This design comes from an exercise in tuning for small area and a short achievable clock period on the open sky130 flow, not from production work.
Only simulation tests tie the RTL to the original design; equivalence was not proved.
Some runs may be left out. An edit can pass the tests and still lose a function that they never use.

## flow/run.sh

```bash
#!/bin/bash
# synth_recipe.tcl (not shown) runs the flow's synth.tcl, then flattens the netlist and writes it again
# the make line also repeats each setting of config.mk as NAME=value (left out here)
make -C /OpenROAD-flow-scripts/flow DESIGN_CONFIG=/design/flow/config.mk WORK_HOME=/design/flow/orfs CLKGATE_MAP_FILE= SYNTH_SCRIPT=/design/flow/synth_recipe.tcl finish
```

## flow/config.mk

```make
export PLATFORM = sky130hd
export DESIGN_NAME = sparc_mul_top
export DESIGN_NICKNAME = sparc_mul_top
export VERILOG_FILES = /design/flow/design.v
export SDC_FILE = /design/flow/constraint.sdc
export NUM_CORES = 4
export LEC_CHECK = 0
export CAP_MARGIN = 20
export CORE_MARGIN = 2
export CORE_UTILIZATION = 40
export PLACE_DENSITY = 0.6
export SLEW_MARGIN = 20
```

## flow/constraint.sdc

```tcl
create_clock -name core_clock -period 8.0 [get_ports {rclk}]
set_input_delay 1.6000 -clock core_clock [delete_from_list [all_inputs] [get_ports {rclk}]]
set_output_delay 1.6000 -clock core_clock [all_outputs]
set_load 0.01 [all_outputs]
```

## flow/design.v

```verilog
module dff_s (din, clk, q, se, si, so);
parameter SIZE = 1;
input	[SIZE-1:0]	din ;
input			clk ;
output	[SIZE-1:0]	q ;
input			se ;
input	[SIZE-1:0]	si ;
output	[SIZE-1:0]	so ;
reg 	[SIZE-1:0]	q ;
always @ (posedge clk)
	q[SIZE-1:0]  <= din[SIZE-1:0] ;
assign so[SIZE-1:0] = q[SIZE-1:0] ;
endmodule  
module dffr_s (din, clk, rst, q, se, si, so);
parameter SIZE = 1;
input	[SIZE-1:0]	din ;
input			clk ;
input			rst ;
output	[SIZE-1:0]	q ;
input			se ;
input	[SIZE-1:0]	si ;
output	[SIZE-1:0]	so ;
reg 	[SIZE-1:0]	q ;
always @ (posedge clk)
	q[SIZE-1:0]  <= ((rst) ? {SIZE{1'b0}}  : din[SIZE-1:0] );
assign so[SIZE-1:0] = q[SIZE-1:0] ;
endmodule  
module dffe_s (din, en, clk, q, se, si, so);
parameter SIZE = 1;
input	[SIZE-1:0]	din ;
input			en ;
input			clk ;
output	[SIZE-1:0]	q ;
input			se ;
input	[SIZE-1:0]	si ;
output	[SIZE-1:0]	so ;
reg 	[SIZE-1:0]	q ;
always @ (posedge clk)
	q[SIZE-1:0]  <= ((en) ? din[SIZE-1:0] : q[SIZE-1:0]) ;
assign so[SIZE-1:0] = q[SIZE-1:0] ;
endmodule  
module dffre_s (din, rst, en, clk, q, se, si, so);
parameter SIZE = 1;
input	[SIZE-1:0]	din ;
input			en ;
input			rst ;
input			clk ;
output	[SIZE-1:0]	q ;
input			se ;
input	[SIZE-1:0]	si ;
output	[SIZE-1:0]	so ;
reg 	[SIZE-1:0]	q ;
always @ (posedge clk)
	q[SIZE-1:0]  <= (rst ? {SIZE{1'b0}} : ((en) ? din[SIZE-1:0] : q[SIZE-1:0])) ;
assign so[SIZE-1:0] = q[SIZE-1:0] ;
endmodule  
module dp_mux2es (dout, in0, in1, sel) ;
parameter SIZE = 1;
output 	[SIZE-1:0] 	dout;
input	[SIZE-1:0]	in0;
input	[SIZE-1:0]	in1;
input			sel;
assign dout = sel ? in1 : in0 ;
endmodule  
module mul64 (rs1_l, rs2, valid, areg, accreg, x2, out, rclk, si, so, se, mul_rst_l, mul_step);
input  [63:0]  	rs1_l;			 
input  [63:0]  	rs2;			 
input	       	valid;			 
input  [96:0]  	areg;			 
input  [135:129] accreg;		 
input	       	x2;			 
input	       	rclk, si, se, mul_rst_l, mul_step;
output  	so;
output [135:0] 	out;
wire	       	cyc1, cyc2, cyc3;	 
wire [2:0]	b0, b1, b2,  b3,  b4,  b5,  b6,  b7;
wire [2:0]	b8, b9, b10, b11, b12, b13, b14, b15;
wire	    	b16;
wire [63:0]	op1_l, op1;
wire [81:0]	a0sum, a1sum, a0s, a1s; 
wire [81:4]	a0cout, a1cout, a0c, a1c;
wire		pcoutx2, psumx2;
wire 		x2_c1, x2_c2, x2_c3, x2_c2c3;
wire [98:0]	psum, pcout;
wire [98:30]	pcout_in, pc;
wire [98:31]	psum_in, ps;
wire [96:0]	ary2_cout, addin_cout;
wire [97:0]	ary2_sum,  addin_sum ;
wire		add_cin, addin_cin, add_co31, add_co96;
wire [103:0]	addout;
wire		clk_enb0;
wire 		rst;
wire		clk;
wire		tm_l;
  assign clk = rclk;
  assign rst = ~mul_rst_l; 
  assign tm_l = ~se;
  assign clk_enb0 = clk;
  dffr_s  cyc1_dff(.din(valid), .clk(clk_enb0), .q(cyc1), .rst(rst), .se(se), .si(), .so());
  dffr_s  cyc2_dff(.din(cyc1),  .clk(clk_enb0), .q(cyc2), .rst(rst), .se(se), .si(), .so());
  dffr_s  cyc3_dff(.din(cyc2),  .clk(clk_enb0), .q(cyc3), .rst(rst), .se(se), .si(), .so());
  dffr_s  x2c1_dff(.din(x2),    .clk(clk_enb0), .q(x2_c1), .rst(rst), .se(se), .si(), .so());
  dffr_s  x2c2_dff(.din(x2_c1), .clk(clk_enb0), .q(x2_c2), .rst(rst), .se(se), .si(), .so());
  dffr_s  x2c3_dff(.din(x2_c2), .clk(clk_enb0), .q(x2_c3), .rst(rst), .se(se), .si(), .so());
  assign x2_c2c3 =  x2_c2 | x2_c3 ;
  dffe_s #(64)  	ffrs1  (.din(rs1_l[63:0]), .en(valid & mul_step), .clk(clk), .q(op1_l[63:0]),
			.se(se), .si(), .so());
  assign op1[63:0] = ~op1_l[63:0];
  mul_booth	 booth (.head (valid),
			.b_in (rs2),
			.b0   (b0),
			.b1   (b1),
			.b2   (b2),
			.b3   (b3),
			.b4   (b4),
			.b5   (b5),
			.b6   (b6),
			.b7   (b7),
			.b8   (b8),
			.b9   (b9),
			.b10  (b10),
			.b11  (b11),
			.b12  (b12),
			.b13  (b13),
			.b14  (b14),
			.b15  (b15),
			.b16  (b16),
			.clk  (clk), .se(se), .si(), .so(), .mul_step(mul_step), .tm_l(tm_l));
  mul_array1	ary1_a0(.cout (a0cout[81:4]),
			.sum  (a0sum[81:0]),
			.a    (op1),
			.b0   (b0),
			.b1   (b1),
			.b2   (b2),
			.b3   (b3),
			.b4   (b4),
			.b5   (b5),
			.b6   (b6),
			.b7   (b7),
			.b8   (3'b000),
			.head (cyc1),
			.bot  (1'b0));  
  dff_s #(78)  a0cot_dff (.din(a0cout[81:4]), .clk(clk_enb0), .q(a0c[81:4]),
			.se(se), .si(), .so());
  dff_s #(82)  a0sum_dff (.din(a0sum[81:0]), .clk(clk_enb0), .q(a0s[81:0]),
			.se(se), .si(), .so());
  mul_array1	ary1_a1(.cout (a1cout[81:4]),
			.sum  (a1sum[81:0]),
			.a    (op1),
			.b0   (b8),
			.b1   (b9),
			.b2   (b10),
			.b3   (b11),
			.b4   (b12),
			.b5   (b13),
			.b6   (b14),
			.b7   (b15),
			.b8   ({1'b0,b16,1'b0}),
			.head (1'b0),	 
			.bot  (cyc2)); 
  dff_s #(78)  a1cot_dff (.din(a1cout[81:4]), .clk(clk_enb0), .q(a1c[81:4]),
			.se(se), .si(), .so());
  dff_s #(82)  a1sum_dff (.din(a1sum[81:0]), .clk(clk_enb0), .q(a1s[81:0]),
			.se(se), .si(), .so());
  mul_array2 	 array2(.pcoutx2 (pcoutx2),
			.psumx2  (psumx2),
			.pcout 	 (pcout[98:0]),
			.psum    (psum[98:0]), 
			.a0c     (a0c[81:4]),
			.a0s     (a0s[81:0]),
			.a1c     (a1c[81:4]),
			.a1s     (a1s[81:0]),
			.pc	 (pc[98:30]),
			.ps	 (ps[98:31]),
			.areg    (areg[96:0]),
			.bot     (cyc3),
			.x2      (x2_c2c3));
  dp_mux2es #(97)  ary2_cmux (.dout(ary2_cout[96:0]),
                              .in0(pcout[96:0]),
                              .in1({pcout[95:0],pcoutx2}),
                              .sel(x2_c2c3));
  dff_s #(97)  a2cot_dff (.din(ary2_cout[96:0]), .clk(clk_enb0), .q(addin_cout[96:0]), 
              		.se(se), .si(), .so());
  dp_mux2es #(98) ary2_smux (.dout(ary2_sum[97:0]),
                             .in0(psum[97:0]),
                             .in1({psum[96:0],psumx2}),
                             .sel(x2_c2c3));
  dff_s #(98)  a2sum_dff (.din(ary2_sum[97:0]), .clk(clk_enb0), .q(addin_sum[97:0]), 
			.se(se), .si(), .so());
  assign psum_in[98:32]  = psum[98:32] & {67{cyc2}} ;
  assign psum_in[31]     = psum[31] & x2_c2 ;
  assign pcout_in[98:31] = pcout[98:31] & {68{cyc2}} ;
  assign pcout_in[30]    = pcout[30] & x2_c2 ;
  dff_s #(68)  psum_dff  (.din(psum_in[98:31]), .clk(clk_enb0), .q(ps[98:31]),
                	.se(se), .si(), .so());
  dff_s #(69)  pcout_dff (.din(pcout_in[98:30]), .clk(clk_enb0), .q(pc[98:30]),
            		.se(se), .si(), .so());
  assign 	add_cin = add_co31 & cyc3 ;
  assign {add_co31,addout[31:0]} =   {{1'b0},addin_sum[31:0]} 
		     		   + {{1'b0},addin_cout[30:0],addin_cin} ;
  assign {add_co96,addout[96:32]} =  addin_sum[97:32]	
				  + addin_cout[96:31]
				  + {{65'b0},add_co31} ;
  assign 	addout[103:97] =  accreg[135:129] + {{6'b0},add_co96} ;
  dff_s  	      co31_dff (.din(add_cin), .clk(clk_enb0), .q(addin_cin),
       			.se(se), .si(), .so());
  dff_s #(104)   out_dff (.din(addout[103:0]), .clk(clk_enb0), .q(out[135:32]),
              		.se(se), .si(), .so());
  dff_s #(32)    pip_dff (.din(out[63:32]), .clk(clk_enb0), .q(out[31:0]),
               		.se(se), .si(), .so());
endmodule  
module mul_array1 ( cout, sum, a, b0, b1, b2, b3, b4, b5, b6, b7, b8,
     bot, head );
input  bot, head;
output [81:4]  cout;
output [81:0]  sum;
input [2:0]  b6;
input [2:0]  b3;
input [2:0]  b8;
input [2:0]  b2;
input [2:0]  b1;
input [2:0]  b7;
input [63:0]  a;
input [2:0]  b0;
input [2:0]  b4;
input [2:0]  b5;
wire  [1:0]  b5n;
wire  [1:0]  b2n;
wire  [68:1]  c0;
wire  [69:0]  s1;
wire  [68:1]  c1;
wire  [69:0]  s2;
wire  [68:1]  c2;
wire  [70:4]  s_1;
wire  [69:2]  s0;
wire  [76:10]  s_2;
wire  [70:2]  c_1;
wire  [76:10]  c_2;
wire  [75:11]  co;
mul_negen p1n ( .b(b5[2:0]), .n1(b5n[1]), .n0(b5n[0]));
mul_negen p0n ( .b(b2[2:0]), .n1(b2n[1]), .n0(b2n[0]));
mul_csa42  sc3_71_ ( .c(s_2[71]), .cin(co[70]), .a(c_1[70]),
     .b(c_2[70]), .cout(co[71]), .sum(sum[71]), .d(s1[65]),
     .carry(cout[71]));
mul_csa42  sc3_75_ ( .c(s_2[75]), .cin(co[74]), .a(1'b0),
     .b(c_2[74]), .cout(co[75]), .sum(sum[75]), .d(s1[69]),
     .carry(cout[75]));
mul_csa42  sc3_74_ ( .c(s_2[74]), .cin(co[73]), .a(1'b0),
     .b(c_2[73]), .cout(co[74]), .sum(sum[74]), .d(s1[68]),
     .carry(cout[74]));
mul_csa42  sc3_73_ ( .c(s_2[73]), .cin(co[72]), .a(1'b0),
     .b(c_2[72]), .cout(co[73]), .sum(sum[73]), .d(s1[67]),
     .carry(cout[73]));
mul_csa42  sc3_72_ ( .c(s_2[72]), .cin(co[71]), .a(1'b0),
     .b(c_2[71]), .cout(co[72]), .sum(sum[72]), .d(s1[66]),
     .carry(cout[72]));
mul_csa42  sc3_76_ ( .c(s_2[76]), .cin(co[75]), .a(1'b0),
     .b(c_2[75]), .cout(), .sum(sum[76]), .d(1'b0),
     .carry(cout[76]));
mul_csa42  sc3_70_ ( .c(s_2[70]), .cin(co[69]), .a(c_1[69]),
     .b(c_2[69]), .cout(co[70]), .sum(sum[70]), .d(s_1[70]),
     .carry(cout[70]));
mul_csa42  sc3_69_ ( .c(s_2[69]), .cin(co[68]), .a(c_1[68]),
     .b(c_2[68]), .cout(co[69]), .sum(sum[69]), .d(s_1[69]),
     .carry(cout[69]));
mul_csa42  sc3_68_ ( .c(s_2[68]), .cin(co[67]), .a(c_1[67]),
     .b(c_2[67]), .cout(co[68]), .sum(sum[68]), .d(s_1[68]),
     .carry(cout[68]));
mul_csa42  sc3_67_ ( .c(s_2[67]), .cin(co[66]), .a(c_1[66]),
     .b(c_2[66]), .cout(co[67]), .sum(sum[67]), .d(s_1[67]),
     .carry(cout[67]));
mul_csa42  sc3_66_ ( .c(s_2[66]), .cin(co[65]), .a(c_1[65]),
     .b(c_2[65]), .cout(co[66]), .sum(sum[66]), .d(s_1[66]),
     .carry(cout[66]));
mul_csa42  sc3_65_ ( .c(s_2[65]), .cin(co[64]), .a(c_1[64]),
     .b(c_2[64]), .cout(co[65]), .sum(sum[65]), .d(s_1[65]),
     .carry(cout[65]));
mul_csa42  sc3_64_ ( .c(s_2[64]), .cin(co[63]), .a(c_1[63]),
     .b(c_2[63]), .cout(co[64]), .sum(sum[64]), .d(s_1[64]),
     .carry(cout[64]));
mul_csa42  sc3_63_ ( .c(s_2[63]), .cin(co[62]), .a(c_1[62]),
     .b(c_2[62]), .cout(co[63]), .sum(sum[63]), .d(s_1[63]),
     .carry(cout[63]));
mul_csa42  sc3_62_ ( .c(s_2[62]), .cin(co[61]), .a(c_1[61]),
     .b(c_2[61]), .cout(co[62]), .sum(sum[62]), .d(s_1[62]),
     .carry(cout[62]));
mul_csa42  sc3_61_ ( .c(s_2[61]), .cin(co[60]), .a(c_1[60]),
     .b(c_2[60]), .cout(co[61]), .sum(sum[61]), .d(s_1[61]),
     .carry(cout[61]));
mul_csa42  sc3_60_ ( .c(s_2[60]), .cin(co[59]), .a(c_1[59]),
     .b(c_2[59]), .cout(co[60]), .sum(sum[60]), .d(s_1[60]),
     .carry(cout[60]));
mul_csa42  sc3_59_ ( .c(s_2[59]), .cin(co[58]), .a(c_1[58]),
     .b(c_2[58]), .cout(co[59]), .sum(sum[59]), .d(s_1[59]),
     .carry(cout[59]));
mul_csa42  sc3_58_ ( .c(s_2[58]), .cin(co[57]), .a(c_1[57]),
     .b(c_2[57]), .cout(co[58]), .sum(sum[58]), .d(s_1[58]),
     .carry(cout[58]));
mul_csa42  sc3_57_ ( .c(s_2[57]), .cin(co[56]), .a(c_1[56]),
     .b(c_2[56]), .cout(co[57]), .sum(sum[57]), .d(s_1[57]),
     .carry(cout[57]));
mul_csa42  sc3_56_ ( .c(s_2[56]), .cin(co[55]), .a(c_1[55]),
     .b(c_2[55]), .cout(co[56]), .sum(sum[56]), .d(s_1[56]),
     .carry(cout[56]));
mul_csa42  sc3_55_ ( .c(s_2[55]), .cin(co[54]), .a(c_1[54]),
     .b(c_2[54]), .cout(co[55]), .sum(sum[55]), .d(s_1[55]),
     .carry(cout[55]));
mul_csa42  sc3_54_ ( .c(s_2[54]), .cin(co[53]), .a(c_1[53]),
     .b(c_2[53]), .cout(co[54]), .sum(sum[54]), .d(s_1[54]),
     .carry(cout[54]));
mul_csa42  sc3_53_ ( .c(s_2[53]), .cin(co[52]), .a(c_1[52]),
     .b(c_2[52]), .cout(co[53]), .sum(sum[53]), .d(s_1[53]),
     .carry(cout[53]));
mul_csa42  sc3_52_ ( .c(s_2[52]), .cin(co[51]), .a(c_1[51]),
     .b(c_2[51]), .cout(co[52]), .sum(sum[52]), .d(s_1[52]),
     .carry(cout[52]));
mul_csa42  sc3_51_ ( .c(s_2[51]), .cin(co[50]), .a(c_1[50]),
     .b(c_2[50]), .cout(co[51]), .sum(sum[51]), .d(s_1[51]),
     .carry(cout[51]));
mul_csa42  sc3_50_ ( .c(s_2[50]), .cin(co[49]), .a(c_1[49]),
     .b(c_2[49]), .cout(co[50]), .sum(sum[50]), .d(s_1[50]),
     .carry(cout[50]));
mul_csa42  sc3_49_ ( .c(s_2[49]), .cin(co[48]), .a(c_1[48]),
     .b(c_2[48]), .cout(co[49]), .sum(sum[49]), .d(s_1[49]),
     .carry(cout[49]));
mul_csa42  sc3_48_ ( .c(s_2[48]), .cin(co[47]), .a(c_1[47]),
     .b(c_2[47]), .cout(co[48]), .sum(sum[48]), .d(s_1[48]),
     .carry(cout[48]));
mul_csa42  sc3_47_ ( .c(s_2[47]), .cin(co[46]), .a(c_1[46]),
     .b(c_2[46]), .cout(co[47]), .sum(sum[47]), .d(s_1[47]),
     .carry(cout[47]));
mul_csa42  sc3_46_ ( .c(s_2[46]), .cin(co[45]), .a(c_1[45]),
     .b(c_2[45]), .cout(co[46]), .sum(sum[46]), .d(s_1[46]),
     .carry(cout[46]));
mul_csa42  sc3_45_ ( .c(s_2[45]), .cin(co[44]), .a(c_1[44]),
     .b(c_2[44]), .cout(co[45]), .sum(sum[45]), .d(s_1[45]),
     .carry(cout[45]));
mul_csa42  sc3_44_ ( .c(s_2[44]), .cin(co[43]), .a(c_1[43]),
     .b(c_2[43]), .cout(co[44]), .sum(sum[44]), .d(s_1[44]),
     .carry(cout[44]));
mul_csa42  sc3_43_ ( .c(s_2[43]), .cin(co[42]), .a(c_1[42]),
     .b(c_2[42]), .cout(co[43]), .sum(sum[43]), .d(s_1[43]),
     .carry(cout[43]));
mul_csa42  sc3_42_ ( .c(s_2[42]), .cin(co[41]), .a(c_1[41]),
     .b(c_2[41]), .cout(co[42]), .sum(sum[42]), .d(s_1[42]),
     .carry(cout[42]));
mul_csa42  sc3_41_ ( .c(s_2[41]), .cin(co[40]), .a(c_1[40]),
     .b(c_2[40]), .cout(co[41]), .sum(sum[41]), .d(s_1[41]),
     .carry(cout[41]));
mul_csa42  sc3_40_ ( .c(s_2[40]), .cin(co[39]), .a(c_1[39]),
     .b(c_2[39]), .cout(co[40]), .sum(sum[40]), .d(s_1[40]),
     .carry(cout[40]));
mul_csa42  sc3_39_ ( .c(s_2[39]), .cin(co[38]), .a(c_1[38]),
     .b(c_2[38]), .cout(co[39]), .sum(sum[39]), .d(s_1[39]),
     .carry(cout[39]));
mul_csa42  sc3_38_ ( .c(s_2[38]), .cin(co[37]), .a(c_1[37]),
     .b(c_2[37]), .cout(co[38]), .sum(sum[38]), .d(s_1[38]),
     .carry(cout[38]));
mul_csa42  sc3_37_ ( .c(s_2[37]), .cin(co[36]), .a(c_1[36]),
     .b(c_2[36]), .cout(co[37]), .sum(sum[37]), .d(s_1[37]),
     .carry(cout[37]));
mul_csa42  sc3_36_ ( .c(s_2[36]), .cin(co[35]), .a(c_1[35]),
     .b(c_2[35]), .cout(co[36]), .sum(sum[36]), .d(s_1[36]),
     .carry(cout[36]));
mul_csa42  sc3_35_ ( .c(s_2[35]), .cin(co[34]), .a(c_1[34]),
     .b(c_2[34]), .cout(co[35]), .sum(sum[35]), .d(s_1[35]),
     .carry(cout[35]));
mul_csa42  sc3_34_ ( .c(s_2[34]), .cin(co[33]), .a(c_1[33]),
     .b(c_2[33]), .cout(co[34]), .sum(sum[34]), .d(s_1[34]),
     .carry(cout[34]));
mul_csa42  sc3_33_ ( .c(s_2[33]), .cin(co[32]), .a(c_1[32]),
     .b(c_2[32]), .cout(co[33]), .sum(sum[33]), .d(s_1[33]),
     .carry(cout[33]));
mul_csa42  sc3_32_ ( .c(s_2[32]), .cin(co[31]), .a(c_1[31]),
     .b(c_2[31]), .cout(co[32]), .sum(sum[32]), .d(s_1[32]),
     .carry(cout[32]));
mul_csa42  sc3_31_ ( .c(s_2[31]), .cin(co[30]), .a(c_1[30]),
     .b(c_2[30]), .cout(co[31]), .sum(sum[31]), .d(s_1[31]),
     .carry(cout[31]));
mul_csa42  sc3_30_ ( .c(s_2[30]), .cin(co[29]), .a(c_1[29]),
     .b(c_2[29]), .cout(co[30]), .sum(sum[30]), .d(s_1[30]),
     .carry(cout[30]));
mul_csa42  sc3_29_ ( .c(s_2[29]), .cin(co[28]), .a(c_1[28]),
     .b(c_2[28]), .cout(co[29]), .sum(sum[29]), .d(s_1[29]),
     .carry(cout[29]));
mul_csa42  sc3_28_ ( .c(s_2[28]), .cin(co[27]), .a(c_1[27]),
     .b(c_2[27]), .cout(co[28]), .sum(sum[28]), .d(s_1[28]),
     .carry(cout[28]));
mul_csa42  sc3_27_ ( .c(s_2[27]), .cin(co[26]), .a(c_1[26]),
     .b(c_2[26]), .cout(co[27]), .sum(sum[27]), .d(s_1[27]),
     .carry(cout[27]));
mul_csa42  sc3_26_ ( .c(s_2[26]), .cin(co[25]), .a(c_1[25]),
     .b(c_2[25]), .cout(co[26]), .sum(sum[26]), .d(s_1[26]),
     .carry(cout[26]));
mul_csa42  sc3_25_ ( .c(s_2[25]), .cin(co[24]), .a(c_1[24]),
     .b(c_2[24]), .cout(co[25]), .sum(sum[25]), .d(s_1[25]),
     .carry(cout[25]));
mul_csa42  sc3_24_ ( .c(s_2[24]), .cin(co[23]), .a(c_1[23]),
     .b(c_2[23]), .cout(co[24]), .sum(sum[24]), .d(s_1[24]),
     .carry(cout[24]));
mul_csa42  sc3_23_ ( .c(s_2[23]), .cin(co[22]), .a(c_1[22]),
     .b(c_2[22]), .cout(co[23]), .sum(sum[23]), .d(s_1[23]),
     .carry(cout[23]));
mul_csa42  sc3_22_ ( .c(s_2[22]), .cin(co[21]), .a(c_1[21]),
     .b(c_2[21]), .cout(co[22]), .sum(sum[22]), .d(s_1[22]),
     .carry(cout[22]));
mul_csa42  sc3_21_ ( .c(s_2[21]), .cin(co[20]), .a(c_1[20]),
     .b(c_2[20]), .cout(co[21]), .sum(sum[21]), .d(s_1[21]),
     .carry(cout[21]));
mul_csa42  sc3_20_ ( .c(s_2[20]), .cin(co[19]), .a(c_1[19]),
     .b(c_2[19]), .cout(co[20]), .sum(sum[20]), .d(s_1[20]),
     .carry(cout[20]));
mul_csa42  sc3_19_ ( .c(s_2[19]), .cin(co[18]), .a(c_1[18]),
     .b(c_2[18]), .cout(co[19]), .sum(sum[19]), .d(s_1[19]),
     .carry(cout[19]));
mul_csa42  sc3_18_ ( .c(s_2[18]), .cin(co[17]), .a(c_1[17]),
     .b(c_2[17]), .cout(co[18]), .sum(sum[18]), .d(s_1[18]),
     .carry(cout[18]));
mul_csa42  sc3_17_ ( .c(s_2[17]), .cin(co[16]), .a(c_1[16]),
     .b(c_2[16]), .cout(co[17]), .sum(sum[17]), .d(s_1[17]),
     .carry(cout[17]));
mul_csa42  sc3_16_ ( .c(s_2[16]), .cin(co[15]), .a(c_1[15]),
     .b(c_2[15]), .cout(co[16]), .sum(sum[16]), .d(s_1[16]),
     .carry(cout[16]));
mul_csa42  sc3_15_ ( .c(s_2[15]), .cin(co[14]), .a(c_1[14]),
     .b(c_2[14]), .cout(co[15]), .sum(sum[15]), .d(s_1[15]),
     .carry(cout[15]));
mul_csa42  sc3_14_ ( .c(s_2[14]), .cin(co[13]), .a(c_1[13]),
     .b(c_2[13]), .cout(co[14]), .sum(sum[14]), .d(s_1[14]),
     .carry(cout[14]));
mul_csa42  sc3_13_ ( .c(s_2[13]), .cin(co[12]), .a(c_1[12]),
     .b(c_2[12]), .cout(co[13]), .sum(sum[13]), .d(s_1[13]),
     .carry(cout[13]));
mul_csa42  sc3_12_ ( .c(s_2[12]), .cin(co[11]), .a(c_1[11]),
     .b(c_2[11]), .cout(co[12]), .sum(sum[12]), .d(s_1[12]),
     .carry(cout[12]));
mul_csa42  sc3_11_ ( .c(s_2[11]), .cin(1'b0),
     .a(c_1[10]), .b(c_2[10]), .cout(co[11]), .sum(sum[11]),
     .d(s_1[11]), .carry(cout[11]));
mul_csa32  sc2_2_70_ ( .c(c1[63]), .b(c2[57]), .a(s2[58]),
     .cout(c_2[70]), .sum(s_2[70]));
mul_csa32  sc2_2_69_ ( .c(c1[62]), .b(c2[56]), .a(s2[57]),
     .cout(c_2[69]), .sum(s_2[69]));
mul_csa32  sc2_2_68_ ( .c(c1[61]), .b(c2[55]), .a(s2[56]),
     .cout(c_2[68]), .sum(s_2[68]));
mul_csa32  sc2_2_67_ ( .c(c1[60]), .b(c2[54]), .a(s2[55]),
     .cout(c_2[67]), .sum(s_2[67]));
mul_csa32  sc2_2_66_ ( .c(c1[59]), .b(c2[53]), .a(s2[54]),
     .cout(c_2[66]), .sum(s_2[66]));
mul_csa32  sc2_2_65_ ( .c(c1[58]), .b(c2[52]), .a(s2[53]),
     .cout(c_2[65]), .sum(s_2[65]));
mul_csa32  sc2_2_64_ ( .c(c1[57]), .b(c2[51]), .a(s2[52]),
     .cout(c_2[64]), .sum(s_2[64]));
mul_csa32  sc2_2_63_ ( .c(c1[56]), .b(c2[50]), .a(s2[51]),
     .cout(c_2[63]), .sum(s_2[63]));
mul_csa32  sc2_2_62_ ( .c(c1[55]), .b(c2[49]), .a(s2[50]),
     .cout(c_2[62]), .sum(s_2[62]));
mul_csa32  sc2_2_61_ ( .c(c1[54]), .b(c2[48]), .a(s2[49]),
     .cout(c_2[61]), .sum(s_2[61]));
mul_csa32  sc2_2_60_ ( .c(c1[53]), .b(c2[47]), .a(s2[48]),
     .cout(c_2[60]), .sum(s_2[60]));
mul_csa32  sc2_2_59_ ( .c(c1[52]), .b(c2[46]), .a(s2[47]),
     .cout(c_2[59]), .sum(s_2[59]));
mul_csa32  sc2_2_58_ ( .c(c1[51]), .b(c2[45]), .a(s2[46]),
     .cout(c_2[58]), .sum(s_2[58]));
mul_csa32  sc2_2_57_ ( .c(c1[50]), .b(c2[44]), .a(s2[45]),
     .cout(c_2[57]), .sum(s_2[57]));
mul_csa32  sc2_2_56_ ( .c(c1[49]), .b(c2[43]), .a(s2[44]),
     .cout(c_2[56]), .sum(s_2[56]));
mul_csa32  sc2_2_55_ ( .c(c1[48]), .b(c2[42]), .a(s2[43]),
     .cout(c_2[55]), .sum(s_2[55]));
mul_csa32  sc2_2_54_ ( .c(c1[47]), .b(c2[41]), .a(s2[42]),
     .cout(c_2[54]), .sum(s_2[54]));
mul_csa32  sc2_2_53_ ( .c(c1[46]), .b(c2[40]), .a(s2[41]),
     .cout(c_2[53]), .sum(s_2[53]));
mul_csa32  sc2_2_52_ ( .c(c1[45]), .b(c2[39]), .a(s2[40]),
     .cout(c_2[52]), .sum(s_2[52]));
mul_csa32  sc2_2_51_ ( .c(c1[44]), .b(c2[38]), .a(s2[39]),
     .cout(c_2[51]), .sum(s_2[51]));
mul_csa32  sc2_2_50_ ( .c(c1[43]), .b(c2[37]), .a(s2[38]),
     .cout(c_2[50]), .sum(s_2[50]));
mul_csa32  sc2_2_49_ ( .c(c1[42]), .b(c2[36]), .a(s2[37]),
     .cout(c_2[49]), .sum(s_2[49]));
mul_csa32  sc2_2_48_ ( .c(c1[41]), .b(c2[35]), .a(s2[36]),
     .cout(c_2[48]), .sum(s_2[48]));
mul_csa32  sc2_2_47_ ( .c(c1[40]), .b(c2[34]), .a(s2[35]),
     .cout(c_2[47]), .sum(s_2[47]));
mul_csa32  sc2_2_46_ ( .c(c1[39]), .b(c2[33]), .a(s2[34]),
     .cout(c_2[46]), .sum(s_2[46]));
mul_csa32  sc2_2_45_ ( .c(c1[38]), .b(c2[32]), .a(s2[33]),
     .cout(c_2[45]), .sum(s_2[45]));
mul_csa32  sc2_2_44_ ( .c(c1[37]), .b(c2[31]), .a(s2[32]),
     .cout(c_2[44]), .sum(s_2[44]));
mul_csa32  sc2_2_43_ ( .c(c1[36]), .b(c2[30]), .a(s2[31]),
     .cout(c_2[43]), .sum(s_2[43]));
mul_csa32  sc2_2_42_ ( .c(c1[35]), .b(c2[29]), .a(s2[30]),
     .cout(c_2[42]), .sum(s_2[42]));
mul_csa32  sc2_2_41_ ( .c(c1[34]), .b(c2[28]), .a(s2[29]),
     .cout(c_2[41]), .sum(s_2[41]));
mul_csa32  sc2_2_40_ ( .c(c1[33]), .b(c2[27]), .a(s2[28]),
     .cout(c_2[40]), .sum(s_2[40]));
mul_csa32  sc2_2_39_ ( .c(c1[32]), .b(c2[26]), .a(s2[27]),
     .cout(c_2[39]), .sum(s_2[39]));
mul_csa32  sc2_2_38_ ( .c(c1[31]), .b(c2[25]), .a(s2[26]),
     .cout(c_2[38]), .sum(s_2[38]));
mul_csa32  sc2_2_37_ ( .c(c1[30]), .b(c2[24]), .a(s2[25]),
     .cout(c_2[37]), .sum(s_2[37]));
mul_csa32  sc2_2_36_ ( .c(c1[29]), .b(c2[23]), .a(s2[24]),
     .cout(c_2[36]), .sum(s_2[36]));
mul_csa32  sc2_2_35_ ( .c(c1[28]), .b(c2[22]), .a(s2[23]),
     .cout(c_2[35]), .sum(s_2[35]));
mul_csa32  sc2_2_34_ ( .c(c1[27]), .b(c2[21]), .a(s2[22]),
     .cout(c_2[34]), .sum(s_2[34]));
mul_csa32  sc2_2_33_ ( .c(c1[26]), .b(c2[20]), .a(s2[21]),
     .cout(c_2[33]), .sum(s_2[33]));
mul_csa32  sc2_2_32_ ( .c(c1[25]), .b(c2[19]), .a(s2[20]),
     .cout(c_2[32]), .sum(s_2[32]));
mul_csa32  sc2_2_31_ ( .c(c1[24]), .b(c2[18]), .a(s2[19]),
     .cout(c_2[31]), .sum(s_2[31]));
mul_csa32  sc2_2_30_ ( .c(c1[23]), .b(c2[17]), .a(s2[18]),
     .cout(c_2[30]), .sum(s_2[30]));
mul_csa32  sc2_2_29_ ( .c(c1[22]), .b(c2[16]), .a(s2[17]),
     .cout(c_2[29]), .sum(s_2[29]));
mul_csa32  sc2_2_28_ ( .c(c1[21]), .b(c2[15]), .a(s2[16]),
     .cout(c_2[28]), .sum(s_2[28]));
mul_csa32  sc2_2_27_ ( .c(c1[20]), .b(c2[14]), .a(s2[15]),
     .cout(c_2[27]), .sum(s_2[27]));
mul_csa32  sc2_2_26_ ( .c(c1[19]), .b(c2[13]), .a(s2[14]),
     .cout(c_2[26]), .sum(s_2[26]));
mul_csa32  sc2_2_25_ ( .c(c1[18]), .b(c2[12]), .a(s2[13]),
     .cout(c_2[25]), .sum(s_2[25]));
mul_csa32  sc2_2_24_ ( .c(c1[17]), .b(c2[11]), .a(s2[12]),
     .cout(c_2[24]), .sum(s_2[24]));
mul_csa32  sc2_2_23_ ( .c(c1[16]), .b(c2[10]), .a(s2[11]),
     .cout(c_2[23]), .sum(s_2[23]));
mul_csa32  sc2_2_22_ ( .c(c1[15]), .b(c2[9]), .a(s2[10]),
     .cout(c_2[22]), .sum(s_2[22]));
mul_csa32  sc2_2_21_ ( .c(c1[14]), .b(c2[8]), .a(s2[9]),
     .cout(c_2[21]), .sum(s_2[21]));
mul_csa32  sc2_2_20_ ( .c(c1[13]), .b(c2[7]), .a(s2[8]),
     .cout(c_2[20]), .sum(s_2[20]));
mul_csa32  sc2_2_19_ ( .c(c1[12]), .b(c2[6]), .a(s2[7]),
     .cout(c_2[19]), .sum(s_2[19]));
mul_csa32  sc2_2_18_ ( .c(c1[11]), .b(c2[5]), .a(s2[6]),
     .cout(c_2[18]), .sum(s_2[18]));
mul_csa32  sc2_2_17_ ( .c(c1[10]), .b(c2[4]), .a(s2[5]),
     .cout(c_2[17]), .sum(s_2[17]));
mul_csa32  sc2_2_16_ ( .c(c1[9]), .b(c2[3]), .a(s2[4]),
     .cout(c_2[16]), .sum(s_2[16]));
mul_csa32  sc2_2_15_ ( .c(c1[8]), .b(c2[2]), .a(s2[3]),
     .cout(c_2[15]), .sum(s_2[15]));
mul_csa32  sc2_2_14_ ( .c(c1[7]), .b(c2[1]), .a(s2[2]),
     .cout(c_2[14]), .sum(s_2[14]));
mul_csa32  sc2_2_13_ ( .c(c1[6]), .b(s1[7]), .a(s2[1]),
     .cout(c_2[13]), .sum(s_2[13]));
mul_csa32  sc2_2_12_ ( .c(c1[5]), .b(s1[6]), .a(s2[0]),
     .cout(c_2[12]), .sum(s_2[12]));
mul_csa32  sc2_2_11_ ( .c(c1[4]), .b(s1[5]), .a(b5n[1]),
     .cout(c_2[11]), .sum(s_2[11]));
mul_csa32  sc2_2_10_ ( .c(c1[3]), .b(s1[4]), .a(b5n[0]),
     .cout(c_2[10]), .sum(s_2[10]));
mul_csa32  sc2_2_76_ ( .c(1'b1), .b(c2[63]), .a(s2[64]),
     .cout(c_2[76]), .sum(s_2[76]));
mul_csa32  sc2_2_77_ ( .c(c_2[76]), .b(c2[64]), .a(s2[65]),
     .cout(cout[77]), .sum(sum[77]));
mul_csa32  sc2_1_9_ ( .c(s1[3]), .b(c0[8]), .a(s0[9]), .cout(c_1[9]),
     .sum(s_1[9]));
mul_csa32  sc2_1_8_ ( .c(s1[2]), .b(c0[7]), .a(s0[8]), .cout(c_1[8]),
     .sum(s_1[8]));
mul_csa32  sc2_1_3_ ( .c(c_1[2]), .b(c0[2]), .a(s0[3]),
     .cout(c_1[3]), .sum(sum[3]));
mul_csa32  sc3_10_ ( .c(s_2[10]), .b(s_1[10]), .a(c_1[9]),
     .cout(cout[10]), .sum(sum[10]));
mul_csa32  sc3_9_ ( .c(c1[2]), .sum(sum[9]), .cout(cout[9]),
     .a(c_1[8]), .b(s_1[9]));
mul_csa32  sc3_8_ ( .c(c1[1]), .sum(sum[8]), .cout(cout[8]),
     .a(c_1[7]), .b(s_1[8]));
mul_csa32  sc2_2_71_ ( .c(c1[64]), .b(c2[58]), .a(s2[59]),
     .cout(c_2[71]), .sum(s_2[71]));
mul_csa32  sc2_2_75_ ( .c(c1[68]), .b(c2[62]), .a(s2[63]),
     .cout(c_2[75]), .sum(s_2[75]));
mul_csa32  sc2_2_74_ ( .c(c1[67]), .b(c2[61]), .a(s2[62]),
     .cout(c_2[74]), .sum(s_2[74]));
mul_csa32  sc2_2_73_ ( .c(c1[66]), .b(c2[60]), .a(s2[61]),
     .cout(c_2[73]), .sum(s_2[73]));
mul_csa32  sc2_2_72_ ( .c(c1[65]), .b(c2[59]), .a(s2[60]),
     .cout(c_2[72]), .sum(s_2[72]));
mul_csa32  sc2_1_69_ ( .c(s1[63]), .sum(s_1[69]), .cout(c_1[69]),
     .a(s0[69]), .b(c0[68]));
mul_csa32  sc2_1_68_ ( .c(s1[62]), .sum(s_1[68]), .cout(c_1[68]),
     .a(s0[68]), .b(c0[67]));
mul_csa32  sc2_1_67_ ( .c(s1[61]), .sum(s_1[67]), .cout(c_1[67]),
     .a(s0[67]), .b(c0[66]));
mul_csa32  sc2_1_66_ ( .c(s1[60]), .sum(s_1[66]), .cout(c_1[66]),
     .a(s0[66]), .b(c0[65]));
mul_csa32  sc2_1_65_ ( .c(s1[59]), .sum(s_1[65]), .cout(c_1[65]),
     .a(s0[65]), .b(c0[64]));
mul_csa32  sc2_1_64_ ( .c(s1[58]), .sum(s_1[64]), .cout(c_1[64]),
     .a(s0[64]), .b(c0[63]));
mul_csa32  sc2_1_63_ ( .c(s1[57]), .sum(s_1[63]), .cout(c_1[63]),
     .a(s0[63]), .b(c0[62]));
mul_csa32  sc2_1_62_ ( .c(s1[56]), .sum(s_1[62]), .cout(c_1[62]),
     .a(s0[62]), .b(c0[61]));
mul_csa32  sc2_1_61_ ( .c(s1[55]), .sum(s_1[61]), .cout(c_1[61]),
     .a(s0[61]), .b(c0[60]));
mul_csa32  sc2_1_60_ ( .c(s1[54]), .sum(s_1[60]), .cout(c_1[60]),
     .a(s0[60]), .b(c0[59]));
mul_csa32  sc2_1_59_ ( .c(s1[53]), .sum(s_1[59]), .cout(c_1[59]),
     .a(s0[59]), .b(c0[58]));
mul_csa32  sc2_1_58_ ( .c(s1[52]), .sum(s_1[58]), .cout(c_1[58]),
     .a(s0[58]), .b(c0[57]));
mul_csa32  sc2_1_57_ ( .c(s1[51]), .sum(s_1[57]), .cout(c_1[57]),
     .a(s0[57]), .b(c0[56]));
mul_csa32  sc2_1_56_ ( .c(s1[50]), .sum(s_1[56]), .cout(c_1[56]),
     .a(s0[56]), .b(c0[55]));
mul_csa32  sc2_1_55_ ( .c(s1[49]), .sum(s_1[55]), .cout(c_1[55]),
     .a(s0[55]), .b(c0[54]));
mul_csa32  sc2_1_54_ ( .c(s1[48]), .sum(s_1[54]), .cout(c_1[54]),
     .a(s0[54]), .b(c0[53]));
mul_csa32  sc2_1_53_ ( .c(s1[47]), .sum(s_1[53]), .cout(c_1[53]),
     .a(s0[53]), .b(c0[52]));
mul_csa32  sc2_1_52_ ( .c(s1[46]), .sum(s_1[52]), .cout(c_1[52]),
     .a(s0[52]), .b(c0[51]));
mul_csa32  sc2_1_51_ ( .c(s1[45]), .sum(s_1[51]), .cout(c_1[51]),
     .a(s0[51]), .b(c0[50]));
mul_csa32  sc2_1_50_ ( .c(s1[44]), .sum(s_1[50]), .cout(c_1[50]),
     .a(s0[50]), .b(c0[49]));
mul_csa32  sc2_1_49_ ( .c(s1[43]), .sum(s_1[49]), .cout(c_1[49]),
     .a(s0[49]), .b(c0[48]));
mul_csa32  sc2_1_48_ ( .c(s1[42]), .sum(s_1[48]), .cout(c_1[48]),
     .a(s0[48]), .b(c0[47]));
mul_csa32  sc2_1_47_ ( .c(s1[41]), .sum(s_1[47]), .cout(c_1[47]),
     .a(s0[47]), .b(c0[46]));
mul_csa32  sc2_1_46_ ( .c(s1[40]), .sum(s_1[46]), .cout(c_1[46]),
     .a(s0[46]), .b(c0[45]));
mul_csa32  sc2_1_45_ ( .c(s1[39]), .sum(s_1[45]), .cout(c_1[45]),
     .a(s0[45]), .b(c0[44]));
mul_csa32  sc2_1_44_ ( .c(s1[38]), .sum(s_1[44]), .cout(c_1[44]),
     .a(s0[44]), .b(c0[43]));
mul_csa32  sc2_1_43_ ( .c(s1[37]), .sum(s_1[43]), .cout(c_1[43]),
     .a(s0[43]), .b(c0[42]));
mul_csa32  sc2_1_42_ ( .c(s1[36]), .sum(s_1[42]), .cout(c_1[42]),
     .a(s0[42]), .b(c0[41]));
mul_csa32  sc2_1_41_ ( .c(s1[35]), .sum(s_1[41]), .cout(c_1[41]),
     .a(s0[41]), .b(c0[40]));
mul_csa32  sc2_1_40_ ( .c(s1[34]), .sum(s_1[40]), .cout(c_1[40]),
     .a(s0[40]), .b(c0[39]));
mul_csa32  sc2_1_39_ ( .c(s1[33]), .sum(s_1[39]), .cout(c_1[39]),
     .a(s0[39]), .b(c0[38]));
mul_csa32  sc2_1_38_ ( .c(s1[32]), .sum(s_1[38]), .cout(c_1[38]),
     .a(s0[38]), .b(c0[37]));
mul_csa32  sc2_1_37_ ( .c(s1[31]), .sum(s_1[37]), .cout(c_1[37]),
     .a(s0[37]), .b(c0[36]));
mul_csa32  sc2_1_36_ ( .c(s1[30]), .sum(s_1[36]), .cout(c_1[36]),
     .a(s0[36]), .b(c0[35]));
mul_csa32  sc2_1_35_ ( .c(s1[29]), .sum(s_1[35]), .cout(c_1[35]),
     .a(s0[35]), .b(c0[34]));
mul_csa32  sc2_1_34_ ( .c(s1[28]), .sum(s_1[34]), .cout(c_1[34]),
     .a(s0[34]), .b(c0[33]));
mul_csa32  sc2_1_33_ ( .c(s1[27]), .sum(s_1[33]), .cout(c_1[33]),
     .a(s0[33]), .b(c0[32]));
mul_csa32  sc2_1_32_ ( .c(s1[26]), .sum(s_1[32]), .cout(c_1[32]),
     .a(s0[32]), .b(c0[31]));
mul_csa32  sc2_1_31_ ( .c(s1[25]), .sum(s_1[31]), .cout(c_1[31]),
     .a(s0[31]), .b(c0[30]));
mul_csa32  sc2_1_30_ ( .c(s1[24]), .sum(s_1[30]), .cout(c_1[30]),
     .a(s0[30]), .b(c0[29]));
mul_csa32  sc2_1_29_ ( .c(s1[23]), .sum(s_1[29]), .cout(c_1[29]),
     .a(s0[29]), .b(c0[28]));
mul_csa32  sc2_1_28_ ( .c(s1[22]), .sum(s_1[28]), .cout(c_1[28]),
     .a(s0[28]), .b(c0[27]));
mul_csa32  sc2_1_27_ ( .c(s1[21]), .sum(s_1[27]), .cout(c_1[27]),
     .a(s0[27]), .b(c0[26]));
mul_csa32  sc2_1_26_ ( .c(s1[20]), .sum(s_1[26]), .cout(c_1[26]),
     .a(s0[26]), .b(c0[25]));
mul_csa32  sc2_1_25_ ( .c(s1[19]), .sum(s_1[25]), .cout(c_1[25]),
     .a(s0[25]), .b(c0[24]));
mul_csa32  sc2_1_24_ ( .c(s1[18]), .sum(s_1[24]), .cout(c_1[24]),
     .a(s0[24]), .b(c0[23]));
mul_csa32  sc2_1_23_ ( .c(s1[17]), .sum(s_1[23]), .cout(c_1[23]),
     .a(s0[23]), .b(c0[22]));
mul_csa32  sc2_1_22_ ( .c(s1[16]), .sum(s_1[22]), .cout(c_1[22]),
     .a(s0[22]), .b(c0[21]));
mul_csa32  sc2_1_21_ ( .c(s1[15]), .sum(s_1[21]), .cout(c_1[21]),
     .a(s0[21]), .b(c0[20]));
mul_csa32  sc2_1_20_ ( .c(s1[14]), .sum(s_1[20]), .cout(c_1[20]),
     .a(s0[20]), .b(c0[19]));
mul_csa32  sc2_1_19_ ( .c(s1[13]), .sum(s_1[19]), .cout(c_1[19]),
     .a(s0[19]), .b(c0[18]));
mul_csa32  sc2_1_18_ ( .c(s1[12]), .sum(s_1[18]), .cout(c_1[18]),
     .a(s0[18]), .b(c0[17]));
mul_csa32  sc2_1_17_ ( .c(s1[11]), .sum(s_1[17]), .cout(c_1[17]),
     .a(s0[17]), .b(c0[16]));
mul_csa32  sc2_1_16_ ( .c(s1[10]), .sum(s_1[16]), .cout(c_1[16]),
     .a(s0[16]), .b(c0[15]));
mul_csa32  sc2_1_15_ ( .c(s1[9]), .sum(s_1[15]), .cout(c_1[15]),
     .a(s0[15]), .b(c0[14]));
mul_csa32  sc2_1_14_ ( .c(s1[8]), .sum(s_1[14]), .cout(c_1[14]),
     .a(s0[14]), .b(c0[13]));
mul_csa32  sc2_1_7_ ( .c(s1[1]), .b(c0[6]), .a(s0[7]), .cout(c_1[7]),
     .sum(s_1[7]));
mul_csa32  sc2_1_6_ ( .c(s1[0]), .b(c0[5]), .a(s0[6]), .cout(c_1[6]),
     .sum(s_1[6]));
mul_csa32  sc2_1_5_ ( .c(b2n[1]), .b(c0[4]), .a(s0[5]),
     .cout(c_1[5]), .sum(s_1[5]));
mul_csa32  sc2_1_4_ ( .c(b2n[0]), .b(c0[3]), .a(s0[4]),
     .cout(c_1[4]), .sum(s_1[4]));
mul_ha sc2_1_10_ ( .sum(s_1[10]), .cout(c_1[10]), .a(s0[10]),
     .b(c0[9]));
mul_ha sc3_7_ ( .sum(sum[7]), .cout(cout[7]), .a(c_1[6]),
     .b(s_1[7]));
mul_ha sc3_6_ ( .sum(sum[6]), .cout(cout[6]), .a(c_1[5]),
     .b(s_1[6]));
mul_ha sc3_5_ ( .sum(sum[5]), .cout(cout[5]), .a(c_1[4]),
     .b(s_1[5]));
mul_ha sc3_4_ ( .sum(sum[4]), .cout(cout[4]), .a(c_1[3]),
     .b(s_1[4]));
mul_ha sc2_2_81_ ( .sum(sum[81]), .cout(cout[81]), .a(s2[69]),
     .b(c2[68]));
mul_ha sc2_2_80_ ( .sum(sum[80]), .cout(cout[80]), .a(s2[68]),
     .b(c2[67]));
mul_ha sc2_2_79_ ( .sum(sum[79]), .cout(cout[79]), .a(s2[67]),
     .b(c2[66]));
mul_ha sc2_2_78_ ( .sum(sum[78]), .cout(cout[78]), .a(s2[66]),
     .b(c2[65]));
mul_ha sc2_1_70_ ( .sum(s_1[70]), .cout(c_1[70]),
     .a(1'b1), .b(s1[64]));
mul_ha sc2_1_2_ ( .sum(sum[2]), .cout(c_1[2]), .a(s0[2]), .b(c0[1]));
mul_ha sc2_1_13_ ( .sum(s_1[13]), .cout(c_1[13]), .a(s0[13]),
     .b(c0[12]));
mul_ha sc2_1_12_ ( .sum(s_1[12]), .cout(c_1[12]), .a(s0[12]),
     .b(c0[11]));
mul_ha sc2_1_11_ ( .sum(s_1[11]), .cout(c_1[11]), .a(s0[11]),
     .b(c0[10]));
mul_ppgenrow3 I2 ( .head(1'b0), .bot(bot), .b2(b8[2:0]),
     .b1(b7[2:0]), .b0(b6[2:0]), .a(a[63:0]), .sum(s2[69:0]),
     .cout(c2[68:1]));
mul_ppgenrow3 I1 ( .head(1'b0), .bot(1'b1),
     .b2(b5[2:0]), .b1(b4[2:0]), .b0(b3[2:0]), .a(a[63:0]),
     .sum(s1[69:0]), .cout(c1[68:1]));
mul_ppgenrow3 I0 ( .head(head), .bot(1'b1), .b2(b2[2:0]),
     .b1(b1[2:0]), .b0(b0[2:0]), .a(a[63:0]), .sum({s0[69:2],
     sum[1:0]}), .cout(c0[68:1]));
endmodule  
module mul_array2 ( pcout, pcoutx2, psum, psumx2, a0c, a0s, a1c, a1s,
     areg, bot, pc, ps, x2 );
output  pcoutx2, psumx2;
input  bot, x2;
output [98:0]  psum;
output [98:0]  pcout;
input [81:4]  a1c;
input [98:30]  pc;
input [98:31]  ps;
input [81:0]  a0s;
input [96:0]  areg;
input [81:0]  a1s;
input [81:4]  a0c;
wire  [81:15]  s3;
wire  [81:15]  c3;
wire  [96:0]  ain;
wire  [67:20]  co;
wire  [82:0]  s1;
wire  [96:0]  c2;
wire  [82:0]  c1;
wire  [96:0]  s2;
wire	      ainx2, s1x2, c1x2;
mul_mux2 sh_82_ ( .d1(areg[83]), .z(ain[82]), .d0(areg[82]), .s(x2));
mul_mux2 sh_68_ ( .d1(areg[69]), .z(ain[68]), .d0(areg[68]), .s(x2));
mul_mux2 sh_67_ ( .d1(areg[68]), .z(ain[67]), .d0(areg[67]), .s(x2));
mul_mux2 sh_66_ ( .d1(areg[67]), .z(ain[66]), .d0(areg[66]), .s(x2));
mul_mux2 sh_65_ ( .d1(areg[66]), .z(ain[65]), .d0(areg[65]), .s(x2));
mul_mux2 sh_64_ ( .d1(areg[65]), .z(ain[64]), .d0(areg[64]), .s(x2));
mul_mux2 sh_63_ ( .d1(areg[64]), .z(ain[63]), .d0(areg[63]), .s(x2));
mul_mux2 sh_62_ ( .d1(areg[63]), .z(ain[62]), .d0(areg[62]), .s(x2));
mul_mux2 sh_61_ ( .d1(areg[62]), .z(ain[61]), .d0(areg[61]), .s(x2));
mul_mux2 sh_60_ ( .d1(areg[61]), .z(ain[60]), .d0(areg[60]), .s(x2));
mul_mux2 sh_59_ ( .d1(areg[60]), .z(ain[59]), .d0(areg[59]), .s(x2));
mul_mux2 sh_58_ ( .d1(areg[59]), .z(ain[58]), .d0(areg[58]), .s(x2));
mul_mux2 sh_57_ ( .d1(areg[58]), .z(ain[57]), .d0(areg[57]), .s(x2));
mul_mux2 sh_56_ ( .d1(areg[57]), .z(ain[56]), .d0(areg[56]), .s(x2));
mul_mux2 sh_55_ ( .d1(areg[56]), .z(ain[55]), .d0(areg[55]), .s(x2));
mul_mux2 sh_54_ ( .d1(areg[55]), .z(ain[54]), .d0(areg[54]), .s(x2));
mul_mux2 sh_53_ ( .d1(areg[54]), .z(ain[53]), .d0(areg[53]), .s(x2));
mul_mux2 sh_52_ ( .d1(areg[53]), .z(ain[52]), .d0(areg[52]), .s(x2));
mul_mux2 sh_51_ ( .d1(areg[52]), .z(ain[51]), .d0(areg[51]), .s(x2));
mul_mux2 sh_50_ ( .d1(areg[51]), .z(ain[50]), .d0(areg[50]), .s(x2));
mul_mux2 sh_49_ ( .d1(areg[50]), .z(ain[49]), .d0(areg[49]), .s(x2));
mul_mux2 sh_48_ ( .d1(areg[49]), .z(ain[48]), .d0(areg[48]), .s(x2));
mul_mux2 sh_47_ ( .d1(areg[48]), .z(ain[47]), .d0(areg[47]), .s(x2));
mul_mux2 sh_46_ ( .d1(areg[47]), .z(ain[46]), .d0(areg[46]), .s(x2));
mul_mux2 sh_45_ ( .d1(areg[46]), .z(ain[45]), .d0(areg[45]), .s(x2));
mul_mux2 sh_44_ ( .d1(areg[45]), .z(ain[44]), .d0(areg[44]), .s(x2));
mul_mux2 sh_43_ ( .d1(areg[44]), .z(ain[43]), .d0(areg[43]), .s(x2));
mul_mux2 sh_42_ ( .d1(areg[43]), .z(ain[42]), .d0(areg[42]), .s(x2));
mul_mux2 sh_41_ ( .d1(areg[42]), .z(ain[41]), .d0(areg[41]), .s(x2));
mul_mux2 sh_40_ ( .d1(areg[41]), .z(ain[40]), .d0(areg[40]), .s(x2));
mul_mux2 sh_39_ ( .d1(areg[40]), .z(ain[39]), .d0(areg[39]), .s(x2));
mul_mux2 sh_38_ ( .d1(areg[39]), .z(ain[38]), .d0(areg[38]), .s(x2));
mul_mux2 sh_37_ ( .d1(areg[38]), .z(ain[37]), .d0(areg[37]), .s(x2));
mul_mux2 sh_36_ ( .d1(areg[37]), .z(ain[36]), .d0(areg[36]), .s(x2));
mul_mux2 sh_35_ ( .d1(areg[36]), .z(ain[35]), .d0(areg[35]), .s(x2));
mul_mux2 sh_34_ ( .d1(areg[35]), .z(ain[34]), .d0(areg[34]), .s(x2));
mul_mux2 sh_33_ ( .d1(areg[34]), .z(ain[33]), .d0(areg[33]), .s(x2));
mul_mux2 sh_32_ ( .d1(areg[33]), .z(ain[32]), .d0(areg[32]), .s(x2));
mul_mux2 sh_31_ ( .d1(areg[32]), .z(ain[31]), .d0(areg[31]), .s(x2));
mul_mux2 sh_30_ ( .d1(areg[31]), .z(ain[30]), .d0(areg[30]), .s(x2));
mul_mux2 sh_29_ ( .d1(areg[30]), .z(ain[29]), .d0(areg[29]), .s(x2));
mul_mux2 sh_28_ ( .d1(areg[29]), .z(ain[28]), .d0(areg[28]), .s(x2));
mul_mux2 sh_27_ ( .d1(areg[28]), .z(ain[27]), .d0(areg[27]), .s(x2));
mul_mux2 sh_26_ ( .d1(areg[27]), .z(ain[26]), .d0(areg[26]), .s(x2));
mul_mux2 sh_25_ ( .d1(areg[26]), .z(ain[25]), .d0(areg[25]), .s(x2));
mul_mux2 sh_24_ ( .d1(areg[25]), .z(ain[24]), .d0(areg[24]), .s(x2));
mul_mux2 sh_23_ ( .d1(areg[24]), .z(ain[23]), .d0(areg[23]), .s(x2));
mul_mux2 sh_22_ ( .d1(areg[23]), .z(ain[22]), .d0(areg[22]), .s(x2));
mul_mux2 sh_21_ ( .d1(areg[22]), .z(ain[21]), .d0(areg[21]), .s(x2));
mul_mux2 sh_20_ ( .d1(areg[21]), .z(ain[20]), .d0(areg[20]), .s(x2));
mul_mux2 sh_96_ ( .d1(1'b0), .z(ain[96]), .d0(areg[96]),
     .s(x2));
mul_mux2 sh_95_ ( .d1(areg[96]), .z(ain[95]), .d0(areg[95]), .s(x2));
mul_mux2 sh_94_ ( .d1(areg[95]), .z(ain[94]), .d0(areg[94]), .s(x2));
mul_mux2 sh_93_ ( .d1(areg[94]), .z(ain[93]), .d0(areg[93]), .s(x2));
mul_mux2 sh_92_ ( .d1(areg[93]), .z(ain[92]), .d0(areg[92]), .s(x2));
mul_mux2 sh_91_ ( .d1(areg[92]), .z(ain[91]), .d0(areg[91]), .s(x2));
mul_mux2 sh_90_ ( .d1(areg[91]), .z(ain[90]), .d0(areg[90]), .s(x2));
mul_mux2 sh_89_ ( .d1(areg[90]), .z(ain[89]), .d0(areg[89]), .s(x2));
mul_mux2 sh_88_ ( .d1(areg[89]), .z(ain[88]), .d0(areg[88]), .s(x2));
mul_mux2 sh_87_ ( .d1(areg[88]), .z(ain[87]), .d0(areg[87]), .s(x2));
mul_mux2 sh_86_ ( .d1(areg[87]), .z(ain[86]), .d0(areg[86]), .s(x2));
mul_mux2 sh_85_ ( .d1(areg[86]), .z(ain[85]), .d0(areg[85]), .s(x2));
mul_mux2 sh_84_ ( .d1(areg[85]), .z(ain[84]), .d0(areg[84]), .s(x2));
mul_mux2 sh_0_ ( .d1(areg[1]), .z(ain[0]), .d0(areg[0]), .s(x2));
mul_mux2 sh_81_ ( .d1(areg[82]), .z(ain[81]), .d0(areg[81]), .s(x2));
mul_mux2 sh_80_ ( .d1(areg[81]), .z(ain[80]), .d0(areg[80]), .s(x2));
mul_mux2 sh_79_ ( .d1(areg[80]), .z(ain[79]), .d0(areg[79]), .s(x2));
mul_mux2 sh_78_ ( .d1(areg[79]), .z(ain[78]), .d0(areg[78]), .s(x2));
mul_mux2 sh_77_ ( .d1(areg[78]), .z(ain[77]), .d0(areg[77]), .s(x2));
mul_mux2 sh_76_ ( .d1(areg[77]), .z(ain[76]), .d0(areg[76]), .s(x2));
mul_mux2 sh_75_ ( .d1(areg[76]), .z(ain[75]), .d0(areg[75]), .s(x2));
mul_mux2 sh_74_ ( .d1(areg[75]), .z(ain[74]), .d0(areg[74]), .s(x2));
mul_mux2 sh_73_ ( .d1(areg[74]), .z(ain[73]), .d0(areg[73]), .s(x2));
mul_mux2 sh_72_ ( .d1(areg[73]), .z(ain[72]), .d0(areg[72]), .s(x2));
mul_mux2 sh_71_ ( .d1(areg[72]), .z(ain[71]), .d0(areg[71]), .s(x2));
mul_mux2 sh_70_ ( .d1(areg[71]), .z(ain[70]), .d0(areg[70]), .s(x2));
mul_mux2 sh_69_ ( .d1(areg[70]), .z(ain[69]), .d0(areg[69]), .s(x2));
mul_mux2 sh_19_ ( .d1(areg[20]), .z(ain[19]), .d0(areg[19]), .s(x2));
mul_mux2 sh_18_ ( .d1(areg[19]), .z(ain[18]), .d0(areg[18]), .s(x2));
mul_mux2 sh_17_ ( .d1(areg[18]), .z(ain[17]), .d0(areg[17]), .s(x2));
mul_mux2 sh_16_ ( .d1(areg[17]), .z(ain[16]), .d0(areg[16]), .s(x2));
mul_mux2 sh_15_ ( .d1(areg[16]), .z(ain[15]), .d0(areg[15]), .s(x2));
mul_mux2 sh_4_ ( .d1(areg[5]), .z(ain[4]), .d0(areg[4]), .s(x2));
mul_mux2 sh_3_ ( .d1(areg[4]), .z(ain[3]), .d0(areg[3]), .s(x2));
mul_mux2 sh_2_ ( .d1(areg[3]), .z(ain[2]), .d0(areg[2]), .s(x2));
mul_mux2 sh_1_ ( .d1(areg[2]), .z(ain[1]), .d0(areg[1]), .s(x2));
mul_mux2 shx2 ( .d1(areg[0]), .z(ainx2), .d0(1'b0),
     .s(x2));
mul_mux2 sh_83_ ( .d1(areg[84]), .z(ain[83]), .d0(areg[83]), .s(x2));
mul_mux2 sh_14_ ( .d1(areg[15]), .z(ain[14]), .d0(areg[14]), .s(x2));
mul_mux2 sh_13_ ( .d1(areg[14]), .z(ain[13]), .d0(areg[13]), .s(x2));
mul_mux2 sh_12_ ( .d1(areg[13]), .z(ain[12]), .d0(areg[12]), .s(x2));
mul_mux2 sh_11_ ( .d1(areg[12]), .z(ain[11]), .d0(areg[11]), .s(x2));
mul_mux2 sh_10_ ( .d1(areg[11]), .z(ain[10]), .d0(areg[10]), .s(x2));
mul_mux2 sh_9_ ( .d1(areg[10]), .z(ain[9]), .d0(areg[9]), .s(x2));
mul_mux2 sh_8_ ( .d1(areg[9]), .z(ain[8]), .d0(areg[8]), .s(x2));
mul_mux2 sh_7_ ( .d1(areg[8]), .z(ain[7]), .d0(areg[7]), .s(x2));
mul_mux2 sh_6_ ( .d1(areg[7]), .z(ain[6]), .d0(areg[6]), .s(x2));
mul_mux2 sh_5_ ( .d1(areg[6]), .z(ain[5]), .d0(areg[5]), .s(x2));
mul_csa42  sc3_68_ ( .cin(co[67]), .d(1'b0),
     .carry(c3[68]), .c(c2[67]), .b(s2[68]), .a(1'b0),
     .cout(), .sum(s3[68]));
mul_csa42  sc3_67_ ( .cin(co[66]), .d(1'b0),
     .carry(c3[67]), .c(c2[66]), .b(s2[67]), .a(s1[67]), .cout(co[67]),
     .sum(s3[67]));
mul_csa42  sc3_66_ ( .cin(co[65]), .d(c1[65]), .carry(c3[66]),
     .c(c2[65]), .b(s2[66]), .a(s1[66]), .cout(co[66]), .sum(s3[66]));
mul_csa42  sc3_65_ ( .cin(co[64]), .d(c1[64]), .carry(c3[65]),
     .c(c2[64]), .b(s2[65]), .a(s1[65]), .cout(co[65]), .sum(s3[65]));
mul_csa42  sc3_64_ ( .cin(co[63]), .d(c1[63]), .carry(c3[64]),
     .c(c2[63]), .b(s2[64]), .a(s1[64]), .cout(co[64]), .sum(s3[64]));
mul_csa42  sc3_63_ ( .cin(co[62]), .d(c1[62]), .carry(c3[63]),
     .c(c2[62]), .b(s2[63]), .a(s1[63]), .cout(co[63]), .sum(s3[63]));
mul_csa42  sc3_62_ ( .cin(co[61]), .d(c1[61]), .carry(c3[62]),
     .c(c2[61]), .b(s2[62]), .a(s1[62]), .cout(co[62]), .sum(s3[62]));
mul_csa42  sc3_61_ ( .cin(co[60]), .d(c1[60]), .carry(c3[61]),
     .c(c2[60]), .b(s2[61]), .a(s1[61]), .cout(co[61]), .sum(s3[61]));
mul_csa42  sc3_60_ ( .cin(co[59]), .d(c1[59]), .carry(c3[60]),
     .c(c2[59]), .b(s2[60]), .a(s1[60]), .cout(co[60]), .sum(s3[60]));
mul_csa42  sc3_59_ ( .cin(co[58]), .d(c1[58]), .carry(c3[59]),
     .c(c2[58]), .b(s2[59]), .a(s1[59]), .cout(co[59]), .sum(s3[59]));
mul_csa42  sc3_58_ ( .cin(co[57]), .d(c1[57]), .carry(c3[58]),
     .c(c2[57]), .b(s2[58]), .a(s1[58]), .cout(co[58]), .sum(s3[58]));
mul_csa42  sc3_57_ ( .cin(co[56]), .d(c1[56]), .carry(c3[57]),
     .c(c2[56]), .b(s2[57]), .a(s1[57]), .cout(co[57]), .sum(s3[57]));
mul_csa42  sc3_56_ ( .cin(co[55]), .d(c1[55]), .carry(c3[56]),
     .c(c2[55]), .b(s2[56]), .a(s1[56]), .cout(co[56]), .sum(s3[56]));
mul_csa42  sc3_55_ ( .cin(co[54]), .d(c1[54]), .carry(c3[55]),
     .c(c2[54]), .b(s2[55]), .a(s1[55]), .cout(co[55]), .sum(s3[55]));
mul_csa42  sc3_54_ ( .cin(co[53]), .d(c1[53]), .carry(c3[54]),
     .c(c2[53]), .b(s2[54]), .a(s1[54]), .cout(co[54]), .sum(s3[54]));
mul_csa42  sc3_53_ ( .cin(co[52]), .d(c1[52]), .carry(c3[53]),
     .c(c2[52]), .b(s2[53]), .a(s1[53]), .cout(co[53]), .sum(s3[53]));
mul_csa42  sc3_52_ ( .cin(co[51]), .d(c1[51]), .carry(c3[52]),
     .c(c2[51]), .b(s2[52]), .a(s1[52]), .cout(co[52]), .sum(s3[52]));
mul_csa42  sc3_51_ ( .cin(co[50]), .d(c1[50]), .carry(c3[51]),
     .c(c2[50]), .b(s2[51]), .a(s1[51]), .cout(co[51]), .sum(s3[51]));
mul_csa42  sc3_50_ ( .cin(co[49]), .d(c1[49]), .carry(c3[50]),
     .c(c2[49]), .b(s2[50]), .a(s1[50]), .cout(co[50]), .sum(s3[50]));
mul_csa42  sc3_49_ ( .cin(co[48]), .d(c1[48]), .carry(c3[49]),
     .c(c2[48]), .b(s2[49]), .a(s1[49]), .cout(co[49]), .sum(s3[49]));
mul_csa42  sc3_48_ ( .cin(co[47]), .d(c1[47]), .carry(c3[48]),
     .c(c2[47]), .b(s2[48]), .a(s1[48]), .cout(co[48]), .sum(s3[48]));
mul_csa42  sc3_47_ ( .cin(co[46]), .d(c1[46]), .carry(c3[47]),
     .c(c2[46]), .b(s2[47]), .a(s1[47]), .cout(co[47]), .sum(s3[47]));
mul_csa42  sc3_46_ ( .cin(co[45]), .d(c1[45]), .carry(c3[46]),
     .c(c2[45]), .b(s2[46]), .a(s1[46]), .cout(co[46]), .sum(s3[46]));
mul_csa42  sc3_45_ ( .cin(co[44]), .d(c1[44]), .carry(c3[45]),
     .c(c2[44]), .b(s2[45]), .a(s1[45]), .cout(co[45]), .sum(s3[45]));
mul_csa42  sc3_44_ ( .cin(co[43]), .d(c1[43]), .carry(c3[44]),
     .c(c2[43]), .b(s2[44]), .a(s1[44]), .cout(co[44]), .sum(s3[44]));
mul_csa42  sc3_43_ ( .cin(co[42]), .d(c1[42]), .carry(c3[43]),
     .c(c2[42]), .b(s2[43]), .a(s1[43]), .cout(co[43]), .sum(s3[43]));
mul_csa42  sc3_42_ ( .cin(co[41]), .d(c1[41]), .carry(c3[42]),
     .c(c2[41]), .b(s2[42]), .a(s1[42]), .cout(co[42]), .sum(s3[42]));
mul_csa42  sc3_41_ ( .cin(co[40]), .d(c1[40]), .carry(c3[41]),
     .c(c2[40]), .b(s2[41]), .a(s1[41]), .cout(co[41]), .sum(s3[41]));
mul_csa42  sc3_40_ ( .cin(co[39]), .d(c1[39]), .carry(c3[40]),
     .c(c2[39]), .b(s2[40]), .a(s1[40]), .cout(co[40]), .sum(s3[40]));
mul_csa42  sc3_39_ ( .cin(co[38]), .d(c1[38]), .carry(c3[39]),
     .c(c2[38]), .b(s2[39]), .a(s1[39]), .cout(co[39]), .sum(s3[39]));
mul_csa42  sc3_38_ ( .cin(co[37]), .d(c1[37]), .carry(c3[38]),
     .c(c2[37]), .b(s2[38]), .a(s1[38]), .cout(co[38]), .sum(s3[38]));
mul_csa42  sc3_37_ ( .cin(co[36]), .d(c1[36]), .carry(c3[37]),
     .c(c2[36]), .b(s2[37]), .a(s1[37]), .cout(co[37]), .sum(s3[37]));
mul_csa42  sc3_36_ ( .cin(co[35]), .d(c1[35]), .carry(c3[36]),
     .c(c2[35]), .b(s2[36]), .a(s1[36]), .cout(co[36]), .sum(s3[36]));
mul_csa42  sc3_35_ ( .cin(co[34]), .d(c1[34]), .carry(c3[35]),
     .c(c2[34]), .b(s2[35]), .a(s1[35]), .cout(co[35]), .sum(s3[35]));
mul_csa42  sc3_34_ ( .cin(co[33]), .d(c1[33]), .carry(c3[34]),
     .c(c2[33]), .b(s2[34]), .a(s1[34]), .cout(co[34]), .sum(s3[34]));
mul_csa42  sc3_33_ ( .cin(co[32]), .d(c1[32]), .carry(c3[33]),
     .c(c2[32]), .b(s2[33]), .a(s1[33]), .cout(co[33]), .sum(s3[33]));
mul_csa42  sc3_32_ ( .cin(co[31]), .d(c1[31]), .carry(c3[32]),
     .c(c2[31]), .b(s2[32]), .a(s1[32]), .cout(co[32]), .sum(s3[32]));
mul_csa42  sc3_31_ ( .cin(co[30]), .d(c1[30]), .carry(c3[31]),
     .c(c2[30]), .b(s2[31]), .a(s1[31]), .cout(co[31]), .sum(s3[31]));
mul_csa42  sc3_30_ ( .cin(co[29]), .d(c1[29]), .carry(c3[30]),
     .c(c2[29]), .b(s2[30]), .a(s1[30]), .cout(co[30]), .sum(s3[30]));
mul_csa42  sc3_29_ ( .cin(co[28]), .d(c1[28]), .carry(c3[29]),
     .c(c2[28]), .b(s2[29]), .a(s1[29]), .cout(co[29]), .sum(s3[29]));
mul_csa42  sc3_28_ ( .cin(co[27]), .d(c1[27]), .carry(c3[28]),
     .c(c2[27]), .b(s2[28]), .a(s1[28]), .cout(co[28]), .sum(s3[28]));
mul_csa42  sc3_27_ ( .cin(co[26]), .d(c1[26]), .carry(c3[27]),
     .c(c2[26]), .b(s2[27]), .a(s1[27]), .cout(co[27]), .sum(s3[27]));
mul_csa42  sc3_26_ ( .cin(co[25]), .d(c1[25]), .carry(c3[26]),
     .c(c2[25]), .b(s2[26]), .a(s1[26]), .cout(co[26]), .sum(s3[26]));
mul_csa42  sc3_25_ ( .cin(co[24]), .d(c1[24]), .carry(c3[25]),
     .c(c2[24]), .b(s2[25]), .a(s1[25]), .cout(co[25]), .sum(s3[25]));
mul_csa42  sc3_24_ ( .cin(co[23]), .d(c1[23]), .carry(c3[24]),
     .c(c2[23]), .b(s2[24]), .a(s1[24]), .cout(co[24]), .sum(s3[24]));
mul_csa42  sc3_23_ ( .cin(co[22]), .d(c1[22]), .carry(c3[23]),
     .c(c2[22]), .b(s2[23]), .a(s1[23]), .cout(co[23]), .sum(s3[23]));
mul_csa42  sc3_22_ ( .cin(co[21]), .d(c1[21]), .carry(c3[22]),
     .c(c2[21]), .b(s2[22]), .a(s1[22]), .cout(co[22]), .sum(s3[22]));
mul_csa42  sc3_21_ ( .cin(co[20]), .d(c1[20]), .carry(c3[21]),
     .c(c2[20]), .b(s2[21]), .a(s1[21]), .cout(co[21]), .sum(s3[21]));
mul_csa42  sc3_20_ ( .cin(1'b0), .d(c1[19]),
     .carry(c3[20]), .c(c2[19]), .b(s2[20]), .a(s1[20]), .cout(co[20]),
     .sum(s3[20]));
mul_csa32  sc4_82_ ( .c(c3[81]), .b(s2[82]), .a(ain[82]),
     .cout(pcout[82]), .sum(psum[82]));
mul_csa32  sc4_68_ ( .c(c3[67]), .b(s3[68]), .a(ain[68]),
     .cout(pcout[68]), .sum(psum[68]));
mul_csa32  sc4_67_ ( .c(c3[66]), .b(s3[67]), .a(ain[67]),
     .cout(pcout[67]), .sum(psum[67]));
mul_csa32  sc4_66_ ( .c(c3[65]), .b(s3[66]), .a(ain[66]),
     .cout(pcout[66]), .sum(psum[66]));
mul_csa32  sc4_65_ ( .c(c3[64]), .b(s3[65]), .a(ain[65]),
     .cout(pcout[65]), .sum(psum[65]));
mul_csa32  sc4_64_ ( .c(c3[63]), .b(s3[64]), .a(ain[64]),
     .cout(pcout[64]), .sum(psum[64]));
mul_csa32  sc4_63_ ( .c(c3[62]), .b(s3[63]), .a(ain[63]),
     .cout(pcout[63]), .sum(psum[63]));
mul_csa32  sc4_62_ ( .c(c3[61]), .b(s3[62]), .a(ain[62]),
     .cout(pcout[62]), .sum(psum[62]));
mul_csa32  sc4_61_ ( .c(c3[60]), .b(s3[61]), .a(ain[61]),
     .cout(pcout[61]), .sum(psum[61]));
mul_csa32  sc4_60_ ( .c(c3[59]), .b(s3[60]), .a(ain[60]),
     .cout(pcout[60]), .sum(psum[60]));
mul_csa32  sc4_59_ ( .c(c3[58]), .b(s3[59]), .a(ain[59]),
     .cout(pcout[59]), .sum(psum[59]));
mul_csa32  sc4_58_ ( .c(c3[57]), .b(s3[58]), .a(ain[58]),
     .cout(pcout[58]), .sum(psum[58]));
mul_csa32  sc4_57_ ( .c(c3[56]), .b(s3[57]), .a(ain[57]),
     .cout(pcout[57]), .sum(psum[57]));
mul_csa32  sc4_56_ ( .c(c3[55]), .b(s3[56]), .a(ain[56]),
     .cout(pcout[56]), .sum(psum[56]));
mul_csa32  sc4_55_ ( .c(c3[54]), .b(s3[55]), .a(ain[55]),
     .cout(pcout[55]), .sum(psum[55]));
mul_csa32  sc4_54_ ( .c(c3[53]), .b(s3[54]), .a(ain[54]),
     .cout(pcout[54]), .sum(psum[54]));
mul_csa32  sc4_53_ ( .c(c3[52]), .b(s3[53]), .a(ain[53]),
     .cout(pcout[53]), .sum(psum[53]));
mul_csa32  sc4_52_ ( .c(c3[51]), .b(s3[52]), .a(ain[52]),
     .cout(pcout[52]), .sum(psum[52]));
mul_csa32  sc4_51_ ( .c(c3[50]), .b(s3[51]), .a(ain[51]),
     .cout(pcout[51]), .sum(psum[51]));
mul_csa32  sc4_50_ ( .c(c3[49]), .b(s3[50]), .a(ain[50]),
     .cout(pcout[50]), .sum(psum[50]));
mul_csa32  sc4_49_ ( .c(c3[48]), .b(s3[49]), .a(ain[49]),
     .cout(pcout[49]), .sum(psum[49]));
mul_csa32  sc4_48_ ( .c(c3[47]), .b(s3[48]), .a(ain[48]),
     .cout(pcout[48]), .sum(psum[48]));
mul_csa32  sc4_47_ ( .c(c3[46]), .b(s3[47]), .a(ain[47]),
     .cout(pcout[47]), .sum(psum[47]));
mul_csa32  sc4_46_ ( .c(c3[45]), .b(s3[46]), .a(ain[46]),
     .cout(pcout[46]), .sum(psum[46]));
mul_csa32  sc4_45_ ( .c(c3[44]), .b(s3[45]), .a(ain[45]),
     .cout(pcout[45]), .sum(psum[45]));
mul_csa32  sc4_44_ ( .c(c3[43]), .b(s3[44]), .a(ain[44]),
     .cout(pcout[44]), .sum(psum[44]));
mul_csa32  sc4_43_ ( .c(c3[42]), .b(s3[43]), .a(ain[43]),
     .cout(pcout[43]), .sum(psum[43]));
mul_csa32  sc4_42_ ( .c(c3[41]), .b(s3[42]), .a(ain[42]),
     .cout(pcout[42]), .sum(psum[42]));
mul_csa32  sc4_41_ ( .c(c3[40]), .b(s3[41]), .a(ain[41]),
     .cout(pcout[41]), .sum(psum[41]));
mul_csa32  sc4_40_ ( .c(c3[39]), .b(s3[40]), .a(ain[40]),
     .cout(pcout[40]), .sum(psum[40]));
mul_csa32  sc4_39_ ( .c(c3[38]), .b(s3[39]), .a(ain[39]),
     .cout(pcout[39]), .sum(psum[39]));
mul_csa32  sc4_38_ ( .c(c3[37]), .b(s3[38]), .a(ain[38]),
     .cout(pcout[38]), .sum(psum[38]));
mul_csa32  sc4_37_ ( .c(c3[36]), .b(s3[37]), .a(ain[37]),
     .cout(pcout[37]), .sum(psum[37]));
mul_csa32  sc4_36_ ( .c(c3[35]), .b(s3[36]), .a(ain[36]),
     .cout(pcout[36]), .sum(psum[36]));
mul_csa32  sc4_35_ ( .c(c3[34]), .b(s3[35]), .a(ain[35]),
     .cout(pcout[35]), .sum(psum[35]));
mul_csa32  sc4_34_ ( .c(c3[33]), .b(s3[34]), .a(ain[34]),
     .cout(pcout[34]), .sum(psum[34]));
mul_csa32  sc4_33_ ( .c(c3[32]), .b(s3[33]), .a(ain[33]),
     .cout(pcout[33]), .sum(psum[33]));
mul_csa32  sc4_32_ ( .c(c3[31]), .b(s3[32]), .a(ain[32]),
     .cout(pcout[32]), .sum(psum[32]));
mul_csa32  sc4_31_ ( .c(c3[30]), .b(s3[31]), .a(ain[31]),
     .cout(pcout[31]), .sum(psum[31]));
mul_csa32  sc4_30_ ( .c(c3[29]), .b(s3[30]), .a(ain[30]),
     .cout(pcout[30]), .sum(psum[30]));
mul_csa32  sc4_29_ ( .c(c3[28]), .b(s3[29]), .a(ain[29]),
     .cout(pcout[29]), .sum(psum[29]));
mul_csa32  sc4_28_ ( .c(c3[27]), .b(s3[28]), .a(ain[28]),
     .cout(pcout[28]), .sum(psum[28]));
mul_csa32  sc4_27_ ( .c(c3[26]), .b(s3[27]), .a(ain[27]),
     .cout(pcout[27]), .sum(psum[27]));
mul_csa32  sc4_26_ ( .c(c3[25]), .b(s3[26]), .a(ain[26]),
     .cout(pcout[26]), .sum(psum[26]));
mul_csa32  sc4_25_ ( .c(c3[24]), .b(s3[25]), .a(ain[25]),
     .cout(pcout[25]), .sum(psum[25]));
mul_csa32  sc4_24_ ( .c(c3[23]), .b(s3[24]), .a(ain[24]),
     .cout(pcout[24]), .sum(psum[24]));
mul_csa32  sc4_23_ ( .c(c3[22]), .b(s3[23]), .a(ain[23]),
     .cout(pcout[23]), .sum(psum[23]));
mul_csa32  sc4_22_ ( .c(c3[21]), .b(s3[22]), .a(ain[22]),
     .cout(pcout[22]), .sum(psum[22]));
mul_csa32  sc4_21_ ( .c(c3[20]), .b(s3[21]), .a(ain[21]),
     .cout(pcout[21]), .sum(psum[21]));
mul_csa32  sc4_20_ ( .c(c3[19]), .b(s3[20]), .a(ain[20]),
     .cout(pcout[20]), .sum(psum[20]));
mul_csa32  sc4_96_ ( .c(c2[95]), .b(s2[96]), .a(ain[96]),
     .cout(pcout[96]), .sum(psum[96]));
mul_csa32  sc4_95_ ( .c(c2[94]), .b(s2[95]), .a(ain[95]),
     .cout(pcout[95]), .sum(psum[95]));
mul_csa32  sc4_94_ ( .c(c2[93]), .b(s2[94]), .a(ain[94]),
     .cout(pcout[94]), .sum(psum[94]));
mul_csa32  sc4_93_ ( .c(c2[92]), .b(s2[93]), .a(ain[93]),
     .cout(pcout[93]), .sum(psum[93]));
mul_csa32  sc4_92_ ( .c(c2[91]), .b(s2[92]), .a(ain[92]),
     .cout(pcout[92]), .sum(psum[92]));
mul_csa32  sc4_91_ ( .c(c2[90]), .b(s2[91]), .a(ain[91]),
     .cout(pcout[91]), .sum(psum[91]));
mul_csa32  sc4_90_ ( .c(c2[89]), .b(s2[90]), .a(ain[90]),
     .cout(pcout[90]), .sum(psum[90]));
mul_csa32  sc4_89_ ( .c(c2[88]), .b(s2[89]), .a(ain[89]),
     .cout(pcout[89]), .sum(psum[89]));
mul_csa32  sc4_88_ ( .c(c2[87]), .b(s2[88]), .a(ain[88]),
     .cout(pcout[88]), .sum(psum[88]));
mul_csa32  sc4_87_ ( .c(c2[86]), .b(s2[87]), .a(ain[87]),
     .cout(pcout[87]), .sum(psum[87]));
mul_csa32  sc4_86_ ( .c(c2[85]), .b(s2[86]), .a(ain[86]),
     .cout(pcout[86]), .sum(psum[86]));
mul_csa32  sc4_85_ ( .c(c2[84]), .b(s2[85]), .a(ain[85]),
     .cout(pcout[85]), .sum(psum[85]));
mul_csa32  sc4_84_ ( .c(c2[83]), .b(s2[84]), .a(ain[84]),
     .cout(pcout[84]), .sum(psum[84]));
mul_csa32  sc4_81_ ( .c(c3[80]), .b(s3[81]), .a(ain[81]),
     .cout(pcout[81]), .sum(psum[81]));
mul_csa32  sc4_80_ ( .c(c3[79]), .b(s3[80]), .a(ain[80]),
     .cout(pcout[80]), .sum(psum[80]));
mul_csa32  sc4_79_ ( .c(c3[78]), .b(s3[79]), .a(ain[79]),
     .cout(pcout[79]), .sum(psum[79]));
mul_csa32  sc4_78_ ( .c(c3[77]), .b(s3[78]), .a(ain[78]),
     .cout(pcout[78]), .sum(psum[78]));
mul_csa32  sc4_77_ ( .c(c3[76]), .b(s3[77]), .a(ain[77]),
     .cout(pcout[77]), .sum(psum[77]));
mul_csa32  sc4_76_ ( .c(c3[75]), .b(s3[76]), .a(ain[76]),
     .cout(pcout[76]), .sum(psum[76]));
mul_csa32  sc4_75_ ( .c(c3[74]), .b(s3[75]), .a(ain[75]),
     .cout(pcout[75]), .sum(psum[75]));
mul_csa32  sc4_74_ ( .c(c3[73]), .b(s3[74]), .a(ain[74]),
     .cout(pcout[74]), .sum(psum[74]));
mul_csa32  sc4_73_ ( .c(c3[72]), .b(s3[73]), .a(ain[73]),
     .cout(pcout[73]), .sum(psum[73]));
mul_csa32  sc4_72_ ( .c(c3[71]), .b(s3[72]), .a(ain[72]),
     .cout(pcout[72]), .sum(psum[72]));
mul_csa32  sc4_71_ ( .c(c3[70]), .b(s3[71]), .a(ain[71]),
     .cout(pcout[71]), .sum(psum[71]));
mul_csa32  sc4_70_ ( .c(c3[69]), .b(s3[70]), .a(ain[70]),
     .cout(pcout[70]), .sum(psum[70]));
mul_csa32  sc4_69_ ( .c(c3[68]), .b(s3[69]), .a(ain[69]),
     .cout(pcout[69]), .sum(psum[69]));
mul_csa32  acc_4_ ( .c(c2[3]), .sum(psum[4]), .cout(pcout[4]),
     .a(ain[4]), .b(s2[4]));
mul_csa32  acc_3_ ( .c(c2[2]), .sum(psum[3]), .cout(pcout[3]),
     .a(ain[3]), .b(s2[3]));
mul_csa32  acc_2_ ( .c(c2[1]), .sum(psum[2]), .cout(pcout[2]),
     .a(ain[2]), .b(s2[2]));
mul_csa32  acc_1_ ( .c(c2[0]), .sum(psum[1]), .cout(pcout[1]),
     .a(ain[1]), .b(s2[1]));
mul_csa32  sc3_97_ ( .c(c2[96]), .sum(psum[97]), .cout(pcout[97]),
     .a(a1s[81]), .b(a1c[80]));
mul_csa32  sc1_19_ ( .c(a1s[3]), .b(pc[50]), .a(ps[51]),
     .cout(c1[19]), .sum(s1[19]));
mul_csa32  sc1_18_ ( .c(a1s[2]), .b(pc[49]), .a(ps[50]),
     .cout(c1[18]), .sum(s1[18]));
mul_csa32  sc1_17_ ( .c(a1s[1]), .b(pc[48]), .a(ps[49]),
     .cout(c1[17]), .sum(s1[17]));
mul_csa32  sc1_16_ ( .c(a1s[0]), .b(pc[47]), .a(ps[48]),
     .cout(c1[16]), .sum(s1[16]));
mul_csa32  sc1_15_ ( .c(1'b0), .b(pc[46]), .a(ps[47]),
     .cout(c1[15]), .sum(s1[15]));
mul_csa32  sc4_83_ ( .c(c2[82]), .b(s2[83]), .a(ain[83]),
     .cout(pcout[83]), .sum(psum[83]));
mul_csa32  sc2_83_ ( .c(c1[82]), .b(a1c[66]), .a(a1s[67]),
     .cout(c2[83]), .sum(s2[83]));
mul_csa32  sc2_19_ ( .c(a0c[18]), .b(a0s[19]), .a(s1[19]),
     .cout(c2[19]), .sum(s2[19]));
mul_csa32  sc2_18_ ( .c(a0c[17]), .b(a0s[18]), .a(s1[18]),
     .cout(c2[18]), .sum(s2[18]));
mul_csa32  sc2_17_ ( .c(a0c[16]), .b(a0s[17]), .a(s1[17]),
     .cout(c2[17]), .sum(s2[17]));
mul_csa32  sc2_16_ ( .c(a0c[15]), .b(a0s[16]), .a(s1[16]),
     .cout(c2[16]), .sum(s2[16]));
mul_csa32  sc2_15_ ( .c(a0c[14]), .b(a0s[15]), .a(s1[15]),
     .cout(c2[15]), .sum(s2[15]));
mul_csa32  sc1_81_ ( .c(a0s[81]), .b(a1c[64]), .a(a1s[65]),
     .cout(c1[81]), .sum(s1[81]));
mul_csa32  sc1_80_ ( .c(a0s[80]), .b(a1c[63]), .a(a1s[64]),
     .cout(c1[80]), .sum(s1[80]));
mul_csa32  sc1_79_ ( .c(a0s[79]), .b(a1c[62]), .a(a1s[63]),
     .cout(c1[79]), .sum(s1[79]));
mul_csa32  sc1_78_ ( .c(a0s[78]), .b(a1c[61]), .a(a1s[62]),
     .cout(c1[78]), .sum(s1[78]));
mul_csa32  sc1_77_ ( .c(a0s[77]), .b(a1c[60]), .a(a1s[61]),
     .cout(c1[77]), .sum(s1[77]));
mul_csa32  sc1_76_ ( .c(a0s[76]), .b(a1c[59]), .a(a1s[60]),
     .cout(c1[76]), .sum(s1[76]));
mul_csa32  sc1_75_ ( .c(a0s[75]), .b(a1c[58]), .a(a1s[59]),
     .cout(c1[75]), .sum(s1[75]));
mul_csa32  sc1_74_ ( .c(a0s[74]), .b(a1c[57]), .a(a1s[58]),
     .cout(c1[74]), .sum(s1[74]));
mul_csa32  sc1_73_ ( .c(a0s[73]), .b(a1c[56]), .a(a1s[57]),
     .cout(c1[73]), .sum(s1[73]));
mul_csa32  sc1_72_ ( .c(a0s[72]), .b(a1c[55]), .a(a1s[56]),
     .cout(c1[72]), .sum(s1[72]));
mul_csa32  sc1_71_ ( .c(a0s[71]), .b(a1c[54]), .a(a1s[55]),
     .cout(c1[71]), .sum(s1[71]));
mul_csa32  sc1_70_ ( .c(a0s[70]), .b(a1c[53]), .a(a1s[54]),
     .cout(c1[70]), .sum(s1[70]));
mul_csa32  sc1_69_ ( .c(a0s[69]), .b(a1c[52]), .a(a1s[53]),
     .cout(c1[69]), .sum(s1[69]));
mul_csa32  sc1_68_ ( .c(a0s[68]), .b(a1c[51]), .a(a1s[52]),
     .cout(c1[68]), .sum(s1[68]));
mul_csa32  sc3_19_ ( .c(c2[18]), .b(c1[18]), .a(s2[19]),
     .cout(c3[19]), .sum(s3[19]));
mul_csa32  sc3_18_ ( .c(c2[17]), .b(c1[17]), .a(s2[18]),
     .cout(c3[18]), .sum(s3[18]));
mul_csa32  sc3_17_ ( .c(c2[16]), .b(c1[16]), .a(s2[17]),
     .cout(c3[17]), .sum(s3[17]));
mul_csa32  sc3_16_ ( .c(c2[15]), .b(c1[15]), .a(s2[16]),
     .cout(c3[16]), .sum(s3[16]));
mul_csa32  sc3_15_ ( .c(c2[14]), .b(c1[14]), .a(s2[15]),
     .cout(c3[15]), .sum(s3[15]));
mul_csa32  sc1_82_ ( .c(a0c[81]), .b(a1c[65]), .a(a1s[66]),
     .cout(c1[82]), .sum(s1[82]));
mul_csa32  acc_14_ ( .c(c2[13]), .sum(psum[14]), .cout(pcout[14]),
     .a(ain[14]), .b(s2[14]));
mul_csa32  acc_13_ ( .c(c2[12]), .sum(psum[13]), .cout(pcout[13]),
     .a(ain[13]), .b(s2[13]));
mul_csa32  acc_12_ ( .c(c2[11]), .sum(psum[12]), .cout(pcout[12]),
     .a(ain[12]), .b(s2[12]));
mul_csa32  acc_11_ ( .c(c2[10]), .sum(psum[11]), .cout(pcout[11]),
     .a(ain[11]), .b(s2[11]));
mul_csa32  acc_10_ ( .c(c2[9]), .sum(psum[10]), .cout(pcout[10]),
     .a(ain[10]), .b(s2[10]));
mul_csa32  acc_9_ ( .c(c2[8]), .sum(psum[9]), .cout(pcout[9]),
     .a(ain[9]), .b(s2[9]));
mul_csa32  acc_8_ ( .c(c2[7]), .sum(psum[8]), .cout(pcout[8]),
     .a(ain[8]), .b(s2[8]));
mul_csa32  acc_7_ ( .c(c2[6]), .sum(psum[7]), .cout(pcout[7]),
     .a(ain[7]), .b(s2[7]));
mul_csa32  acc_6_ ( .c(c2[5]), .sum(psum[6]), .cout(pcout[6]),
     .a(ain[6]), .b(s2[6]));
mul_csa32  acc_5_ ( .c(c2[4]), .sum(psum[5]), .cout(pcout[5]),
     .a(ain[5]), .b(s2[5]));
mul_csa32  sc2_67_ ( .c(a0c[66]), .b(c1[66]), .a(a0s[67]),
     .cout(c2[67]), .sum(s2[67]));
mul_csa32  sc1_14_ ( .c(a0s[14]), .b(pc[45]), .a(ps[46]),
     .cout(c1[14]), .sum(s1[14]));
mul_csa32  sc1_13_ ( .c(a0s[13]), .b(pc[44]), .a(ps[45]),
     .cout(c1[13]), .sum(s1[13]));
mul_csa32  sc1_12_ ( .c(a0s[12]), .b(pc[43]), .a(ps[44]),
     .cout(c1[12]), .sum(s1[12]));
mul_csa32  sc1_11_ ( .c(a0s[11]), .b(pc[42]), .a(ps[43]),
     .cout(c1[11]), .sum(s1[11]));
mul_csa32  sc1_10_ ( .c(a0s[10]), .b(pc[41]), .a(ps[42]),
     .cout(c1[10]), .sum(s1[10]));
mul_csa32  sc1_9_ ( .c(a0s[9]), .b(pc[40]), .a(ps[41]), .cout(c1[9]),
     .sum(s1[9]));
mul_csa32  sc1_8_ ( .c(a0s[8]), .b(pc[39]), .a(ps[40]), .cout(c1[8]),
     .sum(s1[8]));
mul_csa32  sc1_7_ ( .c(a0s[7]), .b(pc[38]), .a(ps[39]), .cout(c1[7]),
     .sum(s1[7]));
mul_csa32  sc1_6_ ( .c(a0s[6]), .b(pc[37]), .a(ps[38]), .cout(c1[6]),
     .sum(s1[6]));
mul_csa32  sc1_5_ ( .c(a0s[5]), .b(pc[36]), .a(ps[37]), .cout(c1[5]),
     .sum(s1[5]));
mul_csa32  sc2_14_ ( .c(a0c[13]), .b(c1[13]), .a(s1[14]),
     .cout(c2[14]), .sum(s2[14]));
mul_csa32  sc2_13_ ( .c(a0c[12]), .b(c1[12]), .a(s1[13]),
     .cout(c2[13]), .sum(s2[13]));
mul_csa32  sc2_12_ ( .c(a0c[11]), .b(c1[11]), .a(s1[12]),
     .cout(c2[12]), .sum(s2[12]));
mul_csa32  sc2_11_ ( .c(a0c[10]), .b(c1[10]), .a(s1[11]),
     .cout(c2[11]), .sum(s2[11]));
mul_csa32  sc2_10_ ( .c(a0c[9]), .b(c1[9]), .a(s1[10]),
     .cout(c2[10]), .sum(s2[10]));
mul_csa32  sc2_9_ ( .c(a0c[8]), .b(c1[8]), .a(s1[9]), .cout(c2[9]),
     .sum(s2[9]));
mul_csa32  sc2_8_ ( .c(a0c[7]), .b(c1[7]), .a(s1[8]), .cout(c2[8]),
     .sum(s2[8]));
mul_csa32  sc2_7_ ( .c(a0c[6]), .b(c1[6]), .a(s1[7]), .cout(c2[7]),
     .sum(s2[7]));
mul_csa32  sc2_6_ ( .c(a0c[5]), .b(c1[5]), .a(s1[6]), .cout(c2[6]),
     .sum(s2[6]));
mul_csa32  sc2_5_ ( .c(a0c[4]), .b(c1[4]), .a(s1[5]), .cout(c2[5]),
     .sum(s2[5]));
mul_csa32  sc2_82_ ( .c(c2[81]), .b(c1[81]), .a(s1[82]),
     .cout(c2[82]), .sum(s2[82]));
mul_csa32  sc1_4_ ( .c(a0s[4]), .b(pc[35]), .a(ps[36]), .cout(c1[4]),
     .sum(s1[4]));
mul_csa32  sc1_3_ ( .c(a0s[3]), .b(pc[34]), .a(ps[35]), .cout(c1[3]),
     .sum(s1[3]));
mul_csa32  sc1_2_ ( .c(a0s[2]), .b(pc[33]), .a(ps[34]), .cout(c1[2]),
     .sum(s1[2]));
mul_csa32  sc1_1_ ( .c(a0s[1]), .b(pc[32]), .a(ps[33]), .cout(c1[1]),
     .sum(s1[1]));
mul_csa32  sc2_66_ ( .c(a0c[65]), .b(a0s[66]), .a(a1c[49]),
     .cout(c2[66]), .sum(s2[66]));
mul_csa32  sc2_65_ ( .c(a0c[64]), .b(a0s[65]), .a(a1c[48]),
     .cout(c2[65]), .sum(s2[65]));
mul_csa32  sc2_64_ ( .c(a0c[63]), .b(a0s[64]), .a(a1c[47]),
     .cout(c2[64]), .sum(s2[64]));
mul_csa32  sc2_63_ ( .c(a0c[62]), .b(a0s[63]), .a(a1c[46]),
     .cout(c2[63]), .sum(s2[63]));
mul_csa32  sc2_62_ ( .c(a0c[61]), .b(a0s[62]), .a(a1c[45]),
     .cout(c2[62]), .sum(s2[62]));
mul_csa32  sc2_61_ ( .c(a0c[60]), .b(a0s[61]), .a(a1c[44]),
     .cout(c2[61]), .sum(s2[61]));
mul_csa32  sc2_60_ ( .c(a0c[59]), .b(a0s[60]), .a(a1c[43]),
     .cout(c2[60]), .sum(s2[60]));
mul_csa32  sc2_59_ ( .c(a0c[58]), .b(a0s[59]), .a(a1c[42]),
     .cout(c2[59]), .sum(s2[59]));
mul_csa32  sc2_58_ ( .c(a0c[57]), .b(a0s[58]), .a(a1c[41]),
     .cout(c2[58]), .sum(s2[58]));
mul_csa32  sc2_57_ ( .c(a0c[56]), .b(a0s[57]), .a(a1c[40]),
     .cout(c2[57]), .sum(s2[57]));
mul_csa32  sc2_56_ ( .c(a0c[55]), .b(a0s[56]), .a(a1c[39]),
     .cout(c2[56]), .sum(s2[56]));
mul_csa32  sc2_55_ ( .c(a0c[54]), .b(a0s[55]), .a(a1c[38]),
     .cout(c2[55]), .sum(s2[55]));
mul_csa32  sc2_54_ ( .c(a0c[53]), .b(a0s[54]), .a(a1c[37]),
     .cout(c2[54]), .sum(s2[54]));
mul_csa32  sc2_53_ ( .c(a0c[52]), .b(a0s[53]), .a(a1c[36]),
     .cout(c2[53]), .sum(s2[53]));
mul_csa32  sc2_52_ ( .c(a0c[51]), .b(a0s[52]), .a(a1c[35]),
     .cout(c2[52]), .sum(s2[52]));
mul_csa32  sc2_51_ ( .c(a0c[50]), .b(a0s[51]), .a(a1c[34]),
     .cout(c2[51]), .sum(s2[51]));
mul_csa32  sc2_50_ ( .c(a0c[49]), .b(a0s[50]), .a(a1c[33]),
     .cout(c2[50]), .sum(s2[50]));
mul_csa32  sc2_49_ ( .c(a0c[48]), .b(a0s[49]), .a(a1c[32]),
     .cout(c2[49]), .sum(s2[49]));
mul_csa32  sc2_48_ ( .c(a0c[47]), .b(a0s[48]), .a(a1c[31]),
     .cout(c2[48]), .sum(s2[48]));
mul_csa32  sc2_47_ ( .c(a0c[46]), .b(a0s[47]), .a(a1c[30]),
     .cout(c2[47]), .sum(s2[47]));
mul_csa32  sc2_46_ ( .c(a0c[45]), .b(a0s[46]), .a(a1c[29]),
     .cout(c2[46]), .sum(s2[46]));
mul_csa32  sc2_45_ ( .c(a0c[44]), .b(a0s[45]), .a(a1c[28]),
     .cout(c2[45]), .sum(s2[45]));
mul_csa32  sc2_44_ ( .c(a0c[43]), .b(a0s[44]), .a(a1c[27]),
     .cout(c2[44]), .sum(s2[44]));
mul_csa32  sc2_43_ ( .c(a0c[42]), .b(a0s[43]), .a(a1c[26]),
     .cout(c2[43]), .sum(s2[43]));
mul_csa32  sc2_42_ ( .c(a0c[41]), .b(a0s[42]), .a(a1c[25]),
     .cout(c2[42]), .sum(s2[42]));
mul_csa32  sc2_41_ ( .c(a0c[40]), .b(a0s[41]), .a(a1c[24]),
     .cout(c2[41]), .sum(s2[41]));
mul_csa32  sc2_40_ ( .c(a0c[39]), .b(a0s[40]), .a(a1c[23]),
     .cout(c2[40]), .sum(s2[40]));
mul_csa32  sc2_39_ ( .c(a0c[38]), .b(a0s[39]), .a(a1c[22]),
     .cout(c2[39]), .sum(s2[39]));
mul_csa32  sc2_38_ ( .c(a0c[37]), .b(a0s[38]), .a(a1c[21]),
     .cout(c2[38]), .sum(s2[38]));
mul_csa32  sc2_37_ ( .c(a0c[36]), .b(a0s[37]), .a(a1c[20]),
     .cout(c2[37]), .sum(s2[37]));
mul_csa32  sc2_36_ ( .c(a0c[35]), .b(a0s[36]), .a(a1c[19]),
     .cout(c2[36]), .sum(s2[36]));
mul_csa32  sc2_35_ ( .c(a0c[34]), .b(a0s[35]), .a(a1c[18]),
     .cout(c2[35]), .sum(s2[35]));
mul_csa32  sc2_34_ ( .c(a0c[33]), .b(a0s[34]), .a(a1c[17]),
     .cout(c2[34]), .sum(s2[34]));
mul_csa32  sc2_33_ ( .c(a0c[32]), .b(a0s[33]), .a(a1c[16]),
     .cout(c2[33]), .sum(s2[33]));
mul_csa32  sc2_32_ ( .c(a0c[31]), .b(a0s[32]), .a(a1c[15]),
     .cout(c2[32]), .sum(s2[32]));
mul_csa32  sc2_31_ ( .c(a0c[30]), .b(a0s[31]), .a(a1c[14]),
     .cout(c2[31]), .sum(s2[31]));
mul_csa32  sc2_30_ ( .c(a0c[29]), .b(a0s[30]), .a(a1c[13]),
     .cout(c2[30]), .sum(s2[30]));
mul_csa32  sc2_29_ ( .c(a0c[28]), .b(a0s[29]), .a(a1c[12]),
     .cout(c2[29]), .sum(s2[29]));
mul_csa32  sc2_28_ ( .c(a0c[27]), .b(a0s[28]), .a(a1c[11]),
     .cout(c2[28]), .sum(s2[28]));
mul_csa32  sc2_27_ ( .c(a0c[26]), .b(a0s[27]), .a(a1c[10]),
     .cout(c2[27]), .sum(s2[27]));
mul_csa32  sc2_26_ ( .c(a0c[25]), .b(a0s[26]), .a(a1c[9]),
     .cout(c2[26]), .sum(s2[26]));
mul_csa32  sc2_25_ ( .c(a0c[24]), .b(a0s[25]), .a(a1c[8]),
     .cout(c2[25]), .sum(s2[25]));
mul_csa32  sc2_24_ ( .c(a0c[23]), .b(a0s[24]), .a(a1c[7]),
     .cout(c2[24]), .sum(s2[24]));
mul_csa32  sc2_23_ ( .c(a0c[22]), .b(a0s[23]), .a(a1c[6]),
     .cout(c2[23]), .sum(s2[23]));
mul_csa32  sc2_22_ ( .c(a0c[21]), .b(a0s[22]), .a(a1c[5]),
     .cout(c2[22]), .sum(s2[22]));
mul_csa32  sc2_21_ ( .c(a0c[20]), .b(a0s[21]), .a(a1c[4]),
     .cout(c2[21]), .sum(s2[21]));
mul_csa32  sc2_20_ ( .c(a0c[19]), .b(a0s[20]), .a(1'b0),
     .cout(c2[20]), .sum(s2[20]));
mul_csa32  sc1_66_ ( .c(a1s[50]), .b(pc[97]), .a(ps[98]),
     .cout(c1[66]), .sum(s1[66]));
mul_csa32  sc1_65_ ( .c(a1s[49]), .b(pc[96]), .a(ps[97]),
     .cout(c1[65]), .sum(s1[65]));
mul_csa32  sc1_64_ ( .c(a1s[48]), .b(pc[95]), .a(ps[96]),
     .cout(c1[64]), .sum(s1[64]));
mul_csa32  sc1_63_ ( .c(a1s[47]), .b(pc[94]), .a(ps[95]),
     .cout(c1[63]), .sum(s1[63]));
mul_csa32  sc1_62_ ( .c(a1s[46]), .b(pc[93]), .a(ps[94]),
     .cout(c1[62]), .sum(s1[62]));
mul_csa32  sc1_61_ ( .c(a1s[45]), .b(pc[92]), .a(ps[93]),
     .cout(c1[61]), .sum(s1[61]));
mul_csa32  sc1_60_ ( .c(a1s[44]), .b(pc[91]), .a(ps[92]),
     .cout(c1[60]), .sum(s1[60]));
mul_csa32  sc1_59_ ( .c(a1s[43]), .b(pc[90]), .a(ps[91]),
     .cout(c1[59]), .sum(s1[59]));
mul_csa32  sc1_58_ ( .c(a1s[42]), .b(pc[89]), .a(ps[90]),
     .cout(c1[58]), .sum(s1[58]));
mul_csa32  sc1_57_ ( .c(a1s[41]), .b(pc[88]), .a(ps[89]),
     .cout(c1[57]), .sum(s1[57]));
mul_csa32  sc1_56_ ( .c(a1s[40]), .b(pc[87]), .a(ps[88]),
     .cout(c1[56]), .sum(s1[56]));
mul_csa32  sc1_55_ ( .c(a1s[39]), .b(pc[86]), .a(ps[87]),
     .cout(c1[55]), .sum(s1[55]));
mul_csa32  sc1_54_ ( .c(a1s[38]), .b(pc[85]), .a(ps[86]),
     .cout(c1[54]), .sum(s1[54]));
mul_csa32  sc1_53_ ( .c(a1s[37]), .b(pc[84]), .a(ps[85]),
     .cout(c1[53]), .sum(s1[53]));
mul_csa32  sc1_52_ ( .c(a1s[36]), .b(pc[83]), .a(ps[84]),
     .cout(c1[52]), .sum(s1[52]));
mul_csa32  sc1_51_ ( .c(a1s[35]), .b(pc[82]), .a(ps[83]),
     .cout(c1[51]), .sum(s1[51]));
mul_csa32  sc1_50_ ( .c(a1s[34]), .b(pc[81]), .a(ps[82]),
     .cout(c1[50]), .sum(s1[50]));
mul_csa32  sc1_49_ ( .c(a1s[33]), .b(pc[80]), .a(ps[81]),
     .cout(c1[49]), .sum(s1[49]));
mul_csa32  sc1_48_ ( .c(a1s[32]), .b(pc[79]), .a(ps[80]),
     .cout(c1[48]), .sum(s1[48]));
mul_csa32  sc1_47_ ( .c(a1s[31]), .b(pc[78]), .a(ps[79]),
     .cout(c1[47]), .sum(s1[47]));
mul_csa32  sc1_46_ ( .c(a1s[30]), .b(pc[77]), .a(ps[78]),
     .cout(c1[46]), .sum(s1[46]));
mul_csa32  sc1_45_ ( .c(a1s[29]), .b(pc[76]), .a(ps[77]),
     .cout(c1[45]), .sum(s1[45]));
mul_csa32  sc1_44_ ( .c(a1s[28]), .b(pc[75]), .a(ps[76]),
     .cout(c1[44]), .sum(s1[44]));
mul_csa32  sc1_43_ ( .c(a1s[27]), .b(pc[74]), .a(ps[75]),
     .cout(c1[43]), .sum(s1[43]));
mul_csa32  sc1_42_ ( .c(a1s[26]), .b(pc[73]), .a(ps[74]),
     .cout(c1[42]), .sum(s1[42]));
mul_csa32  sc1_41_ ( .c(a1s[25]), .b(pc[72]), .a(ps[73]),
     .cout(c1[41]), .sum(s1[41]));
mul_csa32  sc1_40_ ( .c(a1s[24]), .b(pc[71]), .a(ps[72]),
     .cout(c1[40]), .sum(s1[40]));
mul_csa32  sc1_39_ ( .c(a1s[23]), .b(pc[70]), .a(ps[71]),
     .cout(c1[39]), .sum(s1[39]));
mul_csa32  sc1_38_ ( .c(a1s[22]), .b(pc[69]), .a(ps[70]),
     .cout(c1[38]), .sum(s1[38]));
mul_csa32  sc1_37_ ( .c(a1s[21]), .b(pc[68]), .a(ps[69]),
     .cout(c1[37]), .sum(s1[37]));
mul_csa32  sc1_36_ ( .c(a1s[20]), .b(pc[67]), .a(ps[68]),
     .cout(c1[36]), .sum(s1[36]));
mul_csa32  sc1_35_ ( .c(a1s[19]), .b(pc[66]), .a(ps[67]),
     .cout(c1[35]), .sum(s1[35]));
mul_csa32  sc1_34_ ( .c(a1s[18]), .b(pc[65]), .a(ps[66]),
     .cout(c1[34]), .sum(s1[34]));
mul_csa32  sc1_33_ ( .c(a1s[17]), .b(pc[64]), .a(ps[65]),
     .cout(c1[33]), .sum(s1[33]));
mul_csa32  sc1_32_ ( .c(a1s[16]), .b(pc[63]), .a(ps[64]),
     .cout(c1[32]), .sum(s1[32]));
mul_csa32  sc1_31_ ( .c(a1s[15]), .b(pc[62]), .a(ps[63]),
     .cout(c1[31]), .sum(s1[31]));
mul_csa32  sc1_30_ ( .c(a1s[14]), .b(pc[61]), .a(ps[62]),
     .cout(c1[30]), .sum(s1[30]));
mul_csa32  sc1_29_ ( .c(a1s[13]), .b(pc[60]), .a(ps[61]),
     .cout(c1[29]), .sum(s1[29]));
mul_csa32  sc1_28_ ( .c(a1s[12]), .b(pc[59]), .a(ps[60]),
     .cout(c1[28]), .sum(s1[28]));
mul_csa32  sc1_27_ ( .c(a1s[11]), .b(pc[58]), .a(ps[59]),
     .cout(c1[27]), .sum(s1[27]));
mul_csa32  sc1_26_ ( .c(a1s[10]), .b(pc[57]), .a(ps[58]),
     .cout(c1[26]), .sum(s1[26]));
mul_csa32  sc1_25_ ( .c(a1s[9]), .b(pc[56]), .a(ps[57]),
     .cout(c1[25]), .sum(s1[25]));
mul_csa32  sc1_24_ ( .c(a1s[8]), .b(pc[55]), .a(ps[56]),
     .cout(c1[24]), .sum(s1[24]));
mul_csa32  sc1_23_ ( .c(a1s[7]), .b(pc[54]), .a(ps[55]),
     .cout(c1[23]), .sum(s1[23]));
mul_csa32  sc1_22_ ( .c(a1s[6]), .b(pc[53]), .a(ps[54]),
     .cout(c1[22]), .sum(s1[22]));
mul_csa32  sc1_21_ ( .c(a1s[5]), .b(pc[52]), .a(ps[53]),
     .cout(c1[21]), .sum(s1[21]));
mul_csa32  sc1_20_ ( .c(a1s[4]), .b(pc[51]), .a(ps[52]),
     .cout(c1[20]), .sum(s1[20]));
mul_csa32  sc2_81_ ( .c(a0c[80]), .b(c1[80]), .a(s1[81]),
     .cout(c2[81]), .sum(s2[81]));
mul_csa32  sc2_80_ ( .c(a0c[79]), .b(c1[79]), .a(s1[80]),
     .cout(c2[80]), .sum(s2[80]));
mul_csa32  sc2_79_ ( .c(a0c[78]), .b(c1[78]), .a(s1[79]),
     .cout(c2[79]), .sum(s2[79]));
mul_csa32  sc2_78_ ( .c(a0c[77]), .b(c1[77]), .a(s1[78]),
     .cout(c2[78]), .sum(s2[78]));
mul_csa32  sc2_77_ ( .c(a0c[76]), .b(c1[76]), .a(s1[77]),
     .cout(c2[77]), .sum(s2[77]));
mul_csa32  sc2_76_ ( .c(a0c[75]), .b(c1[75]), .a(s1[76]),
     .cout(c2[76]), .sum(s2[76]));
mul_csa32  sc2_75_ ( .c(a0c[74]), .b(c1[74]), .a(s1[75]),
     .cout(c2[75]), .sum(s2[75]));
mul_csa32  sc2_74_ ( .c(a0c[73]), .b(c1[73]), .a(s1[74]),
     .cout(c2[74]), .sum(s2[74]));
mul_csa32  sc2_73_ ( .c(a0c[72]), .b(c1[72]), .a(s1[73]),
     .cout(c2[73]), .sum(s2[73]));
mul_csa32  sc2_72_ ( .c(a0c[71]), .b(c1[71]), .a(s1[72]),
     .cout(c2[72]), .sum(s2[72]));
mul_csa32  sc2_71_ ( .c(a0c[70]), .b(c1[70]), .a(s1[71]),
     .cout(c2[71]), .sum(s2[71]));
mul_csa32  sc2_70_ ( .c(a0c[69]), .b(c1[69]), .a(s1[70]),
     .cout(c2[70]), .sum(s2[70]));
mul_csa32  sc2_69_ ( .c(a0c[68]), .b(c1[68]), .a(s1[69]),
     .cout(c2[69]), .sum(s2[69]));
mul_csa32  sc2_68_ ( .c(a0c[67]), .b(c1[67]), .a(s1[68]),
     .cout(c2[68]), .sum(s2[68]));
mul_csa32  acc_19_ ( .c(c3[18]), .b(s3[19]), .a(ain[19]),
     .cout(pcout[19]), .sum(psum[19]));
mul_csa32  acc_18_ ( .c(c3[17]), .b(s3[18]), .a(ain[18]),
     .cout(pcout[18]), .sum(psum[18]));
mul_csa32  acc_17_ ( .c(c3[16]), .b(s3[17]), .a(ain[17]),
     .cout(pcout[17]), .sum(psum[17]));
mul_csa32  acc_16_ ( .c(c3[15]), .b(s3[16]), .a(ain[16]),
     .cout(pcout[16]), .sum(psum[16]));
mul_csa32  acc_15_ ( .c(1'b0), .b(s3[15]), .a(ain[15]),
     .cout(pcout[15]), .sum(psum[15]));
mul_csa32  sc1_0_ ( .c(a0s[0]), .sum(s1[0]), .cout(c1[0]),
     .a(ps[32]), .b(pc[31]));
mul_csa32  sc1_67_ ( .c(a1c[50]), .b(pc[98]), .a(a1s[51]),
     .cout(c1[67]), .sum(s1[67]));
mul_ha acc_0_ ( .sum(psum[0]), .cout(pcout[0]), .a(ain[0]),
     .b(s2[0]));
mul_ha sc3_98_ ( .sum(psum[98]), .cout(pcout[98]), .a(bot),
     .b(a1c[81]));
mul_ha sc2_96_ ( .b(a1c[79]), .a(a1s[80]), .cout(c2[96]),
     .sum(s2[96]));
mul_ha sc2_95_ ( .b(a1c[78]), .a(a1s[79]), .cout(c2[95]),
     .sum(s2[95]));
mul_ha sc2_94_ ( .b(a1c[77]), .a(a1s[78]), .cout(c2[94]),
     .sum(s2[94]));
mul_ha sc2_93_ ( .b(a1c[76]), .a(a1s[77]), .cout(c2[93]),
     .sum(s2[93]));
mul_ha sc2_92_ ( .b(a1c[75]), .a(a1s[76]), .cout(c2[92]),
     .sum(s2[92]));
mul_ha sc2_91_ ( .b(a1c[74]), .a(a1s[75]), .cout(c2[91]),
     .sum(s2[91]));
mul_ha sc2_90_ ( .b(a1c[73]), .a(a1s[74]), .cout(c2[90]),
     .sum(s2[90]));
mul_ha sc2_89_ ( .b(a1c[72]), .a(a1s[73]), .cout(c2[89]),
     .sum(s2[89]));
mul_ha sc2_88_ ( .b(a1c[71]), .a(a1s[72]), .cout(c2[88]),
     .sum(s2[88]));
mul_ha sc2_87_ ( .b(a1c[70]), .a(a1s[71]), .cout(c2[87]),
     .sum(s2[87]));
mul_ha sc2_86_ ( .b(a1c[69]), .a(a1s[70]), .cout(c2[86]),
     .sum(s2[86]));
mul_ha sc2_85_ ( .b(a1c[68]), .a(a1s[69]), .cout(c2[85]),
     .sum(s2[85]));
mul_ha sc2_84_ ( .b(a1c[67]), .a(a1s[68]), .cout(c2[84]),
     .sum(s2[84]));
mul_ha sc3_81_ ( .b(c2[80]), .a(s2[81]), .cout(c3[81]),
     .sum(s3[81]));
mul_ha sc3_80_ ( .b(c2[79]), .a(s2[80]), .cout(c3[80]),
     .sum(s3[80]));
mul_ha sc3_79_ ( .b(c2[78]), .a(s2[79]), .cout(c3[79]),
     .sum(s3[79]));
mul_ha sc3_78_ ( .b(c2[77]), .a(s2[78]), .cout(c3[78]),
     .sum(s3[78]));
mul_ha sc3_77_ ( .b(c2[76]), .a(s2[77]), .cout(c3[77]),
     .sum(s3[77]));
mul_ha sc3_76_ ( .b(c2[75]), .a(s2[76]), .cout(c3[76]),
     .sum(s3[76]));
mul_ha sc3_75_ ( .b(c2[74]), .a(s2[75]), .cout(c3[75]),
     .sum(s3[75]));
mul_ha sc3_74_ ( .b(c2[73]), .a(s2[74]), .cout(c3[74]),
     .sum(s3[74]));
mul_ha sc3_73_ ( .b(c2[72]), .a(s2[73]), .cout(c3[73]),
     .sum(s3[73]));
mul_ha sc3_72_ ( .b(c2[71]), .a(s2[72]), .cout(c3[72]),
     .sum(s3[72]));
mul_ha sc3_71_ ( .b(c2[70]), .a(s2[71]), .cout(c3[71]),
     .sum(s3[71]));
mul_ha sc3_70_ ( .b(c2[69]), .a(s2[70]), .cout(c3[70]),
     .sum(s3[70]));
mul_ha sc3_69_ ( .b(c2[68]), .a(s2[69]), .cout(c3[69]),
     .sum(s3[69]));
mul_ha accx2 ( .sum(psumx2), .cout(pcoutx2), .a(ainx2), .b(s1x2));
mul_ha sc2_4_ ( .sum(s2[4]), .cout(c2[4]), .a(s1[4]), .b(c1[3]));
mul_ha sc2_3_ ( .sum(s2[3]), .cout(c2[3]), .a(s1[3]), .b(c1[2]));
mul_ha sc2_2_ ( .sum(s2[2]), .cout(c2[2]), .a(s1[2]), .b(c1[1]));
mul_ha sc2_1_ ( .sum(s2[1]), .cout(c2[1]), .a(s1[1]), .b(c1[0]));
mul_ha sc2_0_ ( .sum(s2[0]), .cout(c2[0]), .a(s1[0]), .b(c1x2));
mul_ha sc1x2 ( .sum(s1x2), .cout(c1x2), .a(ps[31]), .b(pc[30]));
endmodule  
module mul_csa32 (sum, cout, a, b, c);
output sum, cout;
input a, b, c;
wire x, y0, y1, y2;
assign x = a ^ b;
assign sum = c ^ x;
assign y0 = a & b ;
assign y1 = a & c ;
assign y2 = b & c ;
assign cout = y0 | y1 | y2 ;
endmodule  
module mul_csa42 (sum, carry, cout, a, b, c, d, cin);
output sum, carry, cout;
input a, b, c, d, cin;
wire x, y, z;
assign x = a ^ b;
assign y = c ^ d;
assign z = x ^ y;
assign sum = z ^ cin ;
assign carry = (b & ~z) | (cin & z);
assign cout = (d & ~y) | (a & y);
endmodule  
module mul_ha ( cout, sum, a, b );
output  cout, sum;
input  a, b;
assign sum = a ^ b;
assign cout = a & b ;
endmodule  
module mul_negen ( n0, n1, b );
output  n0, n1;
input [2:0]  b;
assign n0 = b[2] & b[1] & ~b[0] ;
assign n1 = b[2] & b[1] & b[0] ;
endmodule  
module mul_ppgen3lsb4 (cout, p0_l, p1_l, sum, a, b0, b1 );
output  p0_l, p1_l;
output [3:0]  sum;
output [3:1]  cout;
input [3:0]  a;
input [2:0]  b0;
input [2:0]  b1;
wire b0n, b0n_0, b0n_1, b1n_0, b1n_1;
wire p0_0, p0_1, p0_2, p0_3, p1_2, p1_3;
wire p0_l_0, p0_l_1, p0_l_2, p1_l_2;
assign b0n = b0n_1 | (b0n_0 & p0_0) ;
assign sum[0] = b0n_0 ^ p0_0 ;
mul_negen p0n ( .b(b0[2:0]), .n1(b0n_1), .n0(b0n_0));
mul_negen p1n ( .b(b1[2:0]), .n1(b1n_1), .n0(b1n_0));
mul_csa32  sc1_2_ ( .c(b1n_0), .sum(sum[2]), .cout(cout[2]),
     .a(p0_2), .b(p1_2));
mul_csa32  sc1_3_ ( .c(b1n_1), .sum(sum[3]), .cout(cout[3]),
     .a(p0_3), .b(p1_3));
mul_ha sc1_1_ ( .sum(sum[1]), .cout(cout[1]), .a(p0_1),
     .b(b0n));
mul_ppgen p0_3_ ( .pm1_l(p0_l_2), .p_l(p0_l), .b(b0[2:0]), .a(a[3]),
     .z(p0_3));
mul_ppgen p1_3_ ( .pm1_l(p1_l_2), .p_l(p1_l), .b(b1[2:0]), .a(a[1]),
     .z(p1_3));
mul_ppgen p0_2_ ( .pm1_l(p0_l_1), .p_l(p0_l_2), .b(b0[2:0]),
     .a(a[2]), .z(p0_2));
mul_ppgen p0_1_ ( .pm1_l(p0_l_0), .p_l(p0_l_1), .b(b0[2:0]),
     .a(a[1]), .z(p0_1));
mul_ppgen p0_0_ ( .pm1_l(1'b1), .p_l(p0_l_0),
     .b(b0[2:0]), .a(a[0]), .z(p0_0));
mul_ppgen p1_2_ ( .pm1_l(1'b1), .p_l(p1_l_2),
     .b(b1[2:0]), .a(a[0]), .z(p1_2));
endmodule  
module mul_ppgen3sign ( cout, sum, am1, am2, am3, am4, b0, b1, b2,
     bot, head, p0m1_l, p1m1_l, p2m1_l );
input  am1, am2, am3, am4;
input  bot, head, p0m1_l, p1m1_l, p2m1_l;
output [5:0]  sum;
output [4:0]  cout;
input [2:0]  b0;
input [2:0]  b2;
input [2:0]  b1;
wire net37, net42, net075, net088, net0117; 
wire net47, net073, net38, net0118, net078, net8, net15, net43, net48, net35;
wire p2_l_67, p2_l_66, p2_l_65, p2_l_64; 
wire p1_l_65, p1_l_64; 
assign sum[5] = bot & net075 ;
assign net0117 = head & net088 ; 
assign net37 = ~net0117 ;
assign net42 = head ^ net088 ;
mul_ppgensign p0_64_ ( .b(b0[2:0]), .z(net47), .p_l(net088),
     .pm1_l(p0m1_l));
mul_ppgensign p2_68_ ( .pm1_l(p2_l_67), .b(b2[2:0]), .z(net073),
     .p_l(net075));
mul_ppgensign p1_66_ ( .pm1_l(p1_l_65), .b(b1[2:0]), .z(net38),
     .p_l(net0118));
mul_ha sc1_68_ ( .b(net073), .a(1'b1), .cout(cout[4]),
     .sum(sum[4]));
mul_ppgen p2_67_ ( .pm1_l(p2_l_66), .b(b2[2:0]), .a(am1), .z(net078),
     .p_l(p2_l_67));
mul_ppgen p2_66_ ( .pm1_l(p2_l_65), .b(b2[2:0]), .a(am2), .z(net8),
     .p_l(p2_l_66));
mul_ppgen p2_65_ ( .pm1_l(p2_l_64), .p_l(p2_l_65), .b(b2[2:0]),
     .a(am3), .z(net15));
mul_ppgen p1_65_ ( .pm1_l(p1_l_64), .p_l(p1_l_65), .b(b1[2:0]),
     .a(am1), .z(net43));
mul_ppgen p1_64_ ( .pm1_l(p1m1_l), .p_l(p1_l_64), .b(b1[2:0]),
     .a(am2), .z(net48));
mul_ppgen p2_64_ ( .pm1_l(p2m1_l), .p_l(p2_l_64), .b(b2[2:0]),
     .a(am4), .z(net35));
mul_csa32  sc1_67_ ( .c(net078), .b(net0117), .a(net0118),
     .cout(cout[3]), .sum(sum[3]));
mul_csa32  sc1_66_ ( .c(net8), .b(net37), .a(net38), .cout(cout[2]),
     .sum(sum[2]));
mul_csa32  sc1_65_ ( .c(net15), .b(net42), .a(net43), .cout(cout[1]),
     .sum(sum[1]));
mul_csa32  sc1_64_ ( .c(net35), .b(net47), .a(net48), .cout(cout[0]),
     .sum(sum[0]));
endmodule  
module mul_ppgen3 ( cout, p0_l, p1_l, p2_l, sum, am2, am4,
     a, b0, b1, b2, p0m1_l, p1m1_l, p2m1_l );
output  cout, p0_l, p1_l, p2_l, sum;
input  am2, am4;
input  a, p0m1_l, p1m1_l, p2m1_l;
input [2:0]  b0;
input [2:0]  b2;
input [2:0]  b1;
wire net046, net32, net043;
mul_csa32  sc1 ( .a(net046), .b(net32), .cout(cout), .sum(sum),
     .c(net043));
mul_ppgen p2 ( .pm1_l(p2m1_l), .p_l(p2_l), .b(b2[2:0]), .a(am4),
     .z(net043));
mul_ppgen p1 ( .pm1_l(p1m1_l), .p_l(p1_l), .b(b1[2:0]), .a(am2),
     .z(net046));
mul_ppgen p0 ( .pm1_l(p0m1_l), .p_l(p0_l), .b(b0[2:0]), .a(a),
     .z(net32));
endmodule  
module mul_ppgenrow3 ( cout, sum, a, b0, b1, b2, bot, head );
output [68:1]  cout;
output [69:0]  sum;
input [63:0]  a;
input [2:0]  b2;
input [2:0]  b0;
input [2:0]  b1;
input  bot, head;
wire  [63:4]  p2_l;
wire  [63:3]  p1_l;
wire  [63:3]  p0_l;
mul_ppgen3sign I2 ( .am4(a[60]), .am3(a[61]), .am2(a[62]),
     .am1(a[63]), .p2m1_l(p2_l[63]), .p1m1_l(p1_l[63]),
     .p0m1_l(p0_l[63]), .b2(b2[2:0]), .head(head), .bot(bot),
     .sum(sum[69:64]), .cout(cout[68:64]), .b1(b1[2:0]), .b0(b0[2:0]));
mul_ppgen3 I1_63_ ( .p2_l(p2_l[63]), .b2(b2[2:0]),
     .am2(a[61]), .a(a[63]), .p2m1_l(p2_l[62]),
     .p1m1_l(p1_l[62]), .p0m1_l(p0_l[62]), .am4(a[59]), .sum(sum[63]),
     .cout(cout[63]), .b1(b1[2:0]), .b0(b0[2:0]), .p1_l(p1_l[63]),
     .p0_l(p0_l[63]));
mul_ppgen3 I1_62_ ( .p2_l(p2_l[62]), .b2(b2[2:0]), 
     .am2(a[60]), .a(a[62]), .p2m1_l(p2_l[61]),
     .p1m1_l(p1_l[61]), .p0m1_l(p0_l[61]), .am4(a[58]), .sum(sum[62]),
     .cout(cout[62]), .b1(b1[2:0]), .b0(b0[2:0]), .p1_l(p1_l[62]),
     .p0_l(p0_l[62]));
mul_ppgen3 I1_61_ ( .p2_l(p2_l[61]), .b2(b2[2:0]), 
     .am2(a[59]), .a(a[61]), .p2m1_l(p2_l[60]),
     .p1m1_l(p1_l[60]), .p0m1_l(p0_l[60]), .am4(a[57]), .sum(sum[61]),
     .cout(cout[61]), .b1(b1[2:0]), .b0(b0[2:0]), .p1_l(p1_l[61]),
     .p0_l(p0_l[61]));
mul_ppgen3 I1_60_ ( .p2_l(p2_l[60]), .b2(b2[2:0]), 
     .am2(a[58]), .a(a[60]), .p2m1_l(p2_l[59]),
     .p1m1_l(p1_l[59]), .p0m1_l(p0_l[59]), .am4(a[56]), .sum(sum[60]),
     .cout(cout[60]), .b1(b1[2:0]), .b0(b0[2:0]), .p1_l(p1_l[60]),
     .p0_l(p0_l[60]));
mul_ppgen3 I1_59_ ( .p2_l(p2_l[59]), .b2(b2[2:0]), 
     .am2(a[57]), .a(a[59]), .p2m1_l(p2_l[58]),
     .p1m1_l(p1_l[58]), .p0m1_l(p0_l[58]), .am4(a[55]), .sum(sum[59]),
     .cout(cout[59]), .b1(b1[2:0]), .b0(b0[2:0]), .p1_l(p1_l[59]),
     .p0_l(p0_l[59]));
mul_ppgen3 I1_58_ ( .p2_l(p2_l[58]), .b2(b2[2:0]), 
     .am2(a[56]), .a(a[58]), .p2m1_l(p2_l[57]),
     .p1m1_l(p1_l[57]), .p0m1_l(p0_l[57]), .am4(a[54]), .sum(sum[58]),
     .cout(cout[58]), .b1(b1[2:0]), .b0(b0[2:0]), .p1_l(p1_l[58]),
     .p0_l(p0_l[58]));
mul_ppgen3 I1_57_ ( .p2_l(p2_l[57]), .b2(b2[2:0]), 
     .am2(a[55]), .a(a[57]), .p2m1_l(p2_l[56]),
     .p1m1_l(p1_l[56]), .p0m1_l(p0_l[56]), .am4(a[53]), .sum(sum[57]),
     .cout(cout[57]), .b1(b1[2:0]), .b0(b0[2:0]), .p1_l(p1_l[57]),
     .p0_l(p0_l[57]));
mul_ppgen3 I1_56_ ( .p2_l(p2_l[56]), .b2(b2[2:0]), 
     .am2(a[54]), .a(a[56]), .p2m1_l(p2_l[55]),
     .p1m1_l(p1_l[55]), .p0m1_l(p0_l[55]), .am4(a[52]), .sum(sum[56]),
     .cout(cout[56]), .b1(b1[2:0]), .b0(b0[2:0]), .p1_l(p1_l[56]),
     .p0_l(p0_l[56]));
mul_ppgen3 I1_55_ ( .p2_l(p2_l[55]), .b2(b2[2:0]), 
     .am2(a[53]), .a(a[55]), .p2m1_l(p2_l[54]),
     .p1m1_l(p1_l[54]), .p0m1_l(p0_l[54]), .am4(a[51]), .sum(sum[55]),
     .cout(cout[55]), .b1(b1[2:0]), .b0(b0[2:0]), .p1_l(p1_l[55]),
     .p0_l(p0_l[55]));
mul_ppgen3 I1_54_ ( .p2_l(p2_l[54]), .b2(b2[2:0]), 
     .am2(a[52]), .a(a[54]), .p2m1_l(p2_l[53]),
     .p1m1_l(p1_l[53]), .p0m1_l(p0_l[53]), .am4(a[50]), .sum(sum[54]),
     .cout(cout[54]), .b1(b1[2:0]), .b0(b0[2:0]), .p1_l(p1_l[54]),
     .p0_l(p0_l[54]));
mul_ppgen3 I1_53_ ( .p2_l(p2_l[53]), .b2(b2[2:0]), 
     .am2(a[51]), .a(a[53]), .p2m1_l(p2_l[52]),
     .p1m1_l(p1_l[52]), .p0m1_l(p0_l[52]), .am4(a[49]), .sum(sum[53]),
     .cout(cout[53]), .b1(b1[2:0]), .b0(b0[2:0]), .p1_l(p1_l[53]),
     .p0_l(p0_l[53]));
mul_ppgen3 I1_52_ ( .p2_l(p2_l[52]), .b2(b2[2:0]), 
     .am2(a[50]), .a(a[52]), .p2m1_l(p2_l[51]),
     .p1m1_l(p1_l[51]), .p0m1_l(p0_l[51]), .am4(a[48]), .sum(sum[52]),
     .cout(cout[52]), .b1(b1[2:0]), .b0(b0[2:0]), .p1_l(p1_l[52]),
     .p0_l(p0_l[52]));
mul_ppgen3 I1_51_ ( .p2_l(p2_l[51]), .b2(b2[2:0]), 
     .am2(a[49]), .a(a[51]), .p2m1_l(p2_l[50]),
     .p1m1_l(p1_l[50]), .p0m1_l(p0_l[50]), .am4(a[47]), .sum(sum[51]),
     .cout(cout[51]), .b1(b1[2:0]), .b0(b0[2:0]), .p1_l(p1_l[51]),
     .p0_l(p0_l[51]));
mul_ppgen3 I1_50_ ( .p2_l(p2_l[50]), .b2(b2[2:0]), 
     .am2(a[48]), .a(a[50]), .p2m1_l(p2_l[49]),
     .p1m1_l(p1_l[49]), .p0m1_l(p0_l[49]), .am4(a[46]), .sum(sum[50]),
     .cout(cout[50]), .b1(b1[2:0]), .b0(b0[2:0]), .p1_l(p1_l[50]),
     .p0_l(p0_l[50]));
mul_ppgen3 I1_49_ ( .p2_l(p2_l[49]), .b2(b2[2:0]), 
     .am2(a[47]), .a(a[49]), .p2m1_l(p2_l[48]),
     .p1m1_l(p1_l[48]), .p0m1_l(p0_l[48]), .am4(a[45]), .sum(sum[49]),
     .cout(cout[49]), .b1(b1[2:0]), .b0(b0[2:0]), .p1_l(p1_l[49]),
     .p0_l(p0_l[49]));
mul_ppgen3 I1_48_ ( .p2_l(p2_l[48]), .b2(b2[2:0]), 
     .am2(a[46]), .a(a[48]), .p2m1_l(p2_l[47]),
     .p1m1_l(p1_l[47]), .p0m1_l(p0_l[47]), .am4(a[44]), .sum(sum[48]),
     .cout(cout[48]), .b1(b1[2:0]), .b0(b0[2:0]), .p1_l(p1_l[48]),
     .p0_l(p0_l[48]));
mul_ppgen3 I1_47_ ( .p2_l(p2_l[47]), .b2(b2[2:0]), 
     .am2(a[45]), .a(a[47]), .p2m1_l(p2_l[46]),
     .p1m1_l(p1_l[46]), .p0m1_l(p0_l[46]), .am4(a[43]), .sum(sum[47]),
     .cout(cout[47]), .b1(b1[2:0]), .b0(b0[2:0]), .p1_l(p1_l[47]),
     .p0_l(p0_l[47]));
mul_ppgen3 I1_46_ ( .p2_l(p2_l[46]), .b2(b2[2:0]), 
     .am2(a[44]), .a(a[46]), .p2m1_l(p2_l[45]),
     .p1m1_l(p1_l[45]), .p0m1_l(p0_l[45]), .am4(a[42]), .sum(sum[46]),
     .cout(cout[46]), .b1(b1[2:0]), .b0(b0[2:0]), .p1_l(p1_l[46]),
     .p0_l(p0_l[46]));
mul_ppgen3 I1_45_ ( .p2_l(p2_l[45]), .b2(b2[2:0]), 
     .am2(a[43]), .a(a[45]), .p2m1_l(p2_l[44]),
     .p1m1_l(p1_l[44]), .p0m1_l(p0_l[44]), .am4(a[41]), .sum(sum[45]),
     .cout(cout[45]), .b1(b1[2:0]), .b0(b0[2:0]), .p1_l(p1_l[45]),
     .p0_l(p0_l[45]));
mul_ppgen3 I1_44_ ( .p2_l(p2_l[44]), .b2(b2[2:0]), 
     .am2(a[42]), .a(a[44]), .p2m1_l(p2_l[43]),
     .p1m1_l(p1_l[43]), .p0m1_l(p0_l[43]), .am4(a[40]), .sum(sum[44]),
     .cout(cout[44]), .b1(b1[2:0]), .b0(b0[2:0]), .p1_l(p1_l[44]),
     .p0_l(p0_l[44]));
mul_ppgen3 I1_43_ ( .p2_l(p2_l[43]), .b2(b2[2:0]), 
     .am2(a[41]), .a(a[43]), .p2m1_l(p2_l[42]),
     .p1m1_l(p1_l[42]), .p0m1_l(p0_l[42]), .am4(a[39]), .sum(sum[43]),
     .cout(cout[43]), .b1(b1[2:0]), .b0(b0[2:0]), .p1_l(p1_l[43]),
     .p0_l(p0_l[43]));
mul_ppgen3 I1_42_ ( .p2_l(p2_l[42]), .b2(b2[2:0]), 
     .am2(a[40]), .a(a[42]), .p2m1_l(p2_l[41]),
     .p1m1_l(p1_l[41]), .p0m1_l(p0_l[41]), .am4(a[38]), .sum(sum[42]),
     .cout(cout[42]), .b1(b1[2:0]), .b0(b0[2:0]), .p1_l(p1_l[42]),
     .p0_l(p0_l[42]));
mul_ppgen3 I1_41_ ( .p2_l(p2_l[41]), .b2(b2[2:0]), 
     .am2(a[39]), .a(a[41]), .p2m1_l(p2_l[40]),
     .p1m1_l(p1_l[40]), .p0m1_l(p0_l[40]), .am4(a[37]), .sum(sum[41]),
     .cout(cout[41]), .b1(b1[2:0]), .b0(b0[2:0]), .p1_l(p1_l[41]),
     .p0_l(p0_l[41]));
mul_ppgen3 I1_40_ ( .p2_l(p2_l[40]), .b2(b2[2:0]), 
     .am2(a[38]), .a(a[40]), .p2m1_l(p2_l[39]),
     .p1m1_l(p1_l[39]), .p0m1_l(p0_l[39]), .am4(a[36]), .sum(sum[40]),
     .cout(cout[40]), .b1(b1[2:0]), .b0(b0[2:0]), .p1_l(p1_l[40]),
     .p0_l(p0_l[40]));
mul_ppgen3 I1_39_ ( .p2_l(p2_l[39]), .b2(b2[2:0]), 
     .am2(a[37]), .a(a[39]), .p2m1_l(p2_l[38]),
     .p1m1_l(p1_l[38]), .p0m1_l(p0_l[38]), .am4(a[35]), .sum(sum[39]),
     .cout(cout[39]), .b1(b1[2:0]), .b0(b0[2:0]), .p1_l(p1_l[39]),
     .p0_l(p0_l[39]));
mul_ppgen3 I1_38_ ( .p2_l(p2_l[38]), .b2(b2[2:0]), 
     .am2(a[36]), .a(a[38]), .p2m1_l(p2_l[37]),
     .p1m1_l(p1_l[37]), .p0m1_l(p0_l[37]), .am4(a[34]), .sum(sum[38]),
     .cout(cout[38]), .b1(b1[2:0]), .b0(b0[2:0]), .p1_l(p1_l[38]),
     .p0_l(p0_l[38]));
mul_ppgen3 I1_37_ ( .p2_l(p2_l[37]), .b2(b2[2:0]), 
     .am2(a[35]), .a(a[37]), .p2m1_l(p2_l[36]),
     .p1m1_l(p1_l[36]), .p0m1_l(p0_l[36]), .am4(a[33]), .sum(sum[37]),
     .cout(cout[37]), .b1(b1[2:0]), .b0(b0[2:0]), .p1_l(p1_l[37]),
     .p0_l(p0_l[37]));
mul_ppgen3 I1_36_ ( .p2_l(p2_l[36]), .b2(b2[2:0]), 
     .am2(a[34]), .a(a[36]), .p2m1_l(p2_l[35]),
     .p1m1_l(p1_l[35]), .p0m1_l(p0_l[35]), .am4(a[32]), .sum(sum[36]),
     .cout(cout[36]), .b1(b1[2:0]), .b0(b0[2:0]), .p1_l(p1_l[36]),
     .p0_l(p0_l[36]));
mul_ppgen3 I1_35_ ( .p2_l(p2_l[35]), .b2(b2[2:0]), 
     .am2(a[33]), .a(a[35]), .p2m1_l(p2_l[34]),
     .p1m1_l(p1_l[34]), .p0m1_l(p0_l[34]), .am4(a[31]), .sum(sum[35]),
     .cout(cout[35]), .b1(b1[2:0]), .b0(b0[2:0]), .p1_l(p1_l[35]),
     .p0_l(p0_l[35]));
mul_ppgen3 I1_34_ ( .p2_l(p2_l[34]), .b2(b2[2:0]), 
     .am2(a[32]), .a(a[34]), .p2m1_l(p2_l[33]),
     .p1m1_l(p1_l[33]), .p0m1_l(p0_l[33]), .am4(a[30]), .sum(sum[34]),
     .cout(cout[34]), .b1(b1[2:0]), .b0(b0[2:0]), .p1_l(p1_l[34]),
     .p0_l(p0_l[34]));
mul_ppgen3 I1_33_ ( .p2_l(p2_l[33]), .b2(b2[2:0]), 
     .am2(a[31]), .a(a[33]), .p2m1_l(p2_l[32]),
     .p1m1_l(p1_l[32]), .p0m1_l(p0_l[32]), .am4(a[29]), .sum(sum[33]),
     .cout(cout[33]), .b1(b1[2:0]), .b0(b0[2:0]), .p1_l(p1_l[33]),
     .p0_l(p0_l[33]));
mul_ppgen3 I1_32_ ( .p2_l(p2_l[32]), .b2(b2[2:0]), 
     .am2(a[30]), .a(a[32]), .p2m1_l(p2_l[31]),
     .p1m1_l(p1_l[31]), .p0m1_l(p0_l[31]), .am4(a[28]), .sum(sum[32]),
     .cout(cout[32]), .b1(b1[2:0]), .b0(b0[2:0]), .p1_l(p1_l[32]),
     .p0_l(p0_l[32]));
mul_ppgen3 I1_31_ ( .p2_l(p2_l[31]), .b2(b2[2:0]), 
     .am2(a[29]), .a(a[31]), .p2m1_l(p2_l[30]),
     .p1m1_l(p1_l[30]), .p0m1_l(p0_l[30]), .am4(a[27]), .sum(sum[31]),
     .cout(cout[31]), .b1(b1[2:0]), .b0(b0[2:0]), .p1_l(p1_l[31]),
     .p0_l(p0_l[31]));
mul_ppgen3 I1_30_ ( .p2_l(p2_l[30]), .b2(b2[2:0]), 
     .am2(a[28]), .a(a[30]), .p2m1_l(p2_l[29]),
     .p1m1_l(p1_l[29]), .p0m1_l(p0_l[29]), .am4(a[26]), .sum(sum[30]),
     .cout(cout[30]), .b1(b1[2:0]), .b0(b0[2:0]), .p1_l(p1_l[30]),
     .p0_l(p0_l[30]));
mul_ppgen3 I1_29_ ( .p2_l(p2_l[29]), .b2(b2[2:0]), 
     .am2(a[27]), .a(a[29]), .p2m1_l(p2_l[28]),
     .p1m1_l(p1_l[28]), .p0m1_l(p0_l[28]), .am4(a[25]), .sum(sum[29]),
     .cout(cout[29]), .b1(b1[2:0]), .b0(b0[2:0]), .p1_l(p1_l[29]),
     .p0_l(p0_l[29]));
mul_ppgen3 I1_28_ ( .p2_l(p2_l[28]), .b2(b2[2:0]), 
     .am2(a[26]), .a(a[28]), .p2m1_l(p2_l[27]),
     .p1m1_l(p1_l[27]), .p0m1_l(p0_l[27]), .am4(a[24]), .sum(sum[28]),
     .cout(cout[28]), .b1(b1[2:0]), .b0(b0[2:0]), .p1_l(p1_l[28]),
     .p0_l(p0_l[28]));
mul_ppgen3 I1_27_ ( .p2_l(p2_l[27]), .b2(b2[2:0]), 
     .am2(a[25]), .a(a[27]), .p2m1_l(p2_l[26]),
     .p1m1_l(p1_l[26]), .p0m1_l(p0_l[26]), .am4(a[23]), .sum(sum[27]),
     .cout(cout[27]), .b1(b1[2:0]), .b0(b0[2:0]), .p1_l(p1_l[27]),
     .p0_l(p0_l[27]));
mul_ppgen3 I1_26_ ( .p2_l(p2_l[26]), .b2(b2[2:0]), 
     .am2(a[24]), .a(a[26]), .p2m1_l(p2_l[25]),
     .p1m1_l(p1_l[25]), .p0m1_l(p0_l[25]), .am4(a[22]), .sum(sum[26]),
     .cout(cout[26]), .b1(b1[2:0]), .b0(b0[2:0]), .p1_l(p1_l[26]),
     .p0_l(p0_l[26]));
mul_ppgen3 I1_25_ ( .p2_l(p2_l[25]), .b2(b2[2:0]), 
     .am2(a[23]), .a(a[25]), .p2m1_l(p2_l[24]),
     .p1m1_l(p1_l[24]), .p0m1_l(p0_l[24]), .am4(a[21]), .sum(sum[25]),
     .cout(cout[25]), .b1(b1[2:0]), .b0(b0[2:0]), .p1_l(p1_l[25]),
     .p0_l(p0_l[25]));
mul_ppgen3 I1_24_ ( .p2_l(p2_l[24]), .b2(b2[2:0]), 
     .am2(a[22]), .a(a[24]), .p2m1_l(p2_l[23]),
     .p1m1_l(p1_l[23]), .p0m1_l(p0_l[23]), .am4(a[20]), .sum(sum[24]),
     .cout(cout[24]), .b1(b1[2:0]), .b0(b0[2:0]), .p1_l(p1_l[24]),
     .p0_l(p0_l[24]));
mul_ppgen3 I1_23_ ( .p2_l(p2_l[23]), .b2(b2[2:0]), 
     .am2(a[21]), .a(a[23]), .p2m1_l(p2_l[22]),
     .p1m1_l(p1_l[22]), .p0m1_l(p0_l[22]), .am4(a[19]), .sum(sum[23]),
     .cout(cout[23]), .b1(b1[2:0]), .b0(b0[2:0]), .p1_l(p1_l[23]),
     .p0_l(p0_l[23]));
mul_ppgen3 I1_22_ ( .p2_l(p2_l[22]), .b2(b2[2:0]), 
     .am2(a[20]), .a(a[22]), .p2m1_l(p2_l[21]),
     .p1m1_l(p1_l[21]), .p0m1_l(p0_l[21]), .am4(a[18]), .sum(sum[22]),
     .cout(cout[22]), .b1(b1[2:0]), .b0(b0[2:0]), .p1_l(p1_l[22]),
     .p0_l(p0_l[22]));
mul_ppgen3 I1_21_ ( .p2_l(p2_l[21]), .b2(b2[2:0]), 
     .am2(a[19]), .a(a[21]), .p2m1_l(p2_l[20]),
     .p1m1_l(p1_l[20]), .p0m1_l(p0_l[20]), .am4(a[17]), .sum(sum[21]),
     .cout(cout[21]), .b1(b1[2:0]), .b0(b0[2:0]), .p1_l(p1_l[21]),
     .p0_l(p0_l[21]));
mul_ppgen3 I1_20_ ( .p2_l(p2_l[20]), .b2(b2[2:0]), 
     .am2(a[18]), .a(a[20]), .p2m1_l(p2_l[19]),
     .p1m1_l(p1_l[19]), .p0m1_l(p0_l[19]), .am4(a[16]), .sum(sum[20]),
     .cout(cout[20]), .b1(b1[2:0]), .b0(b0[2:0]), .p1_l(p1_l[20]),
     .p0_l(p0_l[20]));
mul_ppgen3 I1_19_ ( .p2_l(p2_l[19]), .b2(b2[2:0]), 
     .am2(a[17]), .a(a[19]), .p2m1_l(p2_l[18]),
     .p1m1_l(p1_l[18]), .p0m1_l(p0_l[18]), .am4(a[15]), .sum(sum[19]),
     .cout(cout[19]), .b1(b1[2:0]), .b0(b0[2:0]), .p1_l(p1_l[19]),
     .p0_l(p0_l[19]));
mul_ppgen3 I1_18_ ( .p2_l(p2_l[18]), .b2(b2[2:0]), 
     .am2(a[16]), .a(a[18]), .p2m1_l(p2_l[17]),
     .p1m1_l(p1_l[17]), .p0m1_l(p0_l[17]), .am4(a[14]), .sum(sum[18]),
     .cout(cout[18]), .b1(b1[2:0]), .b0(b0[2:0]), .p1_l(p1_l[18]),
     .p0_l(p0_l[18]));
mul_ppgen3 I1_17_ ( .p2_l(p2_l[17]), .b2(b2[2:0]), 
     .am2(a[15]), .a(a[17]), .p2m1_l(p2_l[16]),
     .p1m1_l(p1_l[16]), .p0m1_l(p0_l[16]), .am4(a[13]), .sum(sum[17]),
     .cout(cout[17]), .b1(b1[2:0]), .b0(b0[2:0]), .p1_l(p1_l[17]),
     .p0_l(p0_l[17]));
mul_ppgen3 I1_16_ ( .p2_l(p2_l[16]), .b2(b2[2:0]), 
     .am2(a[14]), .a(a[16]), .p2m1_l(p2_l[15]),
     .p1m1_l(p1_l[15]), .p0m1_l(p0_l[15]), .am4(a[12]), .sum(sum[16]),
     .cout(cout[16]), .b1(b1[2:0]), .b0(b0[2:0]), .p1_l(p1_l[16]),
     .p0_l(p0_l[16]));
mul_ppgen3 I1_15_ ( .p2_l(p2_l[15]), .b2(b2[2:0]), 
     .am2(a[13]), .a(a[15]), .p2m1_l(p2_l[14]),
     .p1m1_l(p1_l[14]), .p0m1_l(p0_l[14]), .am4(a[11]), .sum(sum[15]),
     .cout(cout[15]), .b1(b1[2:0]), .b0(b0[2:0]), .p1_l(p1_l[15]),
     .p0_l(p0_l[15]));
mul_ppgen3 I1_14_ ( .p2_l(p2_l[14]), .b2(b2[2:0]), 
     .am2(a[12]), .a(a[14]), .p2m1_l(p2_l[13]),
     .p1m1_l(p1_l[13]), .p0m1_l(p0_l[13]), .am4(a[10]), .sum(sum[14]),
     .cout(cout[14]), .b1(b1[2:0]), .b0(b0[2:0]), .p1_l(p1_l[14]),
     .p0_l(p0_l[14]));
mul_ppgen3 I1_13_ ( .p2_l(p2_l[13]), .b2(b2[2:0]), 
     .am2(a[11]), .a(a[13]), .p2m1_l(p2_l[12]),
     .p1m1_l(p1_l[12]), .p0m1_l(p0_l[12]), .am4(a[9]), .sum(sum[13]),
     .cout(cout[13]), .b1(b1[2:0]), .b0(b0[2:0]), .p1_l(p1_l[13]),
     .p0_l(p0_l[13]));
mul_ppgen3 I1_12_ ( .p2_l(p2_l[12]), .b2(b2[2:0]), 
     .am2(a[10]), .a(a[12]), .p2m1_l(p2_l[11]),
     .p1m1_l(p1_l[11]), .p0m1_l(p0_l[11]), .am4(a[8]), .sum(sum[12]),
     .cout(cout[12]), .b1(b1[2:0]), .b0(b0[2:0]), .p1_l(p1_l[12]),
     .p0_l(p0_l[12]));
mul_ppgen3 I1_11_ ( .p2_l(p2_l[11]), .b2(b2[2:0]), 
     .am2(a[9]), .a(a[11]), .p2m1_l(p2_l[10]),
     .p1m1_l(p1_l[10]), .p0m1_l(p0_l[10]), .am4(a[7]), .sum(sum[11]),
     .cout(cout[11]), .b1(b1[2:0]), .b0(b0[2:0]), .p1_l(p1_l[11]),
     .p0_l(p0_l[11]));
mul_ppgen3 I1_10_ ( .p2_l(p2_l[10]), .b2(b2[2:0]), 
     .am2(a[8]), .a(a[10]), .p2m1_l(p2_l[9]),
     .p1m1_l(p1_l[9]), .p0m1_l(p0_l[9]), .am4(a[6]), .sum(sum[10]),
     .cout(cout[10]), .b1(b1[2:0]), .b0(b0[2:0]), .p1_l(p1_l[10]),
     .p0_l(p0_l[10]));
mul_ppgen3 I1_9_ ( .p2_l(p2_l[9]), .b2(b2[2:0]), 
     .am2(a[7]), .a(a[9]), .p2m1_l(p2_l[8]),
     .p1m1_l(p1_l[8]), .p0m1_l(p0_l[8]), .am4(a[5]), .sum(sum[9]),
     .cout(cout[9]), .b1(b1[2:0]), .b0(b0[2:0]), .p1_l(p1_l[9]),
     .p0_l(p0_l[9]));
mul_ppgen3 I1_8_ ( .p2_l(p2_l[8]), .b2(b2[2:0]), 
     .am2(a[6]), .a(a[8]), .p2m1_l(p2_l[7]),
     .p1m1_l(p1_l[7]), .p0m1_l(p0_l[7]), .am4(a[4]), .sum(sum[8]),
     .cout(cout[8]), .b1(b1[2:0]), .b0(b0[2:0]), .p1_l(p1_l[8]),
     .p0_l(p0_l[8]));
mul_ppgen3 I1_7_ ( .p2_l(p2_l[7]), .b2(b2[2:0]), 
     .am2(a[5]), .a(a[7]), .p2m1_l(p2_l[6]),
     .p1m1_l(p1_l[6]), .p0m1_l(p0_l[6]), .am4(a[3]), .sum(sum[7]),
     .cout(cout[7]), .b1(b1[2:0]), .b0(b0[2:0]), .p1_l(p1_l[7]),
     .p0_l(p0_l[7]));
mul_ppgen3 I1_6_ ( .p2_l(p2_l[6]), .b2(b2[2:0]), 
     .am2(a[4]), .a(a[6]), .p2m1_l(p2_l[5]),
     .p1m1_l(p1_l[5]), .p0m1_l(p0_l[5]), .am4(a[2]), .sum(sum[6]),
     .cout(cout[6]), .b1(b1[2:0]), .b0(b0[2:0]), .p1_l(p1_l[6]),
     .p0_l(p0_l[6]));
mul_ppgen3 I1_5_ ( .p2_l(p2_l[5]), .b2(b2[2:0]), 
     .am2(a[3]), .a(a[5]), .p2m1_l(p2_l[4]),
     .p1m1_l(p1_l[4]), .p0m1_l(p0_l[4]), .am4(a[1]), .sum(sum[5]),
     .cout(cout[5]), .b1(b1[2:0]), .b0(b0[2:0]), .p1_l(p1_l[5]),
     .p0_l(p0_l[5]));
mul_ppgen3 I1_4_ ( .p2_l(p2_l[4]), .b2(b2[2:0]), 
     .am2(a[2]), .a(a[4]), .p2m1_l(1'b1),
     .p1m1_l(p1_l[3]), .p0m1_l(p0_l[3]), .am4(a[0]), .sum(sum[4]),
     .cout(cout[4]), .b1(b1[2:0]), .b0(b0[2:0]), .p1_l(p1_l[4]),
     .p0_l(p0_l[4]));
mul_ppgen3lsb4 I0 ( .cout(cout[3:1]), .a(a[3:0]), .sum(sum[3:0]),
     .p1_l(p1_l[3]), .p0_l(p0_l[3]), .b1(b1[2:0]), .b0(b0[2:0]));
endmodule  
module mul_ppgensign ( p_l, z, b, pm1_l );
output  p_l, z;
input  pm1_l;
input [2:0]  b;
assign p_l = ~(b[1] & b[2]);
assign z = b[0] ? ~pm1_l : ~p_l ;
endmodule  
module mul_ppgen ( p_l, z, a, b, pm1_l );
output  p_l, z;
input  a, pm1_l;
input [2:0]  b;
assign p_l = ~((a ^ b[2]) & b[1]) ;
assign z = b[0] ? ~pm1_l : ~p_l ;
endmodule  
module mul_mux2 ( z, d0, d1, s );
output  z;
input  d0, d1, s;
assign z = s ? d1 : d0 ;
endmodule  
module mul_booth(
	head,
        b_in,
        b0, b1, b2, b3, b4, b5, b6, b7,
	b8, b9, b10, b11, b12, b13, b14, b15, b16,
	clk, se, si, so, mul_step, tm_l
	);
input		head;		 
input   [63:0] 	b_in;
input		clk, se, si, mul_step, tm_l;
output  [2:0]  	b0, b1, b2, b3, b4, b5, b6, b7, b8, b9, b10, b11, b12, b13, b14, b15;
output 		b16;
output 		so;
wire  [63:31] 	b;
wire [2:0] 	b0_in0, b1_in0,  b2_in0,  b3_in0,  b4_in0,  b5_in0,  b6_in0,  b7_in0 ;
wire [2:0] 	b8_in0, b9_in0, b10_in0, b11_in0, b12_in0, b13_in0, b14_in0, b15_in0 ;
wire [2:0] 	b0_in1, b1_in1,  b2_in1,  b3_in1,  b4_in1,  b5_in1,  b6_in1,  b7_in1 ;
wire [2:0] 	b8_in1, b9_in1, b10_in1, b11_in1, b12_in1, b13_in1, b14_in1, b15_in1 ;
wire 	   	b16_in1;
wire [2:0] 	b0_outmx, b1_outmx, b2_outmx, b3_outmx, b4_outmx, b5_outmx, b6_outmx;
wire [2:0] 	b7_outmx, b8_outmx, b9_outmx, b10_outmx, b11_outmx, b12_outmx, b13_outmx;
wire [2:0] 	b14_outmx, b15_outmx;
wire 	   	b16_outmx;
wire		clk_enb0;
  mul_bodec 		encode0_a(
				.x  (1'b0),
				.b  (b_in[15:0]),
				.b0 (b0_in0),
				.b1 (b1_in0),
				.b2 (b2_in0),
				.b3 (b3_in0),
				.b4 (b4_in0),
				.b5 (b5_in0),
				.b6 (b6_in0),
				.b7 (b7_in0)
				);
  mul_bodec		encode0_b(
				.x  (b_in[15]),
				.b  (b_in[31:16]),
				.b0 (b8_in0),
				.b1 (b9_in0),
				.b2 (b10_in0),
				.b3 (b11_in0),
				.b4 (b12_in0),
				.b5 (b13_in0),
				.b6 (b14_in0),
				.b7 (b15_in0)
				);
  assign clk_enb0 = clk;
  dffe_s 			hld_dff0(.din(b_in[31]), .en(head & mul_step), .clk(clk), .q(b[31]),
                        	.se(se), .si(), .so());
  dffe_s #(32) 		hld_dff(.din(b_in[63:32]), .en(head & mul_step), .clk(clk), .q(b[63:32]),
				.se(se), .si(), .so());
  mul_bodec     	encode1_a(
                        	.x  (b[31]),
                        	.b  (b[47:32]),
                        	.b0 (b0_in1),
                        	.b1 (b1_in1),
                        	.b2 (b2_in1),
                        	.b3 (b3_in1),
                        	.b4 (b4_in1),
                        	.b5 (b5_in1),
                        	.b6 (b6_in1),
                        	.b7 (b7_in1)
                        	);
  mul_bodec     	encode1_b(
                        	.x  (b[47]),
                        	.b  (b[63:48]),
                        	.b0 (b8_in1),
                        	.b1 (b9_in1),
                        	.b2 (b10_in1),
                        	.b3 (b11_in1),
                        	.b4 (b12_in1),
                        	.b5 (b13_in1),
                        	.b6 (b14_in1),
                        	.b7 (b15_in1)
                        	);
				assign b16_in1 = b[63] ;
  dp_mux2es #(3)    out_mux0(.dout(b0_outmx[2:0]),
                        .in0(b0_in0[2:0]),
                        .in1(b0_in1[2:0]),
                        .sel(~head));
  dp_mux2es #(3)    out_mux1(.dout(b1_outmx[2:0]),
                        .in0(b1_in0[2:0]),
                        .in1(b1_in1[2:0]),
                        .sel(~head));
  dp_mux2es #(3)    out_mux2(.dout(b2_outmx[2:0]),
                        .in0(b2_in0[2:0]),
                        .in1(b2_in1[2:0]),
                        .sel(~head));
  dp_mux2es #(3)    out_mux3(.dout(b3_outmx[2:0]),
                        .in0(b3_in0[2:0]),
                        .in1(b3_in1[2:0]),
                        .sel(~head));
  dp_mux2es #(3)    out_mux4(.dout(b4_outmx[2:0]),
                        .in0(b4_in0[2:0]),
                        .in1(b4_in1[2:0]),
                        .sel(~head));
  dp_mux2es #(3)    out_mux5(.dout(b5_outmx[2:0]),
                        .in0(b5_in0[2:0]),
                        .in1(b5_in1[2:0]),
                        .sel(~head));
  dp_mux2es #(3)    out_mux6(.dout(b6_outmx[2:0]),
                        .in0(b6_in0[2:0]),
                        .in1(b6_in1[2:0]),
                        .sel(~head));
  dp_mux2es #(3)    out_mux7(.dout(b7_outmx[2:0]),
                        .in0(b7_in0[2:0]),
                        .in1(b7_in1[2:0]),
                        .sel(~head));
  dp_mux2es #(3)    out_mux8(.dout(b8_outmx[2:0]),
                        .in0(b8_in0[2:0]),
                        .in1(b8_in1[2:0]),
                        .sel(~head));
  dp_mux2es #(3)    out_mux9(.dout(b9_outmx[2:0]),
                        .in0(b9_in0[2:0]),
                        .in1(b9_in1[2:0]),
                        .sel(~head));
  dp_mux2es #(3)    out_mux10(.dout(b10_outmx[2:0]),
                        .in0(b10_in0[2:0]),
                        .in1(b10_in1[2:0]),
                        .sel(~head));
  dp_mux2es #(3)    out_mux11(.dout(b11_outmx[2:0]),
                        .in0(b11_in0[2:0]),
                        .in1(b11_in1[2:0]),
                        .sel(~head));
  dp_mux2es #(3)    out_mux12(.dout(b12_outmx[2:0]),
                        .in0(b12_in0[2:0]),
                        .in1(b12_in1[2:0]),
                        .sel(~head));
  dp_mux2es #(3)    out_mux13(.dout(b13_outmx[2:0]),
                        .in0(b13_in0[2:0]),
                        .in1(b13_in1[2:0]),
                        .sel(~head));
  dp_mux2es #(3)    out_mux14(.dout(b14_outmx[2:0]),
                        .in0(b14_in0[2:0]),
                        .in1(b14_in1[2:0]),
                        .sel(~head));
  dp_mux2es #(3)    out_mux15(.dout(b15_outmx[2:0]),
                        .in0(b15_in0[2:0]),
                        .in1(b15_in1[2:0]),
                        .sel(~head));
  dp_mux2es         out_mux16(.dout(b16_outmx),
                        .in0(1'b0),
                        .in1(b16_in1),
                        .sel(~head));
  dff_s #(3)    out_dff0 (.din(b0_outmx[2:0]), .clk(clk_enb0), .q(b0[2:0]),
			.se(se), .si(), .so());
  dff_s #(3)    out_dff1 (.din(b1_outmx[2:0]), .clk(clk_enb0), .q(b1[2:0]),
			.se(se), .si(), .so());
  dff_s #(3)    out_dff2 (.din(b2_outmx[2:0]), .clk(clk_enb0), .q(b2[2:0]),
			.se(se), .si(), .so());
  dff_s #(3)    out_dff3 (.din(b3_outmx[2:0]), .clk(clk_enb0), .q(b3[2:0]),
			.se(se), .si(), .so());
  dff_s #(3)    out_dff4 (.din(b4_outmx[2:0]), .clk(clk_enb0), .q(b4[2:0]),
			.se(se), .si(), .so());
  dff_s #(3)    out_dff5 (.din(b5_outmx[2:0]), .clk(clk_enb0), .q(b5[2:0]),
			.se(se), .si(), .so());
  dff_s #(3)    out_dff6 (.din(b6_outmx[2:0]), .clk(clk_enb0), .q(b6[2:0]),
			.se(se), .si(), .so());
  dff_s #(3)    out_dff7 (.din(b7_outmx[2:0]), .clk(clk_enb0), .q(b7[2:0]),
			.se(se), .si(), .so());
  dff_s #(3)    out_dff8 (.din(b8_outmx[2:0]), .clk(clk_enb0), .q(b8[2:0]),
			.se(se), .si(), .so());
  dff_s #(3)    out_dff9 (.din(b9_outmx[2:0]), .clk(clk_enb0), .q(b9[2:0]),
			.se(se), .si(), .so());
  dff_s #(3)    out_dff10 (.din(b10_outmx[2:0]), .clk(clk_enb0), .q(b10[2:0]),
			.se(se), .si(), .so());
  dff_s #(3)    out_dff11 (.din(b11_outmx[2:0]), .clk(clk_enb0), .q(b11[2:0]),
			.se(se), .si(), .so());
  dff_s #(3)    out_dff12 (.din(b12_outmx[2:0]), .clk(clk_enb0), .q(b12[2:0]),
			.se(se), .si(), .so());
  dff_s #(3)    out_dff13 (.din(b13_outmx[2:0]), .clk(clk_enb0), .q(b13[2:0]),
			.se(se), .si(), .so());
  dff_s #(3)    out_dff14 (.din(b14_outmx[2:0]), .clk(clk_enb0), .q(b14[2:0]),
			.se(se), .si(), .so());
  dff_s #(3)    out_dff15 (.din(b15_outmx[2:0]), .clk(clk_enb0), .q(b15[2:0]),
			.se(se), .si(), .so());
  dff_s 	      out_dff16 (.din(b16_outmx), .clk(clk_enb0), .q(b16),
			.se(se), .si(), .so());
endmodule  
module mul_bodec (x, b,  
        b0, b1, b2, b3, b4, b5, b6, b7);
input	x;
input   [15:0] 	b;
output  [2:0] 	b0, b1, b2, b3, b4, b5, b6, b7; 
assign b0[2] = b[1];
assign b0[1] = ~((b[1] & b[0] & x) | (~b[1] & ~b[0] & ~x)) ;
assign b0[0] = (~b[1] & b[0] & x) | (b[1] & ~b[0] & ~x) ;
assign b1[2] = b[3]; 
assign b1[1] = ~((b[3] & b[2] & b[1]) | (~b[3] & ~b[2] & ~b[1])) ;
assign b1[0] = (~b[3] & b[2] & b[1]) | (b[3] & ~b[2] & ~b[1]) ;
assign b2[2] = b[5]; 
assign b2[1] = ~((b[5] & b[4] & b[3]) | (~b[5] & ~b[4] & ~b[3])) ;
assign b2[0] = (~b[5] & b[4] & b[3]) | (b[5] & ~b[4] & ~b[3]) ;
assign b3[2] = b[7] ;
assign b3[1] = ~((b[7] & b[6] & b[5]) | (~b[7] & ~b[6] & ~b[5])) ;
assign b3[0] = (~b[7] & b[6] & b[5]) | (b[7] & ~b[6] & ~b[5]) ;
assign b4[2] = b[9] ;
assign b4[1] = ~((b[9] & b[8] & b[7]) | (~b[9] & ~b[8] & ~b[7])) ;
assign b4[0] = (~b[9] & b[8] & b[7]) | (b[9] & ~b[8] & ~b[7]) ;
assign b5[2] = b[11] ;
assign b5[1] = ~((b[11] & b[10] & b[9]) | (~b[11] & ~b[10] & ~b[9])) ;
assign b5[0] = (~b[11] & b[10] & b[9]) | (b[11] & ~b[10] & ~b[9]) ;
assign b6[2] = b[13] ;
assign b6[1] = ~((b[13] & b[12] & b[11]) | (~b[13] & ~b[12] & ~b[11])) ;
assign b6[0] = (~b[13] & b[12] & b[11]) | (b[13] & ~b[12] & ~b[11]) ;
assign b7[2] = b[15] ;
assign b7[1] = ~((b[15] & b[14] & b[13]) | (~b[15] & ~b[14] & ~b[13])) ;
assign b7[0] = (~b[15] & b[14] & b[13]) | (b[15] & ~b[14] & ~b[13]) ;
endmodule  
module sparc_mul_cntl(
  ecl_mul_req_vld,
  spu_mul_req_vld,
  spu_mul_acc,
  spu_mul_areg_shf,
  spu_mul_areg_rst,
  spu_mul_mulres_lshft,
  c0_act,
  spick,
  byp_sel,
  byp_imm,
  acc_imm,
  acc_actc2,
  acc_actc3,
  acc_actc5,
  acc_reg_enb,
  acc_reg_rst,
  acc_reg_shf,
  x2,
  mul_ecl_ack,
  mul_spu_ack,
  mul_spu_shf_ack,
  rst_l,
  rclk
  );
input		rclk;
input		rst_l;			 
input		ecl_mul_req_vld; 	 
input		spu_mul_req_vld;	 
input		spu_mul_acc;		 
input 		spu_mul_areg_shf;	 
input 		spu_mul_areg_rst;	 
input		spu_mul_mulres_lshft;	 
output		c0_act;			 
output		spick;
output		byp_sel;		 
output		byp_imm;
output		acc_imm;
output		acc_actc2, acc_actc3;	 
output		acc_actc5;		 
output		acc_reg_enb;		 
output		acc_reg_rst;		 
output		acc_reg_shf;		 
output		x2;
output		mul_ecl_ack;		 
output		mul_spu_ack;		 
output		mul_spu_shf_ack;	 
reg 		mul_ecl_ack_d;
reg		mul_spu_ack_d;
reg		c1_act;			 
reg		c2_act;			 
reg		c3_act;			 
reg		favor_e;		 
reg 		acc_actc1, acc_actc2, acc_actc3, acc_actc4, acc_actc5;
reg		acc_reg_shf, acc_reg_rst; 
wire		exu_req_vld, spu_req_vld;
wire		epick;			 
wire		nobyps;			 
wire		noshft;			 
wire		acc_reg_shf_in;
wire 		spu_mul_byp = ~spu_mul_acc ; 
wire		clk;
assign clk = rclk ;
assign	c0_act = epick | spick ;				 
assign  nobyps = c1_act | acc_actc2 | acc_actc3 | acc_actc4 ; 	 
assign  x2 = spick & spu_mul_mulres_lshft;
assign	exu_req_vld = ecl_mul_req_vld & ~c1_act ;
assign	spu_req_vld = spu_mul_req_vld & ~c1_act & ~(nobyps & spu_mul_byp); 
assign	epick = exu_req_vld & ( favor_e | ~spu_req_vld) ; 
assign  spick = spu_req_vld & (~favor_e | ~exu_req_vld) ;
assign    mul_spu_ack = rst_l & spick ;
assign    mul_ecl_ack = rst_l & epick ;
always @(posedge clk)
  begin
	mul_ecl_ack_d <= rst_l & epick ;
	mul_spu_ack_d <= rst_l & spick ;
	c1_act <= rst_l & c0_act ;
	c2_act <= rst_l & c1_act ; 
	c3_act <= rst_l & c2_act ; 
	favor_e <= rst_l & (mul_spu_ack_d & ~mul_ecl_ack_d);		
  end
assign 	byp_sel = spick & spu_mul_byp ;	 
assign  noshft = acc_actc1 | acc_actc2 | c3_act | acc_actc4 ;
assign  acc_reg_shf_in =   spu_mul_areg_shf &	 
			  ~noshft	    &	 
			  ~acc_reg_shf ;	 
always @(posedge clk)
  begin
	acc_reg_shf <= rst_l & acc_reg_shf_in ;		 
	acc_reg_rst <=  spu_mul_areg_rst ;		 
        acc_actc1 <= rst_l & (spick & spu_mul_acc) ;	 
        acc_actc2 <= rst_l & acc_actc1 ;			 
        acc_actc3 <= rst_l & acc_actc2 ;			 
        acc_actc4 <= rst_l & acc_actc3 ;			 
        acc_actc5 <= rst_l & acc_actc4 ;			 
  end
assign  mul_spu_shf_ack = acc_reg_shf;
assign 	byp_imm = acc_actc5 ;
assign 	acc_imm = (acc_actc2 & acc_actc4) | ((acc_actc2 | acc_actc3) & acc_actc5)  ; 
assign 	acc_reg_enb = acc_actc5 | acc_reg_shf;		 
endmodule  
module sparc_mul_dp(
  ecl_mul_rs1_data,
  ecl_mul_rs2_data,
  spu_mul_op1_data,
  spu_mul_op2_data,
  valid,
  spick,
  byp_sel,
  byp_imm,
  acc_imm,
  acc_actc2,
  acc_actc3,
  acc_actc5,
  acc_reg_enb,
  acc_reg_rst,
  acc_reg_shf,
  x2,
  mul_data_out,
  rst_l,
  si,
  so,
  se,
  rclk
  );
input [63:0]	ecl_mul_rs1_data;	 
input [63:0]	ecl_mul_rs2_data;	 
input [63:0]	spu_mul_op1_data;	 
input [63:0]	spu_mul_op2_data;	 
input		valid;			 
input 		spick;			 
input		byp_sel;		 
input		byp_imm;		 
input		acc_imm;		 
input		acc_actc2, acc_actc3;	 
input		acc_actc5;		 
input		acc_reg_enb;		 
input		acc_reg_rst;		 
input 		acc_reg_shf;		 
input		x2;			 
input		rst_l;			 
input		si;			 
input		se;			 
input		rclk;
output		so;			 
output [63:0]	mul_data_out;		 
wire  [63:0]	mul_op1_d, mul_op2_d, bypreg;
wire  [63:32]	mux1_reg, mux1_mou;
wire  [96:0]    mux2_reg, areg;
wire  [135:0]	mout, acc_reg_in, acc_reg;
wire 		op2_s0, op2_s1, op2_s2;
wire 		acc_reg_shf2;
wire 		clk;
assign clk = rclk ;
  assign mul_op1_d = ({64{spick}}  & spu_mul_op1_data) |
                     ({64{~spick}} & ecl_mul_rs1_data );
  assign op2_s0 = ~spick;
  assign op2_s1 = spick & byp_sel ; 
  assign op2_s2 = spick & ~byp_sel ; 
  assign mul_op2_d = (op2_s0 & op2_s1)|(op2_s0 & op2_s2)|(op2_s1 & op2_s2) ? 64'hxx :
                     (op2_s0 ? ecl_mul_rs2_data : 
		     (op2_s1 ? bypreg : 
		     (op2_s2 ? spu_mul_op2_data : 64'hxx)
		      ));
  assign mux1_reg[63:32] = acc_actc2 ? acc_reg[31:0] 
				     : acc_reg[63:32] ;
  assign mux1_mou[63:32] = (acc_actc2 & acc_actc5) ? mout[31:0]
				     		   : mout[63:32] ;
  assign mux2_reg[96:0]  = acc_imm   ? {mout[128:64],mux1_mou[63:32]}
                                     : {acc_reg[128:64],mux1_reg[63:32]};
  assign areg[96:32] = mux2_reg[96:32] & {65{acc_actc3}} ;
  assign areg[31:0] =  mux2_reg[31:0]  & {32{(acc_actc3 | acc_actc2)}};
  mul64		mulcore(.rs1_l	(~mul_op1_d),
			.rs2	(mul_op2_d),
			.valid	(valid),
			.areg	(areg),
			.accreg	(acc_reg[135:129]),
			.x2	(x2),
			.out	(mout),
			.rclk	(clk),
			.si	(),
			.so	(),
			.se	(se),
			.mul_rst_l (rst_l),
			.mul_step  (1'b1)
			);
  dff_s        	dffshf (.din    (acc_reg_shf),
                        .clk    (clk),
                        .q      (acc_reg_shf2),
                        .se     (se),
                        .si     (),
                        .so     ()
                        );
  assign acc_reg_in  =	acc_reg_shf  ?	{64'b0,acc_reg[135:64]}
				     :	mout ;
  assign mul_data_out =	acc_reg_shf2 ?	acc_reg[63:0]
				     :	mout[63:0]	;
  dffre_s  #(136)  accum  (.din    (acc_reg_in),
                        .rst    (acc_reg_rst),
                        .en (acc_reg_enb | acc_reg_rst), .clk(clk),  
                        .q      (acc_reg),
                        .se     (se),
                        .si     (),
                        .so     ()
                        );
  assign bypreg =  byp_imm ? mout[63:0]
			   : acc_reg[63:0] ;
endmodule 
module sparc_mul_top( 
   mul_exu_ack, mul_spu_ack, mul_spu_shf_ack, mul_data_out, 
   rclk, grst_l, exu_mul_input_vld, exu_mul_rs1_data, exu_mul_rs2_data, 
   spu_mul_req_vld, spu_mul_acc, spu_mul_areg_shf, spu_mul_areg_rst, 
   spu_mul_op1_data, spu_mul_op2_data, spu_mul_mulres_lshft
   );
input		rclk;
input		grst_l;			 
input		exu_mul_input_vld;	 
input [63:0]	exu_mul_rs1_data;	 
input [63:0]	exu_mul_rs2_data;	 
input		spu_mul_req_vld;	 
input		spu_mul_acc;		 
input		spu_mul_areg_shf;	 
input		spu_mul_areg_rst;	 
input [63:0]	spu_mul_op1_data;	 
input [63:0]	spu_mul_op2_data;	 
input spu_mul_mulres_lshft;
output		mul_exu_ack;		 
output		mul_spu_ack;		 
output		mul_spu_shf_ack;	 
output [63:0]	mul_data_out;		 
wire 		acc_imm, acc_actc2, acc_actc3, acc_actc5, acc_reg_enb;
wire 		acc_reg_rst, acc_reg_shf;
wire		byp_sel, byp_imm, spick, x2;
wire		c0_act;
wire 		rst_l;
wire		clk;
assign clk = rclk ;
wire		se = 1'b0;		 
dff_s		rstff	(
			.din	(grst_l),
			.clk	(clk),
			.q	(rst_l),
			.se	(se),
			.si	(),
			.so	()); 
sparc_mul_cntl	control	(
			.ecl_mul_req_vld  	(exu_mul_input_vld),
			.spu_mul_req_vld  	(spu_mul_req_vld),
			.spu_mul_acc	  	(spu_mul_acc),
			.spu_mul_areg_shf 	(spu_mul_areg_shf),
			.spu_mul_areg_rst 	(spu_mul_areg_rst),
			.spu_mul_mulres_lshft 	(spu_mul_mulres_lshft),
			.c0_act	  	  	(c0_act),
			.spick	  	  	(spick),
			.byp_sel	  	(byp_sel),
			.byp_imm	  	(byp_imm),
			.acc_imm 	  	(acc_imm),
			.acc_actc2 	  	(acc_actc2),
			.acc_actc3	  	(acc_actc3),
			.acc_actc5	  	(acc_actc5),
			.acc_reg_enb	  	(acc_reg_enb),
			.acc_reg_rst	  	(acc_reg_rst),
			.acc_reg_shf	  	(acc_reg_shf),
			.x2		  	(x2),
			.mul_ecl_ack	  	(mul_exu_ack),
			.mul_spu_ack	  	(mul_spu_ack),
			.mul_spu_shf_ack  	(mul_spu_shf_ack),
			.rst_l		  	(rst_l),
			.rclk 		  	(clk));
sparc_mul_dp	dpath 	(
			.ecl_mul_rs1_data 	(exu_mul_rs1_data),
			.ecl_mul_rs2_data 	(exu_mul_rs2_data),
			.spu_mul_op1_data 	(spu_mul_op1_data),
			.spu_mul_op2_data 	(spu_mul_op2_data),
			.valid		  	(c0_act),
			.spick		  	(spick),
			.byp_sel	  	(byp_sel),
			.byp_imm	  	(byp_imm),
			.acc_imm          	(acc_imm),
			.acc_actc2        	(acc_actc2),
                        .acc_actc3        	(acc_actc3),  
                        .acc_actc5        	(acc_actc5),  
                        .acc_reg_enb      	(acc_reg_enb),
                        .acc_reg_rst      	(acc_reg_rst),
                        .acc_reg_shf      	(acc_reg_shf),
			.x2		  	(x2),
			.mul_data_out	  	(mul_data_out),
			.rst_l		  	(rst_l),
			.si		  	(),
			.so		  	(),
			.se		  	(se),
			.rclk		  	(clk));
endmodule  
```

==> summary.txt, run 1 <==
Non-clock buffers=between 500 and 600; multi-input combinational area share=around two thirds; Max stage delay on crit path=0.52 ns; Final setup viols=0; max-slew violation count=0; initial antenna violation count=27; largest family of logic cells by synthesized area=adder cells; # resized after CTS=0; Worst Setup Start Kind=register; clock buf count=184; clk root buf=clkbuf_16; Synth Instances=10648; Yosys top cell area share=20.0%; largest net degree at the start of global routing=100; Yosys warnings=16; Final min period=7.11 ns; Simple-Gate Fraction of Synth Area=approximately an eighth; Initial Utilization=between 40% and 50%; status=no timing/DRC/antenna violations; fin nets=roughly 12000; setup bufs post-CTS=0; mux contribution to synthesized area=15.1%; Rel. slew slack=21.2%
==> run 1: per-stage QoR <==
stage               util, %  setup WS [ns]
finish                 44.6          0.889
global route           44.6          0.575
CTS                    44.6          0.911
detailed placement     42.6          0.931
global placement       42.6          0.787
floorplan                 -           2.29
==> run 1: path summary, 6_finish.rpt <==
check                          startpoint                            to  cells after the start
max reg2reg  dpath.mulcore.a2sum_dff.q[0]  dpath.mulcore.out_dff.q[103]                     27
min           dpath.mulcore.out_dff.q[27]   dpath.mulcore.pip_dff.q[27]                      0
max          dpath.mulcore.a2sum_dff.q[0]  dpath.mulcore.out_dff.q[103]                     27
min reg2reg   dpath.mulcore.out_dff.q[27]   dpath.mulcore.pip_dff.q[27]                      0
==> run 1: placed cells by master, fill, tap and decap left out, drive strengths merged, types with 218 or more instances in the layout <==
master / n
ha: 255
maj3: 218
fa: 849
xor2: 1181
o21ai: 219
nor2: 383
clkdlybuf4s50: 329
a21oi: 309
and2: 374
dfxtp: 989
inv: 463
xnor2: 651
nand2: 1500
mux2i: 1315
==> run 1: flip-flops by register name, indices dropped and copies added (netlist names), 32 cells and up <==
| signal | count |
|---|---|
| dpath.mulcore.pip_dff.q | 32 |
| dpath.mulcore.a0sum_dff.q | 80 |
| dpath.mulcore.a0cot_dff.q | 76 |
| dpath.mulcore.psum_dff.q | 68 |
| dpath.mulcore.a2cot_dff.q | 97 |
| dpath.mulcore.a1cot_dff.q | 77 |
| dpath.mulcore.out_dff.q | 104 |
| dpath.accum.q | 136 |
| dpath.mulcore.ffrs1.q | 64 |
| dpath.mulcore.a1sum_dff.q | 82 |
| dpath.mulcore.booth.hld_dff.q | 32 |
| dpath.mulcore.a2sum_dff.q | 98 |
| dpath.mulcore.pcout_dff.q | 68 |
==> run 1: cells in the mapped netlist, types with 48 or more instances <==
cell type     n
xor2_1     1181
mux4_2       48
o21a_1       52
mux2_2       65
xnor2_1     651
nand2_1    1499
mux2i_1    1315
clkbuf_1    662
o21ai_0     208
and2_1      374
a21oi_1     308
nor2_1      383
a21o_1       80
maj3_1      218
ha_1        255
dfxtp_1     989
inv_1       445
edfxtp_1     97
buf_1       186
nor2b_1     190
and3_1       53
fa_1        849
nand3_1      98
==> run 1: routing by layer <==
metal  share of wire, %  vias to the layer above
li1                   -                    34101
met1                 43                    38475
met5              0.012                        -
met2                 44                     3314
met4                5.5                        6
met3                7.6                      687
Fig. 1: run 1, cell outlines without signal wires
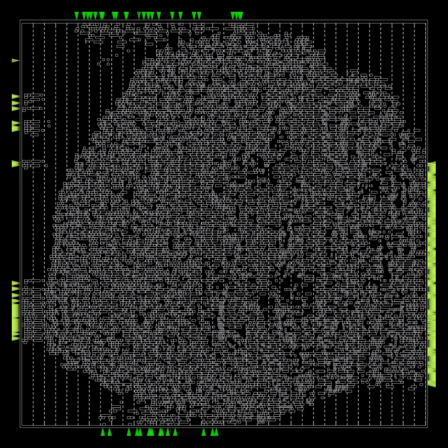
fin util: 44.6%
Seq area share: 20.8%
# Taps: 3312

Fig. 2: run 1, the metal 2 layer
(1.5 px per um)
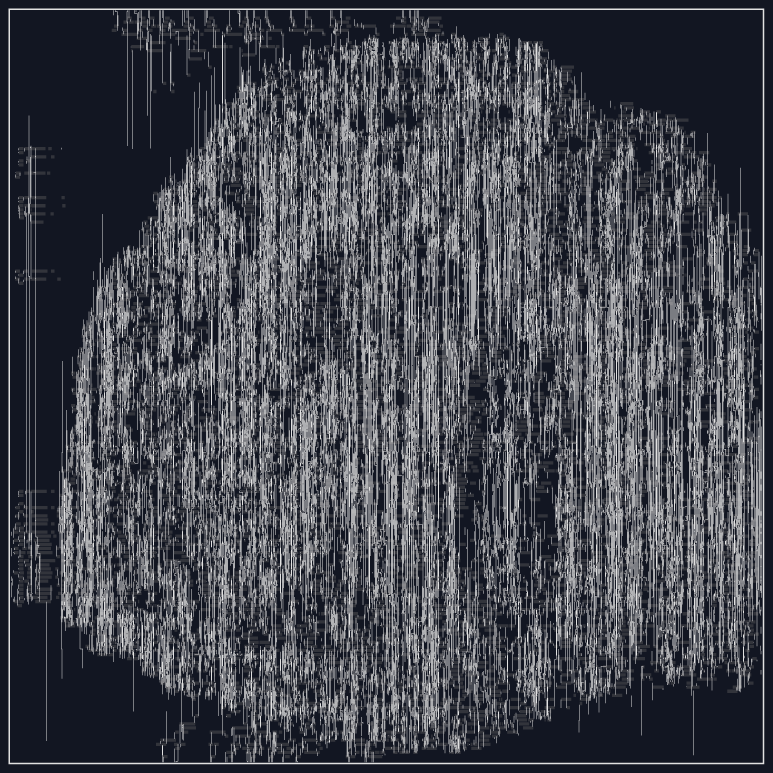
main direction: vertical
share of all routed wire: 44%
longest straight run: 259 um
nets with wire on the layer: 9639
wire length on this layer: 164 mm
final WL: 372000 um
met2 usage: 45.0%
routed via count: 76583

Fig. 3: run 1, pin placement
(1 px per um) Pins as bars across the die edge, other pins in gray.
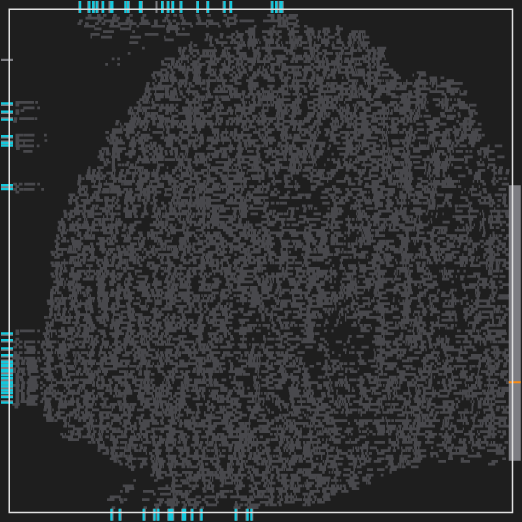
| color | port | pins | direction | edge |
|---|---|---|---|---|
| cyan | `exu_mul_rs1_data` | 64 | input | 26 left, 23 top, 15 bottom |
| orange | `spu_mul_mulres_lshft` | 1 | input | right |
all pins by edge: 202 right, 53 left, 46 top, 30 bottom
die outline width: 502 um
height of the die: 502 um
number of buffers added on ports: 330

--- run 2: outline of the changes from run 1 ---
flow/design.v: 2531 -> 3792 lines; modules unchanged: 0
  mul64: edited, 147 -> 3488 lines
  mul_fin: new, 14 lines
  sparc_mul_cntl: edited, 101 -> 106 lines
  sparc_mul_dp: edited, 107 -> 104 lines
  sparc_mul_top: edited, 85 -> 80 lines
  removed: dff_s, dffr_s, dffe_s, dffre_s, dp_mux2es, mul_array1, mul_array2, mul_csa32, mul_csa42, mul_ha, mul_negen, mul_ppgen3lsb4, mul_ppgen3sign, mul_ppgen3, mul_ppgenrow3, mul_ppgensign, mul_ppgen, mul_mux2, mul_booth, mul_bodec
==> module mul_fin as of run 2 <==
module mul_fin (s, c, a3, cin, res);
input  [97:0] s, c;
input  [96:0] a3;
input  [1:0]   cin;
output [97:0] res;
localparam [97:0] ZL = 98'h2aaaaaaac00000000;
wire   [97:0] z  = ZL | {96'b0, cin};
wire   [97:0] x1 = s ^ c ^ z;
wire   [97:0] y1 = ((s & c) | (s & z) | (c & z));
wire   [97:0] a  = {1'b0, a3};
wire   [97:0] x2 = x1 ^ {y1[96:0], 1'b0} ^ a;
wire   [97:0] y2 = (x1 & {y1[96:0], 1'b0}) | (x1 & a) | ({y1[96:0], 1'b0} & a);
assign res = x2 + {y2[96:0], 1'b0};
endmodule
==> module sparc_mul_top as of run 2 <==
module sparc_mul_top( 
   mul_exu_ack, mul_spu_ack, mul_spu_shf_ack, mul_data_out, 
   rclk, grst_l, exu_mul_input_vld, exu_mul_rs1_data, exu_mul_rs2_data, 
   spu_mul_req_vld, spu_mul_acc, spu_mul_areg_shf, spu_mul_areg_rst, 
   spu_mul_op1_data, spu_mul_op2_data, spu_mul_mulres_lshft
   );
input		rclk;
input		grst_l;			 
input		exu_mul_input_vld;	 
input [63:0]	exu_mul_rs1_data;	 
input [63:0]	exu_mul_rs2_data;	 
input		spu_mul_req_vld;	 
input		spu_mul_acc;		 
input		spu_mul_areg_shf;	 
input		spu_mul_areg_rst;	 
input [63:0]	spu_mul_op1_data;	 
input [63:0]	spu_mul_op2_data;	 
input spu_mul_mulres_lshft;
output		mul_exu_ack;		 
output		mul_spu_ack;		 
output		mul_spu_shf_ack;	 
output [63:0]	mul_data_out;		 
wire 		acc_imm, acc_actc2, acc_actc3, acc_actc4, acc_actc5, acc_reg_enb;
wire		c2_act, c3_act;
wire 		acc_reg_rst, acc_reg_shf;
wire		byp_sel, byp_imm, spick, x2;
wire		c0_act;
wire		clk;
assign clk = rclk ;
reg		rst_l;
always @(posedge clk) rst_l <= grst_l;
sparc_mul_cntl	control	(
			.ecl_mul_req_vld  	(exu_mul_input_vld),
			.spu_mul_req_vld  	(spu_mul_req_vld),
			.spu_mul_acc	  	(spu_mul_acc),
			.spu_mul_areg_shf 	(spu_mul_areg_shf),
			.spu_mul_areg_rst 	(spu_mul_areg_rst),
			.spu_mul_mulres_lshft 	(spu_mul_mulres_lshft),
			.c0_act	  	  	(c0_act),
			.spick	  	  	(spick),
			.byp_sel	  	(byp_sel),
			.byp_imm	  	(byp_imm),
			.acc_imm 	  	(acc_imm),
			.acc_actc2 	  	(acc_actc2),
			.acc_actc3	  	(acc_actc3),
			.acc_actc4	  	(acc_actc4),
			.acc_actc5	  	(acc_actc5),
			.c2_act	  	(c2_act),
			.c3_act	  	(c3_act),
			.acc_reg_enb	  	(acc_reg_enb),
			.acc_reg_rst	  	(acc_reg_rst),
			.acc_reg_shf	  	(acc_reg_shf),
			.x2		  	(x2),
			.mul_ecl_ack	  	(mul_exu_ack),
			.mul_spu_ack	  	(mul_spu_ack),
			.mul_spu_shf_ack  	(mul_spu_shf_ack),
			.rst_l		  	(rst_l),
			.rclk 		  	(clk));
sparc_mul_dp	dpath 	(
			.ecl_mul_rs1_data 	(exu_mul_rs1_data),
			.ecl_mul_rs2_data 	(exu_mul_rs2_data),
			.spu_mul_op1_data 	(spu_mul_op1_data),
			.spu_mul_op2_data 	(spu_mul_op2_data),
			.valid		  	(c0_act),
			.spick		  	(spick),
			.byp_sel	  	(byp_sel),
			.byp_imm	  	(byp_imm),
			.acc_actc2        	(acc_actc2),
			.acc_actc3        	(acc_actc3),
			.acc_actc4        	(acc_actc4),
			.acc_actc5        	(acc_actc5),
			.c2_act        		(c2_act),
			.c3_act        		(c3_act),
			.acc_reg_enb      	(acc_reg_enb),
			.acc_reg_rst      	(acc_reg_rst),
			.acc_reg_shf      	(acc_reg_shf),
			.x2		  	(x2),
			.mul_data_out	  	(mul_data_out),
			.rclk		  	(clk));
endmodule  
==> module sparc_mul_cntl as of run 2 <==
module sparc_mul_cntl(
  ecl_mul_req_vld,
  spu_mul_req_vld,
  spu_mul_acc,
  spu_mul_areg_shf,
  spu_mul_areg_rst,
  spu_mul_mulres_lshft,
  c0_act,
  spick,
  byp_sel,
  byp_imm,
  acc_imm,
  acc_actc2,
  acc_actc3,
  acc_actc4,
  acc_actc5,
  c2_act,
  c3_act,
  acc_reg_enb,
  acc_reg_rst,
  acc_reg_shf,
  x2,
  mul_ecl_ack,
  mul_spu_ack,
  mul_spu_shf_ack,
  rst_l,
  rclk
  );
input		rclk;
input		rst_l;			 
input		ecl_mul_req_vld; 	 
input		spu_mul_req_vld;	 
input		spu_mul_acc;		 
input 		spu_mul_areg_shf;	 
input 		spu_mul_areg_rst;	 
input		spu_mul_mulres_lshft;	 
output		c0_act;			 
output		spick;
output		byp_sel;		 
output		byp_imm;
output		acc_imm;
output		acc_actc2, acc_actc3;	 
output		acc_actc5;		 
output		acc_actc4;		 
output		c2_act, c3_act;		 
output		acc_reg_enb;		 
output		acc_reg_rst;		 
output		acc_reg_shf;		 
output		x2;
output		mul_ecl_ack;		 
output		mul_spu_ack;		 
output		mul_spu_shf_ack;	 
reg 		mul_ecl_ack_d;
reg		mul_spu_ack_d;
reg		c1_act;			 
reg		c2_act;			 
reg		c3_act;			 
reg		favor_e;		 
reg 		acc_actc1, acc_actc2, acc_actc3, acc_actc4, acc_actc5;
reg		acc_reg_shf, acc_reg_rst; 
wire		exu_req_vld, spu_req_vld;
wire		epick;			 
wire		nobyps;			 
wire		noshft;			 
wire		acc_reg_shf_in;
wire 		spu_mul_byp = ~spu_mul_acc ; 
wire		clk;
assign clk = rclk ;
assign	c0_act = epick | spick ;				 
assign  nobyps = c1_act | acc_actc2 | acc_actc3 | acc_actc4 ; 	 
assign  x2 = spick & spu_mul_mulres_lshft;
assign	exu_req_vld = ecl_mul_req_vld & ~c1_act ;
assign	spu_req_vld = spu_mul_req_vld & ~c1_act & ~(nobyps & spu_mul_byp); 
assign	epick = exu_req_vld & ( favor_e | ~spu_req_vld) ; 
assign  spick = spu_req_vld & (~favor_e | ~exu_req_vld) ;
assign    mul_spu_ack = rst_l & spick ;
assign    mul_ecl_ack = rst_l & epick ;
always @(posedge clk)
  begin
	mul_ecl_ack_d <= rst_l & epick ;
	mul_spu_ack_d <= rst_l & spick ;
	c1_act <= rst_l & c0_act ;
	c2_act <= rst_l & c1_act ; 
	c3_act <= rst_l & c2_act ; 
	favor_e <= rst_l & (mul_spu_ack_d & ~mul_ecl_ack_d);		
  end
assign 	byp_sel = spick & spu_mul_byp ;	 
assign  noshft = acc_actc1 | acc_actc2 | c3_act | acc_actc4 ;
assign  acc_reg_shf_in =   spu_mul_areg_shf &	 
			  ~noshft	    &	 
			  ~acc_reg_shf ;	 
always @(posedge clk)
  begin
	acc_reg_shf <= rst_l & acc_reg_shf_in ;		 
	acc_reg_rst <=  spu_mul_areg_rst ;		 
        acc_actc1 <= rst_l & (spick & spu_mul_acc) ;	 
        acc_actc2 <= rst_l & acc_actc1 ;			 
        acc_actc3 <= rst_l & acc_actc2 ;			 
        acc_actc4 <= rst_l & acc_actc3 ;			 
        acc_actc5 <= rst_l & acc_actc4 ;			 
  end
assign  mul_spu_shf_ack = acc_reg_shf;
assign 	byp_imm = acc_actc5 ;
assign 	acc_imm = (acc_actc2 & acc_actc4) | ((acc_actc2 | acc_actc3) & acc_actc5)  ; 
assign 	acc_reg_enb = acc_actc5 | acc_reg_shf;		 
endmodule  
==> module sparc_mul_dp as of run 2 <==
module sparc_mul_dp(
  ecl_mul_rs1_data,
  ecl_mul_rs2_data,
  spu_mul_op1_data,
  spu_mul_op2_data,
  valid,
  spick,
  byp_sel,
  byp_imm,
  acc_actc2,
  acc_actc3,
  acc_actc4,
  acc_actc5,
  c2_act,
  c3_act,
  acc_reg_enb,
  acc_reg_rst,
  acc_reg_shf,
  x2,
  mul_data_out,
  rclk
  );
input [63:0]	ecl_mul_rs1_data;
input [63:0]	ecl_mul_rs2_data;
input [63:0]	spu_mul_op1_data;
input [63:0]	spu_mul_op2_data;
input		valid;
input 		spick;
input		byp_sel;
input		byp_imm;
input		acc_actc2, acc_actc3, acc_actc4, acc_actc5;
input		c2_act, c3_act;
input		acc_reg_enb;
input		acc_reg_rst;
input 		acc_reg_shf;
input		x2;
input		rclk;
output [63:0]	mul_data_out;
reg  [64:0]	op1r;		 
reg  [31:0]	op2h;		 
reg  [15:0]	b_one, b_two, b_neg;	 
reg		b_e;		 
reg  [97:0]	sc_s, sc_c;	 
reg  [31:0]	lo;		 
reg  [1:0]	lo_c;		 
reg  [129:0]	res;		 
reg  [6:0]	top;		 
reg  [135:0]	acc_reg;
reg		acc_reg_shf2;
wire [63:0]	bypreg = byp_imm ? res[63:0] : acc_reg[63:0];
wire [63:0]	mul_op1_d = spick ? spu_mul_op1_data : ecl_mul_rs1_data;
wire [63:0]	mul_op2_d = ~spick ? ecl_mul_rs2_data :
			    byp_sel ? bypreg : spu_mul_op2_data;
wire [31:0]	bh = valid ? mul_op2_d[31:0] : op2h;
wire [32:0]	bx = {bh, 1'b0};
wire [15:0]	d_one, d_two, d_neg;
genvar i;
generate for (i = 0; i < 16; i = i + 1) begin : enc
  assign d_one[i] = bx[2*i+1] ^ bx[2*i];
  assign d_two[i] = (bx[2*i+2] & ~bx[2*i+1] & ~bx[2*i]) | (~bx[2*i+2] & bx[2*i+1] & bx[2*i]);
  assign d_neg[i] = bx[2*i+2];
end endgenerate
always @(posedge rclk) begin
  if (valid) op1r <= x2 ? {mul_op1_d, 1'b0} : {1'b0, mul_op1_d};
  op2h  <= mul_op2_d[63:32];
  b_one <= d_one;
  b_two <= d_two;
  b_neg <= d_neg;
  b_e   <= bh[31];
end
wire [97:0]	t_s, t_c;
mul64 mulcore (
  .a	(op1r),
  .one	(b_one),
  .two	(b_two),
  .neg	(b_neg),
  .e	(b_e),
  .fb_s	(sc_s[97:32] & {66{c2_act}}),
  .fb_c	(sc_c[97:32] & {66{c2_act}}),
  .p2	(c2_act),
  .sum	(t_s),
  .carry(t_c));
wire [31:0]	a2 = {32{acc_actc2}} & ((acc_actc4 | acc_actc5) ? res[31:0] : acc_reg[31:0]);
wire [96:0]	a3 = {97{acc_actc3}} & (acc_actc5 ? res[128:32] : acc_reg[128:32]);
wire [31:0]	l_x = sc_s[31:0] ^ sc_c[31:0] ^ a2;
wire [31:0]	l_y = (sc_s[31:0] & sc_c[31:0]) | (sc_s[31:0] & a2) | (sc_c[31:0] & a2);
wire [33:0]	l_sum = {2'b0, l_x} + {1'b0, l_y, 1'b0};
wire [97:0]	h_sum;
mul_fin fin (.s(sc_s), .c(sc_c), .a3(a3), .cin(lo_c), .res(h_sum));
always @(posedge rclk) begin
  sc_s <= t_s;
  sc_c <= t_c;
  {lo_c, lo} <= l_sum;
  if (c3_act) res <= {h_sum, lo};
  top <= acc_reg[135:129] + {6'b0, res[129]};
  acc_reg_shf2 <= acc_reg_shf;
end
wire [135:0]	mout = {top, res[128:0]};
wire [135:0]	acc_reg_in = acc_reg_shf ? {64'b0, acc_reg[135:64]} : mout;
always @(posedge rclk)
  if (acc_reg_rst) acc_reg <= 136'b0;
  else if (acc_reg_enb) acc_reg <= acc_reg_in;
assign mul_data_out = acc_reg_shf2 ? acc_reg[63:0] : res[63:0];
endmodule
--- a/flow/config.mk
+++ b/flow/config.mk
@@ -6,7 +6,9 @@
 export NUM_CORES = 4
 export LEC_CHECK = 0
+export ABC_CLOCK_PERIOD_IN_PS = 4000
 export CAP_MARGIN = 20
 export CORE_MARGIN = 2
 export CORE_UTILIZATION = 40
 export PLACE_DENSITY = 0.6
+export SETUP_SLACK_MARGIN = 4.2
 export SLEW_MARGIN = 20
Fig. 4: run 2, metal 3
(1 px per um)
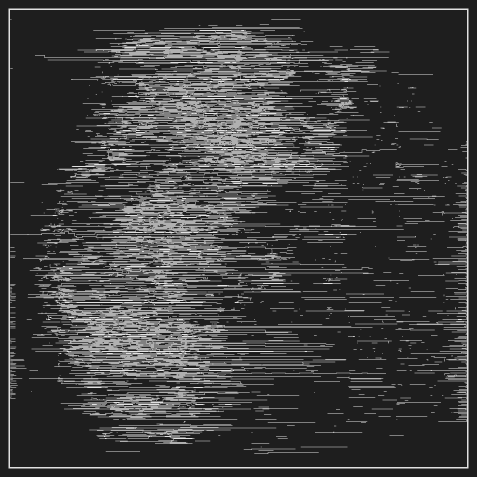
main direction: horizontal
share of all routed wire: 15%
wire length on this layer: 68.3 mm
routed via count: 75433
met3 Track Usage GR: 20.2%

==> run 2 against run 1 <==
Against the previous run:
- die area shrank 17%
- worst setup slack improved by 2.4 ns
- area after synthesis decreased by 17%
- clock skew grew 0.0071 ns
- final cell count is 13% lower
==> summary.txt, run 2 <==
worst reg2reg startpoint=dpath.sc_s[74]; fin util=54.6% (+10 points); Post-Synthesis Cell Area=~82000 um2; register area share after synthesis=18.5%; Mean Syn Cell Area=9.43 um2; Worst Setup Start Kind=register; layout cells sized above 1=a little under a third; HP Start=control.mul_ecl_ack_d; Synth async-reset ratio=0%; clk root buf=clkbuf_16; global placement routability congestion=1.00; Slew @ Worst Pin=between 1 and 1.5 ns; initial antenna violation count=24 (-11%); status=no timing/DRC/antenna violations; crit share post-route=59.4%; Yosys warnings=3 (-13); Final setup viols=0 (unchanged); Synth Instances=8706 (-18%); count leader, synth=inv_1; most frequent cells in the layout=inv_1 (1149), fa_1 (949), xnor2_1 (715), a22oi_2 (559), nand2_1 (482); Initial Utilization=40.2% (-0.085 points); die outline width=457 um (-8.9%); CP arrival=5.42 ns; number of buffers added on ports=330 (unchanged); max reg flops=136 (unchanged); fin nets=11054 (-6.3%); final WL=456000 um (+23%); worst-path fanout max=2; height of the die=457 um (-8.9%); Avg WL per Cell=37.8 um; vias in the first global route=between 70000 and 80000; DRT antenna net count=0; max-slew violation count=0 (unchanged); Area contributors post-synth=fa_1 (30%), dfxtp_1 (11%), xnor2_1 (9.4%); Yosys top cell area share=30.1% (+10 points); Final min period=4.76 ns (-2.36 ns); Rel. slew slack=10.3% (-11 points); largest net degree at the start of global routing=93 (-7.0%); CP Launch Point=dpath.sc_s[74]; commonest non-fill, non-tap cell in the layout=inv_1; synth cell count leaders=inv_1 (1286), fa_1 (1233), a22oi_1 (1025), xnor2_1 (880), nand2_1 (538)
Fig. 5: run 2, cell outlines without signal wires
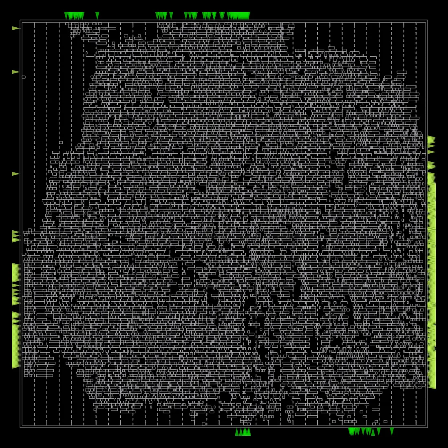
Seq area share: 13.8%
# Taps: 2688
Seq Cell Count: 663
Rows: 166

[run 2: cell types whose count changed after synthesis, moves of 229 or more]
cell / before / now
a22oi_1: 2 / 1025
fa_1: 849 / 1233
xnor2_1: 651 / 880
mux2i_1: 1315 / 160
dfxtp_1: 989 / 468
and2_1: 374 / 53
xor2_1: 1181 / 321
nand2_1: 1499 / 538
inv_1: 445 / 1286
[run 2: cells by family after synthesis]
logic type / after synthesis / synth area share [%]
muxes: 267 / 3.42
DFF: 663 / 18.5
AOI/OAI and AO/OA: 1788 / 14.9
adders and majority gates: 1506 / 34.2
buffers and inverters: 2079 / 9.56
xor gates and xnor gates: 1201 / 12.8
and+or+nand+nor: 1202 / 6.50
[run 2: stage by stage]
step | cells | setup WS, ns
after floorplan | 8706 | 3.68
after global placement | 11126 | 2.36
after detailed placement | 11131 | 2.33
after CTS | 11865 | 3.51
after global routing | 12054 | 3.37
final | 12068 | 3.24
[run 2: routing by layer]
layer | wire, um | vias up | track usage (%)
met1 | 154000 | 37380 | 48.4
met3 | 68300 | 2176 | 20.2
met2 | 179000 | 6538 | 58.4
li1 | - | 29310 | -
met4 | 54000 | 29 | 37.3
met5 | 1040 | - | 3.40
[run 2: worst paths after layout]
path / depth (start not counted) / slack (ns) / end
worst max-delay path: 10 / 3.24 / dpath.sc_s[42]
worst min register to register: 1 / 0.40 / control.favor_e
worst min-delay path: 1 / 0.40 / control.favor_e
worst max register to register: 10 / 3.24 / dpath.sc_s[42]
[run 2: cell type report]
type	instances	share of cell area (%)
antenna	26	0.0583
clock buffer	109	2.15
clock inverter	49	0.475
inverter	1296	4.47
multi-input combinational	5967	60.3
sequential	663	13.8
tap	2688	3.01
timing repair buffer	1266	15.7
timing repair inverter	4	0.0381
[run 2: worst max-delay path: stages (launching register included)]
cell and delay (ns):
dfxtp_1 0.70, nand2_1 0.51, fa_1 0.71, fa_2 0.48
fa_1 0.52, inv_1 0.05, fa_1 0.48, inv_1 0.05
fa_1 0.47, inv_1 0.05, fa_2 0.63
[run 2: repair_timing]
action,in CTS,in global routing
endpoints found under the setup margin,399,282
cloned,120,11
setup buffers,456,166
pin swaps,406,382
resized for setup,1280,557
endpoints found under the hold margin,0,0
==> run 3, diff against run 2 <==
--- a/flow/config.mk
+++ b/flow/config.mk
@@ -7,3 +7,2 @@
 export LEC_CHECK = 0
-export ABC_CLOCK_PERIOD_IN_PS = 4000
 export CAP_MARGIN = 20
@@ -12,3 +11,2 @@
 export PLACE_DENSITY = 0.6
-export SETUP_SLACK_MARGIN = 4.2
 export SLEW_MARGIN = 20
Fig. 6: run 3, pin placement
(1 px per um) Pins as bars across the die edge, other pins in gray.
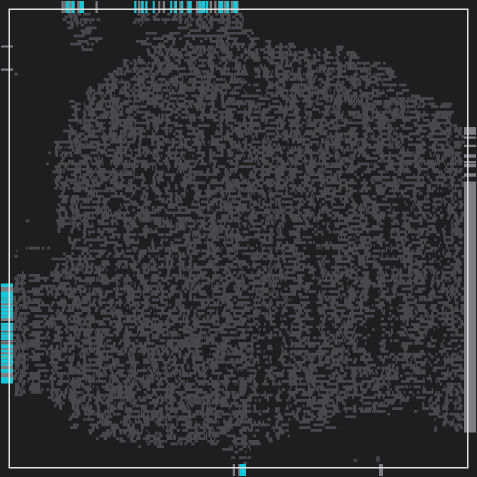
| color | port | pins | direction | edge |
|---|---|---|---|---|
| orange | `spu_mul_mulres_lshft` | 1 | input | left |
| cyan | `exu_mul_rs1_data` | 64 | input | 34 left, 26 top, 4 bottom |
die outline width: 457 um
height of the die: 457 um

==> run 3 against run 2 <==
Against the previous run:
- die area stayed put
- hold slack worse by 0.0024 ns
- area after synthesis stayed put
- first-iteration DRC count is 21% lower
- sequential cell count stayed put
- critical path depth is 5 higher
- critical path type unchanged
- core utilization is 10 points lower
- worst setup slack worse by 1.2 ns
- non-clock buffer count is 732 lower
- critical endpoint is now dpath.res[71]
==> summary.txt, run 3 <==
global placement routability congestion=0.976 (-2.9%); setup bufs post-CTS=0 (-100%); vias in the first global route=70372 (-6.5%); Synth async-reset ratio=0% (unchanged); fin nets=10315 (-6.7%); Avg WL per Cell=31.5 um (-17%); initial antenna violation count=10 (-58%); Top cell by count, worst path=o21ai_0; CP delay by family, top=compound AO/OA/AOI/OAI gates; Final min period=5.97 ns (+1.21 ns); Initial Utilization=40.2% (unchanged); # resized after CTS=0 (-100%); largest net degree at the start of global routing=150 (+61%); most frequent cells in the layout=inv_1 (1283), fa_1 (1233), a22oi_1 (1025), xnor2_1 (880), nand2_1 (538); layout cells sized above 1=6.62% (-25 points); Critical path buffers and inverters=2 (-1); number of buffers added on ports=330 (unchanged); Worst Setup Start Kind=register; Area contributors post-synth=fa_1 (30%), dfxtp_1 (11%), xnor2_1 (9.4%); Slew @ Worst Pin=1.28 ns (-0.0704 ns); clk root buf=clkbuf_16; Yosys top cell area share=30.1% (unchanged); register area share after synthesis=18.5% (unchanged); Synth Instances=8706 (unchanged); status=no timing/DRC/antenna violations; max reg flops=136 (unchanged); Post-Synthesis Cell Area=82100 um2 (unchanged)
Fig. 7: run 3, metal 3
(1 px per um)
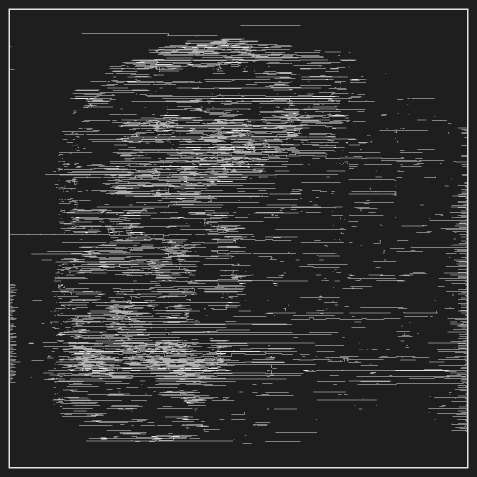
nets with wire on the layer: 1038
longest straight run: 185 um
routed via count: 67644
final WL: 357000 um
met3 Track Usage GR: 11.1%

-- run 3: worst paths after layout --
kind / start / depth (start not counted) / end / slack [ns]
max: control.acc_actc5 / 15 / dpath.res[71] / 2.03
min: control.acc_actc1 / 1 / control.acc_reg_shf / 0.40
max reg2reg: control.acc_actc5 / 15 / dpath.res[71] / 2.03
min reg2reg: control.acc_actc1 / 1 / control.acc_reg_shf / 0.40
-- run 3: final cells by class --
cell class | instances | area (um2) | share of cell area (%)
Multi-Input combinational cell | 5964 | 59100 | 65.1
Sequential cell | 663 | 15300 | 16.9
Timing Repair Buffer | 534 | 5010 | 5.52
Inverter | 1296 | 4870 | 5.37
Tap cell | 2688 | 3360 | 3.71
Clock buffer | 106 | 2360 | 2.60
Clock inverter | 56 | 676 | 0.745
Antenna cell | 12 | 30.0 | 0.0331
-- run 3: logic make-up after synthesis --
kind of cell    count (synthesis)  synth area share (%)
flops                         663                  18.5
simple gates                 1202                  6.50
xor+xnor                     1201                  12.8
compound gates               1788                  14.9
fa+ha+maj                    1506                  34.2
mux                           267                  3.42
buf+inv                      2079                  9.56
-- run 3: metrics by stage --
stage	cells	area (um2)	setup WS, ns	util, %
floorplan	8706	82100	2.93	-
global placement	11142	87600	2.06	42.9
detailed placement	11145	87600	2.00	42.9
CTS	11307	90700	1.99	44.4
global route	11307	90700	1.80	44.4
finish	11319	90700	2.03	44.4
-- run 3: routing by layer --
layer	routed length, um	track usage, %
met3	41700	11.1
met5	42	0.161
met4	30800	23.7
met1	134000	41.0
met2	151000	49.7
## Run 4: large edit since run 3, in outline
flow/design.v: 3792 -> 4038 lines; modules unchanged: 0
  mul64: edited, 3488 -> 2327 lines
  mul_fin: edited, 14 -> 16 lines
  mul_add98: new, 724 lines
  mul_add33: new, 157 lines
  mul_add66: new, 464 lines
  sparc_mul_cntl: edited, 106 -> 129 lines
  sparc_mul_dp: edited, 104 -> 130 lines
  sparc_mul_top: edited, 80 -> 91 lines
==> module sparc_mul_top as of run 4 <==
module sparc_mul_top( 
   mul_exu_ack, mul_spu_ack, mul_spu_shf_ack, mul_data_out, 
   rclk, grst_l, exu_mul_input_vld, exu_mul_rs1_data, exu_mul_rs2_data, 
   spu_mul_req_vld, spu_mul_acc, spu_mul_areg_shf, spu_mul_areg_rst, 
   spu_mul_op1_data, spu_mul_op2_data, spu_mul_mulres_lshft
   );
input		rclk;
input		grst_l;			 
input		exu_mul_input_vld;	 
input [63:0]	exu_mul_rs1_data;	 
input [63:0]	exu_mul_rs2_data;	 
input		spu_mul_req_vld;	 
input		spu_mul_acc;		 
input		spu_mul_areg_shf;	 
input		spu_mul_areg_rst;	 
input [63:0]	spu_mul_op1_data;	 
input [63:0]	spu_mul_op2_data;	 
input spu_mul_mulres_lshft;
output		mul_exu_ack;		 
output		mul_spu_ack;		 
output		mul_spu_shf_ack;	 
output [63:0]	mul_data_out;		 
wire 		acc_imm, acc_actc2, acc_actc3, acc_actc4, acc_actc5, acc_reg_enb;
wire		c1_act, c2_act, c3_act, a2_res, a2_acc, a3_res, a3_acc;
wire 		acc_reg_rst, acc_reg_shf;
wire		byp_sel, byp_imm, spick, x2;
wire		c0_act;
wire		clk;
assign clk = rclk ;
reg		rst_l;
always @(posedge clk) rst_l <= grst_l;
sparc_mul_cntl	control	(
			.ecl_mul_req_vld  	(exu_mul_input_vld),
			.spu_mul_req_vld  	(spu_mul_req_vld),
			.spu_mul_acc	  	(spu_mul_acc),
			.spu_mul_areg_shf 	(spu_mul_areg_shf),
			.spu_mul_areg_rst 	(spu_mul_areg_rst),
			.spu_mul_mulres_lshft 	(spu_mul_mulres_lshft),
			.c0_act	  	  	(c0_act),
			.spick	  	  	(spick),
			.byp_sel	  	(byp_sel),
			.byp_imm	  	(byp_imm),
			.acc_imm 	  	(acc_imm),
			.acc_actc2 	  	(acc_actc2),
			.acc_actc3	  	(acc_actc3),
			.acc_actc4	  	(acc_actc4),
			.acc_actc5	  	(acc_actc5),
			.c1_act	  	(c1_act),
			.c2_act	  	(c2_act),
			.c3_act	  	(c3_act),
			.a2_res	  	(a2_res),
			.a2_acc	  	(a2_acc),
			.a3_res	  	(a3_res),
			.a3_acc	  	(a3_acc),
			.acc_reg_enb	  	(acc_reg_enb),
			.acc_reg_rst	  	(acc_reg_rst),
			.acc_reg_shf	  	(acc_reg_shf),
			.x2		  	(x2),
			.mul_ecl_ack	  	(mul_exu_ack),
			.mul_spu_ack	  	(mul_spu_ack),
			.mul_spu_shf_ack  	(mul_spu_shf_ack),
			.rst_l		  	(rst_l),
			.grst_l_in	  	(grst_l),
			.rclk 		  	(clk));
sparc_mul_dp	dpath 	(
			.ecl_mul_rs1_data 	(exu_mul_rs1_data),
			.ecl_mul_rs2_data 	(exu_mul_rs2_data),
			.spu_mul_op1_data 	(spu_mul_op1_data),
			.spu_mul_op2_data 	(spu_mul_op2_data),
			.valid		  	(c0_act),
			.spick		  	(spick),
			.byp_sel	  	(byp_sel),
			.byp_imm	  	(byp_imm),
			.acc_actc2        	(acc_actc2),
			.acc_actc3        	(acc_actc3),
			.acc_actc4        	(acc_actc4),
			.acc_actc5        	(acc_actc5),
			.c1_act        		(c1_act),
			.c2_act        		(c2_act),
			.c3_act        		(c3_act),
			.a2_res        		(a2_res),
			.a2_acc        		(a2_acc),
			.a3_res        		(a3_res),
			.a3_acc        		(a3_acc),
			.acc_reg_enb      	(acc_reg_enb),
			.acc_reg_rst      	(acc_reg_rst),
			.acc_reg_shf      	(acc_reg_shf),
			.x2		  	(x2),
			.mul_data_out	  	(mul_data_out),
			.rclk		  	(clk));
endmodule  
==> module mul_fin as of run 4 <==
module mul_fin (s, c, a3, cin, res);
input  [97:0] s, c;
input  [96:0] a3;
input  [1:0]  cin;
output [97:0] res;
localparam [97:0] ZL = 98'h3b6db6db800000000;
wire   [97:0] z  = ZL | {96'b0, cin};
wire   [97:0] x1 = s ^ c ^ z;
wire   [97:0] y1 = ((s & c) | (s & z) | (c & z));
wire   [97:0] y1s = {y1[96:0], 1'b0};
wire   [97:0] a  = {1'b0, a3};
wire   [97:0] x2 = x1 ^ y1s ^ a;
wire   [97:0] y2 = (x1 & y1s) | (x1 & a) | (y1s & a);
wire          co;
mul_add98 add (.x(x2), .y({y2[96:0], 1'b0}), .s(res), .co(co));
endmodule
==> module sparc_mul_cntl as of run 4 <==
module sparc_mul_cntl(
  ecl_mul_req_vld,
  spu_mul_req_vld,
  spu_mul_acc,
  spu_mul_areg_shf,
  spu_mul_areg_rst,
  spu_mul_mulres_lshft,
  c0_act,
  spick,
  byp_sel,
  byp_imm,
  acc_imm,
  acc_actc2,
  acc_actc3,
  acc_actc4,
  acc_actc5,
  c1_act,
  c2_act,
  c3_act,
  a2_res,
  a2_acc,
  a3_res,
  a3_acc,
  acc_reg_enb,
  acc_reg_rst,
  acc_reg_shf,
  x2,
  mul_ecl_ack,
  mul_spu_ack,
  mul_spu_shf_ack,
  rst_l,
  grst_l_in,
  rclk
  );
input		rclk;
input		rst_l;			 
input		grst_l_in;		 
input		ecl_mul_req_vld; 	 
input		spu_mul_req_vld;	 
input		spu_mul_acc;		 
input 		spu_mul_areg_shf;	 
input 		spu_mul_areg_rst;	 
input		spu_mul_mulres_lshft;	 
output		c0_act;			 
output		spick;
output		byp_sel;		 
output		byp_imm;
output		acc_imm;
output		acc_actc2, acc_actc3;	 
output		acc_actc5;		 
output		acc_actc4;		 
output		c1_act;			 
output		c2_act, c3_act;		 
output		a2_res, a2_acc;		 
output		a3_res, a3_acc;		 
output		acc_reg_enb;		 
output		acc_reg_rst;		 
output		acc_reg_shf;		 
output		x2;
output		mul_ecl_ack;		 
output		mul_spu_ack;		 
output		mul_spu_shf_ack;	 
reg 		mul_ecl_ack_d;
reg		mul_spu_ack_d;
reg		c1_act;			 
reg		c2_act;			 
reg		c3_act;			 
reg		favor_e;		 
reg 		acc_actc1, acc_actc2, acc_actc3, acc_actc4, acc_actc5;
reg		acc_reg_shf, acc_reg_rst; 
reg		ok_r;			 
reg		nb_r;			 
reg		a2_res, a2_acc, a3_res, a3_acc;
wire		exu_req_vld, spu_req_vld;
wire		epick;			 
wire		nobyps;			 
wire		noshft;			 
wire		acc_reg_shf_in;
wire 		spu_mul_byp = ~spu_mul_acc ; 
wire		clk;
assign clk = rclk ;
assign	c0_act = epick | spick ;				 
assign  nobyps = c1_act | acc_actc2 | acc_actc3 | acc_actc4 ; 	 
assign  x2 = spick & spu_mul_mulres_lshft;
assign	exu_req_vld = ecl_mul_req_vld & ~c1_act ;
assign	spu_req_vld = spu_mul_req_vld & ~c1_act & ~(nobyps & spu_mul_byp); 
assign	epick = exu_req_vld & ( favor_e | ~spu_req_vld) ; 
assign  spick = spu_req_vld & (~favor_e | ~exu_req_vld) ;
wire	spu_ok = spu_mul_req_vld & (spu_mul_acc | ~nb_r);
assign    mul_spu_ack = ok_r & spu_ok & ~(favor_e & ecl_mul_req_vld);
assign    mul_ecl_ack = ok_r & ecl_mul_req_vld & (favor_e | ~spu_ok);
always @(posedge clk)
  begin
	ok_r <= grst_l_in & ~(rst_l & c0_act);
	nb_r <= rst_l & (c0_act | acc_actc1 | acc_actc2 | acc_actc3);
	a2_res <= rst_l & acc_actc1 & (acc_actc3 | acc_actc4);
	a2_acc <= rst_l & acc_actc1 & ~acc_actc3 & ~acc_actc4;
	a3_res <= rst_l & acc_actc2 & acc_actc4;
	a3_acc <= rst_l & acc_actc2 & ~acc_actc4;
  end
always @(posedge clk)
  begin
	mul_ecl_ack_d <= rst_l & epick ;
	mul_spu_ack_d <= rst_l & spick ;
	c1_act <= rst_l & c0_act ;
	c2_act <= rst_l & c1_act ; 
	c3_act <= rst_l & c2_act ; 
	favor_e <= rst_l & (mul_spu_ack_d & ~mul_ecl_ack_d);		
  end
assign 	byp_sel = spick & spu_mul_byp ;	 
assign  noshft = acc_actc1 | acc_actc2 | c3_act | acc_actc4 ;
assign  acc_reg_shf_in =   spu_mul_areg_shf &	 
			  ~noshft	    &	 
			  ~acc_reg_shf ;	 
always @(posedge clk)
  begin
	acc_reg_shf <= rst_l & acc_reg_shf_in ;		 
	acc_reg_rst <=  spu_mul_areg_rst ;		 
        acc_actc1 <= rst_l & (spick & spu_mul_acc) ;	 
        acc_actc2 <= rst_l & acc_actc1 ;			 
        acc_actc3 <= rst_l & acc_actc2 ;			 
        acc_actc4 <= rst_l & acc_actc3 ;			 
        acc_actc5 <= rst_l & acc_actc4 ;			 
  end
assign  mul_spu_shf_ack = acc_reg_shf;
assign 	byp_imm = acc_actc5 ;
assign 	acc_imm = (acc_actc2 & acc_actc4) | ((acc_actc2 | acc_actc3) & acc_actc5)  ; 
assign 	acc_reg_enb = acc_actc5 | acc_reg_shf;		 
endmodule  
==> module sparc_mul_dp as of run 4 <==
module sparc_mul_dp(
  ecl_mul_rs1_data,
  ecl_mul_rs2_data,
  spu_mul_op1_data,
  spu_mul_op2_data,
  valid,
  spick,
  byp_sel,
  byp_imm,
  acc_actc2,
  acc_actc3,
  acc_actc4,
  acc_actc5,
  c1_act,
  c2_act,
  c3_act,
  a2_res,
  a2_acc,
  a3_res,
  a3_acc,
  acc_reg_enb,
  acc_reg_rst,
  acc_reg_shf,
  x2,
  mul_data_out,
  rclk
  );
input [63:0]	ecl_mul_rs1_data;
input [63:0]	ecl_mul_rs2_data;
input [63:0]	spu_mul_op1_data;
input [63:0]	spu_mul_op2_data;
input		valid;
input 		spick;
input		byp_sel;
input		byp_imm;
input		acc_actc2, acc_actc3, acc_actc4, acc_actc5;
input		c1_act, c2_act, c3_act;
input		a2_res, a2_acc, a3_res, a3_acc;
input		acc_reg_enb;
input		acc_reg_rst;
input 		acc_reg_shf;
input		x2;
input		rclk;
output [63:0]	mul_data_out;
reg  [64:0]	op1r;		 
reg  [66:0]	op1r3;		 
reg  [31:0]	op2h;		 
reg  [10:0]	b_s1, b_s2, b_s3, b_s4;	 
reg  [9:0]	b_neg;			 
reg  [97:0]	sc_s, sc_c;	 
reg  [31:0]	lo;		 
reg  [1:0]	lo_c;		 
reg  [129:0]	res;		 
reg  [6:0]	top;		 
reg  [135:0]	acc_reg;
reg		acc_reg_shf2;
wire [63:0]	bypreg = byp_imm ? res[63:0] : acc_reg[63:0];
wire [63:0]	mul_op1_d = spick ? spu_mul_op1_data : ecl_mul_rs1_data;
wire [63:0]	mul_op2_d = ~spick ? ecl_mul_rs2_data :
			    byp_sel ? bypreg : spu_mul_op2_data;
wire [65:0]	spu_x3, exu_x3;
wire		spu_x3c, exu_x3c;
mul_add66 spu_add (.x({2'b0, spu_mul_op1_data}), .y({1'b0, spu_mul_op1_data, 1'b0}), .s(spu_x3), .co(spu_x3c));
mul_add66 exu_add (.x({2'b0, ecl_mul_rs1_data}), .y({1'b0, ecl_mul_rs1_data, 1'b0}), .s(exu_x3), .co(exu_x3c));
wire [66:0]	mul_op1x3_d = ~spick ? {1'b0, exu_x3} :
			      x2 ? {spu_x3, 1'b0} : {1'b0, spu_x3};
wire [31:0]	bh = c1_act ? op2h : mul_op2_d[31:0];
wire [35:0]	bx = {3'b0, bh, 1'b0};
wire [10:0]	d_s1, d_s2, d_s3, d_s4, d_neg;
genvar i;
generate for (i = 0; i < 11; i = i + 1) begin : enc
  wire n  = bx[3*i+3];
  wire x1 = bx[3*i+2] ^ n;
  wire x0 = bx[3*i+1] ^ n;
  wire xm = bx[3*i] ^ n;
  assign d_neg[i] = n;
  assign d_s1[i] = ~x1 & (x0 ^ xm);
  assign d_s2[i] = (~x1 & x0 & xm) | (x1 & ~x0 & ~xm);
  assign d_s3[i] = x1 & (x0 ^ xm);
  assign d_s4[i] = x1 & x0 & xm;
end endgenerate
always @(posedge rclk) begin
  if (~c1_act) begin
    op1r  <= x2 ? {mul_op1_d, 1'b0} : {1'b0, mul_op1_d};
    op1r3 <= mul_op1x3_d;
  end
  op2h  <= mul_op2_d[63:32];
  b_s1  <= d_s1;
  b_s2  <= d_s2;
  b_s3  <= d_s3;
  b_s4  <= d_s4;
  b_neg <= d_neg[9:0];
end
wire [97:0]	t_s, t_c;
mul64 mulcore (
  .a	(op1r),
  .t	(op1r3),
  .s1	(b_s1),
  .s2	(b_s2),
  .s3	(b_s3),
  .s4	(b_s4),
  .neg	(b_neg),
  .fb_s	(sc_s[97:32] & {66{c2_act}}),
  .fb_c	(sc_c[97:32] & {66{c2_act}}),
  .p2	(c2_act),
  .sum	(t_s),
  .carry(t_c));
wire [31:0]	a2 = ({32{a2_res}} & res[31:0]) | ({32{a2_acc}} & acc_reg[31:0]);
wire [96:0]	a3 = ({97{a3_res}} & res[128:32]) | ({97{a3_acc}} & acc_reg[128:32]);
wire [31:0]	l_x = sc_s[31:0] ^ sc_c[31:0] ^ a2;
wire [31:0]	l_y = (sc_s[31:0] & sc_c[31:0]) | (sc_s[31:0] & a2) | (sc_c[31:0] & a2);
wire [33:0]	l_sum;
mul_add33 lo_add (.x({1'b0, l_x}), .y({l_y, 1'b0}), .s(l_sum[32:0]), .co(l_sum[33]));
wire [97:0]	h_sum;
mul_fin fin (.s(sc_s), .c(sc_c), .a3(a3), .cin(lo_c), .res(h_sum));
always @(posedge rclk) begin
  sc_s <= t_s;
  sc_c <= t_c;
  {lo_c, lo} <= l_sum;
  if (c3_act) res <= {h_sum, lo};
  top <= acc_reg[135:129] + {6'b0, res[129]};
  acc_reg_shf2 <= acc_reg_shf;
end
wire [135:0]	mout = {top, res[128:0]};
wire [135:0]	acc_reg_in = acc_reg_shf ? {64'b0, acc_reg[135:64]} : mout;
always @(posedge rclk)
  if (acc_reg_rst) acc_reg <= 136'b0;
  else if (acc_reg_enb) acc_reg <= acc_reg_in;
assign mul_data_out = acc_reg_shf2 ? acc_reg[63:0] : res[63:0];
endmodule
==> flow/flow/run.sh (new file) <==
#!/bin/bash
# Layout flow: the standard synthesis, then the full adders' polarities
# are chosen to need fewer inverters (flow/polfix.py, which only removes or
# adds inverters and swaps xor2/xnor2), then the standard layout.
set -euo pipefail
WORK=$(pwd)
RES=$WORK/orfs/results/sky130hd/sparc_mul_top/base
bash standard.sh $RES/1_2_yosys.v > synth.log 2>&1
cp $RES/1_2_yosys.v $WORK/yosys_standard.v
python3 flow/polfix.py $WORK/yosys_standard.v $RES/1_2_yosys.v > polfix.log 2>&1
touch $RES/1_2_yosys.v
bash standard.sh finish BUFFER_PORTS_ARGS="-buffer_cell sky130_fd_sc_hd__buf_2" > layout.log 2>&1
==> flow/flow/polfix.py (new file) <==
#!/usr/bin/env python3
"""Choose the polarity of each full-adder cell of a mapped netlist so that
fewer inverters are needed around them, and rewrite the netlist.

A full adder with all three inputs inverted gives both outputs inverted:
fa(~a, ~b, ~c) = (~cout, ~sum).  So each fa cell may be "flipped": it then
takes the inverted version of each of its inputs and its output nets carry
the inverted values.  Every consumer pin is then wired to the root net of
its signal (following inverter chains) or to one shared inverter of it,
whichever polarity it needs.  Registers, ports and all other cells keep
their function; only inverters are removed or added.

usage: polfix.py IN.v OUT.v
"""
import re
import sys
from collections import defaultdict

src = open(sys.argv[1]).read()
m = re.search(r'^module\s+(\S+)\s*\((.*?)\);', src, re.S | re.M)
head_end = m.end()
end_mod = src.rindex('endmodule')

# cell instances: "  TYPE NAME (\n .P(net),\n ... );"
cell_re = re.compile(r'^\s*(sky130_fd_sc_hd__\w+)\s+(\S+)\s*\((.*?)\);\s*$', re.S | re.M)
pin_re = re.compile(r'\.(\w+)\((.*?)\)\s*(?:,|$)', re.S)
OUTS = {'X', 'Y', 'Q', 'Q_N', 'SUM', 'COUT', 'HI', 'LO'}

cells = []
spans = []
for cm in cell_re.finditer(src, head_end, end_mod):
    typ, name, body = cm.group(1), cm.group(2), cm.group(3)
    pins = [(p, n) for p, n in pin_re.findall(body)]
    cells.append([typ, name, pins])
    spans.append((cm.start(), cm.end()))

ports = set()
for pm in re.finditer(r'^\s*(input|output)\s+(\[[^\]]*\]\s*)?(\S+?);', src, re.M):
    rng, nm = pm.group(2), pm.group(3)
    if rng:
        hi, lo = map(int, re.findall(r'-?\d+', rng))
        for b in range(min(hi, lo), max(hi, lo) + 1):
            ports.add(f"{nm}[{b}]")
    ports.add(nm)
    if pm.group(1) == 'output':
        pass
outports = set()
for pm in re.finditer(r'^\s*output\s+(\[[^\]]*\]\s*)?(\S+?);', src, re.M):
    rng, nm = pm.group(1), pm.group(2)
    if rng:
        hi, lo = map(int, re.findall(r'-?\d+', rng))
        for b in range(min(hi, lo), max(hi, lo) + 1):
            outports.add(f"{nm}[{b}]")
    outports.add(nm)


orig_text = {}


def norm(n):
    k = re.sub(r'\s+', '', n)
    if k not in orig_text:
        t = n.strip()
        if t.startswith('\\'):
            t = t + ' '
        orig_text[k] = t
    return k


def is_inv(t):
    return re.match(r'sky130_fd_sc_hd__(inv|clkinv)_\d+$', t) is not None


def is_fa(t):
    return re.match(r'sky130_fd_sc_hd__fa_\d+$', t) is not None


def is_x(t):
    return re.match(r'sky130_fd_sc_hd__x(n?)or2_\d+$', t) is not None


driver = {}
for ci, (typ, name, pins) in enumerate(cells):
    for p, n in pins:
        if p in OUTS:
            driver[norm(n)] = (ci, p)

# inverters whose output is an output port stay as they are
fixed_inv = set()
for ci, (typ, name, pins) in enumerate(cells):
    if is_inv(typ):
        y = norm(dict(pins)['Y'])
        if y in outports:
            fixed_inv.add(ci)


def resolve(net):
    par = 0
    seen = 0
    while True:
        d = driver.get(net)
        if d is None or not is_inv(cells[d[0]][0]):
            return net, par
        net = norm(dict(cells[d[0]][2])['A'])
        par ^= 1
        seen += 1
        if seen > 50:
            raise SystemExit("inverter loop")


# consumers: every input pin of every cell that is not a removable inverter
consumers = []          # (ci, pin, root, parity)
for ci, (typ, name, pins) in enumerate(cells):
    if is_inv(typ) and ci not in fixed_inv:
        continue
    for p, n in pins:
        if p in OUTS:
            continue
        nn = norm(n)
        if not nn or nn.startswith("1'b") or nn.startswith("'"):
            consumers.append((ci, p, None, 0))
            continue
        r, par = resolve(nn)
        consumers.append((ci, p, r, par))

# output ports driven through inverters: the driving (removable) inverter
# chain must still produce the port net; such inverters are fixed above
# only if they drive the port directly, which is the case in mapped netlists.

fa_cells = [ci for ci, c in enumerate(cells) if is_fa(c[0])]
flip = defaultdict(int)
flippable = set()
for ci in fa_cells:
    outs = [norm(n) for p, n in cells[ci][2] if p in OUTS]
    if not any(o in outports for o in outs):
        flippable.add(ci)

x_cells = [ci for ci, c in enumerate(cells) if is_x(c[0])
           and not any(norm(n) in outports for p, n in c[2] if p in OUTS)]
root_driver_fa = {}
for ci in fa_cells + x_cells:
    for p, n in cells[ci][2]:
        if p in OUTS and (ci in flippable or ci in x_cells):
            root_driver_fa[norm(n)] = ci

by_root = defaultdict(list)
for k, (ci, p, r, par) in enumerate(consumers):
    if r is not None:
        by_root[r].append(k)
fa_in_roots = defaultdict(set)
for k, (ci, p, r, par) in enumerate(consumers):
    if r is not None and ci in flippable:
        fa_in_roots[ci].add(r)


def phys(r):
    d = root_driver_fa.get(r)
    return flip[d] if d is not None else 0


def need(k):
    ci, p, r, par = consumers[k]
    return par ^ (flip[ci] if ci in flippable else 0)


def root_cost(r):
    ph = phys(r)
    return 1 if any(need(k) != ph for k in by_root[r]) else 0


def fa_roots(ci):
    rs = set(fa_in_roots[ci]) if ci in flippable else set()
    for p, n in cells[ci][2]:
        if p in OUTS:
            rs.add(norm(n))
    return rs


before = sum(root_cost(r) for r in by_root)
for it in range(20):
    changed = 0
    for ci in fa_cells + x_cells:
        if ci not in flippable and ci not in x_cells:
            continue
        rs = fa_roots(ci)
        c0 = sum(root_cost(r) for r in rs)
        flip[ci] ^= 1
        c1 = sum(root_cost(r) for r in rs)
        if c1 < c0:
            changed += 1
        else:
            flip[ci] ^= 1
    if not changed:
        break
after = sum(root_cost(r) for r in by_root)
old_inv = sum(1 for c in cells if is_inv(c[0]))
sys.stderr.write(f"polfix: {len(fa_cells)} fa cells, {len(x_cells)} xor cells, {sum(flip.values())} flipped; "
                 f"inverters {old_inv} -> {after + len(fixed_inv)} (roots needing one: {before} -> {after})\n")

# rebuild
inv_net = {}
new_decl = []
new_cells = []
cnt = 0
newpins = {}
for k, (ci, p, r, par) in enumerate(consumers):
    if r is None:
        continue
    if need(k) == phys(r):
        net = orig_text[r]
    else:
        if r not in inv_net:
            cnt += 1
            w = f"_polfix_n{cnt}_"
            inv_net[r] = w
            new_decl.append(f"  wire {w};")
            new_cells.append(f"  sky130_fd_sc_hd__inv_1 _polfix_i{cnt}_ (\n    .A({orig_text[r]}),\n    .Y({w})\n  );")
        net = inv_net[r]
    newpins[(ci, p)] = net


def escape_net(n):
    return n


out = [src[:head_end]]
pos = head_end
# declarations go right after the header's port list section: insert before first cell
first_cell = spans[0][0] if spans else end_mod
out.append(src[head_end:first_cell])
out.append("\n".join(new_decl) + "\n")
pos = first_cell
for ci, (s, e) in enumerate(spans):
    out.append(src[pos:s])
    typ, name, pins = cells[ci]
    if ci in x_cells and flip[ci]:
        if 'xnor2' in typ:
            typ = typ.replace('xnor2', 'xor2')
            pins = [('X' if p == 'Y' else p, n) for p, n in pins]
            newpins.update({(ci, 'X'): newpins[(ci, 'Y')]} if (ci, 'Y') in newpins else {})
        else:
            typ = typ.replace('xor2', 'xnor2')
            pins = [('Y' if p == 'X' else p, n) for p, n in pins]
    if is_inv(typ) and ci not in fixed_inv:
        pos = e
        continue
    pl = []
    for p, n in pins:
        if (ci, p) in newpins:
            pl.append(f"    .{p}({newpins[(ci, p)]})")
        else:
            pl.append(f"    .{p}({orig_text[norm(n)] if n.strip() else n})")
    out.append(f"  {typ} {name} (\n" + ",\n".join(pl) + "\n  );")
    pos = e
out.append(src[pos:end_mod])
out.append("\n".join(new_cells) + "\n")
out.append(src[end_mod:])
open(sys.argv[2], 'w').write("".join(out))
==> flow/standard.sh (new file) <==
#!/bin/bash
# synth_recipe.tcl (not shown) runs the flow's synth.tcl, then flattens the netlist and writes it again
# the make line also repeats each setting of config.mk as NAME=value (left out here)
make -C /OpenROAD-flow-scripts/flow DESIGN_CONFIG=/design/flow/config.mk WORK_HOME=/design/flow/orfs CLKGATE_MAP_FILE= SYNTH_SCRIPT=/design/flow/synth_recipe.tcl "${@:-finish}"
--- a/flow/config.mk
+++ b/flow/config.mk
@@ -10,3 +10,4 @@
 export CORE_UTILIZATION = 40
 export PLACE_DENSITY = 0.6
+export SETUP_SLACK_MARGIN = 3.6
 export SLEW_MARGIN = 20
removed: flow/run.sh
Fig. 8: run 4, metal 3
(1 px per um)
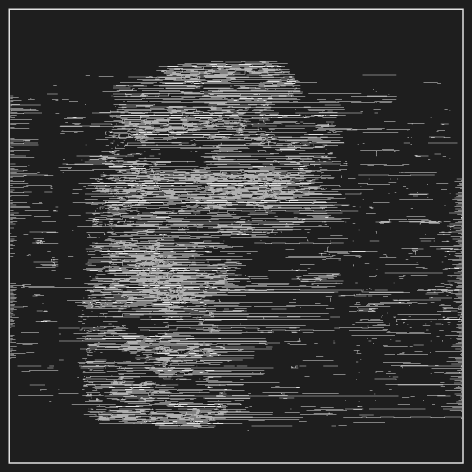
routed via count: 72818
final WL: 380000 um

==> run 4 against run 3 <==
Against the previous run:
- still clean
- first-iteration DRC count is 37% higher
- sequential cell count up 79
- core utilization increased by 1.5 points
- critical path type unchanged
- highest routed layer unchanged
==> summary.txt, run 4 <==
Avg WL per Cell=34.6 um (+9.8%); CTS tree=yes; clk root buf=clkbuf_16; height of the die=452 um (-1.1%); Synth Instances=8204 (-5.8%); Inst Count DP=10550 (-5.3%); CP delay by family, top=compound AO/OA/AOI/OAI gates; Mean Syn Cell Area=between 9 and 10 um2; global placement routability congestion=1.04 (+6.3%); Worst Setup Start Kind=register; fin nets=9757 (-5.4%); Final min period=4.65 ns (-1.32 ns); register area=17700 um2 (+15%); critical path class=reg -> reg; Remaining Overflow, GRT=0; Initial Utilization=40.3% (+0.082 points); Die ar.=205000 um2; die outline width=452 um (-1.1%); Post-Synthesis Cell Area=80400 um2 (-2.1%); Worst setup EP type=register; crit share post-route=58.1%; CP Launch Point=control.a3_res; maxcap violations=0; vias in the first global route=71125 (+1.1%); Slew @ Worst Pin=1.13 ns (-0.145 ns); RSZ-0062 raised after global routing=yes; Final Non-Filler Cells=10966 (-3.1%); GR peak layer=met2; met1 usage=44.0% (+3.0 points); most frequent cells in the layout=fa_1 (849), a22o_1 (704), xnor2_1 (695), a221oi_1 (608), inv_1 (607); status=no timing/DRC/antenna violations; Yosys warnings=3; worst reg2reg startpoint=control.a3_res; Rows=~160; area of the multi-input gates=58800 um2 (-0.47%); HP Start=dpath.lo[16]; Max stage delay on crit path=between 0.4 and 0.5 ns; initial antenna violation count=31 (+21); clock buffer depth=3; met3 Track Usage GR=15.9% (+4.8 points); DP HPWL=255000 um; largest net degree at the start of global routing=182 (+21%); CTS H-tree depth=3; max reg flops=136 (unchanged); max-slew violation count=0; layout cells sized above 1=16.1% (+9.4 points); Critical path buffers and inverters=3 (+1); Final setup viols=0; FILL cells=18882; number of buffers added on ports=330 (unchanged); Clk Latency, worst-skew pair=roughly 0.74 ns
Fig. 9: run 4, the metal 2 layer
(1.5 px per um)
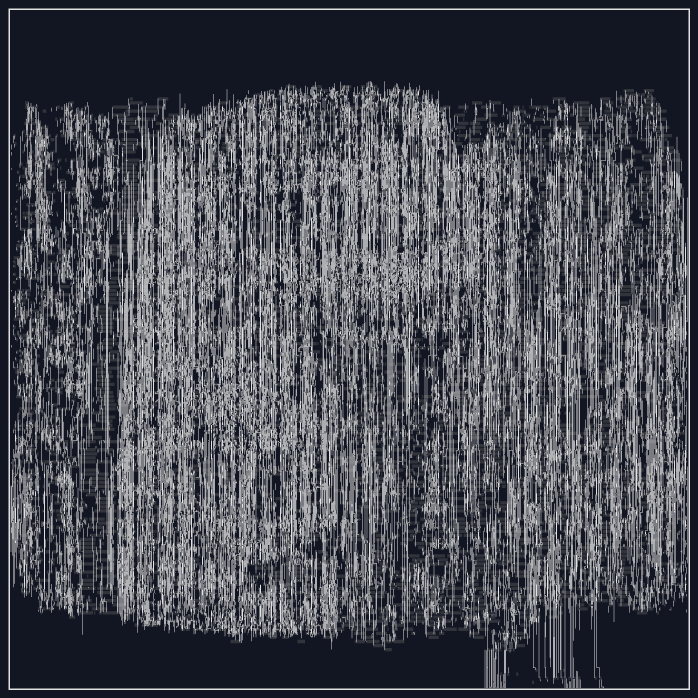
longest straight run: 152 um
main direction: vertical
met2 usage: 50.4%

## run 4: worst register-to-register path: cells and delay by family (launching register included)
| family | cells | cell delay (ns) |
|---|---|---|
| AOI/OAI and AO/OA | 8 | 1.84 |
| adders and majority gates | 2 | 0.79 |
| and+or+nand+nor | 4 | 0.76 |
| buffers and inverters | 3 | 0.47 |
| DFF | 1 | 0.41 |
| xor gates and xnor gates | 1 | 0.12 |
## run 4: cell type report
| type | count | area share [%] |
|---|---|---|
| Tap cell | 2656 | 3.63 |
| Multi-Input combinational cell | 5995 | 64.2 |
| Sequential cell | 742 | 19.3 |
| Clock buffer | 105 | 2.48 |
| Inverter | 620 | 2.56 |
| Antenna cell | 23 | 0.0629 |
| Clock inverter | 55 | 0.678 |
| Timing Repair Buffer | 770 | 7.09 |
## run 4: repair_timing
item / 4_1_cts / 5_1_grt
cloned: 4 / 4
setup buffers: 144 / 81
pin swaps: 35 / 76
endpoints found under the setup margin: 235 / 182
gates resized for setup: 196 / 248
## run 4: per-layer routing
layer  routed length (um)  part of all wire (%)  vias to the layer above
li1                     -                     -                    29594
met1               141000                    37                    35608
met2               151000                    40                     5936
met3                54700                    14                     1637
met4                32400                   8.5                       43
met5                  767                  0.20                        -
## run 4: path summary, 6_finish.rpt
check	end	slack, ns	depth (start not counted)
setup reg to reg	dpath.res[129]	3.35	18
setup / recovery	dpath.res[129]	3.35	18
hold reg to reg	dpath.res[16]	0.40	0
hold / removal	dpath.res[16]	0.40	0
## run 4: stage by stage
step	util, %	setup slack [ns]	instance area (um2)	hold slack, ns
global placement	42.1	2.35	84100	0.386
detailed placement	42.1	2.33	84100	0.389
CTS	44.8	3.43	89500	0.403
finish	45.9	3.35	91600	0.403
floorplan	-	3.42	80600	0.386
global route	45.8	3.20	91500	0.410

[what the ideal ports hide]
The flow's constraints put no driver on any port. The routed layouts listed below were extracted and timed again, unchanged, in two steps.
Step 1 sets driving cells, clkbuf_16 on the clock port and buf_2 on the other inputs (assumed; they add their load-dependent delay and slew).
Step 2 also shifts input and output timing later by t, the mid clock arrival at the registers, as if the neighbouring blocks saw the same clock.
a / b / c = ideal ports / drivers / drivers and shift; a / b = the first two.
run | shift t [ns] | setup slack, ns | worst setup path at the end | worst register clock-pin slew, ns
run 1 | 0.912 | 0.889 / 0.889 / 0.889 | register to register | 0.07 / 0.07
run 2 | 0.857 | 3.245 / 3.245 / 3.245 | register to register | 0.07 / 0.07
run 3 | 0.831 | 2.033 / 2.033 / 2.033 | register to register | 0.07 / 0.07
run 4 | 0.810 | 3.354 / 3.354 / 2.925 | input to register | 0.07 / 0.07
After both steps every run listed still meets setup and hold. For run 4, which loses most, drivers alone change the setup slack by 0.000 ns; drivers and shift together by -0.429 ns.
